This design comes from an exercise in tuning for small area and a short achievable clock period on the open sky130 flow, not from production work. Where RTL was checked, it was by simulation tests only, not by an equivalence proof against the original. Not every run is shown, and edits may drop behaviour that the tests do not exercise. The RTL of runs 3 and 4 was laid out without a check of its function. The flow treats the clock pin as an ideal source, which a real chip does not have.

[flow/design.v]
module mul_A (CLK, RESETn, a, b, y);
	input CLK;
	input RESETn;
	input [31:0] a, b;
	output [63:0] y;
	reg [31:0] b0;
	reg d0_n0;
	reg d0_o0;
	reg d0_t0;
	reg d0_n1;
	reg d0_o1;
	reg d0_t1;
	reg d0_n2;
	reg d0_o2;
	reg d0_t2;
	reg d0_n3;
	reg d0_o3;
	reg d0_t3;
	reg a0_7;
	reg a0_8;
	reg a0_9;
	reg a0_10;
	reg a0_11;
	reg a0_12;
	reg a0_13;
	reg a0_14;
	reg a0_15;
	reg a0_16;
	reg a0_17;
	reg a0_18;
	reg a0_19;
	reg a0_20;
	reg a0_21;
	reg a0_22;
	reg a0_23;
	reg a0_24;
	reg a0_25;
	reg a0_26;
	reg a0_27;
	reg a0_28;
	reg a0_29;
	reg a0_30;
	reg a0_31;
	reg m1_0_0;
	reg m1_0_1;
	reg m1_1_0;
	reg m1_2_0;
	reg m1_2_1;
	reg m1_3_0;
	reg m1_3_1;
	reg m1_4_0;
	reg m1_4_1;
	reg m1_5_0;
	reg m1_5_1;
	reg m1_6_0;
	reg m1_6_1;
	reg m1_7_0;
	reg m1_7_1;
	reg m1_8_0;
	reg m1_8_1;
	reg m1_9_0;
	reg m1_9_1;
	reg m1_10_0;
	reg m1_10_1;
	reg m1_11_0;
	reg m1_11_1;
	reg m1_12_0;
	reg m1_12_1;
	reg m1_13_0;
	reg m1_13_1;
	reg m1_14_0;
	reg m1_14_1;
	reg m1_15_0;
	reg m1_15_1;
	reg m1_16_0;
	reg m1_16_1;
	reg m1_17_0;
	reg m1_17_1;
	reg m1_18_0;
	reg m1_18_1;
	reg m1_19_0;
	reg m1_19_1;
	reg m1_20_0;
	reg m1_20_1;
	reg m1_21_0;
	reg m1_21_1;
	reg m1_22_0;
	reg m1_22_1;
	reg m1_23_0;
	reg m1_23_1;
	reg m1_24_0;
	reg m1_24_1;
	reg m1_25_0;
	reg m1_25_1;
	reg m1_26_0;
	reg m1_26_1;
	reg m1_27_0;
	reg m1_27_1;
	reg m1_28_0;
	reg m1_28_1;
	reg m1_29_0;
	reg m1_29_1;
	reg m1_30_0;
	reg m1_30_1;
	reg m1_31_0;
	reg m1_31_1;
	reg m1_32_0;
	reg m1_32_1;
	reg m1_33_0;
	reg m1_33_1;
	reg m1_34_0;
	reg m1_34_1;
	reg m1_35_0;
	reg m1_35_1;
	reg m1_36_0;
	reg m1_36_1;
	reg m1_37_0;
	reg m1_37_1;
	reg m1_38_0;
	reg m1_38_1;
	reg m1_39_0;
	reg m1_39_1;
	reg nd1;
	reg [31:0] b1;
	reg d1_n4;
	reg d1_o4;
	reg d1_t4;
	reg d1_n5;
	reg d1_o5;
	reg d1_t5;
	reg a1_11;
	reg a1_12;
	reg a1_13;
	reg a1_14;
	reg a1_15;
	reg a1_16;
	reg a1_17;
	reg a1_18;
	reg a1_19;
	reg a1_20;
	reg a1_21;
	reg a1_22;
	reg a1_23;
	reg a1_24;
	reg a1_25;
	reg a1_26;
	reg a1_27;
	reg a1_28;
	reg a1_29;
	reg a1_30;
	reg a1_31;
	reg l2_0;
	reg l2_1;
	reg l2_2;
	reg l2_3;
	reg l2_4;
	reg l2_5;
	reg l2_6;
	reg l2_7;
	reg m2_8_0;
	reg m2_8_1;
	reg m2_9_0;
	reg m2_9_1;
	reg m2_10_0;
	reg m2_10_1;
	reg m2_11_0;
	reg m2_11_1;
	reg m2_12_0;
	reg m2_12_1;
	reg m2_13_0;
	reg m2_13_1;
	reg m2_14_0;
	reg m2_14_1;
	reg m2_15_0;
	reg m2_15_1;
	reg m2_16_0;
	reg m2_16_1;
	reg m2_17_0;
	reg m2_17_1;
	reg m2_18_0;
	reg m2_18_1;
	reg m2_19_0;
	reg m2_19_1;
	reg m2_20_0;
	reg m2_20_1;
	reg m2_21_0;
	reg m2_21_1;
	reg m2_22_0;
	reg m2_22_1;
	reg m2_23_0;
	reg m2_23_1;
	reg m2_24_0;
	reg m2_24_1;
	reg m2_25_0;
	reg m2_25_1;
	reg m2_26_0;
	reg m2_26_1;
	reg m2_27_0;
	reg m2_27_1;
	reg m2_28_0;
	reg m2_28_1;
	reg m2_29_0;
	reg m2_29_1;
	reg m2_30_0;
	reg m2_30_1;
	reg m2_31_0;
	reg m2_31_1;
	reg m2_32_0;
	reg m2_32_1;
	reg m2_33_0;
	reg m2_33_1;
	reg m2_34_0;
	reg m2_34_1;
	reg m2_35_0;
	reg m2_35_1;
	reg m2_36_0;
	reg m2_36_1;
	reg m2_37_0;
	reg m2_37_1;
	reg m2_38_0;
	reg m2_38_1;
	reg m2_39_0;
	reg m2_39_1;
	reg m2_40_0;
	reg m2_40_1;
	reg m2_41_0;
	reg m2_41_1;
	reg m2_42_0;
	reg m2_42_1;
	reg m2_43_0;
	reg m2_43_1;
	reg nd2;
	reg [31:0] b2;
	reg d2_n6;
	reg d2_o6;
	reg d2_t6;
	reg d2_n7;
	reg d2_o7;
	reg d2_t7;
	reg a2_15;
	reg a2_16;
	reg a2_17;
	reg a2_18;
	reg a2_19;
	reg a2_20;
	reg a2_21;
	reg a2_22;
	reg a2_23;
	reg a2_24;
	reg a2_25;
	reg a2_26;
	reg a2_27;
	reg a2_28;
	reg a2_29;
	reg a2_30;
	reg a2_31;
	reg l3_8;
	reg l3_9;
	reg l3_10;
	reg l3_11;
	reg l3_0;
	reg l3_1;
	reg l3_2;
	reg l3_3;
	reg l3_4;
	reg l3_5;
	reg l3_6;
	reg l3_7;
	reg m3_12_0;
	reg m3_12_1;
	reg m3_13_0;
	reg m3_13_1;
	reg m3_14_0;
	reg m3_14_1;
	reg m3_15_0;
	reg m3_15_1;
	reg m3_16_0;
	reg m3_16_1;
	reg m3_17_0;
	reg m3_17_1;
	reg m3_18_0;
	reg m3_18_1;
	reg m3_19_0;
	reg m3_19_1;
	reg m3_20_0;
	reg m3_20_1;
	reg m3_21_0;
	reg m3_21_1;
	reg m3_22_0;
	reg m3_22_1;
	reg m3_23_0;
	reg m3_23_1;
	reg m3_24_0;
	reg m3_24_1;
	reg m3_25_0;
	reg m3_25_1;
	reg m3_26_0;
	reg m3_26_1;
	reg m3_27_0;
	reg m3_27_1;
	reg m3_28_0;
	reg m3_28_1;
	reg m3_29_0;
	reg m3_29_1;
	reg m3_30_0;
	reg m3_30_1;
	reg m3_31_0;
	reg m3_31_1;
	reg m3_32_0;
	reg m3_32_1;
	reg m3_33_0;
	reg m3_33_1;
	reg m3_34_0;
	reg m3_34_1;
	reg m3_35_0;
	reg m3_35_1;
	reg m3_36_0;
	reg m3_36_1;
	reg m3_37_0;
	reg m3_37_1;
	reg m3_38_0;
	reg m3_38_1;
	reg m3_39_0;
	reg m3_39_1;
	reg m3_40_0;
	reg m3_40_1;
	reg m3_41_0;
	reg m3_41_1;
	reg m3_42_0;
	reg m3_42_1;
	reg m3_43_0;
	reg m3_43_1;
	reg m3_44_0;
	reg m3_44_1;
	reg m3_45_0;
	reg m3_45_1;
	reg m3_46_0;
	reg m3_46_1;
	reg m3_47_0;
	reg m3_47_1;
	reg nd3;
	reg [31:0] b3;
	reg d3_n8;
	reg d3_o8;
	reg d3_t8;
	reg d3_n9;
	reg d3_o9;
	reg d3_t9;
	reg a3_19;
	reg a3_20;
	reg a3_21;
	reg a3_22;
	reg a3_23;
	reg a3_24;
	reg a3_25;
	reg a3_26;
	reg a3_27;
	reg a3_28;
	reg a3_29;
	reg a3_30;
	reg a3_31;
	reg l4_12;
	reg l4_13;
	reg l4_14;
	reg l4_15;
	reg l4_0;
	reg l4_1;
	reg l4_2;
	reg l4_3;
	reg l4_4;
	reg l4_5;
	reg l4_6;
	reg l4_7;
	reg l4_8;
	reg l4_9;
	reg l4_10;
	reg l4_11;
	reg m4_16_0;
	reg m4_16_1;
	reg m4_17_0;
	reg m4_17_1;
	reg m4_18_0;
	reg m4_18_1;
	reg m4_19_0;
	reg m4_19_1;
	reg m4_20_0;
	reg m4_20_1;
	reg m4_21_0;
	reg m4_21_1;
	reg m4_22_0;
	reg m4_22_1;
	reg m4_23_0;
	reg m4_23_1;
	reg m4_24_0;
	reg m4_24_1;
	reg m4_25_0;
	reg m4_25_1;
	reg m4_26_0;
	reg m4_26_1;
	reg m4_27_0;
	reg m4_27_1;
	reg m4_28_0;
	reg m4_28_1;
	reg m4_29_0;
	reg m4_29_1;
	reg m4_30_0;
	reg m4_30_1;
	reg m4_31_0;
	reg m4_31_1;
	reg m4_32_0;
	reg m4_32_1;
	reg m4_33_0;
	reg m4_33_1;
	reg m4_34_0;
	reg m4_34_1;
	reg m4_35_0;
	reg m4_35_1;
	reg m4_36_0;
	reg m4_36_1;
	reg m4_37_0;
	reg m4_37_1;
	reg m4_38_0;
	reg m4_38_1;
	reg m4_39_0;
	reg m4_39_1;
	reg m4_40_0;
	reg m4_40_1;
	reg m4_41_0;
	reg m4_41_1;
	reg m4_42_0;
	reg m4_42_1;
	reg m4_43_0;
	reg m4_43_1;
	reg m4_44_0;
	reg m4_44_1;
	reg m4_45_0;
	reg m4_45_1;
	reg m4_46_0;
	reg m4_46_1;
	reg m4_47_0;
	reg m4_47_1;
	reg m4_48_0;
	reg m4_48_1;
	reg m4_49_0;
	reg m4_49_1;
	reg m4_50_0;
	reg m4_50_1;
	reg m4_51_0;
	reg m4_51_1;
	reg nd4;
	reg [31:0] b4;
	reg d4_n10;
	reg d4_o10;
	reg d4_t10;
	reg d4_n11;
	reg d4_o11;
	reg d4_t11;
	reg a4_23;
	reg a4_24;
	reg a4_25;
	reg a4_26;
	reg a4_27;
	reg a4_28;
	reg a4_29;
	reg a4_30;
	reg a4_31;
	reg l5_16;
	reg l5_17;
	reg l5_18;
	reg l5_19;
	reg l5_0;
	reg l5_1;
	reg l5_2;
	reg l5_3;
	reg l5_4;
	reg l5_5;
	reg l5_6;
	reg l5_7;
	reg l5_8;
	reg l5_9;
	reg l5_10;
	reg l5_11;
	reg l5_12;
	reg l5_13;
	reg l5_14;
	reg l5_15;
	reg m5_20_0;
	reg m5_20_1;
	reg m5_21_0;
	reg m5_21_1;
	reg m5_22_0;
	reg m5_22_1;
	reg m5_23_0;
	reg m5_23_1;
	reg m5_24_0;
	reg m5_24_1;
	reg m5_25_0;
	reg m5_25_1;
	reg m5_26_0;
	reg m5_26_1;
	reg m5_27_0;
	reg m5_27_1;
	reg m5_28_0;
	reg m5_28_1;
	reg m5_29_0;
	reg m5_29_1;
	reg m5_30_0;
	reg m5_30_1;
	reg m5_31_0;
	reg m5_31_1;
	reg m5_32_0;
	reg m5_32_1;
	reg m5_33_0;
	reg m5_33_1;
	reg m5_34_0;
	reg m5_34_1;
	reg m5_35_0;
	reg m5_35_1;
	reg m5_36_0;
	reg m5_36_1;
	reg m5_37_0;
	reg m5_37_1;
	reg m5_38_0;
	reg m5_38_1;
	reg m5_39_0;
	reg m5_39_1;
	reg m5_40_0;
	reg m5_40_1;
	reg m5_41_0;
	reg m5_41_1;
	reg m5_42_0;
	reg m5_42_1;
	reg m5_43_0;
	reg m5_43_1;
	reg m5_44_0;
	reg m5_44_1;
	reg m5_45_0;
	reg m5_45_1;
	reg m5_46_0;
	reg m5_46_1;
	reg m5_47_0;
	reg m5_47_1;
	reg m5_48_0;
	reg m5_48_1;
	reg m5_49_0;
	reg m5_49_1;
	reg m5_50_0;
	reg m5_50_1;
	reg m5_51_0;
	reg m5_51_1;
	reg m5_52_0;
	reg m5_52_1;
	reg m5_53_0;
	reg m5_53_1;
	reg m5_54_0;
	reg m5_54_1;
	reg m5_55_0;
	reg m5_55_1;
	reg nd5;
	reg [31:0] b5;
	reg d5_n12;
	reg d5_o12;
	reg d5_t12;
	reg d5_n13;
	reg d5_o13;
	reg d5_t13;
	reg a5_27;
	reg a5_28;
	reg a5_29;
	reg a5_30;
	reg a5_31;
	reg l6_20;
	reg l6_21;
	reg l6_22;
	reg l6_23;
	reg l6_0;
	reg l6_1;
	reg l6_2;
	reg l6_3;
	reg l6_4;
	reg l6_5;
	reg l6_6;
	reg l6_7;
	reg l6_8;
	reg l6_9;
	reg l6_10;
	reg l6_11;
	reg l6_12;
	reg l6_13;
	reg l6_14;
	reg l6_15;
	reg l6_16;
	reg l6_17;
	reg l6_18;
	reg l6_19;
	reg m6_24_0;
	reg m6_24_1;
	reg m6_25_0;
	reg m6_25_1;
	reg m6_26_0;
	reg m6_26_1;
	reg m6_27_0;
	reg m6_27_1;
	reg m6_28_0;
	reg m6_28_1;
	reg m6_29_0;
	reg m6_29_1;
	reg m6_30_0;
	reg m6_30_1;
	reg m6_31_0;
	reg m6_31_1;
	reg m6_32_0;
	reg m6_32_1;
	reg m6_33_0;
	reg m6_33_1;
	reg m6_34_0;
	reg m6_34_1;
	reg m6_35_0;
	reg m6_35_1;
	reg m6_36_0;
	reg m6_36_1;
	reg m6_37_0;
	reg m6_37_1;
	reg m6_38_0;
	reg m6_38_1;
	reg m6_39_0;
	reg m6_39_1;
	reg m6_40_0;
	reg m6_40_1;
	reg m6_41_0;
	reg m6_41_1;
	reg m6_42_0;
	reg m6_42_1;
	reg m6_43_0;
	reg m6_43_1;
	reg m6_44_0;
	reg m6_44_1;
	reg m6_45_0;
	reg m6_45_1;
	reg m6_46_0;
	reg m6_46_1;
	reg m6_47_0;
	reg m6_47_1;
	reg m6_48_0;
	reg m6_48_1;
	reg m6_49_0;
	reg m6_49_1;
	reg m6_50_0;
	reg m6_50_1;
	reg m6_51_0;
	reg m6_51_1;
	reg m6_52_0;
	reg m6_52_1;
	reg m6_53_0;
	reg m6_53_1;
	reg m6_54_0;
	reg m6_54_1;
	reg m6_55_0;
	reg m6_55_1;
	reg m6_56_0;
	reg m6_56_1;
	reg m6_57_0;
	reg m6_57_1;
	reg m6_58_0;
	reg m6_58_1;
	reg m6_59_0;
	reg m6_59_1;
	reg nd6;
	reg [31:0] b6;
	reg d6_n14;
	reg d6_o14;
	reg d6_t14;
	reg d6_n15;
	reg d6_o15;
	reg d6_t15;
	reg a6_31;
	reg l7_24;
	reg l7_25;
	reg l7_26;
	reg l7_27;
	reg l7_0;
	reg l7_1;
	reg l7_2;
	reg l7_3;
	reg l7_4;
	reg l7_5;
	reg l7_6;
	reg l7_7;
	reg l7_8;
	reg l7_9;
	reg l7_10;
	reg l7_11;
	reg l7_12;
	reg l7_13;
	reg l7_14;
	reg l7_15;
	reg l7_16;
	reg l7_17;
	reg l7_18;
	reg l7_19;
	reg l7_20;
	reg l7_21;
	reg l7_22;
	reg l7_23;
	reg m7_28_0;
	reg m7_28_1;
	reg m7_29_0;
	reg m7_29_1;
	reg m7_30_0;
	reg m7_30_1;
	reg m7_31_0;
	reg m7_31_1;
	reg m7_32_0;
	reg m7_32_1;
	reg m7_33_0;
	reg m7_33_1;
	reg m7_34_0;
	reg m7_34_1;
	reg m7_35_0;
	reg m7_35_1;
	reg m7_36_0;
	reg m7_36_1;
	reg m7_37_0;
	reg m7_37_1;
	reg m7_38_0;
	reg m7_38_1;
	reg m7_39_0;
	reg m7_39_1;
	reg m7_40_0;
	reg m7_40_1;
	reg m7_41_0;
	reg m7_41_1;
	reg m7_42_0;
	reg m7_42_1;
	reg m7_43_0;
	reg m7_43_1;
	reg m7_44_0;
	reg m7_44_1;
	reg m7_45_0;
	reg m7_45_1;
	reg m7_46_0;
	reg m7_46_1;
	reg m7_47_0;
	reg m7_47_1;
	reg m7_48_0;
	reg m7_48_1;
	reg m7_49_0;
	reg m7_49_1;
	reg m7_50_0;
	reg m7_50_1;
	reg m7_51_0;
	reg m7_51_1;
	reg m7_52_0;
	reg m7_52_1;
	reg m7_53_0;
	reg m7_53_1;
	reg m7_54_0;
	reg m7_54_1;
	reg m7_55_0;
	reg m7_55_1;
	reg m7_56_0;
	reg m7_56_1;
	reg m7_57_0;
	reg m7_57_1;
	reg m7_58_0;
	reg m7_58_1;
	reg m7_59_0;
	reg m7_59_1;
	reg m7_60_0;
	reg m7_60_1;
	reg m7_61_0;
	reg m7_61_1;
	reg m7_62_0;
	reg m7_62_1;
	reg m7_63_0;
	reg m7_63_1;
	reg nd7;
	reg [31:0] b7;
	reg d7_p16;
	reg l8_28;
	reg l8_29;
	reg l8_30;
	reg l8_31;
	reg l8_0;
	reg l8_1;
	reg l8_2;
	reg l8_3;
	reg l8_4;
	reg l8_5;
	reg l8_6;
	reg l8_7;
	reg l8_8;
	reg l8_9;
	reg l8_10;
	reg l8_11;
	reg l8_12;
	reg l8_13;
	reg l8_14;
	reg l8_15;
	reg l8_16;
	reg l8_17;
	reg l8_18;
	reg l8_19;
	reg l8_20;
	reg l8_21;
	reg l8_22;
	reg l8_23;
	reg l8_24;
	reg l8_25;
	reg l8_26;
	reg l8_27;
	reg m8_32_0;
	reg m8_32_1;
	reg m8_33_0;
	reg m8_33_1;
	reg m8_34_0;
	reg m8_34_1;
	reg m8_35_0;
	reg m8_35_1;
	reg m8_36_0;
	reg m8_36_1;
	reg m8_37_0;
	reg m8_37_1;
	reg m8_38_0;
	reg m8_38_1;
	reg m8_39_0;
	reg m8_39_1;
	reg m8_40_0;
	reg m8_40_1;
	reg m8_41_0;
	reg m8_41_1;
	reg m8_42_0;
	reg m8_42_1;
	reg m8_43_0;
	reg m8_43_1;
	reg m8_44_0;
	reg m8_44_1;
	reg m8_45_0;
	reg m8_45_1;
	reg m8_46_0;
	reg m8_46_1;
	reg m8_47_0;
	reg m8_47_1;
	reg m8_48_0;
	reg m8_48_1;
	reg m8_49_0;
	reg m8_49_1;
	reg m8_50_0;
	reg m8_50_1;
	reg m8_51_0;
	reg m8_51_1;
	reg m8_52_0;
	reg m8_52_1;
	reg m8_53_0;
	reg m8_53_1;
	reg m8_54_0;
	reg m8_54_1;
	reg m8_55_0;
	reg m8_55_1;
	reg m8_56_0;
	reg m8_56_1;
	reg m8_57_0;
	reg m8_57_1;
	reg m8_58_0;
	reg m8_58_1;
	reg m8_59_0;
	reg m8_59_1;
	reg m8_60_0;
	reg m8_60_1;
	reg m8_61_0;
	reg m8_61_1;
	reg m8_62_0;
	reg m8_62_1;
	reg m8_63_0;
	reg m8_63_1;
	reg [63:0] p9;
	reg [63:0] p10;
	reg [63:0] p11;
	reg [63:0] p12;
	reg [63:0] p13;
	reg [63:0] p14;
	reg [63:0] p15;
	reg [63:0] p16;
	reg [63:0] p17;
	reg [63:0] p18;
	reg [63:0] p19;
	reg [63:0] p20;
	reg [63:0] p21;
	reg [63:0] p22;
	reg [63:0] p23;
	reg [63:0] p24;
	reg [63:0] p25;
	reg [63:0] p26;
	reg [63:0] p27;
	reg [63:0] p28;
	reg [63:0] p29;
	reg [63:0] p30;
	reg [63:0] p31;
	reg [5:0] cnt;
	reg [63:0] y;
	wire pp1;
	wire pp2;
	wire pp3;
	wire pp4;
	wire pp5;
	wire pp6;
	wire pp7;
	wire pp8;
	wire pp9;
	wire pp10;
	wire pp11;
	wire pp12;
	wire pp13;
	wire pp14;
	wire pp15;
	wire pp16;
	wire pp17;
	wire pp18;
	wire pp19;
	wire pp20;
	wire pp21;
	wire pp22;
	wire pp23;
	wire pp24;
	wire pp25;
	wire pp26;
	wire pp27;
	wire pp28;
	wire pp29;
	wire pp30;
	wire pp31;
	wire pp32;
	wire pp33;
	wire nn34;
	wire pp35;
	wire pp36;
	wire pp37;
	wire pp38;
	wire pp39;
	wire pp40;
	wire pp41;
	wire pp42;
	wire pp43;
	wire pp44;
	wire pp45;
	wire pp46;
	wire pp47;
	wire pp48;
	wire pp49;
	wire pp50;
	wire pp51;
	wire pp52;
	wire pp53;
	wire pp54;
	wire pp55;
	wire pp56;
	wire pp57;
	wire pp58;
	wire pp59;
	wire pp60;
	wire pp61;
	wire pp62;
	wire pp63;
	wire pp64;
	wire pp65;
	wire pp66;
	wire pp67;
	wire nn68;
	wire pp69;
	wire pp70;
	wire pp71;
	wire pp72;
	wire pp73;
	wire pp74;
	wire pp75;
	wire pp76;
	wire pp77;
	wire pp78;
	wire pp79;
	wire pp80;
	wire pp81;
	wire pp82;
	wire pp83;
	wire pp84;
	wire pp85;
	wire pp86;
	wire pp87;
	wire pp88;
	wire pp89;
	wire pp90;
	wire pp91;
	wire pp92;
	wire pp93;
	wire pp94;
	wire pp95;
	wire pp96;
	wire pp97;
	wire pp98;
	wire pp99;
	wire pp100;
	wire pp101;
	wire nn102;
	wire pp103;
	wire pp104;
	wire pp105;
	wire pp106;
	wire pp107;
	wire pp108;
	wire pp109;
	wire pp110;
	wire pp111;
	wire pp112;
	wire pp113;
	wire pp114;
	wire pp115;
	wire pp116;
	wire pp117;
	wire pp118;
	wire pp119;
	wire pp120;
	wire pp121;
	wire pp122;
	wire pp123;
	wire pp124;
	wire pp125;
	wire pp126;
	wire pp127;
	wire pp128;
	wire pp129;
	wire pp130;
	wire pp131;
	wire pp132;
	wire pp133;
	wire pp134;
	wire pp135;
	wire nn136;
	wire s137;
	wire c138;
	wire s139;
	wire c140;
	wire s141;
	wire c142;
	wire s143;
	wire c144;
	wire s145;
	wire c146;
	wire s147;
	wire c148;
	wire s149;
	wire c150;
	wire s151;
	wire c152;
	wire s153;
	wire c154;
	wire s155;
	wire c156;
	wire s157;
	wire c158;
	wire s159;
	wire c160;
	wire s161;
	wire c162;
	wire s163;
	wire c164;
	wire s165;
	wire c166;
	wire s167;
	wire c168;
	wire s169;
	wire c170;
	wire s171;
	wire c172;
	wire s173;
	wire c174;
	wire s175;
	wire c176;
	wire s177;
	wire c178;
	wire s179;
	wire c180;
	wire s181;
	wire c182;
	wire s183;
	wire c184;
	wire s185;
	wire c186;
	wire s187;
	wire c188;
	wire s189;
	wire c190;
	wire s191;
	wire c192;
	wire s193;
	wire c194;
	wire s195;
	wire c196;
	wire s197;
	wire c198;
	wire s199;
	wire c200;
	wire s201;
	wire c202;
	wire s203;
	wire c204;
	wire s205;
	wire c206;
	wire s207;
	wire c208;
	wire s209;
	wire c210;
	wire s211;
	wire c212;
	wire s213;
	wire c214;
	wire s215;
	wire c216;
	wire s217;
	wire c218;
	wire s219;
	wire c220;
	wire s221;
	wire c222;
	wire s223;
	wire c224;
	wire s225;
	wire c226;
	wire s227;
	wire c228;
	wire s229;
	wire c230;
	wire s231;
	wire c232;
	wire s233;
	wire c234;
	wire s235;
	wire c236;
	wire s237;
	wire c238;
	wire s239;
	wire c240;
	wire s241;
	wire c242;
	wire s243;
	wire c244;
	wire s245;
	wire c246;
	wire s247;
	wire c248;
	wire s249;
	wire c250;
	wire s251;
	wire c252;
	wire s253;
	wire c254;
	wire s255;
	wire c256;
	wire s257;
	wire c258;
	wire s259;
	wire c260;
	wire s261;
	wire c262;
	wire s263;
	wire c264;
	wire s265;
	wire c266;
	wire s267;
	wire c268;
	wire s269;
	wire c270;
	wire s271;
	wire c272;
	wire s273;
	wire c274;
	wire s275;
	wire c276;
	wire s277;
	wire c278;
	wire s279;
	wire c280;
	wire pp281;
	wire pp282;
	wire pp283;
	wire pp284;
	wire pp285;
	wire pp286;
	wire pp287;
	wire pp288;
	wire pp289;
	wire pp290;
	wire pp291;
	wire pp292;
	wire pp293;
	wire pp294;
	wire pp295;
	wire pp296;
	wire pp297;
	wire pp298;
	wire pp299;
	wire pp300;
	wire pp301;
	wire pp302;
	wire pp303;
	wire pp304;
	wire pp305;
	wire pp306;
	wire pp307;
	wire pp308;
	wire pp309;
	wire pp310;
	wire pp311;
	wire pp312;
	wire pp313;
	wire nn314;
	wire pp315;
	wire pp316;
	wire pp317;
	wire pp318;
	wire pp319;
	wire pp320;
	wire pp321;
	wire pp322;
	wire pp323;
	wire pp324;
	wire pp325;
	wire pp326;
	wire pp327;
	wire pp328;
	wire pp329;
	wire pp330;
	wire pp331;
	wire pp332;
	wire pp333;
	wire pp334;
	wire pp335;
	wire pp336;
	wire pp337;
	wire pp338;
	wire pp339;
	wire pp340;
	wire pp341;
	wire pp342;
	wire pp343;
	wire pp344;
	wire pp345;
	wire pp346;
	wire pp347;
	wire nn348;
	wire s349;
	wire c350;
	wire s351;
	wire c352;
	wire [8:0] sum353;
	wire s354;
	wire c355;
	wire s356;
	wire c357;
	wire s358;
	wire c359;
	wire s360;
	wire c361;
	wire s362;
	wire c363;
	wire s364;
	wire c365;
	wire s366;
	wire c367;
	wire s368;
	wire c369;
	wire s370;
	wire c371;
	wire s372;
	wire c373;
	wire s374;
	wire c375;
	wire s376;
	wire c377;
	wire s378;
	wire c379;
	wire s380;
	wire c381;
	wire s382;
	wire c383;
	wire s384;
	wire c385;
	wire s386;
	wire c387;
	wire s388;
	wire c389;
	wire s390;
	wire c391;
	wire s392;
	wire c393;
	wire s394;
	wire c395;
	wire s396;
	wire c397;
	wire s398;
	wire c399;
	wire s400;
	wire c401;
	wire s402;
	wire c403;
	wire s404;
	wire c405;
	wire s406;
	wire c407;
	wire s408;
	wire c409;
	wire s410;
	wire c411;
	wire s412;
	wire c413;
	wire s414;
	wire c415;
	wire s416;
	wire c417;
	wire s418;
	wire c419;
	wire s420;
	wire c421;
	wire s422;
	wire c423;
	wire s424;
	wire c425;
	wire s426;
	wire c427;
	wire s428;
	wire c429;
	wire s430;
	wire c431;
	wire s432;
	wire c433;
	wire s434;
	wire c435;
	wire s436;
	wire c437;
	wire s438;
	wire c439;
	wire s440;
	wire c441;
	wire s442;
	wire c443;
	wire s444;
	wire c445;
	wire s446;
	wire c447;
	wire s448;
	wire c449;
	wire s450;
	wire c451;
	wire s452;
	wire c453;
	wire s454;
	wire c455;
	wire s456;
	wire c457;
	wire s458;
	wire c459;
	wire s460;
	wire c461;
	wire s462;
	wire c463;
	wire s464;
	wire c465;
	wire s466;
	wire c467;
	wire s468;
	wire c469;
	wire s470;
	wire c471;
	wire s472;
	wire c473;
	wire s474;
	wire c475;
	wire s476;
	wire c477;
	wire s478;
	wire c479;
	wire s480;
	wire c481;
	wire s482;
	wire c483;
	wire s484;
	wire c485;
	wire s486;
	wire c487;
	wire s488;
	wire c489;
	wire pp490;
	wire pp491;
	wire pp492;
	wire pp493;
	wire pp494;
	wire pp495;
	wire pp496;
	wire pp497;
	wire pp498;
	wire pp499;
	wire pp500;
	wire pp501;
	wire pp502;
	wire pp503;
	wire pp504;
	wire pp505;
	wire pp506;
	wire pp507;
	wire pp508;
	wire pp509;
	wire pp510;
	wire pp511;
	wire pp512;
	wire pp513;
	wire pp514;
	wire pp515;
	wire pp516;
	wire pp517;
	wire pp518;
	wire pp519;
	wire pp520;
	wire pp521;
	wire pp522;
	wire nn523;
	wire pp524;
	wire pp525;
	wire pp526;
	wire pp527;
	wire pp528;
	wire pp529;
	wire pp530;
	wire pp531;
	wire pp532;
	wire pp533;
	wire pp534;
	wire pp535;
	wire pp536;
	wire pp537;
	wire pp538;
	wire pp539;
	wire pp540;
	wire pp541;
	wire pp542;
	wire pp543;
	wire pp544;
	wire pp545;
	wire pp546;
	wire pp547;
	wire pp548;
	wire pp549;
	wire pp550;
	wire pp551;
	wire pp552;
	wire pp553;
	wire pp554;
	wire pp555;
	wire pp556;
	wire nn557;
	wire s558;
	wire c559;
	wire s560;
	wire c561;
	wire [4:0] sum562;
	wire s563;
	wire c564;
	wire s565;
	wire c566;
	wire s567;
	wire c568;
	wire s569;
	wire c570;
	wire s571;
	wire c572;
	wire s573;
	wire c574;
	wire s575;
	wire c576;
	wire s577;
	wire c578;
	wire s579;
	wire c580;
	wire s581;
	wire c582;
	wire s583;
	wire c584;
	wire s585;
	wire c586;
	wire s587;
	wire c588;
	wire s589;
	wire c590;
	wire s591;
	wire c592;
	wire s593;
	wire c594;
	wire s595;
	wire c596;
	wire s597;
	wire c598;
	wire s599;
	wire c600;
	wire s601;
	wire c602;
	wire s603;
	wire c604;
	wire s605;
	wire c606;
	wire s607;
	wire c608;
	wire s609;
	wire c610;
	wire s611;
	wire c612;
	wire s613;
	wire c614;
	wire s615;
	wire c616;
	wire s617;
	wire c618;
	wire s619;
	wire c620;
	wire s621;
	wire c622;
	wire s623;
	wire c624;
	wire s625;
	wire c626;
	wire s627;
	wire c628;
	wire s629;
	wire c630;
	wire s631;
	wire c632;
	wire s633;
	wire c634;
	wire s635;
	wire c636;
	wire s637;
	wire c638;
	wire s639;
	wire c640;
	wire s641;
	wire c642;
	wire s643;
	wire c644;
	wire s645;
	wire c646;
	wire s647;
	wire c648;
	wire s649;
	wire c650;
	wire s651;
	wire c652;
	wire s653;
	wire c654;
	wire s655;
	wire c656;
	wire s657;
	wire c658;
	wire s659;
	wire c660;
	wire s661;
	wire c662;
	wire s663;
	wire c664;
	wire s665;
	wire c666;
	wire s667;
	wire c668;
	wire s669;
	wire c670;
	wire s671;
	wire c672;
	wire s673;
	wire c674;
	wire s675;
	wire c676;
	wire s677;
	wire c678;
	wire s679;
	wire c680;
	wire s681;
	wire c682;
	wire s683;
	wire c684;
	wire s685;
	wire c686;
	wire s687;
	wire c688;
	wire s689;
	wire c690;
	wire s691;
	wire c692;
	wire s693;
	wire c694;
	wire s695;
	wire c696;
	wire s697;
	wire c698;
	wire pp699;
	wire pp700;
	wire pp701;
	wire pp702;
	wire pp703;
	wire pp704;
	wire pp705;
	wire pp706;
	wire pp707;
	wire pp708;
	wire pp709;
	wire pp710;
	wire pp711;
	wire pp712;
	wire pp713;
	wire pp714;
	wire pp715;
	wire pp716;
	wire pp717;
	wire pp718;
	wire pp719;
	wire pp720;
	wire pp721;
	wire pp722;
	wire pp723;
	wire pp724;
	wire pp725;
	wire pp726;
	wire pp727;
	wire pp728;
	wire pp729;
	wire pp730;
	wire pp731;
	wire nn732;
	wire pp733;
	wire pp734;
	wire pp735;
	wire pp736;
	wire pp737;
	wire pp738;
	wire pp739;
	wire pp740;
	wire pp741;
	wire pp742;
	wire pp743;
	wire pp744;
	wire pp745;
	wire pp746;
	wire pp747;
	wire pp748;
	wire pp749;
	wire pp750;
	wire pp751;
	wire pp752;
	wire pp753;
	wire pp754;
	wire pp755;
	wire pp756;
	wire pp757;
	wire pp758;
	wire pp759;
	wire pp760;
	wire pp761;
	wire pp762;
	wire pp763;
	wire pp764;
	wire pp765;
	wire nn766;
	wire s767;
	wire c768;
	wire s769;
	wire c770;
	wire [4:0] sum771;
	wire s772;
	wire c773;
	wire s774;
	wire c775;
	wire s776;
	wire c777;
	wire s778;
	wire c779;
	wire s780;
	wire c781;
	wire s782;
	wire c783;
	wire s784;
	wire c785;
	wire s786;
	wire c787;
	wire s788;
	wire c789;
	wire s790;
	wire c791;
	wire s792;
	wire c793;
	wire s794;
	wire c795;
	wire s796;
	wire c797;
	wire s798;
	wire c799;
	wire s800;
	wire c801;
	wire s802;
	wire c803;
	wire s804;
	wire c805;
	wire s806;
	wire c807;
	wire s808;
	wire c809;
	wire s810;
	wire c811;
	wire s812;
	wire c813;
	wire s814;
	wire c815;
	wire s816;
	wire c817;
	wire s818;
	wire c819;
	wire s820;
	wire c821;
	wire s822;
	wire c823;
	wire s824;
	wire c825;
	wire s826;
	wire c827;
	wire s828;
	wire c829;
	wire s830;
	wire c831;
	wire s832;
	wire c833;
	wire s834;
	wire c835;
	wire s836;
	wire c837;
	wire s838;
	wire c839;
	wire s840;
	wire c841;
	wire s842;
	wire c843;
	wire s844;
	wire c845;
	wire s846;
	wire c847;
	wire s848;
	wire c849;
	wire s850;
	wire c851;
	wire s852;
	wire c853;
	wire s854;
	wire c855;
	wire s856;
	wire c857;
	wire s858;
	wire c859;
	wire s860;
	wire c861;
	wire s862;
	wire c863;
	wire s864;
	wire c865;
	wire s866;
	wire c867;
	wire s868;
	wire c869;
	wire s870;
	wire c871;
	wire s872;
	wire c873;
	wire s874;
	wire c875;
	wire s876;
	wire c877;
	wire s878;
	wire c879;
	wire s880;
	wire c881;
	wire s882;
	wire c883;
	wire s884;
	wire c885;
	wire s886;
	wire c887;
	wire s888;
	wire c889;
	wire s890;
	wire c891;
	wire s892;
	wire c893;
	wire s894;
	wire c895;
	wire s896;
	wire c897;
	wire s898;
	wire c899;
	wire s900;
	wire c901;
	wire s902;
	wire c903;
	wire s904;
	wire c905;
	wire s906;
	wire c907;
	wire pp908;
	wire pp909;
	wire pp910;
	wire pp911;
	wire pp912;
	wire pp913;
	wire pp914;
	wire pp915;
	wire pp916;
	wire pp917;
	wire pp918;
	wire pp919;
	wire pp920;
	wire pp921;
	wire pp922;
	wire pp923;
	wire pp924;
	wire pp925;
	wire pp926;
	wire pp927;
	wire pp928;
	wire pp929;
	wire pp930;
	wire pp931;
	wire pp932;
	wire pp933;
	wire pp934;
	wire pp935;
	wire pp936;
	wire pp937;
	wire pp938;
	wire pp939;
	wire pp940;
	wire nn941;
	wire pp942;
	wire pp943;
	wire pp944;
	wire pp945;
	wire pp946;
	wire pp947;
	wire pp948;
	wire pp949;
	wire pp950;
	wire pp951;
	wire pp952;
	wire pp953;
	wire pp954;
	wire pp955;
	wire pp956;
	wire pp957;
	wire pp958;
	wire pp959;
	wire pp960;
	wire pp961;
	wire pp962;
	wire pp963;
	wire pp964;
	wire pp965;
	wire pp966;
	wire pp967;
	wire pp968;
	wire pp969;
	wire pp970;
	wire pp971;
	wire pp972;
	wire pp973;
	wire pp974;
	wire nn975;
	wire s976;
	wire c977;
	wire s978;
	wire c979;
	wire [4:0] sum980;
	wire s981;
	wire c982;
	wire s983;
	wire c984;
	wire s985;
	wire c986;
	wire s987;
	wire c988;
	wire s989;
	wire c990;
	wire s991;
	wire c992;
	wire s993;
	wire c994;
	wire s995;
	wire c996;
	wire s997;
	wire c998;
	wire s999;
	wire c1000;
	wire s1001;
	wire c1002;
	wire s1003;
	wire c1004;
	wire s1005;
	wire c1006;
	wire s1007;
	wire c1008;
	wire s1009;
	wire c1010;
	wire s1011;
	wire c1012;
	wire s1013;
	wire c1014;
	wire s1015;
	wire c1016;
	wire s1017;
	wire c1018;
	wire s1019;
	wire c1020;
	wire s1021;
	wire c1022;
	wire s1023;
	wire c1024;
	wire s1025;
	wire c1026;
	wire s1027;
	wire c1028;
	wire s1029;
	wire c1030;
	wire s1031;
	wire c1032;
	wire s1033;
	wire c1034;
	wire s1035;
	wire c1036;
	wire s1037;
	wire c1038;
	wire s1039;
	wire c1040;
	wire s1041;
	wire c1042;
	wire s1043;
	wire c1044;
	wire s1045;
	wire c1046;
	wire s1047;
	wire c1048;
	wire s1049;
	wire c1050;
	wire s1051;
	wire c1052;
	wire s1053;
	wire c1054;
	wire s1055;
	wire c1056;
	wire s1057;
	wire c1058;
	wire s1059;
	wire c1060;
	wire s1061;
	wire c1062;
	wire s1063;
	wire c1064;
	wire s1065;
	wire c1066;
	wire s1067;
	wire c1068;
	wire s1069;
	wire c1070;
	wire s1071;
	wire c1072;
	wire s1073;
	wire c1074;
	wire s1075;
	wire c1076;
	wire s1077;
	wire c1078;
	wire s1079;
	wire c1080;
	wire s1081;
	wire c1082;
	wire s1083;
	wire c1084;
	wire s1085;
	wire c1086;
	wire s1087;
	wire c1088;
	wire s1089;
	wire c1090;
	wire s1091;
	wire c1092;
	wire s1093;
	wire c1094;
	wire s1095;
	wire c1096;
	wire s1097;
	wire c1098;
	wire s1099;
	wire c1100;
	wire s1101;
	wire c1102;
	wire s1103;
	wire c1104;
	wire s1105;
	wire c1106;
	wire s1107;
	wire c1108;
	wire s1109;
	wire c1110;
	wire s1111;
	wire c1112;
	wire s1113;
	wire c1114;
	wire s1115;
	wire c1116;
	wire pp1117;
	wire pp1118;
	wire pp1119;
	wire pp1120;
	wire pp1121;
	wire pp1122;
	wire pp1123;
	wire pp1124;
	wire pp1125;
	wire pp1126;
	wire pp1127;
	wire pp1128;
	wire pp1129;
	wire pp1130;
	wire pp1131;
	wire pp1132;
	wire pp1133;
	wire pp1134;
	wire pp1135;
	wire pp1136;
	wire pp1137;
	wire pp1138;
	wire pp1139;
	wire pp1140;
	wire pp1141;
	wire pp1142;
	wire pp1143;
	wire pp1144;
	wire pp1145;
	wire pp1146;
	wire pp1147;
	wire pp1148;
	wire pp1149;
	wire nn1150;
	wire pp1151;
	wire pp1152;
	wire pp1153;
	wire pp1154;
	wire pp1155;
	wire pp1156;
	wire pp1157;
	wire pp1158;
	wire pp1159;
	wire pp1160;
	wire pp1161;
	wire pp1162;
	wire pp1163;
	wire pp1164;
	wire pp1165;
	wire pp1166;
	wire pp1167;
	wire pp1168;
	wire pp1169;
	wire pp1170;
	wire pp1171;
	wire pp1172;
	wire pp1173;
	wire pp1174;
	wire pp1175;
	wire pp1176;
	wire pp1177;
	wire pp1178;
	wire pp1179;
	wire pp1180;
	wire pp1181;
	wire pp1182;
	wire pp1183;
	wire nn1184;
	wire s1185;
	wire c1186;
	wire s1187;
	wire c1188;
	wire [4:0] sum1189;
	wire s1190;
	wire c1191;
	wire s1192;
	wire c1193;
	wire s1194;
	wire c1195;
	wire s1196;
	wire c1197;
	wire s1198;
	wire c1199;
	wire s1200;
	wire c1201;
	wire s1202;
	wire c1203;
	wire s1204;
	wire c1205;
	wire s1206;
	wire c1207;
	wire s1208;
	wire c1209;
	wire s1210;
	wire c1211;
	wire s1212;
	wire c1213;
	wire s1214;
	wire c1215;
	wire s1216;
	wire c1217;
	wire s1218;
	wire c1219;
	wire s1220;
	wire c1221;
	wire s1222;
	wire c1223;
	wire s1224;
	wire c1225;
	wire s1226;
	wire c1227;
	wire s1228;
	wire c1229;
	wire s1230;
	wire c1231;
	wire s1232;
	wire c1233;
	wire s1234;
	wire c1235;
	wire s1236;
	wire c1237;
	wire s1238;
	wire c1239;
	wire s1240;
	wire c1241;
	wire s1242;
	wire c1243;
	wire s1244;
	wire c1245;
	wire s1246;
	wire c1247;
	wire s1248;
	wire c1249;
	wire s1250;
	wire c1251;
	wire s1252;
	wire c1253;
	wire s1254;
	wire c1255;
	wire s1256;
	wire c1257;
	wire s1258;
	wire c1259;
	wire s1260;
	wire c1261;
	wire s1262;
	wire c1263;
	wire s1264;
	wire c1265;
	wire s1266;
	wire c1267;
	wire s1268;
	wire c1269;
	wire s1270;
	wire c1271;
	wire s1272;
	wire c1273;
	wire s1274;
	wire c1275;
	wire s1276;
	wire c1277;
	wire s1278;
	wire c1279;
	wire s1280;
	wire c1281;
	wire s1282;
	wire c1283;
	wire s1284;
	wire c1285;
	wire s1286;
	wire c1287;
	wire s1288;
	wire c1289;
	wire s1290;
	wire c1291;
	wire s1292;
	wire c1293;
	wire s1294;
	wire c1295;
	wire s1296;
	wire c1297;
	wire s1298;
	wire c1299;
	wire s1300;
	wire c1301;
	wire s1302;
	wire c1303;
	wire s1304;
	wire c1305;
	wire s1306;
	wire c1307;
	wire s1308;
	wire c1309;
	wire s1310;
	wire c1311;
	wire s1312;
	wire c1313;
	wire s1314;
	wire c1315;
	wire s1316;
	wire c1317;
	wire s1318;
	wire c1319;
	wire s1320;
	wire c1321;
	wire s1322;
	wire c1323;
	wire s1324;
	wire c1325;
	wire pp1326;
	wire pp1327;
	wire pp1328;
	wire pp1329;
	wire pp1330;
	wire pp1331;
	wire pp1332;
	wire pp1333;
	wire pp1334;
	wire pp1335;
	wire pp1336;
	wire pp1337;
	wire pp1338;
	wire pp1339;
	wire pp1340;
	wire pp1341;
	wire pp1342;
	wire pp1343;
	wire pp1344;
	wire pp1345;
	wire pp1346;
	wire pp1347;
	wire pp1348;
	wire pp1349;
	wire pp1350;
	wire pp1351;
	wire pp1352;
	wire pp1353;
	wire pp1354;
	wire pp1355;
	wire pp1356;
	wire pp1357;
	wire pp1358;
	wire nn1359;
	wire pp1360;
	wire pp1361;
	wire pp1362;
	wire pp1363;
	wire pp1364;
	wire pp1365;
	wire pp1366;
	wire pp1367;
	wire pp1368;
	wire pp1369;
	wire pp1370;
	wire pp1371;
	wire pp1372;
	wire pp1373;
	wire pp1374;
	wire pp1375;
	wire pp1376;
	wire pp1377;
	wire pp1378;
	wire pp1379;
	wire pp1380;
	wire pp1381;
	wire pp1382;
	wire pp1383;
	wire pp1384;
	wire pp1385;
	wire pp1386;
	wire pp1387;
	wire pp1388;
	wire pp1389;
	wire pp1390;
	wire pp1391;
	wire pp1392;
	wire nn1393;
	wire s1394;
	wire c1395;
	wire s1396;
	wire c1397;
	wire [4:0] sum1398;
	wire s1399;
	wire c1400;
	wire s1401;
	wire c1402;
	wire s1403;
	wire c1404;
	wire s1405;
	wire c1406;
	wire s1407;
	wire c1408;
	wire s1409;
	wire c1410;
	wire s1411;
	wire c1412;
	wire s1413;
	wire c1414;
	wire s1415;
	wire c1416;
	wire s1417;
	wire c1418;
	wire s1419;
	wire c1420;
	wire s1421;
	wire c1422;
	wire s1423;
	wire c1424;
	wire s1425;
	wire c1426;
	wire s1427;
	wire c1428;
	wire s1429;
	wire c1430;
	wire s1431;
	wire c1432;
	wire s1433;
	wire c1434;
	wire s1435;
	wire c1436;
	wire s1437;
	wire c1438;
	wire s1439;
	wire c1440;
	wire s1441;
	wire c1442;
	wire s1443;
	wire c1444;
	wire s1445;
	wire c1446;
	wire s1447;
	wire c1448;
	wire s1449;
	wire c1450;
	wire s1451;
	wire c1452;
	wire s1453;
	wire c1454;
	wire s1455;
	wire c1456;
	wire s1457;
	wire c1458;
	wire s1459;
	wire c1460;
	wire s1461;
	wire c1462;
	wire s1463;
	wire c1464;
	wire s1465;
	wire c1466;
	wire s1467;
	wire c1468;
	wire s1469;
	wire c1470;
	wire s1471;
	wire c1472;
	wire s1473;
	wire c1474;
	wire s1475;
	wire c1476;
	wire s1477;
	wire c1478;
	wire s1479;
	wire c1480;
	wire s1481;
	wire c1482;
	wire s1483;
	wire c1484;
	wire s1485;
	wire c1486;
	wire s1487;
	wire c1488;
	wire s1489;
	wire c1490;
	wire s1491;
	wire c1492;
	wire s1493;
	wire c1494;
	wire s1495;
	wire c1496;
	wire s1497;
	wire c1498;
	wire s1499;
	wire c1500;
	wire s1501;
	wire c1502;
	wire s1503;
	wire c1504;
	wire s1505;
	wire c1506;
	wire s1507;
	wire c1508;
	wire s1509;
	wire c1510;
	wire s1511;
	wire c1512;
	wire s1513;
	wire c1514;
	wire s1515;
	wire c1516;
	wire s1517;
	wire c1518;
	wire s1519;
	wire c1520;
	wire s1521;
	wire c1522;
	wire s1523;
	wire c1524;
	wire s1525;
	wire c1526;
	wire s1527;
	wire c1528;
	wire s1529;
	wire c1530;
	wire s1531;
	wire c1532;
	wire s1533;
	wire c1534;
	wire pp1535;
	wire pp1536;
	wire pp1537;
	wire pp1538;
	wire pp1539;
	wire pp1540;
	wire pp1541;
	wire pp1542;
	wire pp1543;
	wire pp1544;
	wire pp1545;
	wire pp1546;
	wire pp1547;
	wire pp1548;
	wire pp1549;
	wire pp1550;
	wire pp1551;
	wire pp1552;
	wire pp1553;
	wire pp1554;
	wire pp1555;
	wire pp1556;
	wire pp1557;
	wire pp1558;
	wire pp1559;
	wire pp1560;
	wire pp1561;
	wire pp1562;
	wire pp1563;
	wire pp1564;
	wire pp1565;
	wire pp1566;
	wire s1567;
	wire c1568;
	wire s1569;
	wire c1570;
	wire [4:0] sum1571;
	wire s1572;
	wire c1573;
	wire s1574;
	wire c1575;
	wire s1576;
	wire c1577;
	wire s1578;
	wire c1579;
	wire s1580;
	wire c1581;
	wire s1582;
	wire c1583;
	wire s1584;
	wire c1585;
	wire s1586;
	wire c1587;
	wire s1588;
	wire c1589;
	wire s1590;
	wire c1591;
	wire s1592;
	wire c1593;
	wire s1594;
	wire c1595;
	wire s1596;
	wire c1597;
	wire s1598;
	wire c1599;
	wire s1600;
	wire c1601;
	wire s1602;
	wire c1603;
	wire s1604;
	wire c1605;
	wire s1606;
	wire c1607;
	wire s1608;
	wire c1609;
	wire s1610;
	wire c1611;
	wire s1612;
	wire c1613;
	wire s1614;
	wire c1615;
	wire s1616;
	wire c1617;
	wire s1618;
	wire c1619;
	wire s1620;
	wire c1621;
	wire s1622;
	wire c1623;
	wire s1624;
	wire c1625;
	wire s1626;
	wire c1627;
	wire s1628;
	wire c1629;
	wire s1630;
	wire c1631;
	wire s1632;
	wire c1633;
	wire s1634;
	wire c1635;
	wire s1636;
	wire c1637;
	wire s1638;
	wire c1639;
	wire s1640;
	wire c1641;
	wire s1642;
	wire c1643;
	wire s1644;
	wire c1645;
	wire s1646;
	wire c1647;
	wire s1648;
	wire c1649;
	wire s1650;
	wire c1651;
	wire s1652;
	wire c1653;
	wire s1654;
	wire c1655;
	wire s1656;
	wire c1657;
	wire s1658;
	wire c1659;
	wire s1660;
	wire c1661;
	wire s1662;
	wire c1663;
	wire s1664;
	wire c1665;
	wire s1666;
	wire c1667;
	wire s1668;
	wire c1669;
	wire s1670;
	wire c1671;
	wire s1672;
	wire c1673;
	wire s1674;
	wire c1675;
	wire s1676;
	wire c1677;
	wire s1678;
	wire c1679;
	wire s1680;
	wire c1681;
	wire s1682;
	wire c1683;
	wire s1684;
	wire c1685;
	wire s1686;
	wire c1687;
	wire s1688;
	wire c1689;
	wire s1690;
	wire c1691;
	wire s1692;
	wire c1693;
	wire s1694;
	wire c1695;
	wire s1696;
	wire c1697;
	wire s1698;
	wire c1699;
	wire [32:0] sum1700;
	wire [63:0] prod;
	assign pp1 = (d0_o0 & b0[0]) ^ d0_n0;
	assign pp2 = ((d0_o0 & b0[1]) | (d0_t0 & b0[0])) ^ d0_n0;
	assign pp3 = ((d0_o0 & b0[2]) | (d0_t0 & b0[1])) ^ d0_n0;
	assign pp4 = ((d0_o0 & b0[3]) | (d0_t0 & b0[2])) ^ d0_n0;
	assign pp5 = ((d0_o0 & b0[4]) | (d0_t0 & b0[3])) ^ d0_n0;
	assign pp6 = ((d0_o0 & b0[5]) | (d0_t0 & b0[4])) ^ d0_n0;
	assign pp7 = ((d0_o0 & b0[6]) | (d0_t0 & b0[5])) ^ d0_n0;
	assign pp8 = ((d0_o0 & b0[7]) | (d0_t0 & b0[6])) ^ d0_n0;
	assign pp9 = ((d0_o0 & b0[8]) | (d0_t0 & b0[7])) ^ d0_n0;
	assign pp10 = ((d0_o0 & b0[9]) | (d0_t0 & b0[8])) ^ d0_n0;
	assign pp11 = ((d0_o0 & b0[10]) | (d0_t0 & b0[9])) ^ d0_n0;
	assign pp12 = ((d0_o0 & b0[11]) | (d0_t0 & b0[10])) ^ d0_n0;
	assign pp13 = ((d0_o0 & b0[12]) | (d0_t0 & b0[11])) ^ d0_n0;
	assign pp14 = ((d0_o0 & b0[13]) | (d0_t0 & b0[12])) ^ d0_n0;
	assign pp15 = ((d0_o0 & b0[14]) | (d0_t0 & b0[13])) ^ d0_n0;
	assign pp16 = ((d0_o0 & b0[15]) | (d0_t0 & b0[14])) ^ d0_n0;
	assign pp17 = ((d0_o0 & b0[16]) | (d0_t0 & b0[15])) ^ d0_n0;
	assign pp18 = ((d0_o0 & b0[17]) | (d0_t0 & b0[16])) ^ d0_n0;
	assign pp19 = ((d0_o0 & b0[18]) | (d0_t0 & b0[17])) ^ d0_n0;
	assign pp20 = ((d0_o0 & b0[19]) | (d0_t0 & b0[18])) ^ d0_n0;
	assign pp21 = ((d0_o0 & b0[20]) | (d0_t0 & b0[19])) ^ d0_n0;
	assign pp22 = ((d0_o0 & b0[21]) | (d0_t0 & b0[20])) ^ d0_n0;
	assign pp23 = ((d0_o0 & b0[22]) | (d0_t0 & b0[21])) ^ d0_n0;
	assign pp24 = ((d0_o0 & b0[23]) | (d0_t0 & b0[22])) ^ d0_n0;
	assign pp25 = ((d0_o0 & b0[24]) | (d0_t0 & b0[23])) ^ d0_n0;
	assign pp26 = ((d0_o0 & b0[25]) | (d0_t0 & b0[24])) ^ d0_n0;
	assign pp27 = ((d0_o0 & b0[26]) | (d0_t0 & b0[25])) ^ d0_n0;
	assign pp28 = ((d0_o0 & b0[27]) | (d0_t0 & b0[26])) ^ d0_n0;
	assign pp29 = ((d0_o0 & b0[28]) | (d0_t0 & b0[27])) ^ d0_n0;
	assign pp30 = ((d0_o0 & b0[29]) | (d0_t0 & b0[28])) ^ d0_n0;
	assign pp31 = ((d0_o0 & b0[30]) | (d0_t0 & b0[29])) ^ d0_n0;
	assign pp32 = ((d0_o0 & b0[31]) | (d0_t0 & b0[30])) ^ d0_n0;
	assign pp33 = (d0_t0 & b0[31]) ^ d0_n0;
	assign nn34 = ~d0_n0;
	assign pp35 = (d0_o1 & b0[0]) ^ d0_n1;
	assign pp36 = ((d0_o1 & b0[1]) | (d0_t1 & b0[0])) ^ d0_n1;
	assign pp37 = ((d0_o1 & b0[2]) | (d0_t1 & b0[1])) ^ d0_n1;
	assign pp38 = ((d0_o1 & b0[3]) | (d0_t1 & b0[2])) ^ d0_n1;
	assign pp39 = ((d0_o1 & b0[4]) | (d0_t1 & b0[3])) ^ d0_n1;
	assign pp40 = ((d0_o1 & b0[5]) | (d0_t1 & b0[4])) ^ d0_n1;
	assign pp41 = ((d0_o1 & b0[6]) | (d0_t1 & b0[5])) ^ d0_n1;
	assign pp42 = ((d0_o1 & b0[7]) | (d0_t1 & b0[6])) ^ d0_n1;
	assign pp43 = ((d0_o1 & b0[8]) | (d0_t1 & b0[7])) ^ d0_n1;
	assign pp44 = ((d0_o1 & b0[9]) | (d0_t1 & b0[8])) ^ d0_n1;
	assign pp45 = ((d0_o1 & b0[10]) | (d0_t1 & b0[9])) ^ d0_n1;
	assign pp46 = ((d0_o1 & b0[11]) | (d0_t1 & b0[10])) ^ d0_n1;
	assign pp47 = ((d0_o1 & b0[12]) | (d0_t1 & b0[11])) ^ d0_n1;
	assign pp48 = ((d0_o1 & b0[13]) | (d0_t1 & b0[12])) ^ d0_n1;
	assign pp49 = ((d0_o1 & b0[14]) | (d0_t1 & b0[13])) ^ d0_n1;
	assign pp50 = ((d0_o1 & b0[15]) | (d0_t1 & b0[14])) ^ d0_n1;
	assign pp51 = ((d0_o1 & b0[16]) | (d0_t1 & b0[15])) ^ d0_n1;
	assign pp52 = ((d0_o1 & b0[17]) | (d0_t1 & b0[16])) ^ d0_n1;
	assign pp53 = ((d0_o1 & b0[18]) | (d0_t1 & b0[17])) ^ d0_n1;
	assign pp54 = ((d0_o1 & b0[19]) | (d0_t1 & b0[18])) ^ d0_n1;
	assign pp55 = ((d0_o1 & b0[20]) | (d0_t1 & b0[19])) ^ d0_n1;
	assign pp56 = ((d0_o1 & b0[21]) | (d0_t1 & b0[20])) ^ d0_n1;
	assign pp57 = ((d0_o1 & b0[22]) | (d0_t1 & b0[21])) ^ d0_n1;
	assign pp58 = ((d0_o1 & b0[23]) | (d0_t1 & b0[22])) ^ d0_n1;
	assign pp59 = ((d0_o1 & b0[24]) | (d0_t1 & b0[23])) ^ d0_n1;
	assign pp60 = ((d0_o1 & b0[25]) | (d0_t1 & b0[24])) ^ d0_n1;
	assign pp61 = ((d0_o1 & b0[26]) | (d0_t1 & b0[25])) ^ d0_n1;
	assign pp62 = ((d0_o1 & b0[27]) | (d0_t1 & b0[26])) ^ d0_n1;
	assign pp63 = ((d0_o1 & b0[28]) | (d0_t1 & b0[27])) ^ d0_n1;
	assign pp64 = ((d0_o1 & b0[29]) | (d0_t1 & b0[28])) ^ d0_n1;
	assign pp65 = ((d0_o1 & b0[30]) | (d0_t1 & b0[29])) ^ d0_n1;
	assign pp66 = ((d0_o1 & b0[31]) | (d0_t1 & b0[30])) ^ d0_n1;
	assign pp67 = (d0_t1 & b0[31]) ^ d0_n1;
	assign nn68 = ~d0_n1;
	assign pp69 = (d0_o2 & b0[0]) ^ d0_n2;
	assign pp70 = ((d0_o2 & b0[1]) | (d0_t2 & b0[0])) ^ d0_n2;
	assign pp71 = ((d0_o2 & b0[2]) | (d0_t2 & b0[1])) ^ d0_n2;
	assign pp72 = ((d0_o2 & b0[3]) | (d0_t2 & b0[2])) ^ d0_n2;
	assign pp73 = ((d0_o2 & b0[4]) | (d0_t2 & b0[3])) ^ d0_n2;
	assign pp74 = ((d0_o2 & b0[5]) | (d0_t2 & b0[4])) ^ d0_n2;
	assign pp75 = ((d0_o2 & b0[6]) | (d0_t2 & b0[5])) ^ d0_n2;
	assign pp76 = ((d0_o2 & b0[7]) | (d0_t2 & b0[6])) ^ d0_n2;
	assign pp77 = ((d0_o2 & b0[8]) | (d0_t2 & b0[7])) ^ d0_n2;
	assign pp78 = ((d0_o2 & b0[9]) | (d0_t2 & b0[8])) ^ d0_n2;
	assign pp79 = ((d0_o2 & b0[10]) | (d0_t2 & b0[9])) ^ d0_n2;
	assign pp80 = ((d0_o2 & b0[11]) | (d0_t2 & b0[10])) ^ d0_n2;
	assign pp81 = ((d0_o2 & b0[12]) | (d0_t2 & b0[11])) ^ d0_n2;
	assign pp82 = ((d0_o2 & b0[13]) | (d0_t2 & b0[12])) ^ d0_n2;
	assign pp83 = ((d0_o2 & b0[14]) | (d0_t2 & b0[13])) ^ d0_n2;
	assign pp84 = ((d0_o2 & b0[15]) | (d0_t2 & b0[14])) ^ d0_n2;
	assign pp85 = ((d0_o2 & b0[16]) | (d0_t2 & b0[15])) ^ d0_n2;
	assign pp86 = ((d0_o2 & b0[17]) | (d0_t2 & b0[16])) ^ d0_n2;
	assign pp87 = ((d0_o2 & b0[18]) | (d0_t2 & b0[17])) ^ d0_n2;
	assign pp88 = ((d0_o2 & b0[19]) | (d0_t2 & b0[18])) ^ d0_n2;
	assign pp89 = ((d0_o2 & b0[20]) | (d0_t2 & b0[19])) ^ d0_n2;
	assign pp90 = ((d0_o2 & b0[21]) | (d0_t2 & b0[20])) ^ d0_n2;
	assign pp91 = ((d0_o2 & b0[22]) | (d0_t2 & b0[21])) ^ d0_n2;
	assign pp92 = ((d0_o2 & b0[23]) | (d0_t2 & b0[22])) ^ d0_n2;
	assign pp93 = ((d0_o2 & b0[24]) | (d0_t2 & b0[23])) ^ d0_n2;
	assign pp94 = ((d0_o2 & b0[25]) | (d0_t2 & b0[24])) ^ d0_n2;
	assign pp95 = ((d0_o2 & b0[26]) | (d0_t2 & b0[25])) ^ d0_n2;
	assign pp96 = ((d0_o2 & b0[27]) | (d0_t2 & b0[26])) ^ d0_n2;
	assign pp97 = ((d0_o2 & b0[28]) | (d0_t2 & b0[27])) ^ d0_n2;
	assign pp98 = ((d0_o2 & b0[29]) | (d0_t2 & b0[28])) ^ d0_n2;
	assign pp99 = ((d0_o2 & b0[30]) | (d0_t2 & b0[29])) ^ d0_n2;
	assign pp100 = ((d0_o2 & b0[31]) | (d0_t2 & b0[30])) ^ d0_n2;
	assign pp101 = (d0_t2 & b0[31]) ^ d0_n2;
	assign nn102 = ~d0_n2;
	assign pp103 = (d0_o3 & b0[0]) ^ d0_n3;
	assign pp104 = ((d0_o3 & b0[1]) | (d0_t3 & b0[0])) ^ d0_n3;
	assign pp105 = ((d0_o3 & b0[2]) | (d0_t3 & b0[1])) ^ d0_n3;
	assign pp106 = ((d0_o3 & b0[3]) | (d0_t3 & b0[2])) ^ d0_n3;
	assign pp107 = ((d0_o3 & b0[4]) | (d0_t3 & b0[3])) ^ d0_n3;
	assign pp108 = ((d0_o3 & b0[5]) | (d0_t3 & b0[4])) ^ d0_n3;
	assign pp109 = ((d0_o3 & b0[6]) | (d0_t3 & b0[5])) ^ d0_n3;
	assign pp110 = ((d0_o3 & b0[7]) | (d0_t3 & b0[6])) ^ d0_n3;
	assign pp111 = ((d0_o3 & b0[8]) | (d0_t3 & b0[7])) ^ d0_n3;
	assign pp112 = ((d0_o3 & b0[9]) | (d0_t3 & b0[8])) ^ d0_n3;
	assign pp113 = ((d0_o3 & b0[10]) | (d0_t3 & b0[9])) ^ d0_n3;
	assign pp114 = ((d0_o3 & b0[11]) | (d0_t3 & b0[10])) ^ d0_n3;
	assign pp115 = ((d0_o3 & b0[12]) | (d0_t3 & b0[11])) ^ d0_n3;
	assign pp116 = ((d0_o3 & b0[13]) | (d0_t3 & b0[12])) ^ d0_n3;
	assign pp117 = ((d0_o3 & b0[14]) | (d0_t3 & b0[13])) ^ d0_n3;
	assign pp118 = ((d0_o3 & b0[15]) | (d0_t3 & b0[14])) ^ d0_n3;
	assign pp119 = ((d0_o3 & b0[16]) | (d0_t3 & b0[15])) ^ d0_n3;
	assign pp120 = ((d0_o3 & b0[17]) | (d0_t3 & b0[16])) ^ d0_n3;
	assign pp121 = ((d0_o3 & b0[18]) | (d0_t3 & b0[17])) ^ d0_n3;
	assign pp122 = ((d0_o3 & b0[19]) | (d0_t3 & b0[18])) ^ d0_n3;
	assign pp123 = ((d0_o3 & b0[20]) | (d0_t3 & b0[19])) ^ d0_n3;
	assign pp124 = ((d0_o3 & b0[21]) | (d0_t3 & b0[20])) ^ d0_n3;
	assign pp125 = ((d0_o3 & b0[22]) | (d0_t3 & b0[21])) ^ d0_n3;
	assign pp126 = ((d0_o3 & b0[23]) | (d0_t3 & b0[22])) ^ d0_n3;
	assign pp127 = ((d0_o3 & b0[24]) | (d0_t3 & b0[23])) ^ d0_n3;
	assign pp128 = ((d0_o3 & b0[25]) | (d0_t3 & b0[24])) ^ d0_n3;
	assign pp129 = ((d0_o3 & b0[26]) | (d0_t3 & b0[25])) ^ d0_n3;
	assign pp130 = ((d0_o3 & b0[27]) | (d0_t3 & b0[26])) ^ d0_n3;
	assign pp131 = ((d0_o3 & b0[28]) | (d0_t3 & b0[27])) ^ d0_n3;
	assign pp132 = ((d0_o3 & b0[29]) | (d0_t3 & b0[28])) ^ d0_n3;
	assign pp133 = ((d0_o3 & b0[30]) | (d0_t3 & b0[29])) ^ d0_n3;
	assign pp134 = ((d0_o3 & b0[31]) | (d0_t3 & b0[30])) ^ d0_n3;
	assign pp135 = (d0_t3 & b0[31]) ^ d0_n3;
	assign nn136 = ~d0_n3;
	ha us137 (.a(d0_n1), .b(pp3), .s(s137), .co(c138));
	ha us139 (.a(pp4), .b(pp36), .s(s139), .co(c140));
	ha us141 (.a(d0_n2), .b(pp5), .s(s141), .co(c142));
	fa us143 (.a(pp37), .b(pp69), .ci(c140), .s(s143), .co(c144));
	ha us145 (.a(pp6), .b(pp38), .s(s145), .co(c146));
	fa us147 (.a(pp70), .b(c142), .ci(s145), .s(s147), .co(c148));
	fa us149 (.a(pp7), .b(pp39), .ci(pp71), .s(s149), .co(c150));
	fa us151 (.a(pp103), .b(c146), .ci(s149), .s(s151), .co(c152));
	fa us153 (.a(pp8), .b(pp40), .ci(pp72), .s(s153), .co(c154));
	fa us155 (.a(pp104), .b(c150), .ci(s153), .s(s155), .co(c156));
	fa us157 (.a(pp9), .b(pp41), .ci(pp73), .s(s157), .co(c158));
	fa us159 (.a(pp105), .b(c154), .ci(s157), .s(s159), .co(c160));
	fa us161 (.a(pp10), .b(pp42), .ci(pp74), .s(s161), .co(c162));
	fa us163 (.a(pp106), .b(c158), .ci(s161), .s(s163), .co(c164));
	fa us165 (.a(pp11), .b(pp43), .ci(pp75), .s(s165), .co(c166));
	fa us167 (.a(pp107), .b(c162), .ci(s165), .s(s167), .co(c168));
	fa us169 (.a(pp12), .b(pp44), .ci(pp76), .s(s169), .co(c170));
	fa us171 (.a(pp108), .b(c166), .ci(s169), .s(s171), .co(c172));
	fa us173 (.a(pp13), .b(pp45), .ci(pp77), .s(s173), .co(c174));
	fa us175 (.a(pp109), .b(c170), .ci(s173), .s(s175), .co(c176));
	fa us177 (.a(pp14), .b(pp46), .ci(pp78), .s(s177), .co(c178));
	fa us179 (.a(pp110), .b(c174), .ci(s177), .s(s179), .co(c180));
	fa us181 (.a(pp15), .b(pp47), .ci(pp79), .s(s181), .co(c182));
	fa us183 (.a(pp111), .b(c178), .ci(s181), .s(s183), .co(c184));
	fa us185 (.a(pp16), .b(pp48), .ci(pp80), .s(s185), .co(c186));
	fa us187 (.a(pp112), .b(c182), .ci(s185), .s(s187), .co(c188));
	fa us189 (.a(pp17), .b(pp49), .ci(pp81), .s(s189), .co(c190));
	fa us191 (.a(pp113), .b(c186), .ci(s189), .s(s191), .co(c192));
	fa us193 (.a(pp18), .b(pp50), .ci(pp82), .s(s193), .co(c194));
	fa us195 (.a(pp114), .b(c190), .ci(s193), .s(s195), .co(c196));
	fa us197 (.a(pp19), .b(pp51), .ci(pp83), .s(s197), .co(c198));
	fa us199 (.a(pp115), .b(c194), .ci(s197), .s(s199), .co(c200));
	fa us201 (.a(pp20), .b(pp52), .ci(pp84), .s(s201), .co(c202));
	fa us203 (.a(pp116), .b(c198), .ci(s201), .s(s203), .co(c204));
	fa us205 (.a(pp21), .b(pp53), .ci(pp85), .s(s205), .co(c206));
	fa us207 (.a(pp117), .b(c202), .ci(s205), .s(s207), .co(c208));
	fa us209 (.a(pp22), .b(pp54), .ci(pp86), .s(s209), .co(c210));
	fa us211 (.a(pp118), .b(c206), .ci(s209), .s(s211), .co(c212));
	fa us213 (.a(pp23), .b(pp55), .ci(pp87), .s(s213), .co(c214));
	fa us215 (.a(pp119), .b(c210), .ci(s213), .s(s215), .co(c216));
	fa us217 (.a(pp24), .b(pp56), .ci(pp88), .s(s217), .co(c218));
	fa us219 (.a(pp120), .b(c214), .ci(s217), .s(s219), .co(c220));
	fa us221 (.a(pp25), .b(pp57), .ci(pp89), .s(s221), .co(c222));
	fa us223 (.a(pp121), .b(c218), .ci(s221), .s(s223), .co(c224));
	fa us225 (.a(pp26), .b(pp58), .ci(pp90), .s(s225), .co(c226));
	fa us227 (.a(pp122), .b(c222), .ci(s225), .s(s227), .co(c228));
	fa us229 (.a(pp27), .b(pp59), .ci(pp91), .s(s229), .co(c230));
	fa us231 (.a(pp123), .b(c226), .ci(s229), .s(s231), .co(c232));
	fa us233 (.a(pp28), .b(pp60), .ci(pp92), .s(s233), .co(c234));
	fa us235 (.a(pp124), .b(c230), .ci(s233), .s(s235), .co(c236));
	fa us237 (.a(pp29), .b(pp61), .ci(pp93), .s(s237), .co(c238));
	fa us239 (.a(pp125), .b(c234), .ci(s237), .s(s239), .co(c240));
	fa us241 (.a(pp30), .b(pp62), .ci(pp94), .s(s241), .co(c242));
	fa us243 (.a(pp126), .b(c238), .ci(s241), .s(s243), .co(c244));
	fa us245 (.a(pp31), .b(pp63), .ci(pp95), .s(s245), .co(c246));
	fa us247 (.a(pp127), .b(c242), .ci(s245), .s(s247), .co(c248));
	fa us249 (.a(pp32), .b(pp64), .ci(pp96), .s(s249), .co(c250));
	fa us251 (.a(pp128), .b(c246), .ci(s249), .s(s251), .co(c252));
	fa us253 (.a(pp33), .b(pp65), .ci(pp97), .s(s253), .co(c254));
	fa us255 (.a(pp129), .b(c250), .ci(s253), .s(s255), .co(c256));
	assign s257 = ~nn34;
	assign c258 = nn34;
	fa us259 (.a(s257), .b(pp66), .ci(pp98), .s(s259), .co(c260));
	fa us261 (.a(pp130), .b(c254), .ci(s259), .s(s261), .co(c262));
	assign s263 = ~c258;
	assign c264 = c258;
	fa us265 (.a(s263), .b(pp67), .ci(pp99), .s(s265), .co(c266));
	fa us267 (.a(pp131), .b(c260), .ci(s265), .s(s267), .co(c268));
	fa us269 (.a(nn68), .b(c264), .ci(pp100), .s(s269), .co(c270));
	fa us271 (.a(pp132), .b(c266), .ci(s269), .s(s271), .co(c272));
	assign s273 = ~pp101;
	assign c274 = pp101;
	fa us275 (.a(pp133), .b(s273), .ci(c270), .s(s275), .co(c276));
	fa us277 (.a(nn102), .b(pp134), .ci(c274), .s(s277), .co(c278));
	assign s279 = ~pp135;
	assign c280 = pp135;
	assign pp281 = (d1_o4 & b1[0]) ^ d1_n4;
	assign pp282 = ((d1_o4 & b1[1]) | (d1_t4 & b1[0])) ^ d1_n4;
	assign pp283 = ((d1_o4 & b1[2]) | (d1_t4 & b1[1])) ^ d1_n4;
	assign pp284 = ((d1_o4 & b1[3]) | (d1_t4 & b1[2])) ^ d1_n4;
	assign pp285 = ((d1_o4 & b1[4]) | (d1_t4 & b1[3])) ^ d1_n4;
	assign pp286 = ((d1_o4 & b1[5]) | (d1_t4 & b1[4])) ^ d1_n4;
	assign pp287 = ((d1_o4 & b1[6]) | (d1_t4 & b1[5])) ^ d1_n4;
	assign pp288 = ((d1_o4 & b1[7]) | (d1_t4 & b1[6])) ^ d1_n4;
	assign pp289 = ((d1_o4 & b1[8]) | (d1_t4 & b1[7])) ^ d1_n4;
	assign pp290 = ((d1_o4 & b1[9]) | (d1_t4 & b1[8])) ^ d1_n4;
	assign pp291 = ((d1_o4 & b1[10]) | (d1_t4 & b1[9])) ^ d1_n4;
	assign pp292 = ((d1_o4 & b1[11]) | (d1_t4 & b1[10])) ^ d1_n4;
	assign pp293 = ((d1_o4 & b1[12]) | (d1_t4 & b1[11])) ^ d1_n4;
	assign pp294 = ((d1_o4 & b1[13]) | (d1_t4 & b1[12])) ^ d1_n4;
	assign pp295 = ((d1_o4 & b1[14]) | (d1_t4 & b1[13])) ^ d1_n4;
	assign pp296 = ((d1_o4 & b1[15]) | (d1_t4 & b1[14])) ^ d1_n4;
	assign pp297 = ((d1_o4 & b1[16]) | (d1_t4 & b1[15])) ^ d1_n4;
	assign pp298 = ((d1_o4 & b1[17]) | (d1_t4 & b1[16])) ^ d1_n4;
	assign pp299 = ((d1_o4 & b1[18]) | (d1_t4 & b1[17])) ^ d1_n4;
	assign pp300 = ((d1_o4 & b1[19]) | (d1_t4 & b1[18])) ^ d1_n4;
	assign pp301 = ((d1_o4 & b1[20]) | (d1_t4 & b1[19])) ^ d1_n4;
	assign pp302 = ((d1_o4 & b1[21]) | (d1_t4 & b1[20])) ^ d1_n4;
	assign pp303 = ((d1_o4 & b1[22]) | (d1_t4 & b1[21])) ^ d1_n4;
	assign pp304 = ((d1_o4 & b1[23]) | (d1_t4 & b1[22])) ^ d1_n4;
	assign pp305 = ((d1_o4 & b1[24]) | (d1_t4 & b1[23])) ^ d1_n4;
	assign pp306 = ((d1_o4 & b1[25]) | (d1_t4 & b1[24])) ^ d1_n4;
	assign pp307 = ((d1_o4 & b1[26]) | (d1_t4 & b1[25])) ^ d1_n4;
	assign pp308 = ((d1_o4 & b1[27]) | (d1_t4 & b1[26])) ^ d1_n4;
	assign pp309 = ((d1_o4 & b1[28]) | (d1_t4 & b1[27])) ^ d1_n4;
	assign pp310 = ((d1_o4 & b1[29]) | (d1_t4 & b1[28])) ^ d1_n4;
	assign pp311 = ((d1_o4 & b1[30]) | (d1_t4 & b1[29])) ^ d1_n4;
	assign pp312 = ((d1_o4 & b1[31]) | (d1_t4 & b1[30])) ^ d1_n4;
	assign pp313 = (d1_t4 & b1[31]) ^ d1_n4;
	assign nn314 = ~d1_n4;
	assign pp315 = (d1_o5 & b1[0]) ^ d1_n5;
	assign pp316 = ((d1_o5 & b1[1]) | (d1_t5 & b1[0])) ^ d1_n5;
	assign pp317 = ((d1_o5 & b1[2]) | (d1_t5 & b1[1])) ^ d1_n5;
	assign pp318 = ((d1_o5 & b1[3]) | (d1_t5 & b1[2])) ^ d1_n5;
	assign pp319 = ((d1_o5 & b1[4]) | (d1_t5 & b1[3])) ^ d1_n5;
	assign pp320 = ((d1_o5 & b1[5]) | (d1_t5 & b1[4])) ^ d1_n5;
	assign pp321 = ((d1_o5 & b1[6]) | (d1_t5 & b1[5])) ^ d1_n5;
	assign pp322 = ((d1_o5 & b1[7]) | (d1_t5 & b1[6])) ^ d1_n5;
	assign pp323 = ((d1_o5 & b1[8]) | (d1_t5 & b1[7])) ^ d1_n5;
	assign pp324 = ((d1_o5 & b1[9]) | (d1_t5 & b1[8])) ^ d1_n5;
	assign pp325 = ((d1_o5 & b1[10]) | (d1_t5 & b1[9])) ^ d1_n5;
	assign pp326 = ((d1_o5 & b1[11]) | (d1_t5 & b1[10])) ^ d1_n5;
	assign pp327 = ((d1_o5 & b1[12]) | (d1_t5 & b1[11])) ^ d1_n5;
	assign pp328 = ((d1_o5 & b1[13]) | (d1_t5 & b1[12])) ^ d1_n5;
	assign pp329 = ((d1_o5 & b1[14]) | (d1_t5 & b1[13])) ^ d1_n5;
	assign pp330 = ((d1_o5 & b1[15]) | (d1_t5 & b1[14])) ^ d1_n5;
	assign pp331 = ((d1_o5 & b1[16]) | (d1_t5 & b1[15])) ^ d1_n5;
	assign pp332 = ((d1_o5 & b1[17]) | (d1_t5 & b1[16])) ^ d1_n5;
	assign pp333 = ((d1_o5 & b1[18]) | (d1_t5 & b1[17])) ^ d1_n5;
	assign pp334 = ((d1_o5 & b1[19]) | (d1_t5 & b1[18])) ^ d1_n5;
	assign pp335 = ((d1_o5 & b1[20]) | (d1_t5 & b1[19])) ^ d1_n5;
	assign pp336 = ((d1_o5 & b1[21]) | (d1_t5 & b1[20])) ^ d1_n5;
	assign pp337 = ((d1_o5 & b1[22]) | (d1_t5 & b1[21])) ^ d1_n5;
	assign pp338 = ((d1_o5 & b1[23]) | (d1_t5 & b1[22])) ^ d1_n5;
	assign pp339 = ((d1_o5 & b1[24]) | (d1_t5 & b1[23])) ^ d1_n5;
	assign pp340 = ((d1_o5 & b1[25]) | (d1_t5 & b1[24])) ^ d1_n5;
	assign pp341 = ((d1_o5 & b1[26]) | (d1_t5 & b1[25])) ^ d1_n5;
	assign pp342 = ((d1_o5 & b1[27]) | (d1_t5 & b1[26])) ^ d1_n5;
	assign pp343 = ((d1_o5 & b1[28]) | (d1_t5 & b1[27])) ^ d1_n5;
	assign pp344 = ((d1_o5 & b1[29]) | (d1_t5 & b1[28])) ^ d1_n5;
	assign pp345 = ((d1_o5 & b1[30]) | (d1_t5 & b1[29])) ^ d1_n5;
	assign pp346 = ((d1_o5 & b1[31]) | (d1_t5 & b1[30])) ^ d1_n5;
	assign pp347 = (d1_t5 & b1[31]) ^ d1_n5;
	assign nn348 = ~d1_n5;
	ha us349 (.a(m1_6_0), .b(m1_6_1), .s(s349), .co(c350));
	ha us351 (.a(m1_7_0), .b(m1_7_1), .s(s351), .co(c352));
	assign sum353 = {1'b0, {c350, nd1, m1_5_0, m1_4_0, m1_3_0, m1_2_0, m1_1_0, m1_0_0}} + {1'b0, {s351, s349, m1_5_1, m1_4_1, m1_3_1, m1_2_1, 1'b0, m1_0_1}};
	fa us354 (.a(m1_8_0), .b(m1_8_1), .ci(d1_n4), .s(s354), .co(c355));
	fa us356 (.a(c352), .b(s354), .ci(pp281), .s(s356), .co(c357));
	ha us358 (.a(m1_9_0), .b(m1_9_1), .s(s358), .co(c359));
	fa us360 (.a(s358), .b(c355), .ci(pp282), .s(s360), .co(c361));
	fa us362 (.a(m1_10_0), .b(m1_10_1), .ci(c359), .s(s362), .co(c363));
	fa us364 (.a(pp283), .b(pp315), .ci(s362), .s(s364), .co(c365));
	fa us366 (.a(m1_11_0), .b(m1_11_1), .ci(pp284), .s(s366), .co(c367));
	fa us368 (.a(pp316), .b(c363), .ci(s366), .s(s368), .co(c369));
	fa us370 (.a(m1_12_0), .b(m1_12_1), .ci(pp285), .s(s370), .co(c371));
	fa us372 (.a(pp317), .b(c367), .ci(s370), .s(s372), .co(c373));
	fa us374 (.a(m1_13_0), .b(m1_13_1), .ci(pp286), .s(s374), .co(c375));
	fa us376 (.a(pp318), .b(c371), .ci(s374), .s(s376), .co(c377));
	fa us378 (.a(m1_14_0), .b(m1_14_1), .ci(pp287), .s(s378), .co(c379));
	fa us380 (.a(pp319), .b(c375), .ci(s378), .s(s380), .co(c381));
	fa us382 (.a(m1_15_0), .b(m1_15_1), .ci(pp288), .s(s382), .co(c383));
	fa us384 (.a(pp320), .b(c379), .ci(s382), .s(s384), .co(c385));
	fa us386 (.a(m1_16_0), .b(m1_16_1), .ci(pp289), .s(s386), .co(c387));
	fa us388 (.a(pp321), .b(c383), .ci(s386), .s(s388), .co(c389));
	fa us390 (.a(m1_17_0), .b(m1_17_1), .ci(pp290), .s(s390), .co(c391));
	fa us392 (.a(pp322), .b(c387), .ci(s390), .s(s392), .co(c393));
	fa us394 (.a(m1_18_0), .b(m1_18_1), .ci(pp291), .s(s394), .co(c395));
	fa us396 (.a(pp323), .b(c391), .ci(s394), .s(s396), .co(c397));
	fa us398 (.a(m1_19_0), .b(m1_19_1), .ci(pp292), .s(s398), .co(c399));
	fa us400 (.a(pp324), .b(c395), .ci(s398), .s(s400), .co(c401));
	fa us402 (.a(m1_20_0), .b(m1_20_1), .ci(pp293), .s(s402), .co(c403));
	fa us404 (.a(pp325), .b(c399), .ci(s402), .s(s404), .co(c405));
	fa us406 (.a(m1_21_0), .b(m1_21_1), .ci(pp294), .s(s406), .co(c407));
	fa us408 (.a(pp326), .b(c403), .ci(s406), .s(s408), .co(c409));
	fa us410 (.a(m1_22_0), .b(m1_22_1), .ci(pp295), .s(s410), .co(c411));
	fa us412 (.a(pp327), .b(c407), .ci(s410), .s(s412), .co(c413));
	fa us414 (.a(m1_23_0), .b(m1_23_1), .ci(pp296), .s(s414), .co(c415));
	fa us416 (.a(pp328), .b(c411), .ci(s414), .s(s416), .co(c417));
	fa us418 (.a(m1_24_0), .b(m1_24_1), .ci(pp297), .s(s418), .co(c419));
	fa us420 (.a(pp329), .b(c415), .ci(s418), .s(s420), .co(c421));
	fa us422 (.a(m1_25_0), .b(m1_25_1), .ci(pp298), .s(s422), .co(c423));
	fa us424 (.a(pp330), .b(c419), .ci(s422), .s(s424), .co(c425));
	fa us426 (.a(m1_26_0), .b(m1_26_1), .ci(pp299), .s(s426), .co(c427));
	fa us428 (.a(pp331), .b(c423), .ci(s426), .s(s428), .co(c429));
	fa us430 (.a(m1_27_0), .b(m1_27_1), .ci(pp300), .s(s430), .co(c431));
	fa us432 (.a(pp332), .b(c427), .ci(s430), .s(s432), .co(c433));
	fa us434 (.a(m1_28_0), .b(m1_28_1), .ci(pp301), .s(s434), .co(c435));
	fa us436 (.a(pp333), .b(c431), .ci(s434), .s(s436), .co(c437));
	fa us438 (.a(m1_29_0), .b(m1_29_1), .ci(pp302), .s(s438), .co(c439));
	fa us440 (.a(pp334), .b(c435), .ci(s438), .s(s440), .co(c441));
	fa us442 (.a(m1_30_0), .b(m1_30_1), .ci(pp303), .s(s442), .co(c443));
	fa us444 (.a(pp335), .b(c439), .ci(s442), .s(s444), .co(c445));
	fa us446 (.a(m1_31_0), .b(m1_31_1), .ci(pp304), .s(s446), .co(c447));
	fa us448 (.a(pp336), .b(c443), .ci(s446), .s(s448), .co(c449));
	fa us450 (.a(m1_32_0), .b(m1_32_1), .ci(pp305), .s(s450), .co(c451));
	fa us452 (.a(pp337), .b(c447), .ci(s450), .s(s452), .co(c453));
	fa us454 (.a(m1_33_0), .b(m1_33_1), .ci(pp306), .s(s454), .co(c455));
	fa us456 (.a(pp338), .b(c451), .ci(s454), .s(s456), .co(c457));
	fa us458 (.a(m1_34_0), .b(m1_34_1), .ci(pp307), .s(s458), .co(c459));
	fa us460 (.a(pp339), .b(c455), .ci(s458), .s(s460), .co(c461));
	fa us462 (.a(m1_35_0), .b(m1_35_1), .ci(pp308), .s(s462), .co(c463));
	fa us464 (.a(pp340), .b(c459), .ci(s462), .s(s464), .co(c465));
	fa us466 (.a(m1_36_0), .b(m1_36_1), .ci(pp309), .s(s466), .co(c467));
	fa us468 (.a(pp341), .b(c463), .ci(s466), .s(s468), .co(c469));
	fa us470 (.a(m1_37_0), .b(m1_37_1), .ci(pp310), .s(s470), .co(c471));
	fa us472 (.a(pp342), .b(c467), .ci(s470), .s(s472), .co(c473));
	fa us474 (.a(m1_38_0), .b(m1_38_1), .ci(pp311), .s(s474), .co(c475));
	fa us476 (.a(pp343), .b(c471), .ci(s474), .s(s476), .co(c477));
	fa us478 (.a(m1_39_0), .b(m1_39_1), .ci(pp312), .s(s478), .co(c479));
	fa us480 (.a(pp344), .b(c475), .ci(s478), .s(s480), .co(c481));
	assign s482 = ~pp313;
	assign c483 = pp313;
	fa us484 (.a(pp345), .b(s482), .ci(c479), .s(s484), .co(c485));
	fa us486 (.a(nn314), .b(pp346), .ci(c483), .s(s486), .co(c487));
	assign s488 = ~pp347;
	assign c489 = pp347;
	assign pp490 = (d2_o6 & b2[0]) ^ d2_n6;
	assign pp491 = ((d2_o6 & b2[1]) | (d2_t6 & b2[0])) ^ d2_n6;
	assign pp492 = ((d2_o6 & b2[2]) | (d2_t6 & b2[1])) ^ d2_n6;
	assign pp493 = ((d2_o6 & b2[3]) | (d2_t6 & b2[2])) ^ d2_n6;
	assign pp494 = ((d2_o6 & b2[4]) | (d2_t6 & b2[3])) ^ d2_n6;
	assign pp495 = ((d2_o6 & b2[5]) | (d2_t6 & b2[4])) ^ d2_n6;
	assign pp496 = ((d2_o6 & b2[6]) | (d2_t6 & b2[5])) ^ d2_n6;
	assign pp497 = ((d2_o6 & b2[7]) | (d2_t6 & b2[6])) ^ d2_n6;
	assign pp498 = ((d2_o6 & b2[8]) | (d2_t6 & b2[7])) ^ d2_n6;
	assign pp499 = ((d2_o6 & b2[9]) | (d2_t6 & b2[8])) ^ d2_n6;
	assign pp500 = ((d2_o6 & b2[10]) | (d2_t6 & b2[9])) ^ d2_n6;
	assign pp501 = ((d2_o6 & b2[11]) | (d2_t6 & b2[10])) ^ d2_n6;
	assign pp502 = ((d2_o6 & b2[12]) | (d2_t6 & b2[11])) ^ d2_n6;
	assign pp503 = ((d2_o6 & b2[13]) | (d2_t6 & b2[12])) ^ d2_n6;
	assign pp504 = ((d2_o6 & b2[14]) | (d2_t6 & b2[13])) ^ d2_n6;
	assign pp505 = ((d2_o6 & b2[15]) | (d2_t6 & b2[14])) ^ d2_n6;
	assign pp506 = ((d2_o6 & b2[16]) | (d2_t6 & b2[15])) ^ d2_n6;
	assign pp507 = ((d2_o6 & b2[17]) | (d2_t6 & b2[16])) ^ d2_n6;
	assign pp508 = ((d2_o6 & b2[18]) | (d2_t6 & b2[17])) ^ d2_n6;
	assign pp509 = ((d2_o6 & b2[19]) | (d2_t6 & b2[18])) ^ d2_n6;
	assign pp510 = ((d2_o6 & b2[20]) | (d2_t6 & b2[19])) ^ d2_n6;
	assign pp511 = ((d2_o6 & b2[21]) | (d2_t6 & b2[20])) ^ d2_n6;
	assign pp512 = ((d2_o6 & b2[22]) | (d2_t6 & b2[21])) ^ d2_n6;
	assign pp513 = ((d2_o6 & b2[23]) | (d2_t6 & b2[22])) ^ d2_n6;
	assign pp514 = ((d2_o6 & b2[24]) | (d2_t6 & b2[23])) ^ d2_n6;
	assign pp515 = ((d2_o6 & b2[25]) | (d2_t6 & b2[24])) ^ d2_n6;
	assign pp516 = ((d2_o6 & b2[26]) | (d2_t6 & b2[25])) ^ d2_n6;
	assign pp517 = ((d2_o6 & b2[27]) | (d2_t6 & b2[26])) ^ d2_n6;
	assign pp518 = ((d2_o6 & b2[28]) | (d2_t6 & b2[27])) ^ d2_n6;
	assign pp519 = ((d2_o6 & b2[29]) | (d2_t6 & b2[28])) ^ d2_n6;
	assign pp520 = ((d2_o6 & b2[30]) | (d2_t6 & b2[29])) ^ d2_n6;
	assign pp521 = ((d2_o6 & b2[31]) | (d2_t6 & b2[30])) ^ d2_n6;
	assign pp522 = (d2_t6 & b2[31]) ^ d2_n6;
	assign nn523 = ~d2_n6;
	assign pp524 = (d2_o7 & b2[0]) ^ d2_n7;
	assign pp525 = ((d2_o7 & b2[1]) | (d2_t7 & b2[0])) ^ d2_n7;
	assign pp526 = ((d2_o7 & b2[2]) | (d2_t7 & b2[1])) ^ d2_n7;
	assign pp527 = ((d2_o7 & b2[3]) | (d2_t7 & b2[2])) ^ d2_n7;
	assign pp528 = ((d2_o7 & b2[4]) | (d2_t7 & b2[3])) ^ d2_n7;
	assign pp529 = ((d2_o7 & b2[5]) | (d2_t7 & b2[4])) ^ d2_n7;
	assign pp530 = ((d2_o7 & b2[6]) | (d2_t7 & b2[5])) ^ d2_n7;
	assign pp531 = ((d2_o7 & b2[7]) | (d2_t7 & b2[6])) ^ d2_n7;
	assign pp532 = ((d2_o7 & b2[8]) | (d2_t7 & b2[7])) ^ d2_n7;
	assign pp533 = ((d2_o7 & b2[9]) | (d2_t7 & b2[8])) ^ d2_n7;
	assign pp534 = ((d2_o7 & b2[10]) | (d2_t7 & b2[9])) ^ d2_n7;
	assign pp535 = ((d2_o7 & b2[11]) | (d2_t7 & b2[10])) ^ d2_n7;
	assign pp536 = ((d2_o7 & b2[12]) | (d2_t7 & b2[11])) ^ d2_n7;
	assign pp537 = ((d2_o7 & b2[13]) | (d2_t7 & b2[12])) ^ d2_n7;
	assign pp538 = ((d2_o7 & b2[14]) | (d2_t7 & b2[13])) ^ d2_n7;
	assign pp539 = ((d2_o7 & b2[15]) | (d2_t7 & b2[14])) ^ d2_n7;
	assign pp540 = ((d2_o7 & b2[16]) | (d2_t7 & b2[15])) ^ d2_n7;
	assign pp541 = ((d2_o7 & b2[17]) | (d2_t7 & b2[16])) ^ d2_n7;
	assign pp542 = ((d2_o7 & b2[18]) | (d2_t7 & b2[17])) ^ d2_n7;
	assign pp543 = ((d2_o7 & b2[19]) | (d2_t7 & b2[18])) ^ d2_n7;
	assign pp544 = ((d2_o7 & b2[20]) | (d2_t7 & b2[19])) ^ d2_n7;
	assign pp545 = ((d2_o7 & b2[21]) | (d2_t7 & b2[20])) ^ d2_n7;
	assign pp546 = ((d2_o7 & b2[22]) | (d2_t7 & b2[21])) ^ d2_n7;
	assign pp547 = ((d2_o7 & b2[23]) | (d2_t7 & b2[22])) ^ d2_n7;
	assign pp548 = ((d2_o7 & b2[24]) | (d2_t7 & b2[23])) ^ d2_n7;
	assign pp549 = ((d2_o7 & b2[25]) | (d2_t7 & b2[24])) ^ d2_n7;
	assign pp550 = ((d2_o7 & b2[26]) | (d2_t7 & b2[25])) ^ d2_n7;
	assign pp551 = ((d2_o7 & b2[27]) | (d2_t7 & b2[26])) ^ d2_n7;
	assign pp552 = ((d2_o7 & b2[28]) | (d2_t7 & b2[27])) ^ d2_n7;
	assign pp553 = ((d2_o7 & b2[29]) | (d2_t7 & b2[28])) ^ d2_n7;
	assign pp554 = ((d2_o7 & b2[30]) | (d2_t7 & b2[29])) ^ d2_n7;
	assign pp555 = ((d2_o7 & b2[31]) | (d2_t7 & b2[30])) ^ d2_n7;
	assign pp556 = (d2_t7 & b2[31]) ^ d2_n7;
	assign nn557 = ~d2_n7;
	ha us558 (.a(m2_10_0), .b(m2_10_1), .s(s558), .co(c559));
	ha us560 (.a(m2_11_0), .b(m2_11_1), .s(s560), .co(c561));
	assign sum562 = {1'b0, {c559, nd2, m2_9_0, m2_8_0}} + {1'b0, {s560, s558, m2_9_1, m2_8_1}};
	fa us563 (.a(m2_12_0), .b(m2_12_1), .ci(d2_n6), .s(s563), .co(c564));
	fa us565 (.a(c561), .b(s563), .ci(pp490), .s(s565), .co(c566));
	ha us567 (.a(m2_13_0), .b(m2_13_1), .s(s567), .co(c568));
	fa us569 (.a(s567), .b(c564), .ci(pp491), .s(s569), .co(c570));
	fa us571 (.a(m2_14_0), .b(m2_14_1), .ci(c568), .s(s571), .co(c572));
	fa us573 (.a(pp492), .b(pp524), .ci(s571), .s(s573), .co(c574));
	fa us575 (.a(m2_15_0), .b(m2_15_1), .ci(pp493), .s(s575), .co(c576));
	fa us577 (.a(pp525), .b(c572), .ci(s575), .s(s577), .co(c578));
	fa us579 (.a(m2_16_0), .b(m2_16_1), .ci(pp494), .s(s579), .co(c580));
	fa us581 (.a(pp526), .b(c576), .ci(s579), .s(s581), .co(c582));
	fa us583 (.a(m2_17_0), .b(m2_17_1), .ci(pp495), .s(s583), .co(c584));
	fa us585 (.a(pp527), .b(c580), .ci(s583), .s(s585), .co(c586));
	fa us587 (.a(m2_18_0), .b(m2_18_1), .ci(pp496), .s(s587), .co(c588));
	fa us589 (.a(pp528), .b(c584), .ci(s587), .s(s589), .co(c590));
	fa us591 (.a(m2_19_0), .b(m2_19_1), .ci(pp497), .s(s591), .co(c592));
	fa us593 (.a(pp529), .b(c588), .ci(s591), .s(s593), .co(c594));
	fa us595 (.a(m2_20_0), .b(m2_20_1), .ci(pp498), .s(s595), .co(c596));
	fa us597 (.a(pp530), .b(c592), .ci(s595), .s(s597), .co(c598));
	fa us599 (.a(m2_21_0), .b(m2_21_1), .ci(pp499), .s(s599), .co(c600));
	fa us601 (.a(pp531), .b(c596), .ci(s599), .s(s601), .co(c602));
	fa us603 (.a(m2_22_0), .b(m2_22_1), .ci(pp500), .s(s603), .co(c604));
	fa us605 (.a(pp532), .b(c600), .ci(s603), .s(s605), .co(c606));
	fa us607 (.a(m2_23_0), .b(m2_23_1), .ci(pp501), .s(s607), .co(c608));
	fa us609 (.a(pp533), .b(c604), .ci(s607), .s(s609), .co(c610));
	fa us611 (.a(m2_24_0), .b(m2_24_1), .ci(pp502), .s(s611), .co(c612));
	fa us613 (.a(pp534), .b(c608), .ci(s611), .s(s613), .co(c614));
	fa us615 (.a(m2_25_0), .b(m2_25_1), .ci(pp503), .s(s615), .co(c616));
	fa us617 (.a(pp535), .b(c612), .ci(s615), .s(s617), .co(c618));
	fa us619 (.a(m2_26_0), .b(m2_26_1), .ci(pp504), .s(s619), .co(c620));
	fa us621 (.a(pp536), .b(c616), .ci(s619), .s(s621), .co(c622));
	fa us623 (.a(m2_27_0), .b(m2_27_1), .ci(pp505), .s(s623), .co(c624));
	fa us625 (.a(pp537), .b(c620), .ci(s623), .s(s625), .co(c626));
	fa us627 (.a(m2_28_0), .b(m2_28_1), .ci(pp506), .s(s627), .co(c628));
	fa us629 (.a(pp538), .b(c624), .ci(s627), .s(s629), .co(c630));
	fa us631 (.a(m2_29_0), .b(m2_29_1), .ci(pp507), .s(s631), .co(c632));
	fa us633 (.a(pp539), .b(c628), .ci(s631), .s(s633), .co(c634));
	fa us635 (.a(m2_30_0), .b(m2_30_1), .ci(pp508), .s(s635), .co(c636));
	fa us637 (.a(pp540), .b(c632), .ci(s635), .s(s637), .co(c638));
	fa us639 (.a(m2_31_0), .b(m2_31_1), .ci(pp509), .s(s639), .co(c640));
	fa us641 (.a(pp541), .b(c636), .ci(s639), .s(s641), .co(c642));
	fa us643 (.a(m2_32_0), .b(m2_32_1), .ci(pp510), .s(s643), .co(c644));
	fa us645 (.a(pp542), .b(c640), .ci(s643), .s(s645), .co(c646));
	fa us647 (.a(m2_33_0), .b(m2_33_1), .ci(pp511), .s(s647), .co(c648));
	fa us649 (.a(pp543), .b(c644), .ci(s647), .s(s649), .co(c650));
	fa us651 (.a(m2_34_0), .b(m2_34_1), .ci(pp512), .s(s651), .co(c652));
	fa us653 (.a(pp544), .b(c648), .ci(s651), .s(s653), .co(c654));
	fa us655 (.a(m2_35_0), .b(m2_35_1), .ci(pp513), .s(s655), .co(c656));
	fa us657 (.a(pp545), .b(c652), .ci(s655), .s(s657), .co(c658));
	fa us659 (.a(m2_36_0), .b(m2_36_1), .ci(pp514), .s(s659), .co(c660));
	fa us661 (.a(pp546), .b(c656), .ci(s659), .s(s661), .co(c662));
	fa us663 (.a(m2_37_0), .b(m2_37_1), .ci(pp515), .s(s663), .co(c664));
	fa us665 (.a(pp547), .b(c660), .ci(s663), .s(s665), .co(c666));
	fa us667 (.a(m2_38_0), .b(m2_38_1), .ci(pp516), .s(s667), .co(c668));
	fa us669 (.a(pp548), .b(c664), .ci(s667), .s(s669), .co(c670));
	fa us671 (.a(m2_39_0), .b(m2_39_1), .ci(pp517), .s(s671), .co(c672));
	fa us673 (.a(pp549), .b(c668), .ci(s671), .s(s673), .co(c674));
	fa us675 (.a(m2_40_0), .b(m2_40_1), .ci(pp518), .s(s675), .co(c676));
	fa us677 (.a(pp550), .b(c672), .ci(s675), .s(s677), .co(c678));
	fa us679 (.a(m2_41_0), .b(m2_41_1), .ci(pp519), .s(s679), .co(c680));
	fa us681 (.a(pp551), .b(c676), .ci(s679), .s(s681), .co(c682));
	fa us683 (.a(m2_42_0), .b(m2_42_1), .ci(pp520), .s(s683), .co(c684));
	fa us685 (.a(pp552), .b(c680), .ci(s683), .s(s685), .co(c686));
	fa us687 (.a(m2_43_0), .b(m2_43_1), .ci(pp521), .s(s687), .co(c688));
	fa us689 (.a(pp553), .b(c684), .ci(s687), .s(s689), .co(c690));
	assign s691 = ~pp522;
	assign c692 = pp522;
	fa us693 (.a(pp554), .b(s691), .ci(c688), .s(s693), .co(c694));
	fa us695 (.a(nn523), .b(pp555), .ci(c692), .s(s695), .co(c696));
	assign s697 = ~pp556;
	assign c698 = pp556;
	assign pp699 = (d3_o8 & b3[0]) ^ d3_n8;
	assign pp700 = ((d3_o8 & b3[1]) | (d3_t8 & b3[0])) ^ d3_n8;
	assign pp701 = ((d3_o8 & b3[2]) | (d3_t8 & b3[1])) ^ d3_n8;
	assign pp702 = ((d3_o8 & b3[3]) | (d3_t8 & b3[2])) ^ d3_n8;
	assign pp703 = ((d3_o8 & b3[4]) | (d3_t8 & b3[3])) ^ d3_n8;
	assign pp704 = ((d3_o8 & b3[5]) | (d3_t8 & b3[4])) ^ d3_n8;
	assign pp705 = ((d3_o8 & b3[6]) | (d3_t8 & b3[5])) ^ d3_n8;
	assign pp706 = ((d3_o8 & b3[7]) | (d3_t8 & b3[6])) ^ d3_n8;
	assign pp707 = ((d3_o8 & b3[8]) | (d3_t8 & b3[7])) ^ d3_n8;
	assign pp708 = ((d3_o8 & b3[9]) | (d3_t8 & b3[8])) ^ d3_n8;
	assign pp709 = ((d3_o8 & b3[10]) | (d3_t8 & b3[9])) ^ d3_n8;
	assign pp710 = ((d3_o8 & b3[11]) | (d3_t8 & b3[10])) ^ d3_n8;
	assign pp711 = ((d3_o8 & b3[12]) | (d3_t8 & b3[11])) ^ d3_n8;
	assign pp712 = ((d3_o8 & b3[13]) | (d3_t8 & b3[12])) ^ d3_n8;
	assign pp713 = ((d3_o8 & b3[14]) | (d3_t8 & b3[13])) ^ d3_n8;
	assign pp714 = ((d3_o8 & b3[15]) | (d3_t8 & b3[14])) ^ d3_n8;
	assign pp715 = ((d3_o8 & b3[16]) | (d3_t8 & b3[15])) ^ d3_n8;
	assign pp716 = ((d3_o8 & b3[17]) | (d3_t8 & b3[16])) ^ d3_n8;
	assign pp717 = ((d3_o8 & b3[18]) | (d3_t8 & b3[17])) ^ d3_n8;
	assign pp718 = ((d3_o8 & b3[19]) | (d3_t8 & b3[18])) ^ d3_n8;
	assign pp719 = ((d3_o8 & b3[20]) | (d3_t8 & b3[19])) ^ d3_n8;
	assign pp720 = ((d3_o8 & b3[21]) | (d3_t8 & b3[20])) ^ d3_n8;
	assign pp721 = ((d3_o8 & b3[22]) | (d3_t8 & b3[21])) ^ d3_n8;
	assign pp722 = ((d3_o8 & b3[23]) | (d3_t8 & b3[22])) ^ d3_n8;
	assign pp723 = ((d3_o8 & b3[24]) | (d3_t8 & b3[23])) ^ d3_n8;
	assign pp724 = ((d3_o8 & b3[25]) | (d3_t8 & b3[24])) ^ d3_n8;
	assign pp725 = ((d3_o8 & b3[26]) | (d3_t8 & b3[25])) ^ d3_n8;
	assign pp726 = ((d3_o8 & b3[27]) | (d3_t8 & b3[26])) ^ d3_n8;
	assign pp727 = ((d3_o8 & b3[28]) | (d3_t8 & b3[27])) ^ d3_n8;
	assign pp728 = ((d3_o8 & b3[29]) | (d3_t8 & b3[28])) ^ d3_n8;
	assign pp729 = ((d3_o8 & b3[30]) | (d3_t8 & b3[29])) ^ d3_n8;
	assign pp730 = ((d3_o8 & b3[31]) | (d3_t8 & b3[30])) ^ d3_n8;
	assign pp731 = (d3_t8 & b3[31]) ^ d3_n8;
	assign nn732 = ~d3_n8;
	assign pp733 = (d3_o9 & b3[0]) ^ d3_n9;
	assign pp734 = ((d3_o9 & b3[1]) | (d3_t9 & b3[0])) ^ d3_n9;
	assign pp735 = ((d3_o9 & b3[2]) | (d3_t9 & b3[1])) ^ d3_n9;
	assign pp736 = ((d3_o9 & b3[3]) | (d3_t9 & b3[2])) ^ d3_n9;
	assign pp737 = ((d3_o9 & b3[4]) | (d3_t9 & b3[3])) ^ d3_n9;
	assign pp738 = ((d3_o9 & b3[5]) | (d3_t9 & b3[4])) ^ d3_n9;
	assign pp739 = ((d3_o9 & b3[6]) | (d3_t9 & b3[5])) ^ d3_n9;
	assign pp740 = ((d3_o9 & b3[7]) | (d3_t9 & b3[6])) ^ d3_n9;
	assign pp741 = ((d3_o9 & b3[8]) | (d3_t9 & b3[7])) ^ d3_n9;
	assign pp742 = ((d3_o9 & b3[9]) | (d3_t9 & b3[8])) ^ d3_n9;
	assign pp743 = ((d3_o9 & b3[10]) | (d3_t9 & b3[9])) ^ d3_n9;
	assign pp744 = ((d3_o9 & b3[11]) | (d3_t9 & b3[10])) ^ d3_n9;
	assign pp745 = ((d3_o9 & b3[12]) | (d3_t9 & b3[11])) ^ d3_n9;
	assign pp746 = ((d3_o9 & b3[13]) | (d3_t9 & b3[12])) ^ d3_n9;
	assign pp747 = ((d3_o9 & b3[14]) | (d3_t9 & b3[13])) ^ d3_n9;
	assign pp748 = ((d3_o9 & b3[15]) | (d3_t9 & b3[14])) ^ d3_n9;
	assign pp749 = ((d3_o9 & b3[16]) | (d3_t9 & b3[15])) ^ d3_n9;
	assign pp750 = ((d3_o9 & b3[17]) | (d3_t9 & b3[16])) ^ d3_n9;
	assign pp751 = ((d3_o9 & b3[18]) | (d3_t9 & b3[17])) ^ d3_n9;
	assign pp752 = ((d3_o9 & b3[19]) | (d3_t9 & b3[18])) ^ d3_n9;
	assign pp753 = ((d3_o9 & b3[20]) | (d3_t9 & b3[19])) ^ d3_n9;
	assign pp754 = ((d3_o9 & b3[21]) | (d3_t9 & b3[20])) ^ d3_n9;
	assign pp755 = ((d3_o9 & b3[22]) | (d3_t9 & b3[21])) ^ d3_n9;
	assign pp756 = ((d3_o9 & b3[23]) | (d3_t9 & b3[22])) ^ d3_n9;
	assign pp757 = ((d3_o9 & b3[24]) | (d3_t9 & b3[23])) ^ d3_n9;
	assign pp758 = ((d3_o9 & b3[25]) | (d3_t9 & b3[24])) ^ d3_n9;
	assign pp759 = ((d3_o9 & b3[26]) | (d3_t9 & b3[25])) ^ d3_n9;
	assign pp760 = ((d3_o9 & b3[27]) | (d3_t9 & b3[26])) ^ d3_n9;
	assign pp761 = ((d3_o9 & b3[28]) | (d3_t9 & b3[27])) ^ d3_n9;
	assign pp762 = ((d3_o9 & b3[29]) | (d3_t9 & b3[28])) ^ d3_n9;
	assign pp763 = ((d3_o9 & b3[30]) | (d3_t9 & b3[29])) ^ d3_n9;
	assign pp764 = ((d3_o9 & b3[31]) | (d3_t9 & b3[30])) ^ d3_n9;
	assign pp765 = (d3_t9 & b3[31]) ^ d3_n9;
	assign nn766 = ~d3_n9;
	ha us767 (.a(m3_14_0), .b(m3_14_1), .s(s767), .co(c768));
	ha us769 (.a(m3_15_0), .b(m3_15_1), .s(s769), .co(c770));
	assign sum771 = {1'b0, {c768, nd3, m3_13_0, m3_12_0}} + {1'b0, {s769, s767, m3_13_1, m3_12_1}};
	fa us772 (.a(m3_16_0), .b(m3_16_1), .ci(d3_n8), .s(s772), .co(c773));
	fa us774 (.a(c770), .b(s772), .ci(pp699), .s(s774), .co(c775));
	ha us776 (.a(m3_17_0), .b(m3_17_1), .s(s776), .co(c777));
	fa us778 (.a(s776), .b(c773), .ci(pp700), .s(s778), .co(c779));
	fa us780 (.a(m3_18_0), .b(m3_18_1), .ci(c777), .s(s780), .co(c781));
	fa us782 (.a(pp701), .b(pp733), .ci(s780), .s(s782), .co(c783));
	fa us784 (.a(m3_19_0), .b(m3_19_1), .ci(pp702), .s(s784), .co(c785));
	fa us786 (.a(pp734), .b(c781), .ci(s784), .s(s786), .co(c787));
	fa us788 (.a(m3_20_0), .b(m3_20_1), .ci(pp703), .s(s788), .co(c789));
	fa us790 (.a(pp735), .b(c785), .ci(s788), .s(s790), .co(c791));
	fa us792 (.a(m3_21_0), .b(m3_21_1), .ci(pp704), .s(s792), .co(c793));
	fa us794 (.a(pp736), .b(c789), .ci(s792), .s(s794), .co(c795));
	fa us796 (.a(m3_22_0), .b(m3_22_1), .ci(pp705), .s(s796), .co(c797));
	fa us798 (.a(pp737), .b(c793), .ci(s796), .s(s798), .co(c799));
	fa us800 (.a(m3_23_0), .b(m3_23_1), .ci(pp706), .s(s800), .co(c801));
	fa us802 (.a(pp738), .b(c797), .ci(s800), .s(s802), .co(c803));
	fa us804 (.a(m3_24_0), .b(m3_24_1), .ci(pp707), .s(s804), .co(c805));
	fa us806 (.a(pp739), .b(c801), .ci(s804), .s(s806), .co(c807));
	fa us808 (.a(m3_25_0), .b(m3_25_1), .ci(pp708), .s(s808), .co(c809));
	fa us810 (.a(pp740), .b(c805), .ci(s808), .s(s810), .co(c811));
	fa us812 (.a(m3_26_0), .b(m3_26_1), .ci(pp709), .s(s812), .co(c813));
	fa us814 (.a(pp741), .b(c809), .ci(s812), .s(s814), .co(c815));
	fa us816 (.a(m3_27_0), .b(m3_27_1), .ci(pp710), .s(s816), .co(c817));
	fa us818 (.a(pp742), .b(c813), .ci(s816), .s(s818), .co(c819));
	fa us820 (.a(m3_28_0), .b(m3_28_1), .ci(pp711), .s(s820), .co(c821));
	fa us822 (.a(pp743), .b(c817), .ci(s820), .s(s822), .co(c823));
	fa us824 (.a(m3_29_0), .b(m3_29_1), .ci(pp712), .s(s824), .co(c825));
	fa us826 (.a(pp744), .b(c821), .ci(s824), .s(s826), .co(c827));
	fa us828 (.a(m3_30_0), .b(m3_30_1), .ci(pp713), .s(s828), .co(c829));
	fa us830 (.a(pp745), .b(c825), .ci(s828), .s(s830), .co(c831));
	fa us832 (.a(m3_31_0), .b(m3_31_1), .ci(pp714), .s(s832), .co(c833));
	fa us834 (.a(pp746), .b(c829), .ci(s832), .s(s834), .co(c835));
	fa us836 (.a(m3_32_0), .b(m3_32_1), .ci(pp715), .s(s836), .co(c837));
	fa us838 (.a(pp747), .b(c833), .ci(s836), .s(s838), .co(c839));
	fa us840 (.a(m3_33_0), .b(m3_33_1), .ci(pp716), .s(s840), .co(c841));
	fa us842 (.a(pp748), .b(c837), .ci(s840), .s(s842), .co(c843));
	fa us844 (.a(m3_34_0), .b(m3_34_1), .ci(pp717), .s(s844), .co(c845));
	fa us846 (.a(pp749), .b(c841), .ci(s844), .s(s846), .co(c847));
	fa us848 (.a(m3_35_0), .b(m3_35_1), .ci(pp718), .s(s848), .co(c849));
	fa us850 (.a(pp750), .b(c845), .ci(s848), .s(s850), .co(c851));
	fa us852 (.a(m3_36_0), .b(m3_36_1), .ci(pp719), .s(s852), .co(c853));
	fa us854 (.a(pp751), .b(c849), .ci(s852), .s(s854), .co(c855));
	fa us856 (.a(m3_37_0), .b(m3_37_1), .ci(pp720), .s(s856), .co(c857));
	fa us858 (.a(pp752), .b(c853), .ci(s856), .s(s858), .co(c859));
	fa us860 (.a(m3_38_0), .b(m3_38_1), .ci(pp721), .s(s860), .co(c861));
	fa us862 (.a(pp753), .b(c857), .ci(s860), .s(s862), .co(c863));
	fa us864 (.a(m3_39_0), .b(m3_39_1), .ci(pp722), .s(s864), .co(c865));
	fa us866 (.a(pp754), .b(c861), .ci(s864), .s(s866), .co(c867));
	fa us868 (.a(m3_40_0), .b(m3_40_1), .ci(pp723), .s(s868), .co(c869));
	fa us870 (.a(pp755), .b(c865), .ci(s868), .s(s870), .co(c871));
	fa us872 (.a(m3_41_0), .b(m3_41_1), .ci(pp724), .s(s872), .co(c873));
	fa us874 (.a(pp756), .b(c869), .ci(s872), .s(s874), .co(c875));
	fa us876 (.a(m3_42_0), .b(m3_42_1), .ci(pp725), .s(s876), .co(c877));
	fa us878 (.a(pp757), .b(c873), .ci(s876), .s(s878), .co(c879));
	fa us880 (.a(m3_43_0), .b(m3_43_1), .ci(pp726), .s(s880), .co(c881));
	fa us882 (.a(pp758), .b(c877), .ci(s880), .s(s882), .co(c883));
	fa us884 (.a(m3_44_0), .b(m3_44_1), .ci(pp727), .s(s884), .co(c885));
	fa us886 (.a(pp759), .b(c881), .ci(s884), .s(s886), .co(c887));
	fa us888 (.a(m3_45_0), .b(m3_45_1), .ci(pp728), .s(s888), .co(c889));
	fa us890 (.a(pp760), .b(c885), .ci(s888), .s(s890), .co(c891));
	fa us892 (.a(m3_46_0), .b(m3_46_1), .ci(pp729), .s(s892), .co(c893));
	fa us894 (.a(pp761), .b(c889), .ci(s892), .s(s894), .co(c895));
	fa us896 (.a(m3_47_0), .b(m3_47_1), .ci(pp730), .s(s896), .co(c897));
	fa us898 (.a(pp762), .b(c893), .ci(s896), .s(s898), .co(c899));
	assign s900 = ~pp731;
	assign c901 = pp731;
	fa us902 (.a(pp763), .b(s900), .ci(c897), .s(s902), .co(c903));
	fa us904 (.a(nn732), .b(pp764), .ci(c901), .s(s904), .co(c905));
	assign s906 = ~pp765;
	assign c907 = pp765;
	assign pp908 = (d4_o10 & b4[0]) ^ d4_n10;
	assign pp909 = ((d4_o10 & b4[1]) | (d4_t10 & b4[0])) ^ d4_n10;
	assign pp910 = ((d4_o10 & b4[2]) | (d4_t10 & b4[1])) ^ d4_n10;
	assign pp911 = ((d4_o10 & b4[3]) | (d4_t10 & b4[2])) ^ d4_n10;
	assign pp912 = ((d4_o10 & b4[4]) | (d4_t10 & b4[3])) ^ d4_n10;
	assign pp913 = ((d4_o10 & b4[5]) | (d4_t10 & b4[4])) ^ d4_n10;
	assign pp914 = ((d4_o10 & b4[6]) | (d4_t10 & b4[5])) ^ d4_n10;
	assign pp915 = ((d4_o10 & b4[7]) | (d4_t10 & b4[6])) ^ d4_n10;
	assign pp916 = ((d4_o10 & b4[8]) | (d4_t10 & b4[7])) ^ d4_n10;
	assign pp917 = ((d4_o10 & b4[9]) | (d4_t10 & b4[8])) ^ d4_n10;
	assign pp918 = ((d4_o10 & b4[10]) | (d4_t10 & b4[9])) ^ d4_n10;
	assign pp919 = ((d4_o10 & b4[11]) | (d4_t10 & b4[10])) ^ d4_n10;
	assign pp920 = ((d4_o10 & b4[12]) | (d4_t10 & b4[11])) ^ d4_n10;
	assign pp921 = ((d4_o10 & b4[13]) | (d4_t10 & b4[12])) ^ d4_n10;
	assign pp922 = ((d4_o10 & b4[14]) | (d4_t10 & b4[13])) ^ d4_n10;
	assign pp923 = ((d4_o10 & b4[15]) | (d4_t10 & b4[14])) ^ d4_n10;
	assign pp924 = ((d4_o10 & b4[16]) | (d4_t10 & b4[15])) ^ d4_n10;
	assign pp925 = ((d4_o10 & b4[17]) | (d4_t10 & b4[16])) ^ d4_n10;
	assign pp926 = ((d4_o10 & b4[18]) | (d4_t10 & b4[17])) ^ d4_n10;
	assign pp927 = ((d4_o10 & b4[19]) | (d4_t10 & b4[18])) ^ d4_n10;
	assign pp928 = ((d4_o10 & b4[20]) | (d4_t10 & b4[19])) ^ d4_n10;
	assign pp929 = ((d4_o10 & b4[21]) | (d4_t10 & b4[20])) ^ d4_n10;
	assign pp930 = ((d4_o10 & b4[22]) | (d4_t10 & b4[21])) ^ d4_n10;
	assign pp931 = ((d4_o10 & b4[23]) | (d4_t10 & b4[22])) ^ d4_n10;
	assign pp932 = ((d4_o10 & b4[24]) | (d4_t10 & b4[23])) ^ d4_n10;
	assign pp933 = ((d4_o10 & b4[25]) | (d4_t10 & b4[24])) ^ d4_n10;
	assign pp934 = ((d4_o10 & b4[26]) | (d4_t10 & b4[25])) ^ d4_n10;
	assign pp935 = ((d4_o10 & b4[27]) | (d4_t10 & b4[26])) ^ d4_n10;
	assign pp936 = ((d4_o10 & b4[28]) | (d4_t10 & b4[27])) ^ d4_n10;
	assign pp937 = ((d4_o10 & b4[29]) | (d4_t10 & b4[28])) ^ d4_n10;
	assign pp938 = ((d4_o10 & b4[30]) | (d4_t10 & b4[29])) ^ d4_n10;
	assign pp939 = ((d4_o10 & b4[31]) | (d4_t10 & b4[30])) ^ d4_n10;
	assign pp940 = (d4_t10 & b4[31]) ^ d4_n10;
	assign nn941 = ~d4_n10;
	assign pp942 = (d4_o11 & b4[0]) ^ d4_n11;
	assign pp943 = ((d4_o11 & b4[1]) | (d4_t11 & b4[0])) ^ d4_n11;
	assign pp944 = ((d4_o11 & b4[2]) | (d4_t11 & b4[1])) ^ d4_n11;
	assign pp945 = ((d4_o11 & b4[3]) | (d4_t11 & b4[2])) ^ d4_n11;
	assign pp946 = ((d4_o11 & b4[4]) | (d4_t11 & b4[3])) ^ d4_n11;
	assign pp947 = ((d4_o11 & b4[5]) | (d4_t11 & b4[4])) ^ d4_n11;
	assign pp948 = ((d4_o11 & b4[6]) | (d4_t11 & b4[5])) ^ d4_n11;
	assign pp949 = ((d4_o11 & b4[7]) | (d4_t11 & b4[6])) ^ d4_n11;
	assign pp950 = ((d4_o11 & b4[8]) | (d4_t11 & b4[7])) ^ d4_n11;
	assign pp951 = ((d4_o11 & b4[9]) | (d4_t11 & b4[8])) ^ d4_n11;
	assign pp952 = ((d4_o11 & b4[10]) | (d4_t11 & b4[9])) ^ d4_n11;
	assign pp953 = ((d4_o11 & b4[11]) | (d4_t11 & b4[10])) ^ d4_n11;
	assign pp954 = ((d4_o11 & b4[12]) | (d4_t11 & b4[11])) ^ d4_n11;
	assign pp955 = ((d4_o11 & b4[13]) | (d4_t11 & b4[12])) ^ d4_n11;
	assign pp956 = ((d4_o11 & b4[14]) | (d4_t11 & b4[13])) ^ d4_n11;
	assign pp957 = ((d4_o11 & b4[15]) | (d4_t11 & b4[14])) ^ d4_n11;
	assign pp958 = ((d4_o11 & b4[16]) | (d4_t11 & b4[15])) ^ d4_n11;
	assign pp959 = ((d4_o11 & b4[17]) | (d4_t11 & b4[16])) ^ d4_n11;
	assign pp960 = ((d4_o11 & b4[18]) | (d4_t11 & b4[17])) ^ d4_n11;
	assign pp961 = ((d4_o11 & b4[19]) | (d4_t11 & b4[18])) ^ d4_n11;
	assign pp962 = ((d4_o11 & b4[20]) | (d4_t11 & b4[19])) ^ d4_n11;
	assign pp963 = ((d4_o11 & b4[21]) | (d4_t11 & b4[20])) ^ d4_n11;
	assign pp964 = ((d4_o11 & b4[22]) | (d4_t11 & b4[21])) ^ d4_n11;
	assign pp965 = ((d4_o11 & b4[23]) | (d4_t11 & b4[22])) ^ d4_n11;
	assign pp966 = ((d4_o11 & b4[24]) | (d4_t11 & b4[23])) ^ d4_n11;
	assign pp967 = ((d4_o11 & b4[25]) | (d4_t11 & b4[24])) ^ d4_n11;
	assign pp968 = ((d4_o11 & b4[26]) | (d4_t11 & b4[25])) ^ d4_n11;
	assign pp969 = ((d4_o11 & b4[27]) | (d4_t11 & b4[26])) ^ d4_n11;
	assign pp970 = ((d4_o11 & b4[28]) | (d4_t11 & b4[27])) ^ d4_n11;
	assign pp971 = ((d4_o11 & b4[29]) | (d4_t11 & b4[28])) ^ d4_n11;
	assign pp972 = ((d4_o11 & b4[30]) | (d4_t11 & b4[29])) ^ d4_n11;
	assign pp973 = ((d4_o11 & b4[31]) | (d4_t11 & b4[30])) ^ d4_n11;
	assign pp974 = (d4_t11 & b4[31]) ^ d4_n11;
	assign nn975 = ~d4_n11;
	ha us976 (.a(m4_18_0), .b(m4_18_1), .s(s976), .co(c977));
	ha us978 (.a(m4_19_0), .b(m4_19_1), .s(s978), .co(c979));
	assign sum980 = {1'b0, {c977, nd4, m4_17_0, m4_16_0}} + {1'b0, {s978, s976, m4_17_1, m4_16_1}};
	fa us981 (.a(m4_20_0), .b(m4_20_1), .ci(d4_n10), .s(s981), .co(c982));
	fa us983 (.a(c979), .b(s981), .ci(pp908), .s(s983), .co(c984));
	ha us985 (.a(m4_21_0), .b(m4_21_1), .s(s985), .co(c986));
	fa us987 (.a(s985), .b(c982), .ci(pp909), .s(s987), .co(c988));
	fa us989 (.a(m4_22_0), .b(m4_22_1), .ci(c986), .s(s989), .co(c990));
	fa us991 (.a(pp910), .b(pp942), .ci(s989), .s(s991), .co(c992));
	fa us993 (.a(m4_23_0), .b(m4_23_1), .ci(pp911), .s(s993), .co(c994));
	fa us995 (.a(pp943), .b(c990), .ci(s993), .s(s995), .co(c996));
	fa us997 (.a(m4_24_0), .b(m4_24_1), .ci(pp912), .s(s997), .co(c998));
	fa us999 (.a(pp944), .b(c994), .ci(s997), .s(s999), .co(c1000));
	fa us1001 (.a(m4_25_0), .b(m4_25_1), .ci(pp913), .s(s1001), .co(c1002));
	fa us1003 (.a(pp945), .b(c998), .ci(s1001), .s(s1003), .co(c1004));
	fa us1005 (.a(m4_26_0), .b(m4_26_1), .ci(pp914), .s(s1005), .co(c1006));
	fa us1007 (.a(pp946), .b(c1002), .ci(s1005), .s(s1007), .co(c1008));
	fa us1009 (.a(m4_27_0), .b(m4_27_1), .ci(pp915), .s(s1009), .co(c1010));
	fa us1011 (.a(pp947), .b(c1006), .ci(s1009), .s(s1011), .co(c1012));
	fa us1013 (.a(m4_28_0), .b(m4_28_1), .ci(pp916), .s(s1013), .co(c1014));
	fa us1015 (.a(pp948), .b(c1010), .ci(s1013), .s(s1015), .co(c1016));
	fa us1017 (.a(m4_29_0), .b(m4_29_1), .ci(pp917), .s(s1017), .co(c1018));
	fa us1019 (.a(pp949), .b(c1014), .ci(s1017), .s(s1019), .co(c1020));
	fa us1021 (.a(m4_30_0), .b(m4_30_1), .ci(pp918), .s(s1021), .co(c1022));
	fa us1023 (.a(pp950), .b(c1018), .ci(s1021), .s(s1023), .co(c1024));
	fa us1025 (.a(m4_31_0), .b(m4_31_1), .ci(pp919), .s(s1025), .co(c1026));
	fa us1027 (.a(pp951), .b(c1022), .ci(s1025), .s(s1027), .co(c1028));
	fa us1029 (.a(m4_32_0), .b(m4_32_1), .ci(pp920), .s(s1029), .co(c1030));
	fa us1031 (.a(pp952), .b(c1026), .ci(s1029), .s(s1031), .co(c1032));
	fa us1033 (.a(m4_33_0), .b(m4_33_1), .ci(pp921), .s(s1033), .co(c1034));
	fa us1035 (.a(pp953), .b(c1030), .ci(s1033), .s(s1035), .co(c1036));
	fa us1037 (.a(m4_34_0), .b(m4_34_1), .ci(pp922), .s(s1037), .co(c1038));
	fa us1039 (.a(pp954), .b(c1034), .ci(s1037), .s(s1039), .co(c1040));
	fa us1041 (.a(m4_35_0), .b(m4_35_1), .ci(pp923), .s(s1041), .co(c1042));
	fa us1043 (.a(pp955), .b(c1038), .ci(s1041), .s(s1043), .co(c1044));
	fa us1045 (.a(m4_36_0), .b(m4_36_1), .ci(pp924), .s(s1045), .co(c1046));
	fa us1047 (.a(pp956), .b(c1042), .ci(s1045), .s(s1047), .co(c1048));
	fa us1049 (.a(m4_37_0), .b(m4_37_1), .ci(pp925), .s(s1049), .co(c1050));
	fa us1051 (.a(pp957), .b(c1046), .ci(s1049), .s(s1051), .co(c1052));
	fa us1053 (.a(m4_38_0), .b(m4_38_1), .ci(pp926), .s(s1053), .co(c1054));
	fa us1055 (.a(pp958), .b(c1050), .ci(s1053), .s(s1055), .co(c1056));
	fa us1057 (.a(m4_39_0), .b(m4_39_1), .ci(pp927), .s(s1057), .co(c1058));
	fa us1059 (.a(pp959), .b(c1054), .ci(s1057), .s(s1059), .co(c1060));
	fa us1061 (.a(m4_40_0), .b(m4_40_1), .ci(pp928), .s(s1061), .co(c1062));
	fa us1063 (.a(pp960), .b(c1058), .ci(s1061), .s(s1063), .co(c1064));
	fa us1065 (.a(m4_41_0), .b(m4_41_1), .ci(pp929), .s(s1065), .co(c1066));
	fa us1067 (.a(pp961), .b(c1062), .ci(s1065), .s(s1067), .co(c1068));
	fa us1069 (.a(m4_42_0), .b(m4_42_1), .ci(pp930), .s(s1069), .co(c1070));
	fa us1071 (.a(pp962), .b(c1066), .ci(s1069), .s(s1071), .co(c1072));
	fa us1073 (.a(m4_43_0), .b(m4_43_1), .ci(pp931), .s(s1073), .co(c1074));
	fa us1075 (.a(pp963), .b(c1070), .ci(s1073), .s(s1075), .co(c1076));
	fa us1077 (.a(m4_44_0), .b(m4_44_1), .ci(pp932), .s(s1077), .co(c1078));
	fa us1079 (.a(pp964), .b(c1074), .ci(s1077), .s(s1079), .co(c1080));
	fa us1081 (.a(m4_45_0), .b(m4_45_1), .ci(pp933), .s(s1081), .co(c1082));
	fa us1083 (.a(pp965), .b(c1078), .ci(s1081), .s(s1083), .co(c1084));
	fa us1085 (.a(m4_46_0), .b(m4_46_1), .ci(pp934), .s(s1085), .co(c1086));
	fa us1087 (.a(pp966), .b(c1082), .ci(s1085), .s(s1087), .co(c1088));
	fa us1089 (.a(m4_47_0), .b(m4_47_1), .ci(pp935), .s(s1089), .co(c1090));
	fa us1091 (.a(pp967), .b(c1086), .ci(s1089), .s(s1091), .co(c1092));
	fa us1093 (.a(m4_48_0), .b(m4_48_1), .ci(pp936), .s(s1093), .co(c1094));
	fa us1095 (.a(pp968), .b(c1090), .ci(s1093), .s(s1095), .co(c1096));
	fa us1097 (.a(m4_49_0), .b(m4_49_1), .ci(pp937), .s(s1097), .co(c1098));
	fa us1099 (.a(pp969), .b(c1094), .ci(s1097), .s(s1099), .co(c1100));
	fa us1101 (.a(m4_50_0), .b(m4_50_1), .ci(pp938), .s(s1101), .co(c1102));
	fa us1103 (.a(pp970), .b(c1098), .ci(s1101), .s(s1103), .co(c1104));
	fa us1105 (.a(m4_51_0), .b(m4_51_1), .ci(pp939), .s(s1105), .co(c1106));
	fa us1107 (.a(pp971), .b(c1102), .ci(s1105), .s(s1107), .co(c1108));
	assign s1109 = ~pp940;
	assign c1110 = pp940;
	fa us1111 (.a(pp972), .b(s1109), .ci(c1106), .s(s1111), .co(c1112));
	fa us1113 (.a(nn941), .b(pp973), .ci(c1110), .s(s1113), .co(c1114));
	assign s1115 = ~pp974;
	assign c1116 = pp974;
	assign pp1117 = (d5_o12 & b5[0]) ^ d5_n12;
	assign pp1118 = ((d5_o12 & b5[1]) | (d5_t12 & b5[0])) ^ d5_n12;
	assign pp1119 = ((d5_o12 & b5[2]) | (d5_t12 & b5[1])) ^ d5_n12;
	assign pp1120 = ((d5_o12 & b5[3]) | (d5_t12 & b5[2])) ^ d5_n12;
	assign pp1121 = ((d5_o12 & b5[4]) | (d5_t12 & b5[3])) ^ d5_n12;
	assign pp1122 = ((d5_o12 & b5[5]) | (d5_t12 & b5[4])) ^ d5_n12;
	assign pp1123 = ((d5_o12 & b5[6]) | (d5_t12 & b5[5])) ^ d5_n12;
	assign pp1124 = ((d5_o12 & b5[7]) | (d5_t12 & b5[6])) ^ d5_n12;
	assign pp1125 = ((d5_o12 & b5[8]) | (d5_t12 & b5[7])) ^ d5_n12;
	assign pp1126 = ((d5_o12 & b5[9]) | (d5_t12 & b5[8])) ^ d5_n12;
	assign pp1127 = ((d5_o12 & b5[10]) | (d5_t12 & b5[9])) ^ d5_n12;
	assign pp1128 = ((d5_o12 & b5[11]) | (d5_t12 & b5[10])) ^ d5_n12;
	assign pp1129 = ((d5_o12 & b5[12]) | (d5_t12 & b5[11])) ^ d5_n12;
	assign pp1130 = ((d5_o12 & b5[13]) | (d5_t12 & b5[12])) ^ d5_n12;
	assign pp1131 = ((d5_o12 & b5[14]) | (d5_t12 & b5[13])) ^ d5_n12;
	assign pp1132 = ((d5_o12 & b5[15]) | (d5_t12 & b5[14])) ^ d5_n12;
	assign pp1133 = ((d5_o12 & b5[16]) | (d5_t12 & b5[15])) ^ d5_n12;
	assign pp1134 = ((d5_o12 & b5[17]) | (d5_t12 & b5[16])) ^ d5_n12;
	assign pp1135 = ((d5_o12 & b5[18]) | (d5_t12 & b5[17])) ^ d5_n12;
	assign pp1136 = ((d5_o12 & b5[19]) | (d5_t12 & b5[18])) ^ d5_n12;
	assign pp1137 = ((d5_o12 & b5[20]) | (d5_t12 & b5[19])) ^ d5_n12;
	assign pp1138 = ((d5_o12 & b5[21]) | (d5_t12 & b5[20])) ^ d5_n12;
	assign pp1139 = ((d5_o12 & b5[22]) | (d5_t12 & b5[21])) ^ d5_n12;
	assign pp1140 = ((d5_o12 & b5[23]) | (d5_t12 & b5[22])) ^ d5_n12;
	assign pp1141 = ((d5_o12 & b5[24]) | (d5_t12 & b5[23])) ^ d5_n12;
	assign pp1142 = ((d5_o12 & b5[25]) | (d5_t12 & b5[24])) ^ d5_n12;
	assign pp1143 = ((d5_o12 & b5[26]) | (d5_t12 & b5[25])) ^ d5_n12;
	assign pp1144 = ((d5_o12 & b5[27]) | (d5_t12 & b5[26])) ^ d5_n12;
	assign pp1145 = ((d5_o12 & b5[28]) | (d5_t12 & b5[27])) ^ d5_n12;
	assign pp1146 = ((d5_o12 & b5[29]) | (d5_t12 & b5[28])) ^ d5_n12;
	assign pp1147 = ((d5_o12 & b5[30]) | (d5_t12 & b5[29])) ^ d5_n12;
	assign pp1148 = ((d5_o12 & b5[31]) | (d5_t12 & b5[30])) ^ d5_n12;
	assign pp1149 = (d5_t12 & b5[31]) ^ d5_n12;
	assign nn1150 = ~d5_n12;
	assign pp1151 = (d5_o13 & b5[0]) ^ d5_n13;
	assign pp1152 = ((d5_o13 & b5[1]) | (d5_t13 & b5[0])) ^ d5_n13;
	assign pp1153 = ((d5_o13 & b5[2]) | (d5_t13 & b5[1])) ^ d5_n13;
	assign pp1154 = ((d5_o13 & b5[3]) | (d5_t13 & b5[2])) ^ d5_n13;
	assign pp1155 = ((d5_o13 & b5[4]) | (d5_t13 & b5[3])) ^ d5_n13;
	assign pp1156 = ((d5_o13 & b5[5]) | (d5_t13 & b5[4])) ^ d5_n13;
	assign pp1157 = ((d5_o13 & b5[6]) | (d5_t13 & b5[5])) ^ d5_n13;
	assign pp1158 = ((d5_o13 & b5[7]) | (d5_t13 & b5[6])) ^ d5_n13;
	assign pp1159 = ((d5_o13 & b5[8]) | (d5_t13 & b5[7])) ^ d5_n13;
	assign pp1160 = ((d5_o13 & b5[9]) | (d5_t13 & b5[8])) ^ d5_n13;
	assign pp1161 = ((d5_o13 & b5[10]) | (d5_t13 & b5[9])) ^ d5_n13;
	assign pp1162 = ((d5_o13 & b5[11]) | (d5_t13 & b5[10])) ^ d5_n13;
	assign pp1163 = ((d5_o13 & b5[12]) | (d5_t13 & b5[11])) ^ d5_n13;
	assign pp1164 = ((d5_o13 & b5[13]) | (d5_t13 & b5[12])) ^ d5_n13;
	assign pp1165 = ((d5_o13 & b5[14]) | (d5_t13 & b5[13])) ^ d5_n13;
	assign pp1166 = ((d5_o13 & b5[15]) | (d5_t13 & b5[14])) ^ d5_n13;
	assign pp1167 = ((d5_o13 & b5[16]) | (d5_t13 & b5[15])) ^ d5_n13;
	assign pp1168 = ((d5_o13 & b5[17]) | (d5_t13 & b5[16])) ^ d5_n13;
	assign pp1169 = ((d5_o13 & b5[18]) | (d5_t13 & b5[17])) ^ d5_n13;
	assign pp1170 = ((d5_o13 & b5[19]) | (d5_t13 & b5[18])) ^ d5_n13;
	assign pp1171 = ((d5_o13 & b5[20]) | (d5_t13 & b5[19])) ^ d5_n13;
	assign pp1172 = ((d5_o13 & b5[21]) | (d5_t13 & b5[20])) ^ d5_n13;
	assign pp1173 = ((d5_o13 & b5[22]) | (d5_t13 & b5[21])) ^ d5_n13;
	assign pp1174 = ((d5_o13 & b5[23]) | (d5_t13 & b5[22])) ^ d5_n13;
	assign pp1175 = ((d5_o13 & b5[24]) | (d5_t13 & b5[23])) ^ d5_n13;
	assign pp1176 = ((d5_o13 & b5[25]) | (d5_t13 & b5[24])) ^ d5_n13;
	assign pp1177 = ((d5_o13 & b5[26]) | (d5_t13 & b5[25])) ^ d5_n13;
	assign pp1178 = ((d5_o13 & b5[27]) | (d5_t13 & b5[26])) ^ d5_n13;
	assign pp1179 = ((d5_o13 & b5[28]) | (d5_t13 & b5[27])) ^ d5_n13;
	assign pp1180 = ((d5_o13 & b5[29]) | (d5_t13 & b5[28])) ^ d5_n13;
	assign pp1181 = ((d5_o13 & b5[30]) | (d5_t13 & b5[29])) ^ d5_n13;
	assign pp1182 = ((d5_o13 & b5[31]) | (d5_t13 & b5[30])) ^ d5_n13;
	assign pp1183 = (d5_t13 & b5[31]) ^ d5_n13;
	assign nn1184 = ~d5_n13;
	ha us1185 (.a(m5_22_0), .b(m5_22_1), .s(s1185), .co(c1186));
	ha us1187 (.a(m5_23_0), .b(m5_23_1), .s(s1187), .co(c1188));
	assign sum1189 = {1'b0, {c1186, nd5, m5_21_0, m5_20_0}} + {1'b0, {s1187, s1185, m5_21_1, m5_20_1}};
	fa us1190 (.a(m5_24_0), .b(m5_24_1), .ci(d5_n12), .s(s1190), .co(c1191));
	fa us1192 (.a(c1188), .b(s1190), .ci(pp1117), .s(s1192), .co(c1193));
	ha us1194 (.a(m5_25_0), .b(m5_25_1), .s(s1194), .co(c1195));
	fa us1196 (.a(s1194), .b(c1191), .ci(pp1118), .s(s1196), .co(c1197));
	fa us1198 (.a(m5_26_0), .b(m5_26_1), .ci(c1195), .s(s1198), .co(c1199));
	fa us1200 (.a(pp1119), .b(pp1151), .ci(s1198), .s(s1200), .co(c1201));
	fa us1202 (.a(m5_27_0), .b(m5_27_1), .ci(pp1120), .s(s1202), .co(c1203));
	fa us1204 (.a(pp1152), .b(c1199), .ci(s1202), .s(s1204), .co(c1205));
	fa us1206 (.a(m5_28_0), .b(m5_28_1), .ci(pp1121), .s(s1206), .co(c1207));
	fa us1208 (.a(pp1153), .b(c1203), .ci(s1206), .s(s1208), .co(c1209));
	fa us1210 (.a(m5_29_0), .b(m5_29_1), .ci(pp1122), .s(s1210), .co(c1211));
	fa us1212 (.a(pp1154), .b(c1207), .ci(s1210), .s(s1212), .co(c1213));
	fa us1214 (.a(m5_30_0), .b(m5_30_1), .ci(pp1123), .s(s1214), .co(c1215));
	fa us1216 (.a(pp1155), .b(c1211), .ci(s1214), .s(s1216), .co(c1217));
	fa us1218 (.a(m5_31_0), .b(m5_31_1), .ci(pp1124), .s(s1218), .co(c1219));
	fa us1220 (.a(pp1156), .b(c1215), .ci(s1218), .s(s1220), .co(c1221));
	fa us1222 (.a(m5_32_0), .b(m5_32_1), .ci(pp1125), .s(s1222), .co(c1223));
	fa us1224 (.a(pp1157), .b(c1219), .ci(s1222), .s(s1224), .co(c1225));
	fa us1226 (.a(m5_33_0), .b(m5_33_1), .ci(pp1126), .s(s1226), .co(c1227));
	fa us1228 (.a(pp1158), .b(c1223), .ci(s1226), .s(s1228), .co(c1229));
	fa us1230 (.a(m5_34_0), .b(m5_34_1), .ci(pp1127), .s(s1230), .co(c1231));
	fa us1232 (.a(pp1159), .b(c1227), .ci(s1230), .s(s1232), .co(c1233));
	fa us1234 (.a(m5_35_0), .b(m5_35_1), .ci(pp1128), .s(s1234), .co(c1235));
	fa us1236 (.a(pp1160), .b(c1231), .ci(s1234), .s(s1236), .co(c1237));
	fa us1238 (.a(m5_36_0), .b(m5_36_1), .ci(pp1129), .s(s1238), .co(c1239));
	fa us1240 (.a(pp1161), .b(c1235), .ci(s1238), .s(s1240), .co(c1241));
	fa us1242 (.a(m5_37_0), .b(m5_37_1), .ci(pp1130), .s(s1242), .co(c1243));
	fa us1244 (.a(pp1162), .b(c1239), .ci(s1242), .s(s1244), .co(c1245));
	fa us1246 (.a(m5_38_0), .b(m5_38_1), .ci(pp1131), .s(s1246), .co(c1247));
	fa us1248 (.a(pp1163), .b(c1243), .ci(s1246), .s(s1248), .co(c1249));
	fa us1250 (.a(m5_39_0), .b(m5_39_1), .ci(pp1132), .s(s1250), .co(c1251));
	fa us1252 (.a(pp1164), .b(c1247), .ci(s1250), .s(s1252), .co(c1253));
	fa us1254 (.a(m5_40_0), .b(m5_40_1), .ci(pp1133), .s(s1254), .co(c1255));
	fa us1256 (.a(pp1165), .b(c1251), .ci(s1254), .s(s1256), .co(c1257));
	fa us1258 (.a(m5_41_0), .b(m5_41_1), .ci(pp1134), .s(s1258), .co(c1259));
	fa us1260 (.a(pp1166), .b(c1255), .ci(s1258), .s(s1260), .co(c1261));
	fa us1262 (.a(m5_42_0), .b(m5_42_1), .ci(pp1135), .s(s1262), .co(c1263));
	fa us1264 (.a(pp1167), .b(c1259), .ci(s1262), .s(s1264), .co(c1265));
	fa us1266 (.a(m5_43_0), .b(m5_43_1), .ci(pp1136), .s(s1266), .co(c1267));
	fa us1268 (.a(pp1168), .b(c1263), .ci(s1266), .s(s1268), .co(c1269));
	fa us1270 (.a(m5_44_0), .b(m5_44_1), .ci(pp1137), .s(s1270), .co(c1271));
	fa us1272 (.a(pp1169), .b(c1267), .ci(s1270), .s(s1272), .co(c1273));
	fa us1274 (.a(m5_45_0), .b(m5_45_1), .ci(pp1138), .s(s1274), .co(c1275));
	fa us1276 (.a(pp1170), .b(c1271), .ci(s1274), .s(s1276), .co(c1277));
	fa us1278 (.a(m5_46_0), .b(m5_46_1), .ci(pp1139), .s(s1278), .co(c1279));
	fa us1280 (.a(pp1171), .b(c1275), .ci(s1278), .s(s1280), .co(c1281));
	fa us1282 (.a(m5_47_0), .b(m5_47_1), .ci(pp1140), .s(s1282), .co(c1283));
	fa us1284 (.a(pp1172), .b(c1279), .ci(s1282), .s(s1284), .co(c1285));
	fa us1286 (.a(m5_48_0), .b(m5_48_1), .ci(pp1141), .s(s1286), .co(c1287));
	fa us1288 (.a(pp1173), .b(c1283), .ci(s1286), .s(s1288), .co(c1289));
	fa us1290 (.a(m5_49_0), .b(m5_49_1), .ci(pp1142), .s(s1290), .co(c1291));
	fa us1292 (.a(pp1174), .b(c1287), .ci(s1290), .s(s1292), .co(c1293));
	fa us1294 (.a(m5_50_0), .b(m5_50_1), .ci(pp1143), .s(s1294), .co(c1295));
	fa us1296 (.a(pp1175), .b(c1291), .ci(s1294), .s(s1296), .co(c1297));
	fa us1298 (.a(m5_51_0), .b(m5_51_1), .ci(pp1144), .s(s1298), .co(c1299));
	fa us1300 (.a(pp1176), .b(c1295), .ci(s1298), .s(s1300), .co(c1301));
	fa us1302 (.a(m5_52_0), .b(m5_52_1), .ci(pp1145), .s(s1302), .co(c1303));
	fa us1304 (.a(pp1177), .b(c1299), .ci(s1302), .s(s1304), .co(c1305));
	fa us1306 (.a(m5_53_0), .b(m5_53_1), .ci(pp1146), .s(s1306), .co(c1307));
	fa us1308 (.a(pp1178), .b(c1303), .ci(s1306), .s(s1308), .co(c1309));
	fa us1310 (.a(m5_54_0), .b(m5_54_1), .ci(pp1147), .s(s1310), .co(c1311));
	fa us1312 (.a(pp1179), .b(c1307), .ci(s1310), .s(s1312), .co(c1313));
	fa us1314 (.a(m5_55_0), .b(m5_55_1), .ci(pp1148), .s(s1314), .co(c1315));
	fa us1316 (.a(pp1180), .b(c1311), .ci(s1314), .s(s1316), .co(c1317));
	assign s1318 = ~pp1149;
	assign c1319 = pp1149;
	fa us1320 (.a(pp1181), .b(s1318), .ci(c1315), .s(s1320), .co(c1321));
	fa us1322 (.a(nn1150), .b(pp1182), .ci(c1319), .s(s1322), .co(c1323));
	assign s1324 = ~pp1183;
	assign c1325 = pp1183;
	assign pp1326 = (d6_o14 & b6[0]) ^ d6_n14;
	assign pp1327 = ((d6_o14 & b6[1]) | (d6_t14 & b6[0])) ^ d6_n14;
	assign pp1328 = ((d6_o14 & b6[2]) | (d6_t14 & b6[1])) ^ d6_n14;
	assign pp1329 = ((d6_o14 & b6[3]) | (d6_t14 & b6[2])) ^ d6_n14;
	assign pp1330 = ((d6_o14 & b6[4]) | (d6_t14 & b6[3])) ^ d6_n14;
	assign pp1331 = ((d6_o14 & b6[5]) | (d6_t14 & b6[4])) ^ d6_n14;
	assign pp1332 = ((d6_o14 & b6[6]) | (d6_t14 & b6[5])) ^ d6_n14;
	assign pp1333 = ((d6_o14 & b6[7]) | (d6_t14 & b6[6])) ^ d6_n14;
	assign pp1334 = ((d6_o14 & b6[8]) | (d6_t14 & b6[7])) ^ d6_n14;
	assign pp1335 = ((d6_o14 & b6[9]) | (d6_t14 & b6[8])) ^ d6_n14;
	assign pp1336 = ((d6_o14 & b6[10]) | (d6_t14 & b6[9])) ^ d6_n14;
	assign pp1337 = ((d6_o14 & b6[11]) | (d6_t14 & b6[10])) ^ d6_n14;
	assign pp1338 = ((d6_o14 & b6[12]) | (d6_t14 & b6[11])) ^ d6_n14;
	assign pp1339 = ((d6_o14 & b6[13]) | (d6_t14 & b6[12])) ^ d6_n14;
	assign pp1340 = ((d6_o14 & b6[14]) | (d6_t14 & b6[13])) ^ d6_n14;
	assign pp1341 = ((d6_o14 & b6[15]) | (d6_t14 & b6[14])) ^ d6_n14;
	assign pp1342 = ((d6_o14 & b6[16]) | (d6_t14 & b6[15])) ^ d6_n14;
	assign pp1343 = ((d6_o14 & b6[17]) | (d6_t14 & b6[16])) ^ d6_n14;
	assign pp1344 = ((d6_o14 & b6[18]) | (d6_t14 & b6[17])) ^ d6_n14;
	assign pp1345 = ((d6_o14 & b6[19]) | (d6_t14 & b6[18])) ^ d6_n14;
	assign pp1346 = ((d6_o14 & b6[20]) | (d6_t14 & b6[19])) ^ d6_n14;
	assign pp1347 = ((d6_o14 & b6[21]) | (d6_t14 & b6[20])) ^ d6_n14;
	assign pp1348 = ((d6_o14 & b6[22]) | (d6_t14 & b6[21])) ^ d6_n14;
	assign pp1349 = ((d6_o14 & b6[23]) | (d6_t14 & b6[22])) ^ d6_n14;
	assign pp1350 = ((d6_o14 & b6[24]) | (d6_t14 & b6[23])) ^ d6_n14;
	assign pp1351 = ((d6_o14 & b6[25]) | (d6_t14 & b6[24])) ^ d6_n14;
	assign pp1352 = ((d6_o14 & b6[26]) | (d6_t14 & b6[25])) ^ d6_n14;
	assign pp1353 = ((d6_o14 & b6[27]) | (d6_t14 & b6[26])) ^ d6_n14;
	assign pp1354 = ((d6_o14 & b6[28]) | (d6_t14 & b6[27])) ^ d6_n14;
	assign pp1355 = ((d6_o14 & b6[29]) | (d6_t14 & b6[28])) ^ d6_n14;
	assign pp1356 = ((d6_o14 & b6[30]) | (d6_t14 & b6[29])) ^ d6_n14;
	assign pp1357 = ((d6_o14 & b6[31]) | (d6_t14 & b6[30])) ^ d6_n14;
	assign pp1358 = (d6_t14 & b6[31]) ^ d6_n14;
	assign nn1359 = ~d6_n14;
	assign pp1360 = (d6_o15 & b6[0]) ^ d6_n15;
	assign pp1361 = ((d6_o15 & b6[1]) | (d6_t15 & b6[0])) ^ d6_n15;
	assign pp1362 = ((d6_o15 & b6[2]) | (d6_t15 & b6[1])) ^ d6_n15;
	assign pp1363 = ((d6_o15 & b6[3]) | (d6_t15 & b6[2])) ^ d6_n15;
	assign pp1364 = ((d6_o15 & b6[4]) | (d6_t15 & b6[3])) ^ d6_n15;
	assign pp1365 = ((d6_o15 & b6[5]) | (d6_t15 & b6[4])) ^ d6_n15;
	assign pp1366 = ((d6_o15 & b6[6]) | (d6_t15 & b6[5])) ^ d6_n15;
	assign pp1367 = ((d6_o15 & b6[7]) | (d6_t15 & b6[6])) ^ d6_n15;
	assign pp1368 = ((d6_o15 & b6[8]) | (d6_t15 & b6[7])) ^ d6_n15;
	assign pp1369 = ((d6_o15 & b6[9]) | (d6_t15 & b6[8])) ^ d6_n15;
	assign pp1370 = ((d6_o15 & b6[10]) | (d6_t15 & b6[9])) ^ d6_n15;
	assign pp1371 = ((d6_o15 & b6[11]) | (d6_t15 & b6[10])) ^ d6_n15;
	assign pp1372 = ((d6_o15 & b6[12]) | (d6_t15 & b6[11])) ^ d6_n15;
	assign pp1373 = ((d6_o15 & b6[13]) | (d6_t15 & b6[12])) ^ d6_n15;
	assign pp1374 = ((d6_o15 & b6[14]) | (d6_t15 & b6[13])) ^ d6_n15;
	assign pp1375 = ((d6_o15 & b6[15]) | (d6_t15 & b6[14])) ^ d6_n15;
	assign pp1376 = ((d6_o15 & b6[16]) | (d6_t15 & b6[15])) ^ d6_n15;
	assign pp1377 = ((d6_o15 & b6[17]) | (d6_t15 & b6[16])) ^ d6_n15;
	assign pp1378 = ((d6_o15 & b6[18]) | (d6_t15 & b6[17])) ^ d6_n15;
	assign pp1379 = ((d6_o15 & b6[19]) | (d6_t15 & b6[18])) ^ d6_n15;
	assign pp1380 = ((d6_o15 & b6[20]) | (d6_t15 & b6[19])) ^ d6_n15;
	assign pp1381 = ((d6_o15 & b6[21]) | (d6_t15 & b6[20])) ^ d6_n15;
	assign pp1382 = ((d6_o15 & b6[22]) | (d6_t15 & b6[21])) ^ d6_n15;
	assign pp1383 = ((d6_o15 & b6[23]) | (d6_t15 & b6[22])) ^ d6_n15;
	assign pp1384 = ((d6_o15 & b6[24]) | (d6_t15 & b6[23])) ^ d6_n15;
	assign pp1385 = ((d6_o15 & b6[25]) | (d6_t15 & b6[24])) ^ d6_n15;
	assign pp1386 = ((d6_o15 & b6[26]) | (d6_t15 & b6[25])) ^ d6_n15;
	assign pp1387 = ((d6_o15 & b6[27]) | (d6_t15 & b6[26])) ^ d6_n15;
	assign pp1388 = ((d6_o15 & b6[28]) | (d6_t15 & b6[27])) ^ d6_n15;
	assign pp1389 = ((d6_o15 & b6[29]) | (d6_t15 & b6[28])) ^ d6_n15;
	assign pp1390 = ((d6_o15 & b6[30]) | (d6_t15 & b6[29])) ^ d6_n15;
	assign pp1391 = ((d6_o15 & b6[31]) | (d6_t15 & b6[30])) ^ d6_n15;
	assign pp1392 = (d6_t15 & b6[31]) ^ d6_n15;
	assign nn1393 = ~d6_n15;
	ha us1394 (.a(m6_26_0), .b(m6_26_1), .s(s1394), .co(c1395));
	ha us1396 (.a(m6_27_0), .b(m6_27_1), .s(s1396), .co(c1397));
	assign sum1398 = {1'b0, {c1395, nd6, m6_25_0, m6_24_0}} + {1'b0, {s1396, s1394, m6_25_1, m6_24_1}};
	fa us1399 (.a(m6_28_0), .b(m6_28_1), .ci(d6_n14), .s(s1399), .co(c1400));
	fa us1401 (.a(c1397), .b(s1399), .ci(pp1326), .s(s1401), .co(c1402));
	ha us1403 (.a(m6_29_0), .b(m6_29_1), .s(s1403), .co(c1404));
	fa us1405 (.a(s1403), .b(c1400), .ci(pp1327), .s(s1405), .co(c1406));
	fa us1407 (.a(m6_30_0), .b(m6_30_1), .ci(c1404), .s(s1407), .co(c1408));
	fa us1409 (.a(pp1328), .b(pp1360), .ci(s1407), .s(s1409), .co(c1410));
	fa us1411 (.a(m6_31_0), .b(m6_31_1), .ci(pp1329), .s(s1411), .co(c1412));
	fa us1413 (.a(pp1361), .b(c1408), .ci(s1411), .s(s1413), .co(c1414));
	fa us1415 (.a(m6_32_0), .b(m6_32_1), .ci(pp1330), .s(s1415), .co(c1416));
	fa us1417 (.a(pp1362), .b(c1412), .ci(s1415), .s(s1417), .co(c1418));
	fa us1419 (.a(m6_33_0), .b(m6_33_1), .ci(pp1331), .s(s1419), .co(c1420));
	fa us1421 (.a(pp1363), .b(c1416), .ci(s1419), .s(s1421), .co(c1422));
	fa us1423 (.a(m6_34_0), .b(m6_34_1), .ci(pp1332), .s(s1423), .co(c1424));
	fa us1425 (.a(pp1364), .b(c1420), .ci(s1423), .s(s1425), .co(c1426));
	fa us1427 (.a(m6_35_0), .b(m6_35_1), .ci(pp1333), .s(s1427), .co(c1428));
	fa us1429 (.a(pp1365), .b(c1424), .ci(s1427), .s(s1429), .co(c1430));
	fa us1431 (.a(m6_36_0), .b(m6_36_1), .ci(pp1334), .s(s1431), .co(c1432));
	fa us1433 (.a(pp1366), .b(c1428), .ci(s1431), .s(s1433), .co(c1434));
	fa us1435 (.a(m6_37_0), .b(m6_37_1), .ci(pp1335), .s(s1435), .co(c1436));
	fa us1437 (.a(pp1367), .b(c1432), .ci(s1435), .s(s1437), .co(c1438));
	fa us1439 (.a(m6_38_0), .b(m6_38_1), .ci(pp1336), .s(s1439), .co(c1440));
	fa us1441 (.a(pp1368), .b(c1436), .ci(s1439), .s(s1441), .co(c1442));
	fa us1443 (.a(m6_39_0), .b(m6_39_1), .ci(pp1337), .s(s1443), .co(c1444));
	fa us1445 (.a(pp1369), .b(c1440), .ci(s1443), .s(s1445), .co(c1446));
	fa us1447 (.a(m6_40_0), .b(m6_40_1), .ci(pp1338), .s(s1447), .co(c1448));
	fa us1449 (.a(pp1370), .b(c1444), .ci(s1447), .s(s1449), .co(c1450));
	fa us1451 (.a(m6_41_0), .b(m6_41_1), .ci(pp1339), .s(s1451), .co(c1452));
	fa us1453 (.a(pp1371), .b(c1448), .ci(s1451), .s(s1453), .co(c1454));
	fa us1455 (.a(m6_42_0), .b(m6_42_1), .ci(pp1340), .s(s1455), .co(c1456));
	fa us1457 (.a(pp1372), .b(c1452), .ci(s1455), .s(s1457), .co(c1458));
	fa us1459 (.a(m6_43_0), .b(m6_43_1), .ci(pp1341), .s(s1459), .co(c1460));
	fa us1461 (.a(pp1373), .b(c1456), .ci(s1459), .s(s1461), .co(c1462));
	fa us1463 (.a(m6_44_0), .b(m6_44_1), .ci(pp1342), .s(s1463), .co(c1464));
	fa us1465 (.a(pp1374), .b(c1460), .ci(s1463), .s(s1465), .co(c1466));
	fa us1467 (.a(m6_45_0), .b(m6_45_1), .ci(pp1343), .s(s1467), .co(c1468));
	fa us1469 (.a(pp1375), .b(c1464), .ci(s1467), .s(s1469), .co(c1470));
	fa us1471 (.a(m6_46_0), .b(m6_46_1), .ci(pp1344), .s(s1471), .co(c1472));
	fa us1473 (.a(pp1376), .b(c1468), .ci(s1471), .s(s1473), .co(c1474));
	fa us1475 (.a(m6_47_0), .b(m6_47_1), .ci(pp1345), .s(s1475), .co(c1476));
	fa us1477 (.a(pp1377), .b(c1472), .ci(s1475), .s(s1477), .co(c1478));
	fa us1479 (.a(m6_48_0), .b(m6_48_1), .ci(pp1346), .s(s1479), .co(c1480));
	fa us1481 (.a(pp1378), .b(c1476), .ci(s1479), .s(s1481), .co(c1482));
	fa us1483 (.a(m6_49_0), .b(m6_49_1), .ci(pp1347), .s(s1483), .co(c1484));
	fa us1485 (.a(pp1379), .b(c1480), .ci(s1483), .s(s1485), .co(c1486));
	fa us1487 (.a(m6_50_0), .b(m6_50_1), .ci(pp1348), .s(s1487), .co(c1488));
	fa us1489 (.a(pp1380), .b(c1484), .ci(s1487), .s(s1489), .co(c1490));
	fa us1491 (.a(m6_51_0), .b(m6_51_1), .ci(pp1349), .s(s1491), .co(c1492));
	fa us1493 (.a(pp1381), .b(c1488), .ci(s1491), .s(s1493), .co(c1494));
	fa us1495 (.a(m6_52_0), .b(m6_52_1), .ci(pp1350), .s(s1495), .co(c1496));
	fa us1497 (.a(pp1382), .b(c1492), .ci(s1495), .s(s1497), .co(c1498));
	fa us1499 (.a(m6_53_0), .b(m6_53_1), .ci(pp1351), .s(s1499), .co(c1500));
	fa us1501 (.a(pp1383), .b(c1496), .ci(s1499), .s(s1501), .co(c1502));
	fa us1503 (.a(m6_54_0), .b(m6_54_1), .ci(pp1352), .s(s1503), .co(c1504));
	fa us1505 (.a(pp1384), .b(c1500), .ci(s1503), .s(s1505), .co(c1506));
	fa us1507 (.a(m6_55_0), .b(m6_55_1), .ci(pp1353), .s(s1507), .co(c1508));
	fa us1509 (.a(pp1385), .b(c1504), .ci(s1507), .s(s1509), .co(c1510));
	fa us1511 (.a(m6_56_0), .b(m6_56_1), .ci(pp1354), .s(s1511), .co(c1512));
	fa us1513 (.a(pp1386), .b(c1508), .ci(s1511), .s(s1513), .co(c1514));
	fa us1515 (.a(m6_57_0), .b(m6_57_1), .ci(pp1355), .s(s1515), .co(c1516));
	fa us1517 (.a(pp1387), .b(c1512), .ci(s1515), .s(s1517), .co(c1518));
	fa us1519 (.a(m6_58_0), .b(m6_58_1), .ci(pp1356), .s(s1519), .co(c1520));
	fa us1521 (.a(pp1388), .b(c1516), .ci(s1519), .s(s1521), .co(c1522));
	fa us1523 (.a(m6_59_0), .b(m6_59_1), .ci(pp1357), .s(s1523), .co(c1524));
	fa us1525 (.a(pp1389), .b(c1520), .ci(s1523), .s(s1525), .co(c1526));
	assign s1527 = ~pp1358;
	assign c1528 = pp1358;
	fa us1529 (.a(pp1390), .b(s1527), .ci(c1524), .s(s1529), .co(c1530));
	fa us1531 (.a(nn1359), .b(pp1391), .ci(c1528), .s(s1531), .co(c1532));
	assign s1533 = ~pp1392;
	assign c1534 = pp1392;
	assign pp1535 = d7_p16 & b7[0];
	assign pp1536 = d7_p16 & b7[1];
	assign pp1537 = d7_p16 & b7[2];
	assign pp1538 = d7_p16 & b7[3];
	assign pp1539 = d7_p16 & b7[4];
	assign pp1540 = d7_p16 & b7[5];
	assign pp1541 = d7_p16 & b7[6];
	assign pp1542 = d7_p16 & b7[7];
	assign pp1543 = d7_p16 & b7[8];
	assign pp1544 = d7_p16 & b7[9];
	assign pp1545 = d7_p16 & b7[10];
	assign pp1546 = d7_p16 & b7[11];
	assign pp1547 = d7_p16 & b7[12];
	assign pp1548 = d7_p16 & b7[13];
	assign pp1549 = d7_p16 & b7[14];
	assign pp1550 = d7_p16 & b7[15];
	assign pp1551 = d7_p16 & b7[16];
	assign pp1552 = d7_p16 & b7[17];
	assign pp1553 = d7_p16 & b7[18];
	assign pp1554 = d7_p16 & b7[19];
	assign pp1555 = d7_p16 & b7[20];
	assign pp1556 = d7_p16 & b7[21];
	assign pp1557 = d7_p16 & b7[22];
	assign pp1558 = d7_p16 & b7[23];
	assign pp1559 = d7_p16 & b7[24];
	assign pp1560 = d7_p16 & b7[25];
	assign pp1561 = d7_p16 & b7[26];
	assign pp1562 = d7_p16 & b7[27];
	assign pp1563 = d7_p16 & b7[28];
	assign pp1564 = d7_p16 & b7[29];
	assign pp1565 = d7_p16 & b7[30];
	assign pp1566 = d7_p16 & b7[31];
	ha us1567 (.a(m7_30_0), .b(m7_30_1), .s(s1567), .co(c1568));
	ha us1569 (.a(m7_31_0), .b(m7_31_1), .s(s1569), .co(c1570));
	assign sum1571 = {1'b0, {c1568, nd7, m7_29_0, m7_28_0}} + {1'b0, {s1569, s1567, m7_29_1, m7_28_1}};
	ha us1572 (.a(m7_32_0), .b(m7_32_1), .s(s1572), .co(c1573));
	fa us1574 (.a(c1570), .b(s1572), .ci(pp1535), .s(s1574), .co(c1575));
	ha us1576 (.a(m7_33_0), .b(m7_33_1), .s(s1576), .co(c1577));
	fa us1578 (.a(c1573), .b(s1576), .ci(pp1536), .s(s1578), .co(c1579));
	ha us1580 (.a(m7_34_0), .b(m7_34_1), .s(s1580), .co(c1581));
	fa us1582 (.a(c1577), .b(s1580), .ci(pp1537), .s(s1582), .co(c1583));
	ha us1584 (.a(m7_35_0), .b(m7_35_1), .s(s1584), .co(c1585));
	fa us1586 (.a(c1581), .b(s1584), .ci(pp1538), .s(s1586), .co(c1587));
	ha us1588 (.a(m7_36_0), .b(m7_36_1), .s(s1588), .co(c1589));
	fa us1590 (.a(c1585), .b(s1588), .ci(pp1539), .s(s1590), .co(c1591));
	ha us1592 (.a(m7_37_0), .b(m7_37_1), .s(s1592), .co(c1593));
	fa us1594 (.a(c1589), .b(s1592), .ci(pp1540), .s(s1594), .co(c1595));
	ha us1596 (.a(m7_38_0), .b(m7_38_1), .s(s1596), .co(c1597));
	fa us1598 (.a(c1593), .b(s1596), .ci(pp1541), .s(s1598), .co(c1599));
	ha us1600 (.a(m7_39_0), .b(m7_39_1), .s(s1600), .co(c1601));
	fa us1602 (.a(c1597), .b(s1600), .ci(pp1542), .s(s1602), .co(c1603));
	ha us1604 (.a(m7_40_0), .b(m7_40_1), .s(s1604), .co(c1605));
	fa us1606 (.a(c1601), .b(s1604), .ci(pp1543), .s(s1606), .co(c1607));
	ha us1608 (.a(m7_41_0), .b(m7_41_1), .s(s1608), .co(c1609));
	fa us1610 (.a(c1605), .b(s1608), .ci(pp1544), .s(s1610), .co(c1611));
	ha us1612 (.a(m7_42_0), .b(m7_42_1), .s(s1612), .co(c1613));
	fa us1614 (.a(c1609), .b(s1612), .ci(pp1545), .s(s1614), .co(c1615));
	ha us1616 (.a(m7_43_0), .b(m7_43_1), .s(s1616), .co(c1617));
	fa us1618 (.a(c1613), .b(s1616), .ci(pp1546), .s(s1618), .co(c1619));
	ha us1620 (.a(m7_44_0), .b(m7_44_1), .s(s1620), .co(c1621));
	fa us1622 (.a(c1617), .b(s1620), .ci(pp1547), .s(s1622), .co(c1623));
	ha us1624 (.a(m7_45_0), .b(m7_45_1), .s(s1624), .co(c1625));
	fa us1626 (.a(c1621), .b(s1624), .ci(pp1548), .s(s1626), .co(c1627));
	ha us1628 (.a(m7_46_0), .b(m7_46_1), .s(s1628), .co(c1629));
	fa us1630 (.a(c1625), .b(s1628), .ci(pp1549), .s(s1630), .co(c1631));
	ha us1632 (.a(m7_47_0), .b(m7_47_1), .s(s1632), .co(c1633));
	fa us1634 (.a(c1629), .b(s1632), .ci(pp1550), .s(s1634), .co(c1635));
	ha us1636 (.a(m7_48_0), .b(m7_48_1), .s(s1636), .co(c1637));
	fa us1638 (.a(c1633), .b(s1636), .ci(pp1551), .s(s1638), .co(c1639));
	ha us1640 (.a(m7_49_0), .b(m7_49_1), .s(s1640), .co(c1641));
	fa us1642 (.a(c1637), .b(s1640), .ci(pp1552), .s(s1642), .co(c1643));
	ha us1644 (.a(m7_50_0), .b(m7_50_1), .s(s1644), .co(c1645));
	fa us1646 (.a(c1641), .b(s1644), .ci(pp1553), .s(s1646), .co(c1647));
	ha us1648 (.a(m7_51_0), .b(m7_51_1), .s(s1648), .co(c1649));
	fa us1650 (.a(c1645), .b(s1648), .ci(pp1554), .s(s1650), .co(c1651));
	ha us1652 (.a(m7_52_0), .b(m7_52_1), .s(s1652), .co(c1653));
	fa us1654 (.a(c1649), .b(s1652), .ci(pp1555), .s(s1654), .co(c1655));
	ha us1656 (.a(m7_53_0), .b(m7_53_1), .s(s1656), .co(c1657));
	fa us1658 (.a(c1653), .b(s1656), .ci(pp1556), .s(s1658), .co(c1659));
	ha us1660 (.a(m7_54_0), .b(m7_54_1), .s(s1660), .co(c1661));
	fa us1662 (.a(c1657), .b(s1660), .ci(pp1557), .s(s1662), .co(c1663));
	ha us1664 (.a(m7_55_0), .b(m7_55_1), .s(s1664), .co(c1665));
	fa us1666 (.a(c1661), .b(s1664), .ci(pp1558), .s(s1666), .co(c1667));
	ha us1668 (.a(m7_56_0), .b(m7_56_1), .s(s1668), .co(c1669));
	fa us1670 (.a(c1665), .b(s1668), .ci(pp1559), .s(s1670), .co(c1671));
	ha us1672 (.a(m7_57_0), .b(m7_57_1), .s(s1672), .co(c1673));
	fa us1674 (.a(c1669), .b(s1672), .ci(pp1560), .s(s1674), .co(c1675));
	ha us1676 (.a(m7_58_0), .b(m7_58_1), .s(s1676), .co(c1677));
	fa us1678 (.a(c1673), .b(s1676), .ci(pp1561), .s(s1678), .co(c1679));
	ha us1680 (.a(m7_59_0), .b(m7_59_1), .s(s1680), .co(c1681));
	fa us1682 (.a(c1677), .b(s1680), .ci(pp1562), .s(s1682), .co(c1683));
	ha us1684 (.a(m7_60_0), .b(m7_60_1), .s(s1684), .co(c1685));
	fa us1686 (.a(c1681), .b(s1684), .ci(pp1563), .s(s1686), .co(c1687));
	ha us1688 (.a(m7_61_0), .b(m7_61_1), .s(s1688), .co(c1689));
	fa us1690 (.a(c1685), .b(s1688), .ci(pp1564), .s(s1690), .co(c1691));
	ha us1692 (.a(m7_62_0), .b(m7_62_1), .s(s1692), .co(c1693));
	fa us1694 (.a(c1689), .b(s1692), .ci(pp1565), .s(s1694), .co(c1695));
	ha us1696 (.a(m7_63_0), .b(m7_63_1), .s(s1696), .co(c1697));
	fa us1698 (.a(c1693), .b(s1696), .ci(pp1566), .s(s1698), .co(c1699));
	assign sum1700 = {1'b0, {m8_63_0, m8_62_0, m8_61_0, m8_60_0, m8_59_0, m8_58_0, m8_57_0, m8_56_0, m8_55_0, m8_54_0, m8_53_0, m8_52_0, m8_51_0, m8_50_0, m8_49_0, m8_48_0, m8_47_0, m8_46_0, m8_45_0, m8_44_0, m8_43_0, m8_42_0, m8_41_0, m8_40_0, m8_39_0, m8_38_0, m8_37_0, m8_36_0, m8_35_0, m8_34_0, m8_33_0, m8_32_0}} + {1'b0, {m8_63_1, m8_62_1, m8_61_1, m8_60_1, m8_59_1, m8_58_1, m8_57_1, m8_56_1, m8_55_1, m8_54_1, m8_53_1, m8_52_1, m8_51_1, m8_50_1, m8_49_1, m8_48_1, m8_47_1, m8_46_1, m8_45_1, m8_44_1, m8_43_1, m8_42_1, m8_41_1, m8_40_1, m8_39_1, m8_38_1, m8_37_1, m8_36_1, m8_35_1, m8_34_1, m8_33_1, m8_32_1}};
	assign prod = {sum1700[31], sum1700[30], sum1700[29], sum1700[28], sum1700[27], sum1700[26], sum1700[25], sum1700[24], sum1700[23], sum1700[22], sum1700[21], sum1700[20], sum1700[19], sum1700[18], sum1700[17], sum1700[16], sum1700[15], sum1700[14], sum1700[13], sum1700[12], sum1700[11], sum1700[10], sum1700[9], sum1700[8], sum1700[7], sum1700[6], sum1700[5], sum1700[4], sum1700[3], sum1700[2], sum1700[1], sum1700[0], l8_31, l8_30, l8_29, l8_28, l8_27, l8_26, l8_25, l8_24, l8_23, l8_22, l8_21, l8_20, l8_19, l8_18, l8_17, l8_16, l8_15, l8_14, l8_13, l8_12, l8_11, l8_10, l8_9, l8_8, l8_7, l8_6, l8_5, l8_4, l8_3, l8_2, l8_1, l8_0};
	always @(posedge CLK) begin
		b0 <= b;
		d0_n0 <= a[1];
		d0_o0 <= a[0] ^ 1'b0;
		d0_t0 <= (a[1] & ~a[0] & ~1'b0) | (~a[1] & a[0] & 1'b0);
		d0_n1 <= a[3];
		d0_o1 <= a[2] ^ a[1];
		d0_t1 <= (a[3] & ~a[2] & ~a[1]) | (~a[3] & a[2] & a[1]);
		d0_n2 <= a[5];
		d0_o2 <= a[4] ^ a[3];
		d0_t2 <= (a[5] & ~a[4] & ~a[3]) | (~a[5] & a[4] & a[3]);
		d0_n3 <= a[7];
		d0_o3 <= a[6] ^ a[5];
		d0_t3 <= (a[7] & ~a[6] & ~a[5]) | (~a[7] & a[6] & a[5]);
		a0_7 <= a[7];
		a0_8 <= a[8];
		a0_9 <= a[9];
		a0_10 <= a[10];
		a0_11 <= a[11];
		a0_12 <= a[12];
		a0_13 <= a[13];
		a0_14 <= a[14];
		a0_15 <= a[15];
		a0_16 <= a[16];
		a0_17 <= a[17];
		a0_18 <= a[18];
		a0_19 <= a[19];
		a0_20 <= a[20];
		a0_21 <= a[21];
		a0_22 <= a[22];
		a0_23 <= a[23];
		a0_24 <= a[24];
		a0_25 <= a[25];
		a0_26 <= a[26];
		a0_27 <= a[27];
		a0_28 <= a[28];
		a0_29 <= a[29];
		a0_30 <= a[30];
		a0_31 <= a[31];
		m1_0_0 <= pp1;
		m1_0_1 <= d0_n0;
		m1_1_0 <= pp2;
		m1_2_0 <= pp35;
		m1_2_1 <= s137;
		m1_3_0 <= c138;
		m1_3_1 <= s139;
		m1_4_0 <= s141;
		m1_4_1 <= s143;
		m1_5_0 <= c144;
		m1_5_1 <= s147;
		m1_6_0 <= c148;
		m1_6_1 <= s151;
		m1_7_0 <= c152;
		m1_7_1 <= s155;
		m1_8_0 <= c156;
		m1_8_1 <= s159;
		m1_9_0 <= c160;
		m1_9_1 <= s163;
		m1_10_0 <= c164;
		m1_10_1 <= s167;
		m1_11_0 <= c168;
		m1_11_1 <= s171;
		m1_12_0 <= c172;
		m1_12_1 <= s175;
		m1_13_0 <= c176;
		m1_13_1 <= s179;
		m1_14_0 <= c180;
		m1_14_1 <= s183;
		m1_15_0 <= c184;
		m1_15_1 <= s187;
		m1_16_0 <= c188;
		m1_16_1 <= s191;
		m1_17_0 <= c192;
		m1_17_1 <= s195;
		m1_18_0 <= c196;
		m1_18_1 <= s199;
		m1_19_0 <= c200;
		m1_19_1 <= s203;
		m1_20_0 <= c204;
		m1_20_1 <= s207;
		m1_21_0 <= c208;
		m1_21_1 <= s211;
		m1_22_0 <= c212;
		m1_22_1 <= s215;
		m1_23_0 <= c216;
		m1_23_1 <= s219;
		m1_24_0 <= c220;
		m1_24_1 <= s223;
		m1_25_0 <= c224;
		m1_25_1 <= s227;
		m1_26_0 <= c228;
		m1_26_1 <= s231;
		m1_27_0 <= c232;
		m1_27_1 <= s235;
		m1_28_0 <= c236;
		m1_28_1 <= s239;
		m1_29_0 <= c240;
		m1_29_1 <= s243;
		m1_30_0 <= c244;
		m1_30_1 <= s247;
		m1_31_0 <= c248;
		m1_31_1 <= s251;
		m1_32_0 <= c252;
		m1_32_1 <= s255;
		m1_33_0 <= c256;
		m1_33_1 <= s261;
		m1_34_0 <= c262;
		m1_34_1 <= s267;
		m1_35_0 <= c268;
		m1_35_1 <= s271;
		m1_36_0 <= c272;
		m1_36_1 <= s275;
		m1_37_0 <= c276;
		m1_37_1 <= s277;
		m1_38_0 <= c278;
		m1_38_1 <= s279;
		m1_39_0 <= nn136;
		m1_39_1 <= c280;
		nd1 <= d0_n3;
		b1 <= b0;
		d1_n4 <= a0_9;
		d1_o4 <= a0_8 ^ a0_7;
		d1_t4 <= (a0_9 & ~a0_8 & ~a0_7) | (~a0_9 & a0_8 & a0_7);
		d1_n5 <= a0_11;
		d1_o5 <= a0_10 ^ a0_9;
		d1_t5 <= (a0_11 & ~a0_10 & ~a0_9) | (~a0_11 & a0_10 & a0_9);
		a1_11 <= a0_11;
		a1_12 <= a0_12;
		a1_13 <= a0_13;
		a1_14 <= a0_14;
		a1_15 <= a0_15;
		a1_16 <= a0_16;
		a1_17 <= a0_17;
		a1_18 <= a0_18;
		a1_19 <= a0_19;
		a1_20 <= a0_20;
		a1_21 <= a0_21;
		a1_22 <= a0_22;
		a1_23 <= a0_23;
		a1_24 <= a0_24;
		a1_25 <= a0_25;
		a1_26 <= a0_26;
		a1_27 <= a0_27;
		a1_28 <= a0_28;
		a1_29 <= a0_29;
		a1_30 <= a0_30;
		a1_31 <= a0_31;
		l2_0 <= sum353[0];
		l2_1 <= sum353[1];
		l2_2 <= sum353[2];
		l2_3 <= sum353[3];
		l2_4 <= sum353[4];
		l2_5 <= sum353[5];
		l2_6 <= sum353[6];
		l2_7 <= sum353[7];
		m2_8_0 <= sum353[8];
		m2_8_1 <= s356;
		m2_9_0 <= c357;
		m2_9_1 <= s360;
		m2_10_0 <= c361;
		m2_10_1 <= s364;
		m2_11_0 <= c365;
		m2_11_1 <= s368;
		m2_12_0 <= c369;
		m2_12_1 <= s372;
		m2_13_0 <= c373;
		m2_13_1 <= s376;
		m2_14_0 <= c377;
		m2_14_1 <= s380;
		m2_15_0 <= c381;
		m2_15_1 <= s384;
		m2_16_0 <= c385;
		m2_16_1 <= s388;
		m2_17_0 <= c389;
		m2_17_1 <= s392;
		m2_18_0 <= c393;
		m2_18_1 <= s396;
		m2_19_0 <= c397;
		m2_19_1 <= s400;
		m2_20_0 <= c401;
		m2_20_1 <= s404;
		m2_21_0 <= c405;
		m2_21_1 <= s408;
		m2_22_0 <= c409;
		m2_22_1 <= s412;
		m2_23_0 <= c413;
		m2_23_1 <= s416;
		m2_24_0 <= c417;
		m2_24_1 <= s420;
		m2_25_0 <= c421;
		m2_25_1 <= s424;
		m2_26_0 <= c425;
		m2_26_1 <= s428;
		m2_27_0 <= c429;
		m2_27_1 <= s432;
		m2_28_0 <= c433;
		m2_28_1 <= s436;
		m2_29_0 <= c437;
		m2_29_1 <= s440;
		m2_30_0 <= c441;
		m2_30_1 <= s444;
		m2_31_0 <= c445;
		m2_31_1 <= s448;
		m2_32_0 <= c449;
		m2_32_1 <= s452;
		m2_33_0 <= c453;
		m2_33_1 <= s456;
		m2_34_0 <= c457;
		m2_34_1 <= s460;
		m2_35_0 <= c461;
		m2_35_1 <= s464;
		m2_36_0 <= c465;
		m2_36_1 <= s468;
		m2_37_0 <= c469;
		m2_37_1 <= s472;
		m2_38_0 <= c473;
		m2_38_1 <= s476;
		m2_39_0 <= c477;
		m2_39_1 <= s480;
		m2_40_0 <= c481;
		m2_40_1 <= s484;
		m2_41_0 <= c485;
		m2_41_1 <= s486;
		m2_42_0 <= c487;
		m2_42_1 <= s488;
		m2_43_0 <= nn348;
		m2_43_1 <= c489;
		nd2 <= d1_n5;
		b2 <= b1;
		d2_n6 <= a1_13;
		d2_o6 <= a1_12 ^ a1_11;
		d2_t6 <= (a1_13 & ~a1_12 & ~a1_11) | (~a1_13 & a1_12 & a1_11);
		d2_n7 <= a1_15;
		d2_o7 <= a1_14 ^ a1_13;
		d2_t7 <= (a1_15 & ~a1_14 & ~a1_13) | (~a1_15 & a1_14 & a1_13);
		a2_15 <= a1_15;
		a2_16 <= a1_16;
		a2_17 <= a1_17;
		a2_18 <= a1_18;
		a2_19 <= a1_19;
		a2_20 <= a1_20;
		a2_21 <= a1_21;
		a2_22 <= a1_22;
		a2_23 <= a1_23;
		a2_24 <= a1_24;
		a2_25 <= a1_25;
		a2_26 <= a1_26;
		a2_27 <= a1_27;
		a2_28 <= a1_28;
		a2_29 <= a1_29;
		a2_30 <= a1_30;
		a2_31 <= a1_31;
		l3_8 <= sum562[0];
		l3_9 <= sum562[1];
		l3_10 <= sum562[2];
		l3_11 <= sum562[3];
		l3_0 <= l2_0;
		l3_1 <= l2_1;
		l3_2 <= l2_2;
		l3_3 <= l2_3;
		l3_4 <= l2_4;
		l3_5 <= l2_5;
		l3_6 <= l2_6;
		l3_7 <= l2_7;
		m3_12_0 <= sum562[4];
		m3_12_1 <= s565;
		m3_13_0 <= c566;
		m3_13_1 <= s569;
		m3_14_0 <= c570;
		m3_14_1 <= s573;
		m3_15_0 <= c574;
		m3_15_1 <= s577;
		m3_16_0 <= c578;
		m3_16_1 <= s581;
		m3_17_0 <= c582;
		m3_17_1 <= s585;
		m3_18_0 <= c586;
		m3_18_1 <= s589;
		m3_19_0 <= c590;
		m3_19_1 <= s593;
		m3_20_0 <= c594;
		m3_20_1 <= s597;
		m3_21_0 <= c598;
		m3_21_1 <= s601;
		m3_22_0 <= c602;
		m3_22_1 <= s605;
		m3_23_0 <= c606;
		m3_23_1 <= s609;
		m3_24_0 <= c610;
		m3_24_1 <= s613;
		m3_25_0 <= c614;
		m3_25_1 <= s617;
		m3_26_0 <= c618;
		m3_26_1 <= s621;
		m3_27_0 <= c622;
		m3_27_1 <= s625;
		m3_28_0 <= c626;
		m3_28_1 <= s629;
		m3_29_0 <= c630;
		m3_29_1 <= s633;
		m3_30_0 <= c634;
		m3_30_1 <= s637;
		m3_31_0 <= c638;
		m3_31_1 <= s641;
		m3_32_0 <= c642;
		m3_32_1 <= s645;
		m3_33_0 <= c646;
		m3_33_1 <= s649;
		m3_34_0 <= c650;
		m3_34_1 <= s653;
		m3_35_0 <= c654;
		m3_35_1 <= s657;
		m3_36_0 <= c658;
		m3_36_1 <= s661;
		m3_37_0 <= c662;
		m3_37_1 <= s665;
		m3_38_0 <= c666;
		m3_38_1 <= s669;
		m3_39_0 <= c670;
		m3_39_1 <= s673;
		m3_40_0 <= c674;
		m3_40_1 <= s677;
		m3_41_0 <= c678;
		m3_41_1 <= s681;
		m3_42_0 <= c682;
		m3_42_1 <= s685;
		m3_43_0 <= c686;
		m3_43_1 <= s689;
		m3_44_0 <= c690;
		m3_44_1 <= s693;
		m3_45_0 <= c694;
		m3_45_1 <= s695;
		m3_46_0 <= c696;
		m3_46_1 <= s697;
		m3_47_0 <= nn557;
		m3_47_1 <= c698;
		nd3 <= d2_n7;
		b3 <= b2;
		d3_n8 <= a2_17;
		d3_o8 <= a2_16 ^ a2_15;
		d3_t8 <= (a2_17 & ~a2_16 & ~a2_15) | (~a2_17 & a2_16 & a2_15);
		d3_n9 <= a2_19;
		d3_o9 <= a2_18 ^ a2_17;
		d3_t9 <= (a2_19 & ~a2_18 & ~a2_17) | (~a2_19 & a2_18 & a2_17);
		a3_19 <= a2_19;
		a3_20 <= a2_20;
		a3_21 <= a2_21;
		a3_22 <= a2_22;
		a3_23 <= a2_23;
		a3_24 <= a2_24;
		a3_25 <= a2_25;
		a3_26 <= a2_26;
		a3_27 <= a2_27;
		a3_28 <= a2_28;
		a3_29 <= a2_29;
		a3_30 <= a2_30;
		a3_31 <= a2_31;
		l4_12 <= sum771[0];
		l4_13 <= sum771[1];
		l4_14 <= sum771[2];
		l4_15 <= sum771[3];
		l4_0 <= l3_0;
		l4_1 <= l3_1;
		l4_2 <= l3_2;
		l4_3 <= l3_3;
		l4_4 <= l3_4;
		l4_5 <= l3_5;
		l4_6 <= l3_6;
		l4_7 <= l3_7;
		l4_8 <= l3_8;
		l4_9 <= l3_9;
		l4_10 <= l3_10;
		l4_11 <= l3_11;
		m4_16_0 <= sum771[4];
		m4_16_1 <= s774;
		m4_17_0 <= c775;
		m4_17_1 <= s778;
		m4_18_0 <= c779;
		m4_18_1 <= s782;
		m4_19_0 <= c783;
		m4_19_1 <= s786;
		m4_20_0 <= c787;
		m4_20_1 <= s790;
		m4_21_0 <= c791;
		m4_21_1 <= s794;
		m4_22_0 <= c795;
		m4_22_1 <= s798;
		m4_23_0 <= c799;
		m4_23_1 <= s802;
		m4_24_0 <= c803;
		m4_24_1 <= s806;
		m4_25_0 <= c807;
		m4_25_1 <= s810;
		m4_26_0 <= c811;
		m4_26_1 <= s814;
		m4_27_0 <= c815;
		m4_27_1 <= s818;
		m4_28_0 <= c819;
		m4_28_1 <= s822;
		m4_29_0 <= c823;
		m4_29_1 <= s826;
		m4_30_0 <= c827;
		m4_30_1 <= s830;
		m4_31_0 <= c831;
		m4_31_1 <= s834;
		m4_32_0 <= c835;
		m4_32_1 <= s838;
		m4_33_0 <= c839;
		m4_33_1 <= s842;
		m4_34_0 <= c843;
		m4_34_1 <= s846;
		m4_35_0 <= c847;
		m4_35_1 <= s850;
		m4_36_0 <= c851;
		m4_36_1 <= s854;
		m4_37_0 <= c855;
		m4_37_1 <= s858;
		m4_38_0 <= c859;
		m4_38_1 <= s862;
		m4_39_0 <= c863;
		m4_39_1 <= s866;
		m4_40_0 <= c867;
		m4_40_1 <= s870;
		m4_41_0 <= c871;
		m4_41_1 <= s874;
		m4_42_0 <= c875;
		m4_42_1 <= s878;
		m4_43_0 <= c879;
		m4_43_1 <= s882;
		m4_44_0 <= c883;
		m4_44_1 <= s886;
		m4_45_0 <= c887;
		m4_45_1 <= s890;
		m4_46_0 <= c891;
		m4_46_1 <= s894;
		m4_47_0 <= c895;
		m4_47_1 <= s898;
		m4_48_0 <= c899;
		m4_48_1 <= s902;
		m4_49_0 <= c903;
		m4_49_1 <= s904;
		m4_50_0 <= c905;
		m4_50_1 <= s906;
		m4_51_0 <= nn766;
		m4_51_1 <= c907;
		nd4 <= d3_n9;
		b4 <= b3;
		d4_n10 <= a3_21;
		d4_o10 <= a3_20 ^ a3_19;
		d4_t10 <= (a3_21 & ~a3_20 & ~a3_19) | (~a3_21 & a3_20 & a3_19);
		d4_n11 <= a3_23;
		d4_o11 <= a3_22 ^ a3_21;
		d4_t11 <= (a3_23 & ~a3_22 & ~a3_21) | (~a3_23 & a3_22 & a3_21);
		a4_23 <= a3_23;
		a4_24 <= a3_24;
		a4_25 <= a3_25;
		a4_26 <= a3_26;
		a4_27 <= a3_27;
		a4_28 <= a3_28;
		a4_29 <= a3_29;
		a4_30 <= a3_30;
		a4_31 <= a3_31;
		l5_16 <= sum980[0];
		l5_17 <= sum980[1];
		l5_18 <= sum980[2];
		l5_19 <= sum980[3];
		l5_0 <= l4_0;
		l5_1 <= l4_1;
		l5_2 <= l4_2;
		l5_3 <= l4_3;
		l5_4 <= l4_4;
		l5_5 <= l4_5;
		l5_6 <= l4_6;
		l5_7 <= l4_7;
		l5_8 <= l4_8;
		l5_9 <= l4_9;
		l5_10 <= l4_10;
		l5_11 <= l4_11;
		l5_12 <= l4_12;
		l5_13 <= l4_13;
		l5_14 <= l4_14;
		l5_15 <= l4_15;
		m5_20_0 <= sum980[4];
		m5_20_1 <= s983;
		m5_21_0 <= c984;
		m5_21_1 <= s987;
		m5_22_0 <= c988;
		m5_22_1 <= s991;
		m5_23_0 <= c992;
		m5_23_1 <= s995;
		m5_24_0 <= c996;
		m5_24_1 <= s999;
		m5_25_0 <= c1000;
		m5_25_1 <= s1003;
		m5_26_0 <= c1004;
		m5_26_1 <= s1007;
		m5_27_0 <= c1008;
		m5_27_1 <= s1011;
		m5_28_0 <= c1012;
		m5_28_1 <= s1015;
		m5_29_0 <= c1016;
		m5_29_1 <= s1019;
		m5_30_0 <= c1020;
		m5_30_1 <= s1023;
		m5_31_0 <= c1024;
		m5_31_1 <= s1027;
		m5_32_0 <= c1028;
		m5_32_1 <= s1031;
		m5_33_0 <= c1032;
		m5_33_1 <= s1035;
		m5_34_0 <= c1036;
		m5_34_1 <= s1039;
		m5_35_0 <= c1040;
		m5_35_1 <= s1043;
		m5_36_0 <= c1044;
		m5_36_1 <= s1047;
		m5_37_0 <= c1048;
		m5_37_1 <= s1051;
		m5_38_0 <= c1052;
		m5_38_1 <= s1055;
		m5_39_0 <= c1056;
		m5_39_1 <= s1059;
		m5_40_0 <= c1060;
		m5_40_1 <= s1063;
		m5_41_0 <= c1064;
		m5_41_1 <= s1067;
		m5_42_0 <= c1068;
		m5_42_1 <= s1071;
		m5_43_0 <= c1072;
		m5_43_1 <= s1075;
		m5_44_0 <= c1076;
		m5_44_1 <= s1079;
		m5_45_0 <= c1080;
		m5_45_1 <= s1083;
		m5_46_0 <= c1084;
		m5_46_1 <= s1087;
		m5_47_0 <= c1088;
		m5_47_1 <= s1091;
		m5_48_0 <= c1092;
		m5_48_1 <= s1095;
		m5_49_0 <= c1096;
		m5_49_1 <= s1099;
		m5_50_0 <= c1100;
		m5_50_1 <= s1103;
		m5_51_0 <= c1104;
		m5_51_1 <= s1107;
		m5_52_0 <= c1108;
		m5_52_1 <= s1111;
		m5_53_0 <= c1112;
		m5_53_1 <= s1113;
		m5_54_0 <= c1114;
		m5_54_1 <= s1115;
		m5_55_0 <= nn975;
		m5_55_1 <= c1116;
		nd5 <= d4_n11;
		b5 <= b4;
		d5_n12 <= a4_25;
		d5_o12 <= a4_24 ^ a4_23;
		d5_t12 <= (a4_25 & ~a4_24 & ~a4_23) | (~a4_25 & a4_24 & a4_23);
		d5_n13 <= a4_27;
		d5_o13 <= a4_26 ^ a4_25;
		d5_t13 <= (a4_27 & ~a4_26 & ~a4_25) | (~a4_27 & a4_26 & a4_25);
		a5_27 <= a4_27;
		a5_28 <= a4_28;
		a5_29 <= a4_29;
		a5_30 <= a4_30;
		a5_31 <= a4_31;
		l6_20 <= sum1189[0];
		l6_21 <= sum1189[1];
		l6_22 <= sum1189[2];
		l6_23 <= sum1189[3];
		l6_0 <= l5_0;
		l6_1 <= l5_1;
		l6_2 <= l5_2;
		l6_3 <= l5_3;
		l6_4 <= l5_4;
		l6_5 <= l5_5;
		l6_6 <= l5_6;
		l6_7 <= l5_7;
		l6_8 <= l5_8;
		l6_9 <= l5_9;
		l6_10 <= l5_10;
		l6_11 <= l5_11;
		l6_12 <= l5_12;
		l6_13 <= l5_13;
		l6_14 <= l5_14;
		l6_15 <= l5_15;
		l6_16 <= l5_16;
		l6_17 <= l5_17;
		l6_18 <= l5_18;
		l6_19 <= l5_19;
		m6_24_0 <= sum1189[4];
		m6_24_1 <= s1192;
		m6_25_0 <= c1193;
		m6_25_1 <= s1196;
		m6_26_0 <= c1197;
		m6_26_1 <= s1200;
		m6_27_0 <= c1201;
		m6_27_1 <= s1204;
		m6_28_0 <= c1205;
		m6_28_1 <= s1208;
		m6_29_0 <= c1209;
		m6_29_1 <= s1212;
		m6_30_0 <= c1213;
		m6_30_1 <= s1216;
		m6_31_0 <= c1217;
		m6_31_1 <= s1220;
		m6_32_0 <= c1221;
		m6_32_1 <= s1224;
		m6_33_0 <= c1225;
		m6_33_1 <= s1228;
		m6_34_0 <= c1229;
		m6_34_1 <= s1232;
		m6_35_0 <= c1233;
		m6_35_1 <= s1236;
		m6_36_0 <= c1237;
		m6_36_1 <= s1240;
		m6_37_0 <= c1241;
		m6_37_1 <= s1244;
		m6_38_0 <= c1245;
		m6_38_1 <= s1248;
		m6_39_0 <= c1249;
		m6_39_1 <= s1252;
		m6_40_0 <= c1253;
		m6_40_1 <= s1256;
		m6_41_0 <= c1257;
		m6_41_1 <= s1260;
		m6_42_0 <= c1261;
		m6_42_1 <= s1264;
		m6_43_0 <= c1265;
		m6_43_1 <= s1268;
		m6_44_0 <= c1269;
		m6_44_1 <= s1272;
		m6_45_0 <= c1273;
		m6_45_1 <= s1276;
		m6_46_0 <= c1277;
		m6_46_1 <= s1280;
		m6_47_0 <= c1281;
		m6_47_1 <= s1284;
		m6_48_0 <= c1285;
		m6_48_1 <= s1288;
		m6_49_0 <= c1289;
		m6_49_1 <= s1292;
		m6_50_0 <= c1293;
		m6_50_1 <= s1296;
		m6_51_0 <= c1297;
		m6_51_1 <= s1300;
		m6_52_0 <= c1301;
		m6_52_1 <= s1304;
		m6_53_0 <= c1305;
		m6_53_1 <= s1308;
		m6_54_0 <= c1309;
		m6_54_1 <= s1312;
		m6_55_0 <= c1313;
		m6_55_1 <= s1316;
		m6_56_0 <= c1317;
		m6_56_1 <= s1320;
		m6_57_0 <= c1321;
		m6_57_1 <= s1322;
		m6_58_0 <= c1323;
		m6_58_1 <= s1324;
		m6_59_0 <= nn1184;
		m6_59_1 <= c1325;
		nd6 <= d5_n13;
		b6 <= b5;
		d6_n14 <= a5_29;
		d6_o14 <= a5_28 ^ a5_27;
		d6_t14 <= (a5_29 & ~a5_28 & ~a5_27) | (~a5_29 & a5_28 & a5_27);
		d6_n15 <= a5_31;
		d6_o15 <= a5_30 ^ a5_29;
		d6_t15 <= (a5_31 & ~a5_30 & ~a5_29) | (~a5_31 & a5_30 & a5_29);
		a6_31 <= a5_31;
		l7_24 <= sum1398[0];
		l7_25 <= sum1398[1];
		l7_26 <= sum1398[2];
		l7_27 <= sum1398[3];
		l7_0 <= l6_0;
		l7_1 <= l6_1;
		l7_2 <= l6_2;
		l7_3 <= l6_3;
		l7_4 <= l6_4;
		l7_5 <= l6_5;
		l7_6 <= l6_6;
		l7_7 <= l6_7;
		l7_8 <= l6_8;
		l7_9 <= l6_9;
		l7_10 <= l6_10;
		l7_11 <= l6_11;
		l7_12 <= l6_12;
		l7_13 <= l6_13;
		l7_14 <= l6_14;
		l7_15 <= l6_15;
		l7_16 <= l6_16;
		l7_17 <= l6_17;
		l7_18 <= l6_18;
		l7_19 <= l6_19;
		l7_20 <= l6_20;
		l7_21 <= l6_21;
		l7_22 <= l6_22;
		l7_23 <= l6_23;
		m7_28_0 <= sum1398[4];
		m7_28_1 <= s1401;
		m7_29_0 <= c1402;
		m7_29_1 <= s1405;
		m7_30_0 <= c1406;
		m7_30_1 <= s1409;
		m7_31_0 <= c1410;
		m7_31_1 <= s1413;
		m7_32_0 <= c1414;
		m7_32_1 <= s1417;
		m7_33_0 <= c1418;
		m7_33_1 <= s1421;
		m7_34_0 <= c1422;
		m7_34_1 <= s1425;
		m7_35_0 <= c1426;
		m7_35_1 <= s1429;
		m7_36_0 <= c1430;
		m7_36_1 <= s1433;
		m7_37_0 <= c1434;
		m7_37_1 <= s1437;
		m7_38_0 <= c1438;
		m7_38_1 <= s1441;
		m7_39_0 <= c1442;
		m7_39_1 <= s1445;
		m7_40_0 <= c1446;
		m7_40_1 <= s1449;
		m7_41_0 <= c1450;
		m7_41_1 <= s1453;
		m7_42_0 <= c1454;
		m7_42_1 <= s1457;
		m7_43_0 <= c1458;
		m7_43_1 <= s1461;
		m7_44_0 <= c1462;
		m7_44_1 <= s1465;
		m7_45_0 <= c1466;
		m7_45_1 <= s1469;
		m7_46_0 <= c1470;
		m7_46_1 <= s1473;
		m7_47_0 <= c1474;
		m7_47_1 <= s1477;
		m7_48_0 <= c1478;
		m7_48_1 <= s1481;
		m7_49_0 <= c1482;
		m7_49_1 <= s1485;
		m7_50_0 <= c1486;
		m7_50_1 <= s1489;
		m7_51_0 <= c1490;
		m7_51_1 <= s1493;
		m7_52_0 <= c1494;
		m7_52_1 <= s1497;
		m7_53_0 <= c1498;
		m7_53_1 <= s1501;
		m7_54_0 <= c1502;
		m7_54_1 <= s1505;
		m7_55_0 <= c1506;
		m7_55_1 <= s1509;
		m7_56_0 <= c1510;
		m7_56_1 <= s1513;
		m7_57_0 <= c1514;
		m7_57_1 <= s1517;
		m7_58_0 <= c1518;
		m7_58_1 <= s1521;
		m7_59_0 <= c1522;
		m7_59_1 <= s1525;
		m7_60_0 <= c1526;
		m7_60_1 <= s1529;
		m7_61_0 <= c1530;
		m7_61_1 <= s1531;
		m7_62_0 <= c1532;
		m7_62_1 <= s1533;
		m7_63_0 <= nn1393;
		m7_63_1 <= c1534;
		nd7 <= d6_n15;
		b7 <= b6;
		d7_p16 <= a6_31;
		l8_28 <= sum1571[0];
		l8_29 <= sum1571[1];
		l8_30 <= sum1571[2];
		l8_31 <= sum1571[3];
		l8_0 <= l7_0;
		l8_1 <= l7_1;
		l8_2 <= l7_2;
		l8_3 <= l7_3;
		l8_4 <= l7_4;
		l8_5 <= l7_5;
		l8_6 <= l7_6;
		l8_7 <= l7_7;
		l8_8 <= l7_8;
		l8_9 <= l7_9;
		l8_10 <= l7_10;
		l8_11 <= l7_11;
		l8_12 <= l7_12;
		l8_13 <= l7_13;
		l8_14 <= l7_14;
		l8_15 <= l7_15;
		l8_16 <= l7_16;
		l8_17 <= l7_17;
		l8_18 <= l7_18;
		l8_19 <= l7_19;
		l8_20 <= l7_20;
		l8_21 <= l7_21;
		l8_22 <= l7_22;
		l8_23 <= l7_23;
		l8_24 <= l7_24;
		l8_25 <= l7_25;
		l8_26 <= l7_26;
		l8_27 <= l7_27;
		m8_32_0 <= sum1571[4];
		m8_32_1 <= s1574;
		m8_33_0 <= c1575;
		m8_33_1 <= s1578;
		m8_34_0 <= c1579;
		m8_34_1 <= s1582;
		m8_35_0 <= c1583;
		m8_35_1 <= s1586;
		m8_36_0 <= c1587;
		m8_36_1 <= s1590;
		m8_37_0 <= c1591;
		m8_37_1 <= s1594;
		m8_38_0 <= c1595;
		m8_38_1 <= s1598;
		m8_39_0 <= c1599;
		m8_39_1 <= s1602;
		m8_40_0 <= c1603;
		m8_40_1 <= s1606;
		m8_41_0 <= c1607;
		m8_41_1 <= s1610;
		m8_42_0 <= c1611;
		m8_42_1 <= s1614;
		m8_43_0 <= c1615;
		m8_43_1 <= s1618;
		m8_44_0 <= c1619;
		m8_44_1 <= s1622;
		m8_45_0 <= c1623;
		m8_45_1 <= s1626;
		m8_46_0 <= c1627;
		m8_46_1 <= s1630;
		m8_47_0 <= c1631;
		m8_47_1 <= s1634;
		m8_48_0 <= c1635;
		m8_48_1 <= s1638;
		m8_49_0 <= c1639;
		m8_49_1 <= s1642;
		m8_50_0 <= c1643;
		m8_50_1 <= s1646;
		m8_51_0 <= c1647;
		m8_51_1 <= s1650;
		m8_52_0 <= c1651;
		m8_52_1 <= s1654;
		m8_53_0 <= c1655;
		m8_53_1 <= s1658;
		m8_54_0 <= c1659;
		m8_54_1 <= s1662;
		m8_55_0 <= c1663;
		m8_55_1 <= s1666;
		m8_56_0 <= c1667;
		m8_56_1 <= s1670;
		m8_57_0 <= c1671;
		m8_57_1 <= s1674;
		m8_58_0 <= c1675;
		m8_58_1 <= s1678;
		m8_59_0 <= c1679;
		m8_59_1 <= s1682;
		m8_60_0 <= c1683;
		m8_60_1 <= s1686;
		m8_61_0 <= c1687;
		m8_61_1 <= s1690;
		m8_62_0 <= c1691;
		m8_62_1 <= s1694;
		m8_63_0 <= c1695;
		m8_63_1 <= s1698;
		p9 <= prod;
		p10 <= p9;
		p11 <= p10;
		p12 <= p11;
		p13 <= p12;
		p14 <= p13;
		p15 <= p14;
		p16 <= p15;
		p17 <= p16;
		p18 <= p17;
		p19 <= p18;
		p20 <= p19;
		p21 <= p20;
		p22 <= p21;
		p23 <= p22;
		p24 <= p23;
		p25 <= p24;
		p26 <= p25;
		p27 <= p26;
		p28 <= p27;
		p29 <= p28;
		p30 <= p29;
		p31 <= p30;
	end
	always @(posedge CLK) begin
		if (!RESETn) cnt <= 6'd0;
		else if (!cnt[5]) cnt <= cnt + 6'd1;
		y <= {64{RESETn & cnt[5]}} & p31;
	end
endmodule
module fa (a, b, ci, s, co);
	input a, b, ci;
	output s, co;
	assign s = a ^ b ^ ci;
	assign co = (a & b) | (a & ci) | (b & ci);
endmodule
module ha (a, b, s, co);
	input a, b;
	output s, co;
	assign s = a ^ b;
	assign co = a & b;
endmodule
[flow/run.sh]
#!/bin/bash
# synth_recipe.tcl (not shown) runs the flow's synth.tcl, then flattens the netlist and writes it again
# the make line also repeats each setting of config.mk as NAME=value (left out here)
make -C /OpenROAD-flow-scripts/flow DESIGN_CONFIG=/design/flow/config.mk WORK_HOME=/design/flow/orfs CLKGATE_MAP_FILE= SYNTH_SCRIPT=/design/flow/synth_recipe.tcl finish
[flow/config.mk]
export PLATFORM = sky130hd
export DESIGN_NAME = mul_A
export DESIGN_NICKNAME = mul_A
export VERILOG_FILES = /design/flow/design.v
export SDC_FILE = /design/flow/constraint.sdc
export NUM_CORES = 4
export LEC_CHECK = 0
export CAP_MARGIN = 20
export CORE_MARGIN = 2
export CORE_UTILIZATION = 55
export CTS_CLUSTER_DIAMETER = 120
export CTS_CLUSTER_SIZE = 32
export SETUP_SLACK_MARGIN = 2.75
export SLEW_MARGIN = 20
export SYNTH_HIERARCHICAL = 1
export SYNTH_MINIMUM_KEEP_SIZE = 0
[flow/constraint.sdc]
create_clock -name core_clock -period 5.0 [get_ports {CLK}]
set_input_delay 1.0000 -clock core_clock [delete_from_list [all_inputs] [get_ports {CLK}]]
set_output_delay 1.0000 -clock core_clock [all_outputs]
set_load 0.01 [all_outputs]
==> results.tsv, run 1 <==
metric	value	unit
setup_viol	0	
syn_area	77000	µm²
synth.most_common_cell	dfxtp_1	
reg2reg_from	m8_32_0$_DFF_P_	
drcViolationCount	0	
layout-drive-gt1-share	6.04	%
ys_top_cells_by_area	dfxtp_1 (69%), fa_1 (13%), xnor2_1 (6.4%)	
syn_inst	5050	
start_kind	flip-flop	
clk_pin_slew	0.11	ns
fin_crit	2.23	ns
die_h	378	µm
h-tree-depth	3	
io_pins	130	
insertion_delay	0.75	ns
fin_crit_sh	44.6	%
ant_nets	0	
cts_buffer_depth	3	
nets	5789	
synth_top_area_share	69.0	%
grt_pass1_vias	35269	
worstHoldStart	a0_30$_DFF_P_	
syn_nets	5729	
required	5.62	ns
status	timing/DRC/antenna clean	
ctsResizeCount	300	
pre_cts_slack	2.41	ns
ys_ff_latch	2652	
wire_per_inst	16.8	µm
initial_utilization	55.3	%
worstMarginPinSlew	0.895	ns
synth-edff-count	0	
holdBufCountCts	0	
finalMaxSlewViolations	0	
slew_headroom	40.3	%
crit_path_max_fanout	3	
die_x	378	µm
==> run 1: path summary, 6_finish.rpt <==
| check | end | slack (ns) |
|---|---|---|
| worst min-delay path | a1_30$_DFF_P_ | 0.31 |
| worst max register to register | p9[50]$_DFF_P_ | 2.77 |
| worst min register to register | a1_30$_DFF_P_ | 0.31 |
| worst max-delay path | p9[50]$_DFF_P_ | 2.77 |
==> run 1: through the flow <==
| step | instance area, µm² | std cells |
|---|---|---|
| 2_1_floorplan | 77000 | 5050 |
| 3_3_place_gp | 80100 | 6881 |
| 3_5_place_dp | 80100 | 6881 |
| 4_1_cts | 82500 | 6991 |
| 5_1_grt | 82800 | 6995 |
| 6_report | 82800 | 6996 |
==> run 1: critical path, cell delays in order (launching register included) <==
cell       delay (ns)
dfxtp_2          0.36
ha_4             0.14
fa_2             0.20
a21o_1           0.14
a31oi_2          0.12
o21a_2           0.24
o21a_4           0.22
a2111oi_4        0.36
buf_4            0.18
nor3_2           0.03
xnor2_1          0.12
==> run 1: cell families (layout without fill, tap and decap cells) <==
family          count (synthesis)  in the layout  share of synthesized area, %
simple gates                  269            269                          1.97
fa+ha+maj                     613            613                          14.8
flops                        2652           2652                          69.0
xor+xnor                      594            594                          6.76
mux                             2              2                        0.0260
compound gates                640            640                          6.05
other cells                     0              1                             0
buf+inv                       280            349                          1.48
==> run 1: per-module statistics from Yosys, one instance, submodules excluded <==
module,copies in the design,cells inside,flip-flops and latches
ha,56,1,0
mul_A,1,4508,2652
fa,486,1,0
==> run 1: metal layers <==
layer	vias to the layer above	share of wire (%)	wire, µm	global-route usage [%]
met4	0	2.8	3240	5.74
met1	16819	45	53200	21.4
li1	16497	-	-	-
met3	163	2.9	3440	2.20
met2	421	49	57800	28.8
met5	-	0	0	0
==> run 1: final cells by class <==
type | count | area (µm²)
Inverter | 59 | 221
Fill cell | 10900 | 56400
Antenna cell | 1 | 2.50
Clock inverter | 10 | 199
Timing Repair Buffer | 186 | 1600
Tap cell | 1876 | 2350
Sequential cell | 2652 | 53200
Clock buffer | 94 | 2350
Multi-Input combinational cell | 2118 | 22900
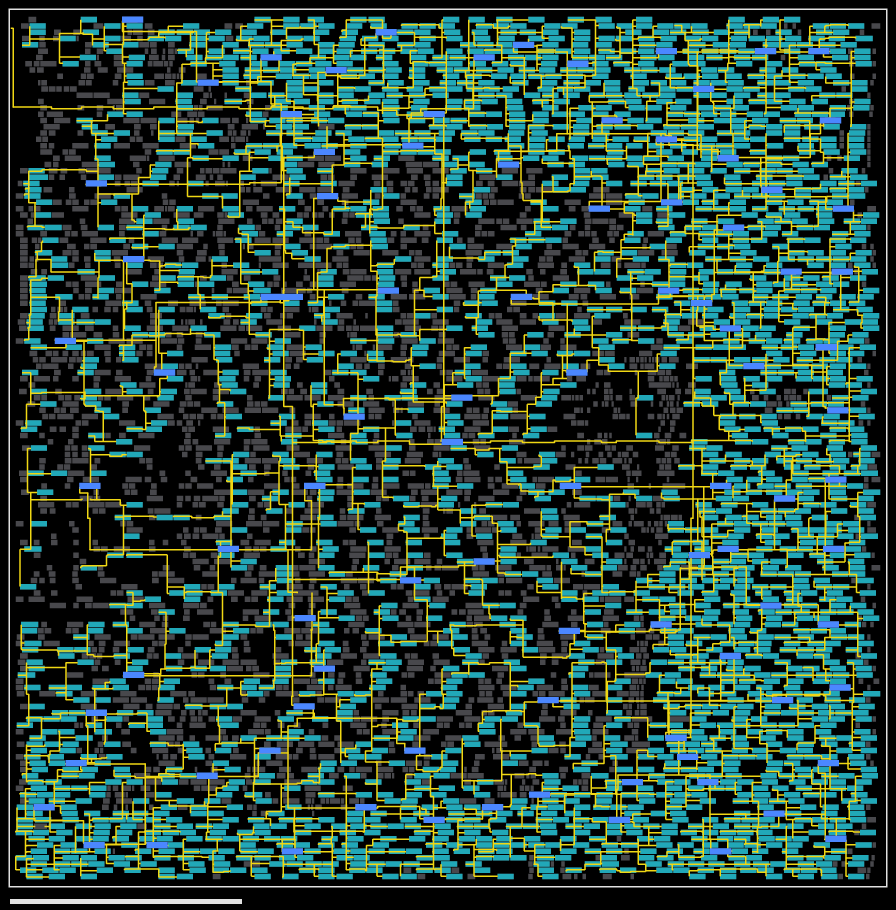
run_1/clk_routes.png
The bar under the picture is 100 µm long.
[clock drivers] blue | count: 93
[clock wires] yellow | length: 22.6 mm
[flip-flops] cyan | count: 2652
routed clock nets	94

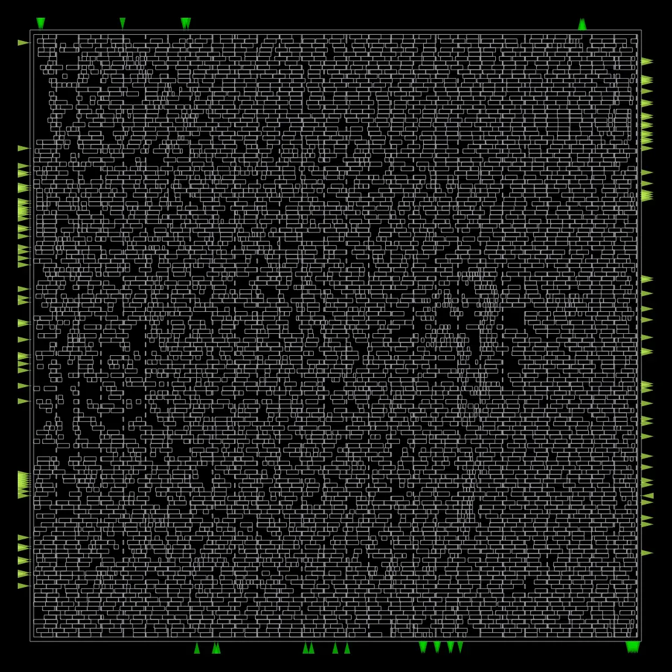
run_1/placement.png
Core Box Area: 139000 µm²
FILL cells: 10900
Seq area share: 64.2%
final core occ: 59.5%
tap cells: 1876

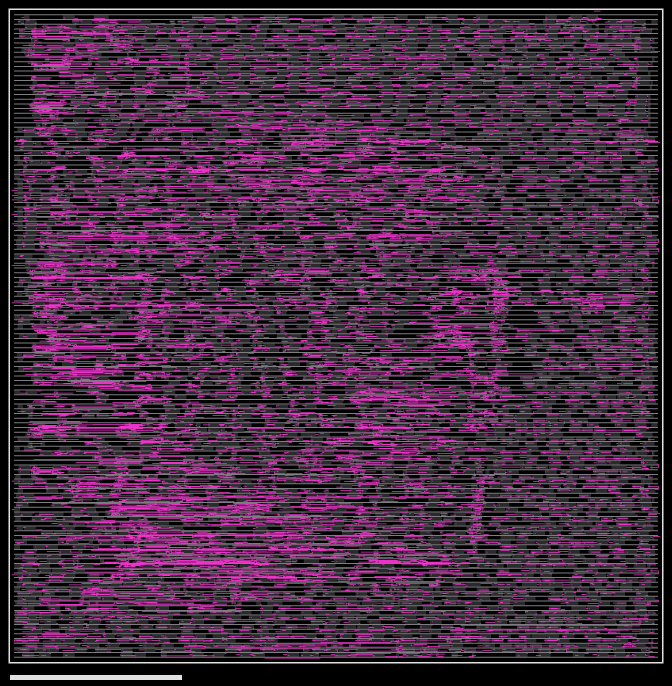
run_1/layer_met1.png
The bar under the picture is 100 µm long. Supply wires on this layer in gray.
longest straight run	94.8 µm
main direction	horizontal
share of all routed wire	45%
wire length on this layer	53.2 mm
nets with wire on the layer	5347
Via Count: 33900
WL final: 118 mm
met1 usage: 21.4%

run_1/cell_density.png
The die is cut into 38 by 38 equal tiles; dark purple is low, yellow is high, 0 to 100% covered.
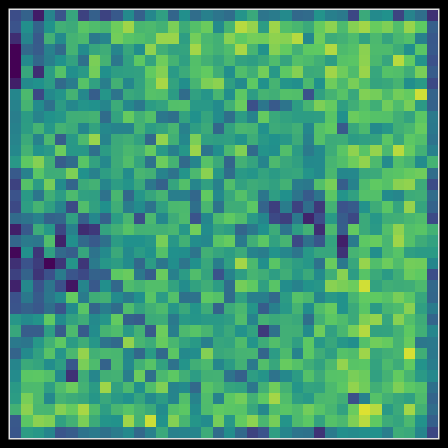

==> inputs of run 2 (changes only) <==
--- a/flow/config.mk
+++ b/flow/config.mk
@@ -9,6 +9,4 @@
 export CORE_MARGIN = 2
 export CORE_UTILIZATION = 55
-export CTS_CLUSTER_DIAMETER = 120
-export CTS_CLUSTER_SIZE = 32
 export SETUP_SLACK_MARGIN = 2.75
 export SLEW_MARGIN = 20
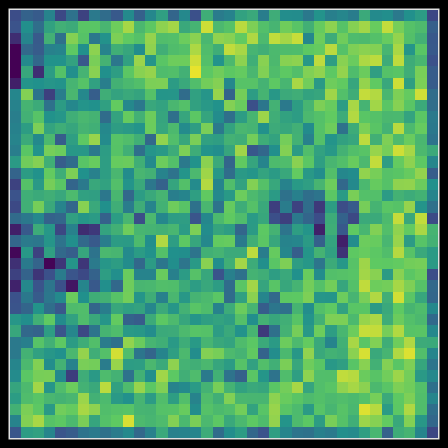
run_2/cell_density.png
The die is cut into 38 by 38 equal tiles; dark purple is low, yellow is high, 0 to 100% covered.
mean over tiles	60%
emptiest ninth of the die	west
nearly empty tiles	0.30%
fullest tile	97%
tiles over 75% full	22%
Initial Util: 55.3%
final core occ: 63.6%

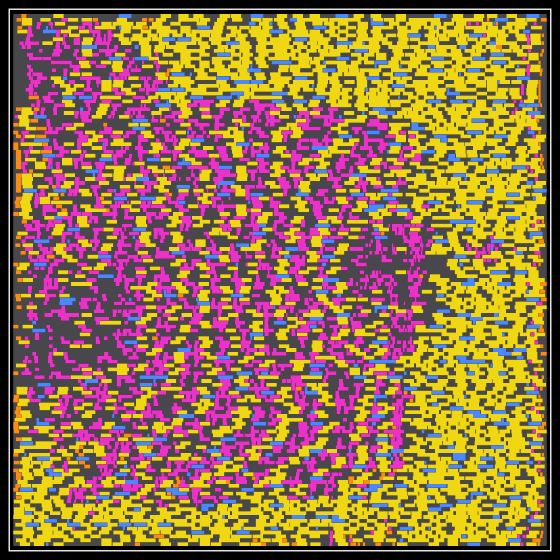
run_2/placement_by_type.png
Fill, decap, tap and diode cells in gray.
class	color	cells	share of their area
remaining buffers and delay cells	orange	186	1.9%
clock drivers and dummy loads	blue	438	9.6%
sequential cells	yellow	2652	62%
combinational and other logic	magenta	2177	27%
Seq area share: 60.0%
cell row count: 137

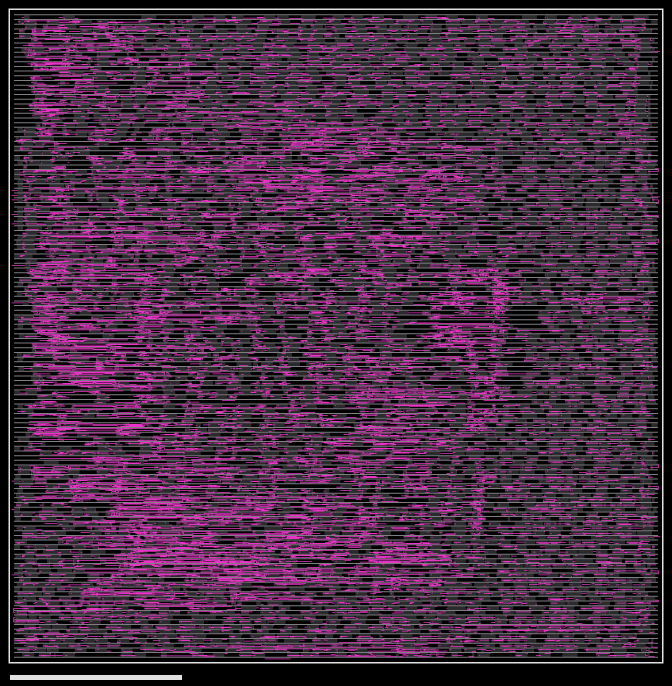
run_2/layer_met1.png
The bar under the picture is 100 µm long. Supply wires on this layer in gray.
share of all routed wire	44%
wire length on this layer	54.1 mm
main direction	horizontal
nets with wire on the layer	5504
longest straight run	104 µm

==> run 2 against run 1 <==
Count of clock-buffer cells in the layout up 244. Global-route usage up 0.72 points. Hold slack worse by 0.037 ns.
==> results.tsv, run 2 <==
metric	value	unit	change
worstMarginPinSlew	0.907	ns	+0.0125 ns
wl	122	mm	+3.6%
worstHoldStart	p10[63]$_DFF_P_		
grt_pass1_vias	36989		+4.9%
fillCellCount	10365		-4.9%
wire_per_inst	16.6	µm	-1.1%
crit_path_max_fanout	1		-2
fin_crit	2.29	ns	+0.0611 ns
required	4.00	ns	-1.62 ns
vias	35074		+3.5%
synth_top_family_by_area	adder cells		
die_x	378	µm	unchanged
status	timing/DRC/antenna clean		
insertion_delay	0.85	ns	+0.10 ns
crit_buf_inv	1		unchanged
slowest_stage	dfxtp_2		
hold_end	p11[63]$_DFF_P_		
critPathTopFamily	flip-flops		
multi_input_area	22900	µm²	-0.10%
clk_pin_slew	0.06	ns	-0.05 ns
timing.reg2reg.setup_slack	2.78	ns	about the same
pre_cts_slack	2.41	ns	unchanged
synth_top_area_share	69.0	%	unchanged
drcViolationCount	0		unchanged
ys_top_cells_by_area	dfxtp_1 (69%), fa_1 (13%), xnor2_1 (6.4%)		
cts_buffer_depth	3		unchanged
syn_inst	5050		unchanged
syn_area	77000	µm²	unchanged
ff_latch_area	53200	µm²	about the same
slew_headroom	39.5	%	-0.83 points
synthAdderAreaFrac	14.8	%	unchanged
reg2reg_to	p9[62]$_DFF_P_		
h-tree-depth	4		+1
crit_chain	buf_6		
synth.most_common_cell	dfxtp_1		
start_kind	flip-flop		
[run 2: cell counts after synthesis]
Identical to the previous run, type by type.
[run 2: per-module statistics from Yosys (local to each module, per instance)]
module / times used / flip-flops and latches
ha: 56 / 0
fa: 486 / 0
mul_A: 1 / 2652
[run 2: how the worst max path moves through the flow]
stage          cells after the start               to          start  slack, ns
2_1_floorplan                      5  m2_17_1$_DFF_P_  d1_n4$_DFF_P_       2.75
3_3_place_gp                       4  m1_23_1$_DFF_P_  d0_n0$_DFF_P_       2.41
3_5_place_dp                       4  m1_23_1$_DFF_P_  d0_n0$_DFF_P_       2.41
4_1_cts                            1            y[19]  y[19]$_DFF_P_       2.61
5_1_grt                            1            y[48]  y[48]$_DFF_P_       2.62
6_report                           1            y[28]  y[28]$_DFF_P_       2.71
[run 2: repair_timing]
item,in CTS,in global routing
buffers inserted,6,4
endpoints found under the setup margin,265,129
hold endpoints to repair,0,0
pin swaps,8,4
resized for setup,292,73
[run 2: metrics by stage]
step | utilization, % | std cells | hold slack, ns | instance area [µm²]
global route | 63.6 | 7329 | 0.276 | 88600
finish | 63.6 | 7330 | 0.277 | 88600
CTS | 63.4 | 7325 | 0.271 | 88300
detailed placement | 57.5 | 6881 | 0.312 | 80100
floorplan | - | 5050 | 0.310 | 77000
global placement | 57.5 | 6881 | 0.310 | 80100
[run 2: logic make-up after synthesis]
logic type | count (synthesis)
DFF | 2652
AOI/OAI and AO/OA | 640
adders and majority gates | 613
xor gates and xnor gates | 594
buffers and inverters | 280
and+or+nand+nor | 269
muxes | 2
[run 2: area by class of cell]
cell class / count / area share, %
Antenna cell: 1 / 0.00283
Clock buffer: 338 / 7.73
Clock inverter: 100 / 1.66
Inverter: 59 / 0.250
Multi-Input combinational cell: 2118 / 25.9
Sequential cell: 2652 / 60.0
Tap cell: 1876 / 2.65
Timing Repair Buffer: 186 / 1.84
[run 2: per-layer routing]
metal	global-route usage, %	routed length, µm	vias up
li1	-	-	16987
met1	21.6	54100	17252
met2	29.7	59700	599
met3	3.11	4430	236
met4	7.30	3870	0
met5	0	0	-
run_2/placement.png
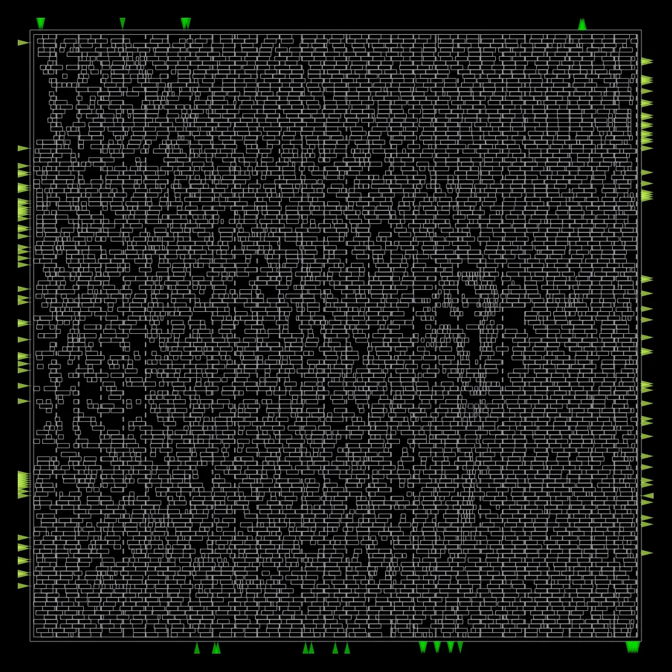

## Run 3: large edit since run 2, in outline
flow/design.v: 4673 -> 4563 lines; modules unchanged: 2
  mul_A: edited, 4661 -> 4551 lines
--- a/flow/config.mk
+++ b/flow/config.mk
@@ -9,5 +9,7 @@
 export CORE_MARGIN = 2
 export CORE_UTILIZATION = 55
-export SETUP_SLACK_MARGIN = 2.75
+export CTS_CLUSTER_DIAMETER = 120
+export CTS_CLUSTER_SIZE = 32
+export SETUP_SLACK_MARGIN = 2.85
 export SLEW_MARGIN = 20
 export SYNTH_HIERARCHICAL = 1
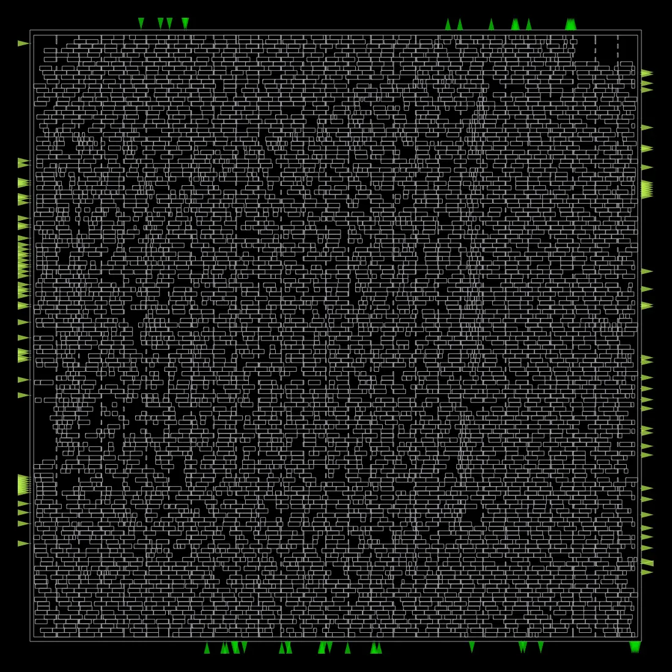
run_3/placement.png
tap cells: 1794
Core Box Area: 137000 µm²
cell row count: 136
fin cells: 6846

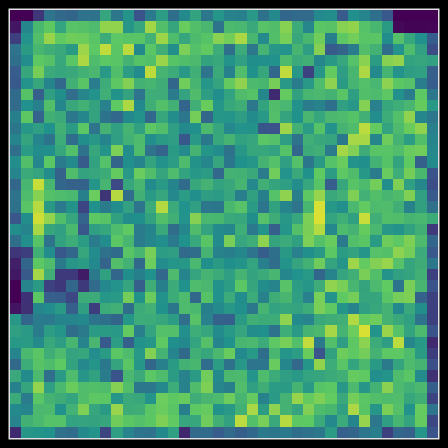
run_3/cell_density.png
The die is cut into 38 by 38 equal tiles; dark purple is low, yellow is high, 0 to 100% covered.
tiles over 75% full	12%
fullest tile	95%
mean over tiles	57%
nearly empty tiles	0.80%
Initial Util: 55.4%
final core occ: 59.9%

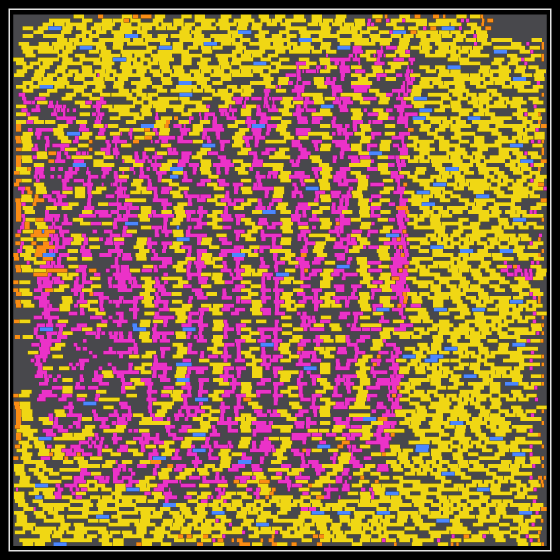
run_3/placement_by_type.png
Fill, decap, tap and diode cells in gray.
class	color	cells	share of their area
remaining buffers and delay cells	orange	212	2.4%
clock drivers and dummy loads	blue	102	3.1%
combinational and other logic	magenta	2092	28%
sequential cells	yellow	2645	66%

==> run 3 against run 2 <==
Still clean. Setup slack improved by 0.084 ns. Global-route usage fell by 2.2 points. Count of clock-buffer cells in the layout fell by 240. Hold slack improved by 0.046 ns. Routed wire length fell by 13%. Fmax rose by 3.8%. First-iteration DRC count rose by 8.9%.
==> results.tsv, run 3 <==
metric	value	unit	change
syn_inst	4946		-2.1%
drcViolationCount	0		unchanged
wl	106	mm	-13%
worstMarginPinSlew	0.704	ns	-0.203 ns
placed_area	79100	µm²	-1.2%
timing.reg2reg.setup_slack	2.79	ns	about the same
wire_per_inst	15.5	µm	-6.6%
vias	33040		-5.8%
multi_input_area	22300	µm²	-2.5%
start_kind	flip-flop		
timing.hold.ws	0.323	ns	+0.0464 ns
cts_buffer_depth	3		unchanged
synth.most_common_cell	dfxtp_1		
pre_cts_slack	2.48	ns	+0.0744 ns
slew_headroom	53.0	%	+14 points
status	timing/DRC/antenna clean		
die_x	376	µm	-0.62%
stdcell_area	82300	µm²	-7.1%
fillCellCount	10619		+2.5%
required	5.60	ns	+1.60 ns
insertion_delay	0.73	ns	-0.12 ns
clk_pin_slew	0.11	ns	+0.05 ns
fin_crit	2.21	ns	-0.0838 ns
ys_async_sr_fraction	0	%	
crit_chain	ha_2, fa_1, ha_4, inv_2, o21bai_1, a21oi_2, o21bai_2, a211oi_2, o21bai_1, xor2_1		
ff_latch_area	53100	µm²	-0.15%
h-tree-depth	3		-1
synth_top_area_share	69.6	%	+0.69 points
slowest_stage	fa_1		
syn_area	76000	µm²	-1.2%
dp.cells	6700		-2.6%
[run 3: cell count changes after synthesis, sizes merged, moves of 6 or more]
cell | before | now
buf | 45 | 28
dfxtp | 2652 | 2645
ha | 120 | 88
o21ai | 42 | 34
nand2 | 62 | 50
o21a | 9 | 3
[run 3: Yosys stat by module, one instance, submodules excluded]
module / copies in the design / cells
fa: 486 / 1
ha: 24 / 1
mul_A: 1 / 4436
[run 3: cell type report]
type / instances / area share (%)
clock inverters: 4 / 0.0730
multi-input cells: 2033 / 27.1
inverters: 59 / 0.269
clock buffers: 98 / 2.94
repair buffers: 212 / 2.37
flip-flops and latches: 2645 / 64.5
diodes: 1 / 0.00304
well taps: 1794 / 2.73
[run 3: cells by family (layout without fill, tap and decap cells)]
kind of cell | count (synthesis) | after routing | synth area share [%]
DFF | 2645 | 2645 | 69.6
AOI/OAI and AO/OA | 613 | 613 | 5.90
xor gates and xnor gates | 594 | 594 | 6.84
adders and majority gates | 581 | 581 | 14.4
buffers and inverters | 268 | 373 | 1.37
and+or+nand+nor | 243 | 243 | 1.80
muxes | 2 | 2 | 0.0263
other | 0 | 1 | 0
[run 3: path summary, 6_finish.rpt]
path	startpoint	to	depth (start not counted)
worst min-delay path	q8_23$_DFF_P_	p9[23]$_DFF_P_	0
worst max register to register	m7_31_0$_DFF_P_	q8_38$_DFF_P_	10
worst min register to register	q8_23$_DFF_P_	p9[23]$_DFF_P_	0
worst max-delay path	m7_31_0$_DFF_P_	q8_38$_DFF_P_	10
[run 3: layer usage]
layer / vias up / wire length, µm / part of all wire (%) / track usage (%)
met3: 166 / 3860 / 3.6 / 2.33
met2: 418 / 51300 / 48 / 25.6
li1: 16168 / - / - / -
met1: 16288 / 48700 / 46 / 20.0
met4: 0 / 2520 / 2.4 / 4.59
met5: - / 0 / 0 / 0
[run 3: what timing repair did]
item	in CTS	in global routing
gates resized for setup	335	65
buffers inserted	27	16
setup endpoints to repair	449	211
pin swaps	28	13
hold endpoints to repair	0	0
[run 3: critical path, delay by kind of cell, from the launching register on]
family | cells | cell delay (ns)
compound gates | 5 | 0.68
flops | 1 | 0.33
xor+xnor | 1 | 0.14
fa+ha+maj | 3 | 0.91
buf+inv | 1 | 0.04
run_3/clk_routes.png
The bar under the picture is 100 µm long.
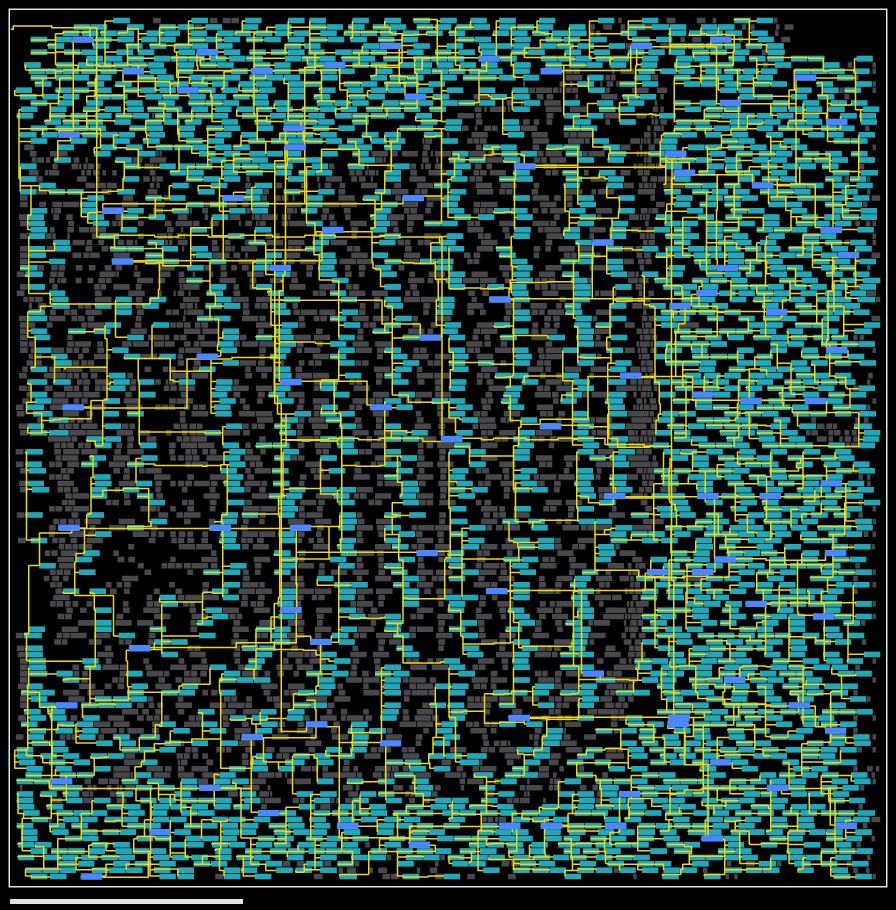

==> inputs of run 4 (changes only) <==
--- a/flow/design.v
+++ b/flow/design.v
@@ -790,4 +790,8 @@
 	reg q8_38;
 	reg q8_39;
+	reg q8_40;
+	reg q8_41;
+	reg q8_42;
+	reg q8_43;
 	reg q8_0;
 	reg q8_1;
@@ -818,12 +822,4 @@
 	reg q8_26;
 	reg q8_27;
-	reg q8_40_0;
-	reg q8_40_1;
-	reg q8_41_0;
-	reg q8_41_1;
-	reg q8_42_0;
-	reg q8_42_1;
-	reg q8_43_0;
-	reg q8_43_1;
 	reg q8_44_0;
 	reg q8_44_1;
@@ -2526,6 +2522,6 @@
 	wire s1633;
 	wire c1634;
-	wire [12:0] sum1635;
-	wire [24:0] sum1636;
+	wire [16:0] sum1635;
+	wire [20:0] sum1636;
 	wire [63:0] prod;
 	assign pp1 = (d0_o0 & b0[0]) ^ d0_n0;
@@ -3653,7 +3649,7 @@
 	fa us1631 (.a(m7_62_0), .b(m7_62_1), .ci(pp1565), .s(s1631), .co(c1632));
 	fa us1633 (.a(m7_63_0), .b(m7_63_1), .ci(pp1566), .s(s1633), .co(c1634));
-	assign sum1635 = {1'b0, {c1584, c1582, c1580, c1578, c1576, c1574, c1572, pp1535, c1568, nd7, m7_29_0, m7_28_0}} + {1'b0, {s1585, s1583, s1581, s1579, s1577, s1575, s1573, s1571, s1569, s1567, m7_29_1, m7_28_1}};
-	assign sum1636 = {{q8_63_0, q8_62_0, q8_61_0, q8_60_0, q8_59_0, q8_58_0, q8_57_0, q8_56_0, q8_55_0, q8_54_0, q8_53_0, q8_52_0, q8_51_0, q8_50_0, q8_49_0, q8_48_0, q8_47_0, q8_46_0, q8_45_0, q8_44_0, q8_43_0, q8_42_0, q8_41_0, q8_40_0}, 1'b1} + {{q8_63_1, q8_62_1, q8_61_1, q8_60_1, q8_59_1, q8_58_1, q8_57_1, q8_56_1, q8_55_1, q8_54_1, q8_53_1, q8_52_1, q8_51_1, q8_50_1, q8_49_1, q8_48_1, q8_47_1, q8_46_1, q8_45_1, q8_44_1, q8_43_1, q8_42_1, q8_41_1, q8_40_1}, q8_ci};
-	assign prod = {sum1636[24], sum1636[23], sum1636[22], sum1636[21], sum1636[20], sum1636[19], sum1636[18], sum1636[17], sum1636[16], sum1636[15], sum1636[14], sum1636[13], sum1636[12], sum1636[11], sum1636[10], sum1636[9], sum1636[8], sum1636[7], sum1636[6], sum1636[5], sum1636[4], sum1636[3], sum1636[2], sum1636[1], q8_39, q8_38, q8_37, q8_36, q8_35, q8_34, q8_33, q8_32, q8_31, q8_30, q8_29, q8_28, q8_27, q8_26, q8_25, q8_24, q8_23, q8_22, q8_21, q8_20, q8_19, q8_18, q8_17, q8_16, q8_15, q8_14, q8_13, q8_12, q8_11, q8_10, q8_9, q8_8, q8_7, q8_6, q8_5, q8_4, q8_3, q8_2, q8_1, q8_0};
+	assign sum1635 = {1'b0, {c1592, c1590, c1588, c1586, c1584, c1582, c1580, c1578, c1576, c1574, c1572, pp1535, c1568, nd7, m7_29_0, m7_28_0}} + {1'b0, {s1593, s1591, s1589, s1587, s1585, s1583, s1581, s1579, s1577, s1575, s1573, s1571, s1569, s1567, m7_29_1, m7_28_1}};
+	assign sum1636 = {{q8_63_0, q8_62_0, q8_61_0, q8_60_0, q8_59_0, q8_58_0, q8_57_0, q8_56_0, q8_55_0, q8_54_0, q8_53_0, q8_52_0, q8_51_0, q8_50_0, q8_49_0, q8_48_0, q8_47_0, q8_46_0, q8_45_0, q8_44_0}, 1'b1} + {{q8_63_1, q8_62_1, q8_61_1, q8_60_1, q8_59_1, q8_58_1, q8_57_1, q8_56_1, q8_55_1, q8_54_1, q8_53_1, q8_52_1, q8_51_1, q8_50_1, q8_49_1, q8_48_1, q8_47_1, q8_46_1, q8_45_1, q8_44_1}, q8_ci};
+	assign prod = {sum1636[20], sum1636[19], sum1636[18], sum1636[17], sum1636[16], sum1636[15], sum1636[14], sum1636[13], sum1636[12], sum1636[11], sum1636[10], sum1636[9], sum1636[8], sum1636[7], sum1636[6], sum1636[5], sum1636[4], sum1636[3], sum1636[2], sum1636[1], q8_43, q8_42, q8_41, q8_40, q8_39, q8_38, q8_37, q8_36, q8_35, q8_34, q8_33, q8_32, q8_31, q8_30, q8_29, q8_28, q8_27, q8_26, q8_25, q8_24, q8_23, q8_22, q8_21, q8_20, q8_19, q8_18, q8_17, q8_16, q8_15, q8_14, q8_13, q8_12, q8_11, q8_10, q8_9, q8_8, q8_7, q8_6, q8_5, q8_4, q8_3, q8_2, q8_1, q8_0};
 	always @(posedge CLK) begin
 		b0 <= b;
@@ -4443,4 +4439,8 @@
 		q8_38 <= sum1635[10];
 		q8_39 <= sum1635[11];
+		q8_40 <= sum1635[12];
+		q8_41 <= sum1635[13];
+		q8_42 <= sum1635[14];
+		q8_43 <= sum1635[15];
 		q8_0 <= l7_0;
 		q8_1 <= l7_1;
@@ -4471,12 +4471,4 @@
 		q8_26 <= l7_26;
 		q8_27 <= l7_27;
-		q8_40_0 <= c1586;
-		q8_40_1 <= s1587;
-		q8_41_0 <= c1588;
-		q8_41_1 <= s1589;
-		q8_42_0 <= c1590;
-		q8_42_1 <= s1591;
-		q8_43_0 <= c1592;
-		q8_43_1 <= s1593;
 		q8_44_0 <= c1594;
 		q8_44_1 <= s1595;
@@ -4519,5 +4511,5 @@
 		q8_63_0 <= c1632;
 		q8_63_1 <= s1633;
-		q8_ci <= sum1635[12];
+		q8_ci <= sum1635[16];
 		p9 <= prod;
 		p10 <= p9;
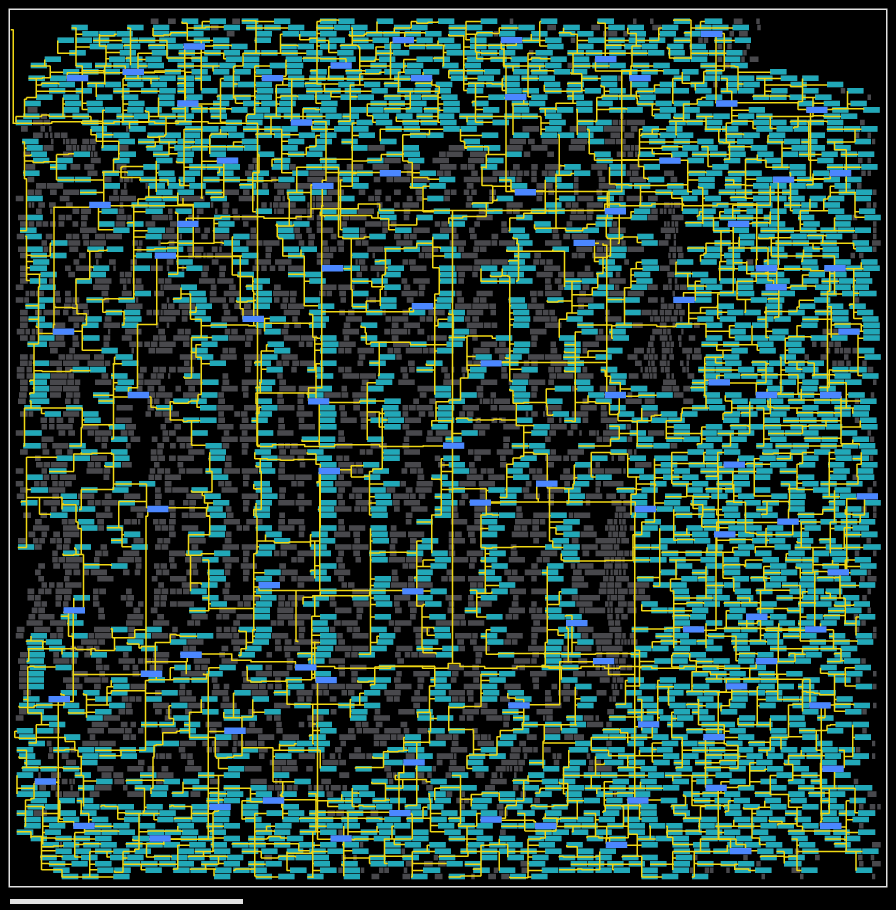
run_4/clk_routes.png
The bar under the picture is 100 µm long.
[flip-flops] cyan | count: 2641
[clock wires] yellow | length: 22.3 mm
[clock drivers] blue | count: 92
flops lie	widely spread
routed clock nets	93

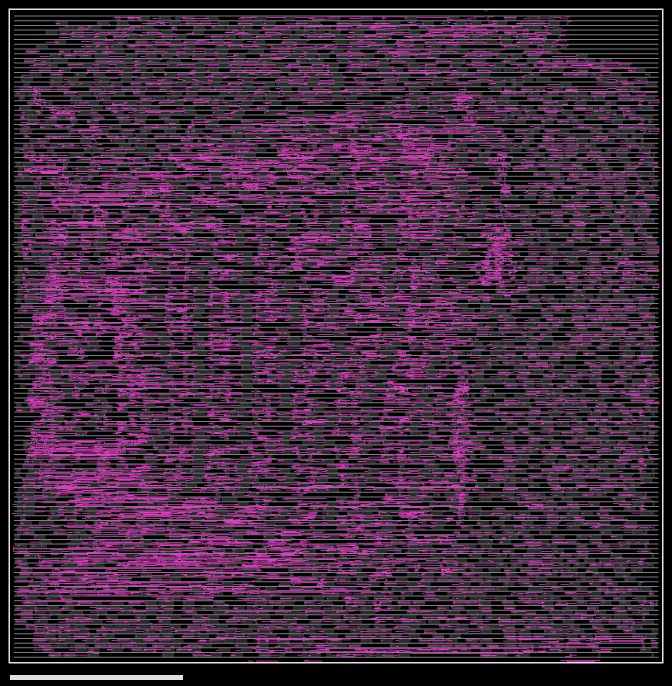
run_4/layer_met1.png
The bar under the picture is 100 µm long. Supply wires on this layer in gray.
nets with wire on the layer	5261
longest straight run	105 µm
main direction	horizontal

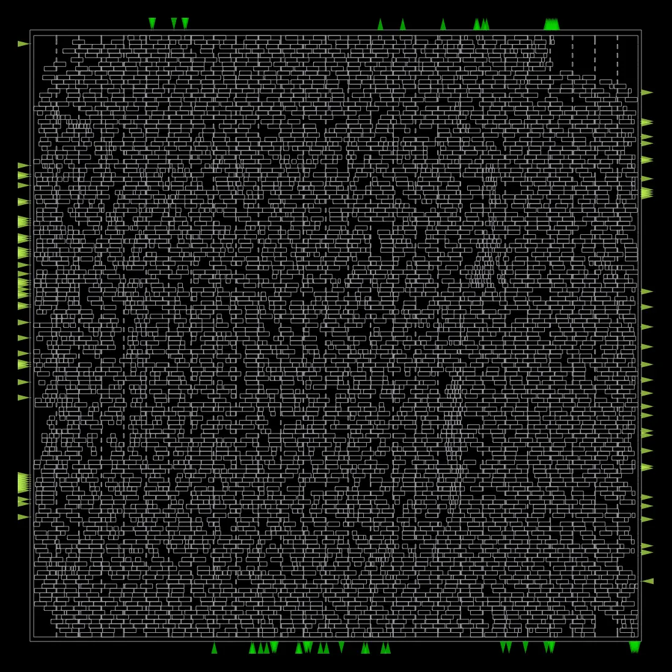
run_4/placement.png
fin cells: 6854
Core Box Area: 137000 µm²

==> run 4 against run 3 <==
Still clean on timing, DRC and antenna. Synthesized cell count rose by 0.57%. Routed wire length rose by 2.8%. Sequential share of layout area fell by 0.051 points. Critical path type unchanged. Highest routed layer unchanged.
==> results.tsv, run 4 <==
metric	value	unit	change
status	timing/DRC/antenna clean		
start_kind	flip-flop		
synth_top_area_share	69.4	%	-0.20 points
slew_headroom	51.7	%	-1.4 points
ff_latch_area	53000	µm²	-0.22%
met2_usage	26.5	%	+0.86 points
highest_layer	met4		
synth.most_common_cell	dfxtp_1		
timing.hold.ws	0.302	ns	-0.0215 ns
met3_wirelength	3.12	mm	-19%
clk_pin_slew	0.12	ns	about the same
whs_path_depth	0		unchanged
dp.cells	6723		+0.34%
hold_end	p20[19]$_DFF_P_		
timing.reg2reg.setup_slack	2.55	ns	-0.24 ns
die_x	376	µm	about the same
reg2regPathDepth	11		+1
use_met1	19.9	%	-0.095 points
wl	109	mm	+2.8%
wl_met1	49.7	mm	+2.0%
busiest_layer	met2		
required	5.68	ns	+0.08 ns
reg2reg_to	q8_43$_DFF_P_		
fillCellCount	10723		+0.98%
fin_crit	2.45	ns	+0.243 ns
ys_async_sr_fraction	0	%	unchanged
-- run 4: worst max path at each step --
stage                          from        endpoint
finish              m7_31_1$_DFF_P_   q8_43$_DFF_P_
CTS                 m7_31_1$_DFF_P_   q8_41$_DFF_P_
floorplan            d7_p16$_DFF_P_   q8_41$_DFF_P_
detailed placement   d7_p16$_DFF_P_   q8_41$_DFF_P_
global placement      d0_t0$_DFF_P_  m1_7_1$_DFF_P_
global route        m7_31_1$_DFF_P_   q8_43$_DFF_P_
-- run 4: modules after synthesis (local to each module, per instance) --
module  cells  times used  cell area (µm²)  flops+latches
fa          1         486             20.0              0
ha          1          24             12.5              0
mul_A    4464           1            66100           2641
-- run 4: cell type report --
cell class | instances | area share, %
flip-flops and latches | 2641 | 64.4
multi-input cells | 2059 | 27.3
clock buffers | 95 | 2.82
well taps | 1794 | 2.73
repair buffers | 199 | 2.19
inverters | 58 | 0.265
clock inverters | 8 | 0.250
-- run 4: cells by family after synthesis --
family                   after synthesis  share of synthesized area (%)
AO/OA/AOI/OAI                        626                           6.02
buffers and inverters                274                           1.44
XOR/XNOR                             594                           6.83
AND/OR/NAND/NOR                      256                           1.84
multiplexers                           2                         0.0263
flip-flops                          2641                           69.4
adder cells (fa/ha/maj)              581                           14.4
-- run 4: critical path, cell delays in order, from the launching register on --
cell and delay, ns:
dfxtp_1 0.32, ha_2 0.18, fa_1 0.53, ha_4 0.24, a21oi_4 0.15, o211ai_1 0.10
buf_4 0.16, a221oi_4 0.27, buf_4 0.16, nor3_2 0.03, nor2_1 0.13, xnor2_1 0.12
-- run 4: timing repair --
action | 4_1_cts | 5_1_grt
pin swaps | 23 | 11
gates cloned | 0 | 0
setup endpoints to repair | 420 | 240
hold endpoints to repair | 0 | 0
setup buffers | 15 | 13
gates resized for setup | 321 | 60
-- run 4: through the flow --
step	area, µm²	util, %	setup slack [ns]
after global routing	82200	59.8	2.46
after floorplan	76300	-	2.65
after detailed placement	79200	57.6	2.26
after global placement	79200	57.6	2.15
final	82200	59.8	2.55
after CTS	81800	59.5	2.60
run_4/cell_density.png
The die is cut into 38 by 38 equal tiles; dark purple is low, yellow is high, 0 to 100% covered.
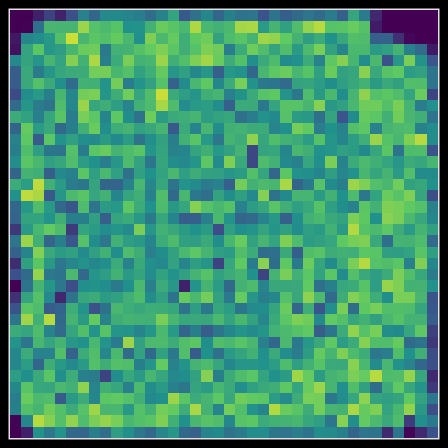

--- run 5: outline of the changes from run 4 ---
flow/design.v: 4555 -> 4541 lines; modules unchanged: 2
  mul_A: edited, 4543 -> 4529 lines
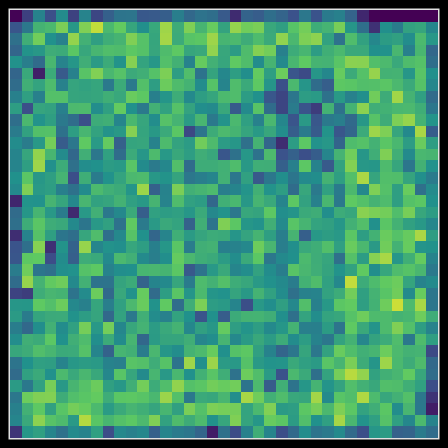
run_5/cell_density.png
The die is cut into 37 by 37 equal tiles; dark purple is low, yellow is high, 0 to 100% covered.
mean over tiles	56%
nearly empty tiles	0.50%
tiles over 75% full	11%
fullest tile	92%

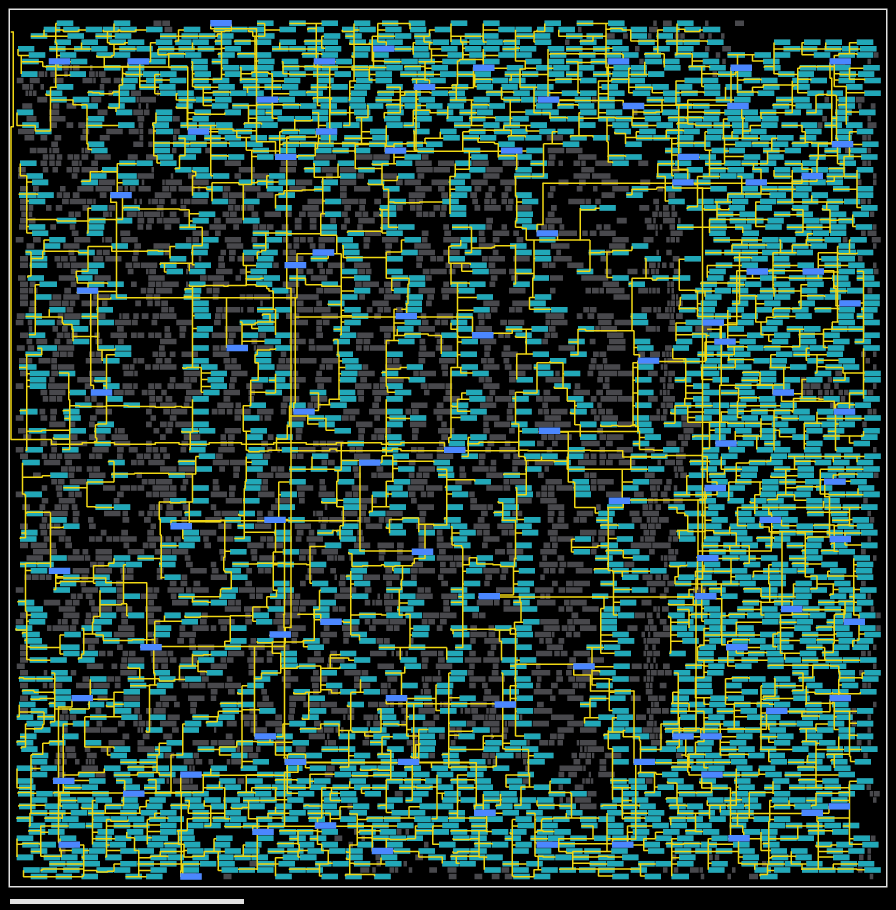
run_5/clk_routes.png
The bar under the picture is 100 µm long.
[clock wires] yellow | length: 22.2 mm
[clock drivers] blue | count: 91
[flip-flops] cyan | count: 2604
routed clock nets	92
Worst Skew: 0.0294 ns
Clk Latency, worst-skew pair: 0.73 ns

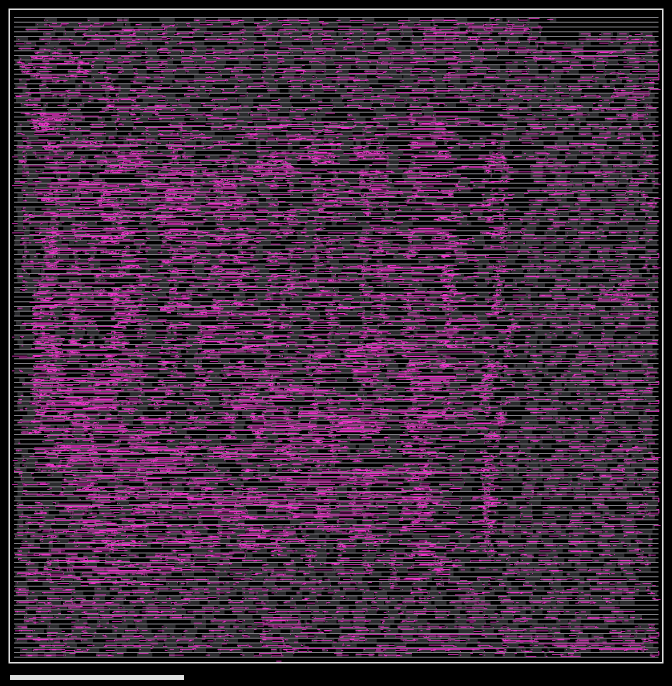
run_5/layer_met1.png
The bar under the picture is 100 µm long. Supply wires on this layer in gray.
wire length on this layer	50.6 mm
nets with wire on the layer	5223
share of all routed wire	44%
main direction	horizontal

==> run 5 against run 4 <==
Routed wire length grew 5.9%. Count of clock-buffer cells in the layout decreased by 1. Critical path type is now flip-flop to output pin. Via count shrank 0.47%. Critical endpoint is now y[16]. Non-clock buffer count fell by 4. Largest cell class unchanged. Final cell count decreased by 1.1%. Highest routed layer unchanged.
==> results.tsv, run 5 <==
metric	value	unit	change
slew_headroom	46.4	%	-5.3 points
die_x	374	µm	-0.50%
reg2reg_to	m7_44_1$_DFF_P_		
crit_buf_inv	1		-1
wl_met1	50.6	mm	+1.9%
met3_wirelength	3.16	mm	+1.3%
busiest_layer	met2		
highest_layer	met4		
wl	116	mm	+5.9%
dp.cells	6657		-0.98%
critPathTopFamily	flip-flops		
fillCellCount	10689		-0.32%
synth.most_common_cell	dfxtp_1		
use_met1	20.6	%	+0.67 points
start_kind	flip-flop		
gr-total-overflow	0		
synth_top_area_share	69.2	%	-0.28 points
root_buffer	clkbuf_16		
status	timing/DRC/antenna clean		
reg2regPathDepth	5		-6
clk_pin_slew	0.12	ns	about the same
fp.coreArea	136000	µm²	-1.2%
hold_end	p16[13]$_DFF_P_		
slowest_delay	0.34	ns	-0.19 ns
final_cells	6782		-1.1%
ys_async_sr_fraction	0	%	unchanged
arrival	1.18	ns	
timing.reg2reg.setup_slack	2.84	ns	+0.29 ns
required	4.00	ns	-1.68 ns
syn_nets	5562		
die_h	374	µm	
whs_path_depth	0		unchanged
fin_crit	2.18	ns	-0.271 ns
fp.dieArea	140000	µm²	
reg2reg_from	d6_p16$_DFF_P_		
met2_usage	30.0	%	+3.5 points
==> run 5: cell type report <==
cell class | count | area (µm²) | area share [%]
Inverter | 56 | 210 | 0.259
Timing Repair Buffer | 195 | 1860 | 2.29
Sequential cell | 2604 | 52200 | 64.3
Clock inverter | 9 | 139 | 0.171
Tap cell | 1781 | 2230 | 2.74
Clock buffer | 94 | 2320 | 2.85
Multi-Input combinational cell | 2043 | 22300 | 27.4
==> run 5: logic make-up after synthesis <==
kind of cell | share of synthesized area (%)
compound gates | 6.21
xor+xnor | 6.90
fa+ha+maj | 14.6
buf+inv | 1.46
flops | 69.2
mux | 0.0133
simple gates | 1.70
==> run 5: worst max-delay path by stage <==
stage | end | cells past startpoint | slack, ns | start
6_report | y[16] | 1 | 2.82 | y[16]$_DFF_P_
5_1_grt | y[19] | 1 | 2.74 | y[19]$_DFF_P_
4_1_cts | y[16] | 1 | 2.73 | y[16]$_DFF_P_
3_5_place_dp | m1_23_1$_DFF_P_ | 5 | 2.33 | d0_o1$_DFF_P_
3_3_place_gp | m1_17_1$_DFF_P_ | 4 | 2.09 | d0_t0$_DFF_P_
2_1_floorplan | m1_10_1$_DFF_P_ | 5 | 2.82 | d0_n0$_DFF_P_
==> run 5: repair_timing <==
| action | 4_1_cts | 5_1_grt |
|---|---|---|
| pin swaps | 10 | 15 |
| resized for setup | 319 | 79 |
| buffers inserted | 12 | 9 |
| setup endpoints to repair | 357 | 277 |
| hold endpoints to repair | 0 | 0 |
| gates cloned | 1 | 0 |
==> run 5: metrics by stage <==
| step | setup slack [ns] | hold slack [ns] | util (%) | area [µm²] |
|---|---|---|---|---|
| 2_1_floorplan | 2.82 | 0.310 | - | 75400 |
| 3_3_place_gp | 2.09 | 0.310 | 57.7 | 78400 |
| 3_5_place_dp | 2.33 | 0.312 | 57.7 | 78400 |
| 4_1_cts | 2.73 | 0.325 | 59.6 | 80900 |
| 5_1_grt | 2.74 | 0.333 | 59.8 | 81300 |
| 6_report | 2.82 | 0.324 | 59.8 | 81300 |
run_5/placement_by_type.png
Fill, decap, tap and diode cells in gray.
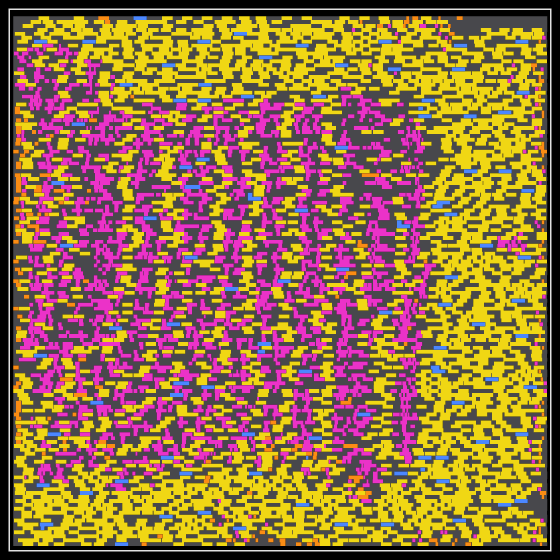

==> inputs of run 6 (changes only) <==
--- a/flow/config.mk
+++ b/flow/config.mk
@@ -8,5 +8,5 @@
 export CAP_MARGIN = 20
 export CORE_MARGIN = 2
-export CORE_UTILIZATION = 55
+export CORE_UTILIZATION = 70
 export CTS_CLUSTER_DIAMETER = 120
 export CTS_CLUSTER_SIZE = 32
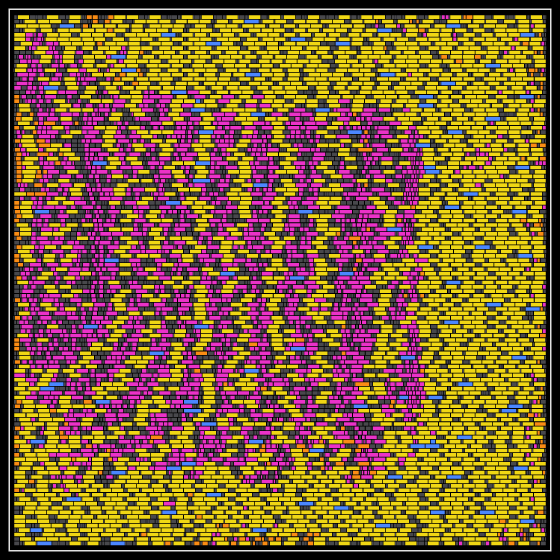
run_6/placement_by_type.png
Fill, decap, tap and diode cells in gray.
class	color	cells	share of their area
sequential cells	yellow	2604	66%
combinational and other logic	magenta	2099	28%
clock drivers and dummy loads	blue	99	3.1%
remaining buffers and delay cells	orange	210	2.5%
Seq area share: 64.5%
Core Box Area: 107000 µm²

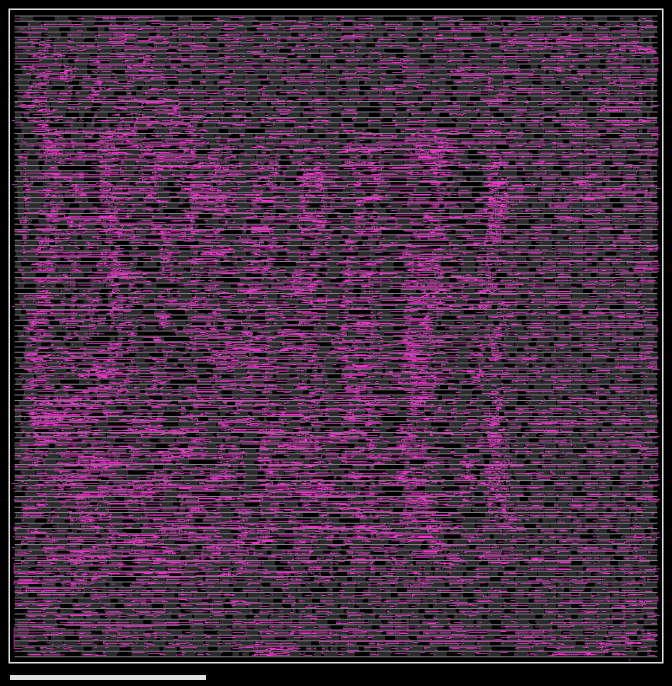
run_6/layer_met1.png
The bar under the picture is 100 µm long. Supply wires on this layer in gray.
share of all routed wire	41%
main direction	horizontal
longest straight run	64.9 µm

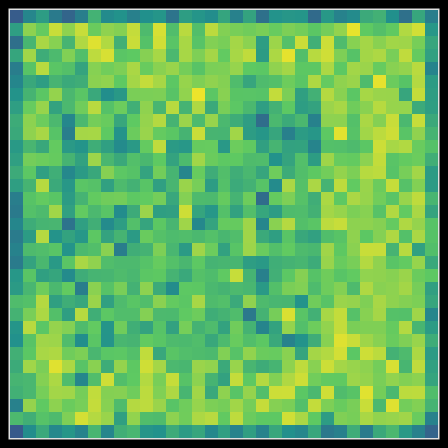
run_6/cell_density.png
The die is cut into 33 by 33 equal tiles; dark purple is low, yellow is high, 0 to 100% covered.
tiles over 75% full	45%
mean over tiles	72%
fullest tile	97%

==> run 6 against run 5 <==
Critical endpoint is now q8_ci$_DFF_P_. Sequential cell count unchanged. Largest cell class unchanged. Utilization increased by 16 points.
==> results.tsv, run 6 <==
metric	value	unit	change
synth_commonest_cells	dfxtp_1 (2604), xnor2_1 (567), a22oi_1 (496)		
top_area_cell_class	sequential cells		
ant_nets	0		
dp.cells	6282		-5.6%
status	timing/DRC/antenna clean		
clk_pin_slew	0.11	ns	about the same
vias	33819		
placed_area	77900	µm²	-0.60%
n_tap_cell	1403		-21%
timing.reg2reg.setup_slack	2.80	ns	-0.04 ns
die_x	332	µm	-11%
clock_area_share	3.01	%	-0.017 points
ff_latch_area	52200	µm²	about the same
worstMarginPinSlew	0.747	ns	
design.seq.count	2604		unchanged
busiest_layer	met2		
nonClkBufAreaFrac	2.49	%	+0.20 points
synth-edff-count	0		
root_buffer	clkbuf_16		
inv_count	56		unchanged
gr-total-overflow	0		unchanged
stdcell_area	81000	µm²	-0.36%
use_met1	25.2	%	+4.6 points
synth.most_common_cell	dfxtp_1		
fp.dieArea	110000	µm²	-21%
final_cells	6415		-5.4%
clkbuf_count	92		-2.1%
die_h	332	µm	-11%
syn_nets	5562		unchanged
reg2reg_from	m7_28_1$_DFF_P_		
seq_area_frac_synth	69.2	%	
crit_path_start	m7_28_1$_DFF_P_		
cts_sinks	2604		
multi_input_area_share	27.6	%	+0.15 points
insertion_delay	0.72	ns	about the same
wl	117	mm	+0.75%
arrival	2.76	ns	+1.58 ns
fin_crit	2.20	ns	+0.0220 ns
nNonClkBuffers	210		+7.7%
required	5.56	ns	+1.56 ns
max_freq	0.454	GHz	
pre_cts_slack	2.16	ns	-0.172 ns
slew_headroom	50.2	%	+3.8 points
multi_input_area	22300	µm²	+0.18%
nMultiInputCombCells	2043		unchanged
synth_top_area_share	69.2	%	unchanged
start_kind	flip-flop		
setup_ws	2.80	ns	-0.0220 ns
ys_async_sr_fraction	0	%	unchanged
skew	0.0324	ns	+0.00298 ns
met2_usage	39.3	%	+9.4 points
==> run 6: cell counts after synthesis <==
Identical to the previous run, type by type.
==> run 6: final timing paths <==
path	endpoint	depth (start not counted)
setup reg to reg	q8_ci$_DFF_P_	8
hold / removal	p17[19]$_DFF_P_	0
setup / recovery	q8_ci$_DFF_P_	8
hold reg to reg	p17[19]$_DFF_P_	0
==> run 6: what timing repair did <==
item,4_1_cts,5_1_grt
buffers inserted,12,20
cloned,0,2
gates resized for setup,351,79
setup endpoints to repair,420,237
pin swaps,10,17
endpoints found under the hold margin,0,0
==> run 6: per-module statistics from Yosys (local to each module, per instance) <==
module / cell area [µm²] / flops+latches / cells inside / copies in the design
fa: 20.0 / 0 / 1 / 486
ha: 12.5 / 0 / 1 / 24
mul_A: 65300 / 2604 / 4405 / 1
==> run 6: through the flow <==
step           util [%]  hold slack (ns)
2_1_floorplan         -            0.310
3_3_place_gp       72.9            0.309
3_5_place_dp       72.9            0.312
4_1_cts            75.3            0.315
5_1_grt            75.8            0.322
6_report           75.8            0.315
==> run 6: logic make-up after synthesis <==
kind of cell    Yosys count  share of synthesized area (%)
compound gates          636                           6.21
buf+inv                 268                           1.46
simple gates            231                           1.70
flops                  2604                           69.2
mux                       1                         0.0133
fa+ha+maj               581                           14.6
xor+xnor                594                           6.90
==> run 6: layer usage <==
metal  vias to the layer above  share of wire (%)
li1                      16100                  -
met1                     16874                 41
met2                       629                 53
met3                       216                3.2
met4                         0                2.9
met5                         -                  0
==> run 6: critical path, cell delays in order, from the launching register on <==
cell and delay (ns):
dfxtp_2 0.35, ha_4 0.17, fa_2 0.37, a211oi_4 0.28, o21ai_4 0.10, o2111ai_4 0.25
a21boi_4 0.14, a21oi_1 0.25, o22ai_1 0.13
run_6/placement.png
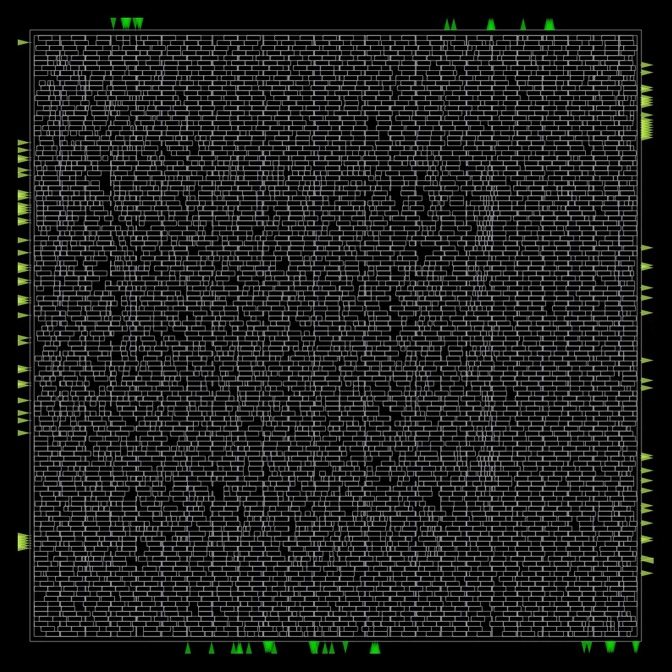

==> inputs of run 7 (changes only) <==
--- a/flow/config.mk
+++ b/flow/config.mk
@@ -8,8 +8,8 @@
 export CAP_MARGIN = 20
 export CORE_MARGIN = 2
-export CORE_UTILIZATION = 70
+export CORE_UTILIZATION = 55
 export CTS_CLUSTER_DIAMETER = 120
 export CTS_CLUSTER_SIZE = 32
-export SETUP_SLACK_MARGIN = 2.85
+export SETUP_SLACK_MARGIN = 2.8
 export SLEW_MARGIN = 20
 export SYNTH_HIERARCHICAL = 1
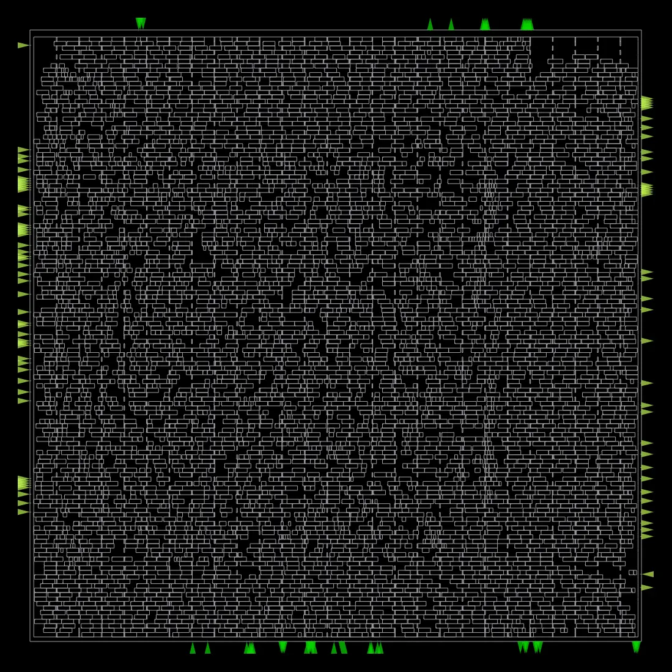
run_7/placement.png
cell row count: 135
final core occ: 59.7%
Core Box Area: 136000 µm²
flip-flop and latch count: 2604

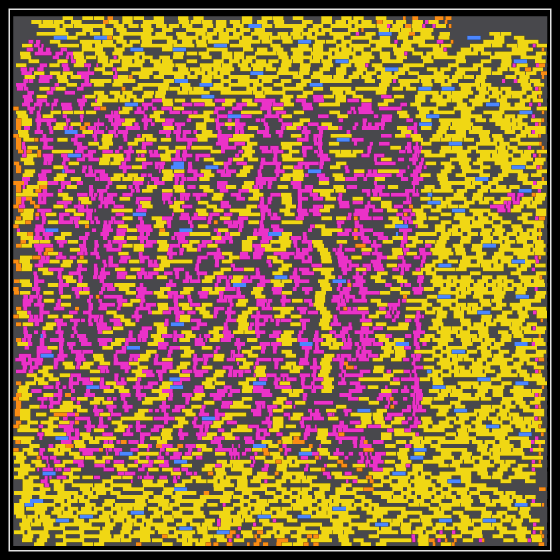
run_7/placement_by_type.png
Fill, decap, tap and diode cells in gray.
class	color	cells	share of their area
sequential cells	yellow	2604	66%
remaining buffers and delay cells	orange	200	2.3%
combinational and other logic	magenta	2099	29%
clock drivers and dummy loads	blue	101	3.1%
Seq area share: 64.3%
Design Area, Final: 81100 µm²

==> run 7 against run 6 <==
Still clean. Die area up 27%. Design area grew 0.19%. Register-to-register slack worse by 0.02 ns. Critical path depth stayed put. Count of clock-buffer cells in the layout up 3. Sequential share of layout area shrank 0.15 points. Final cell count increased by 5.8%. Synthesized area did not move. Non-clock buffer count fell by 10. Critical path type unchanged. Critical endpoint is now q8_46$_DFF_P_. Highest routed layer unchanged.
==> results.tsv, run 7 <==
metric	value	unit	change
layout_commonest_cell	dfxtp_1		
status	timing/DRC/antenna clean		
ant_nets	0		unchanged
synthAdderAreaFrac	14.6	%	unchanged
die_h	374	µm	+13%
synth_commonest_cells	dfxtp_1 (2604), xnor2_1 (567), a22oi_1 (496)		
drt_iter0_markers	1592		
hold_path.class	flip-flop to flip-flop		
synth-edff-count	0		unchanged
die_x	374	µm	+13%
slowest_stage	fa_2		
synth.most_common_cell	dfxtp_1		
arrival	2.87	ns	+0.11 ns
syn_inst	4915		
synthXorXnorAreaFrac	6.90	%	unchanged
required	5.64	ns	+0.08 ns
ys_async_sr_fraction	0	%	unchanged
synthSimpleGateAreaFrac	1.70	%	unchanged
skew	0.0346	ns	+0.00215 ns
wl	115	mm	-1.4%
cts_tree	done		
slew_headroom	44.3	%	-5.9 points
setup_tns	0	ns	
gr-total-overflow	0		unchanged
critPathCaptureType	flip-flop		
fp.dieArea	140000	µm²	+27%
grt_util_all_layers	16.4	%	
seq_area_frac_synth	69.2	%	unchanged
slowest_delay	0.39	ns	+0.02 ns
worstMarginPinSlew	0.835	ns	+0.0884 ns
gp_congestion	0.784		
insertion_delay	0.75	ns	+0.03 ns
root_buffer	clkbuf_16		
fin_crit	2.22	ns	+0.0203 ns
synth_compound_area_share	6.21	%	unchanged
synth_mux_area_share	0.0133	%	unchanged
vias_per_cell	4.88		
synth_top_area_share	69.2	%	unchanged
firstDrtPassIters	5		
clk_pin_slew	0.11	ns	about the same
critPathTopFamily	compound AO/OA/AOI/OAI gates		
syn_nets	5562		unchanged
crit_buf_inv	0		unchanged
vias	33136		-2.0%
crit_chain	ha_4, fa_2, a211oi_4, o21ai_2, o2111ai_4, a21boi_4, a311oi_2, xnor2_1		
max_freq	0.450	GHz	-0.91%
drcViolationCount	0		
cts_sinks	2604		unchanged
synth_top_family_by_area	adder cells		
synth_area_leader_cell	dfxtp_1		
start_kind	flip-flop		
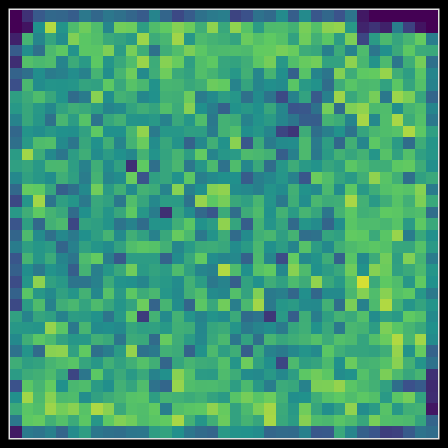
run_7/cell_density.png
The die is cut into 37 by 37 equal tiles; dark purple is low, yellow is high, 0 to 100% covered.
tiles over 75% full	11%
mean over tiles	56%
fullest tile	94%
nearly empty tiles	0.70%
Initial Util: 55.5%

## run 7: per-stage QoR
step                      worst slack (ns)  hold slack (ns)  instances  area, µm²  util, %
after floorplan                       2.82            0.310       4915      75400        -
after global placement                2.13            0.310       6658      78400     57.7
after detailed placement              2.12            0.312       6658      78400     57.7
after CTS                             2.67            0.317       6767      80700     59.5
after global routing                  2.70            0.317       6785      81100     59.7
final                                 2.78            0.316       6785      81100     59.7
## run 7: per-module statistics from Yosys, one instance, submodules excluded
module  times used  flops+latches  cells inside
fa             486              0             1
mul_A            1           2604          4405
ha              24              0             1
## run 7: repair_timing
| action | 4_1_cts | 5_1_grt |
|---|---|---|
| pin swaps | 7 | 12 |
| gates resized for setup | 314 | 57 |
| setup endpoints to repair | 322 | 208 |
| buffers inserted | 8 | 18 |
## run 7: metal layers
layer / wire, µm / track usage (%)
met5: 0 / 0
met4: 2640 / 4.87
met3: 3570 / 2.16
met2: 58200 / 29.7
met1: 50700 / 20.5
## run 7: final timing paths
kind	startpoint	slack, ns	depth (start not counted)	endpoint
setup / recovery	m7_28_0$_DFF_P_	2.78	8	q8_46$_DFF_P_
hold / removal	p9[17]$_DFF_P_	0.32	0	p10[17]$_DFF_P_
setup reg to reg	m7_28_0$_DFF_P_	2.78	8	q8_46$_DFF_P_
hold reg to reg	p9[17]$_DFF_P_	0.32	0	p10[17]$_DFF_P_
## run 7: area by class of cell
cell class / instances / area (µm²)
clock buffers: 95 / 2330
clock inverters: 6 / 78.8
fillers: 10645 / 54700
inverters: 56 / 210
multi-input cells: 2043 / 22300
flip-flops and latches: 2604 / 52200
well taps: 1781 / 2230
repair buffers: 200 / 1790
## run 7: cell families (layout without fill, tap and decap cells)
group / after synthesis / count (layout)
flops: 2604 / 2604
buf+inv: 268 / 357
xor+xnor: 594 / 594
simple gates: 231 / 231
compound gates: 636 / 636
fa+ha+maj: 581 / 581
mux: 1 / 1

==> screenshots <==
Clock wires, drivers and flops.
The bar under the picture is 100 µm long.
shot_01.png
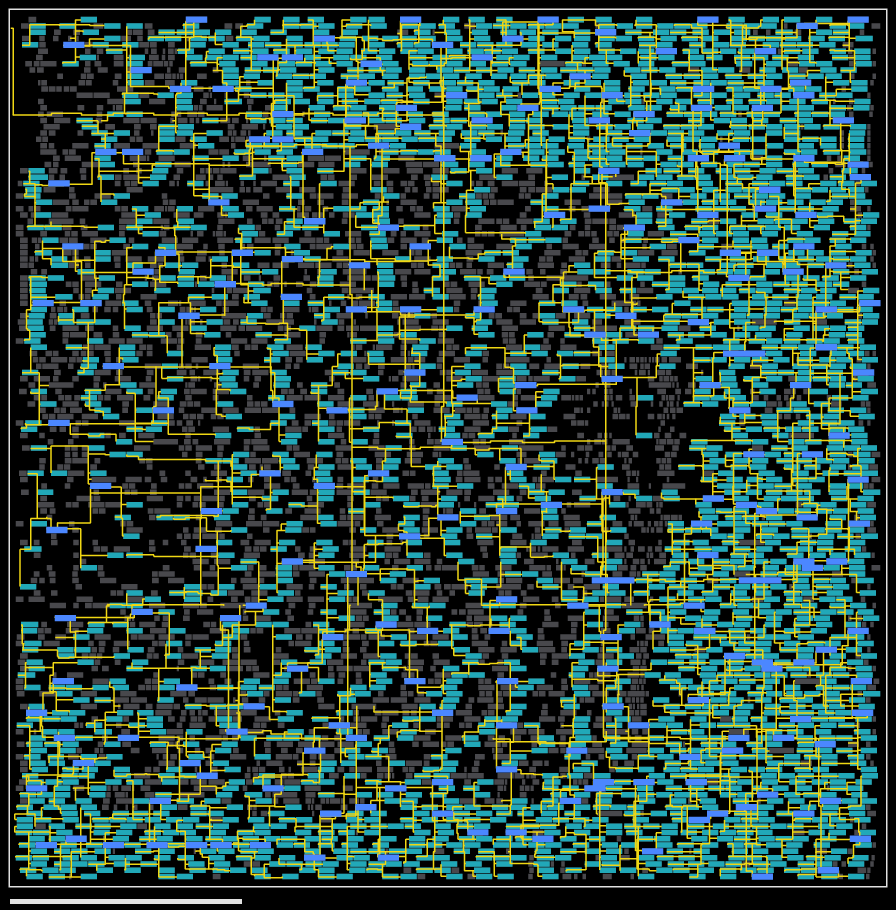
shot_02.png
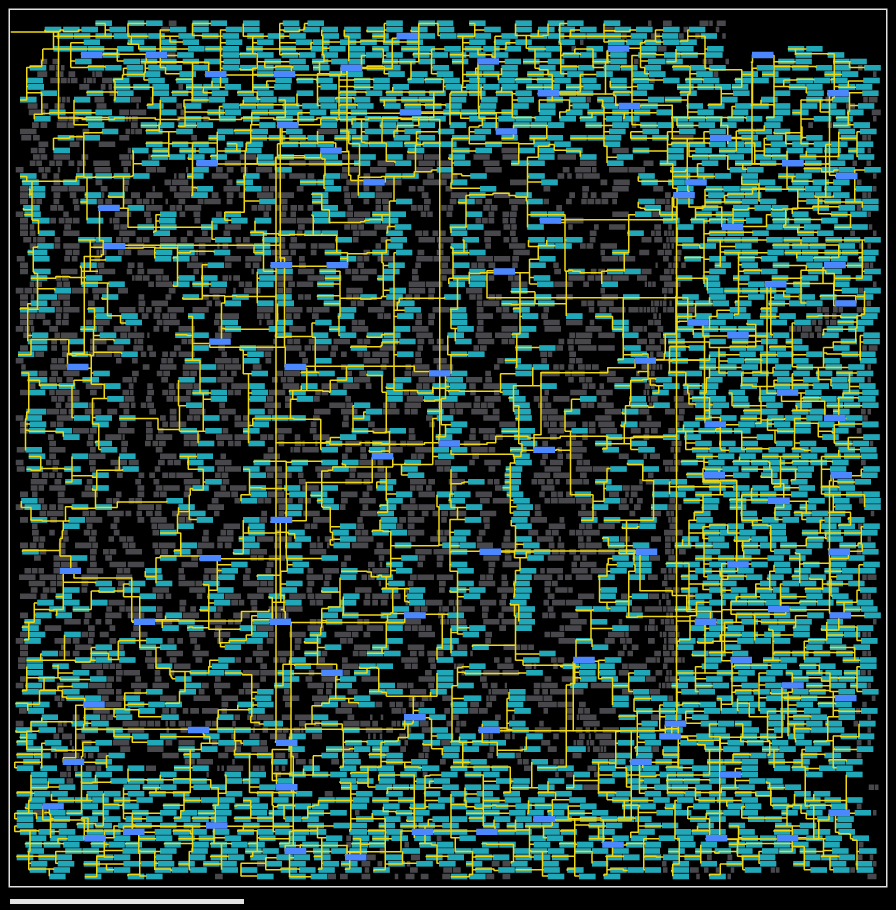
shot_03.png
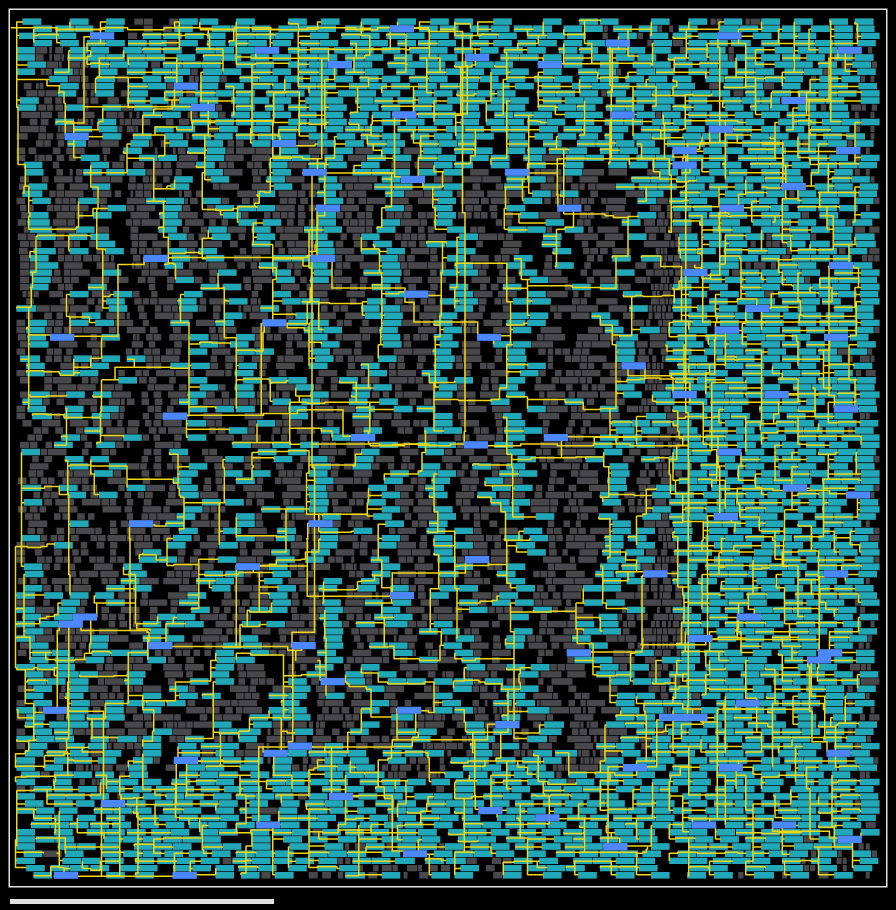
Run 2 is shot_01.png.
Run 6 is shot_03.png.
Run 7 is shot_02.png.

Key to shot_01.png:
[clock wires] yellow | length: 25.5 mm
[flip-flops] cyan | count: 2652
[clock drivers] blue | count: 239
routed clock nets	240
flops lie	widely spread

-- port drivers added, routing unchanged --
No port has a modelled driver above. Below, the same layouts with a new extraction and two added sets of constraints. Step 1: set_driving_cell puts a clkbuf_16 on CLK and a buf_2 on each other input, an assumption about the parent block. Step 2 adds t to the input delays and takes it off the output delays; t is the mean of the earliest and latest rising clock arrival at the registers after step 1. Input paths then give back, and output paths get back, about the clock's delay inside the block. a / b / c = ideal / step 1 / step 2; a / b = the first two.
run | t (ns) | setup slack, ns | latest minus earliest clock arrival (ns)
run 1 | 0.805 | 2.768 / 2.750 / 2.768 | 0.037 / 0.037
run 2 | 0.902 | 2.707 / 2.631 / 2.783 | 0.078 / 0.078
run 3 | 0.789 | 2.791 / 2.756 / 2.791 | 0.047 / 0.048
run 4 | 0.808 | 2.548 / 2.548 / 2.548 | 0.048 / 0.048
run 5 | 0.792 | 2.819 / 2.748 / 2.839 | 0.041 / 0.041
run 6 | 0.784 | 2.797 / 2.756 / 2.797 | 0.047 / 0.047
run 7 | 0.806 | 2.777 / 2.746 / 2.777 | 0.044 / 0.044
After both steps every run listed still meets setup and hold.
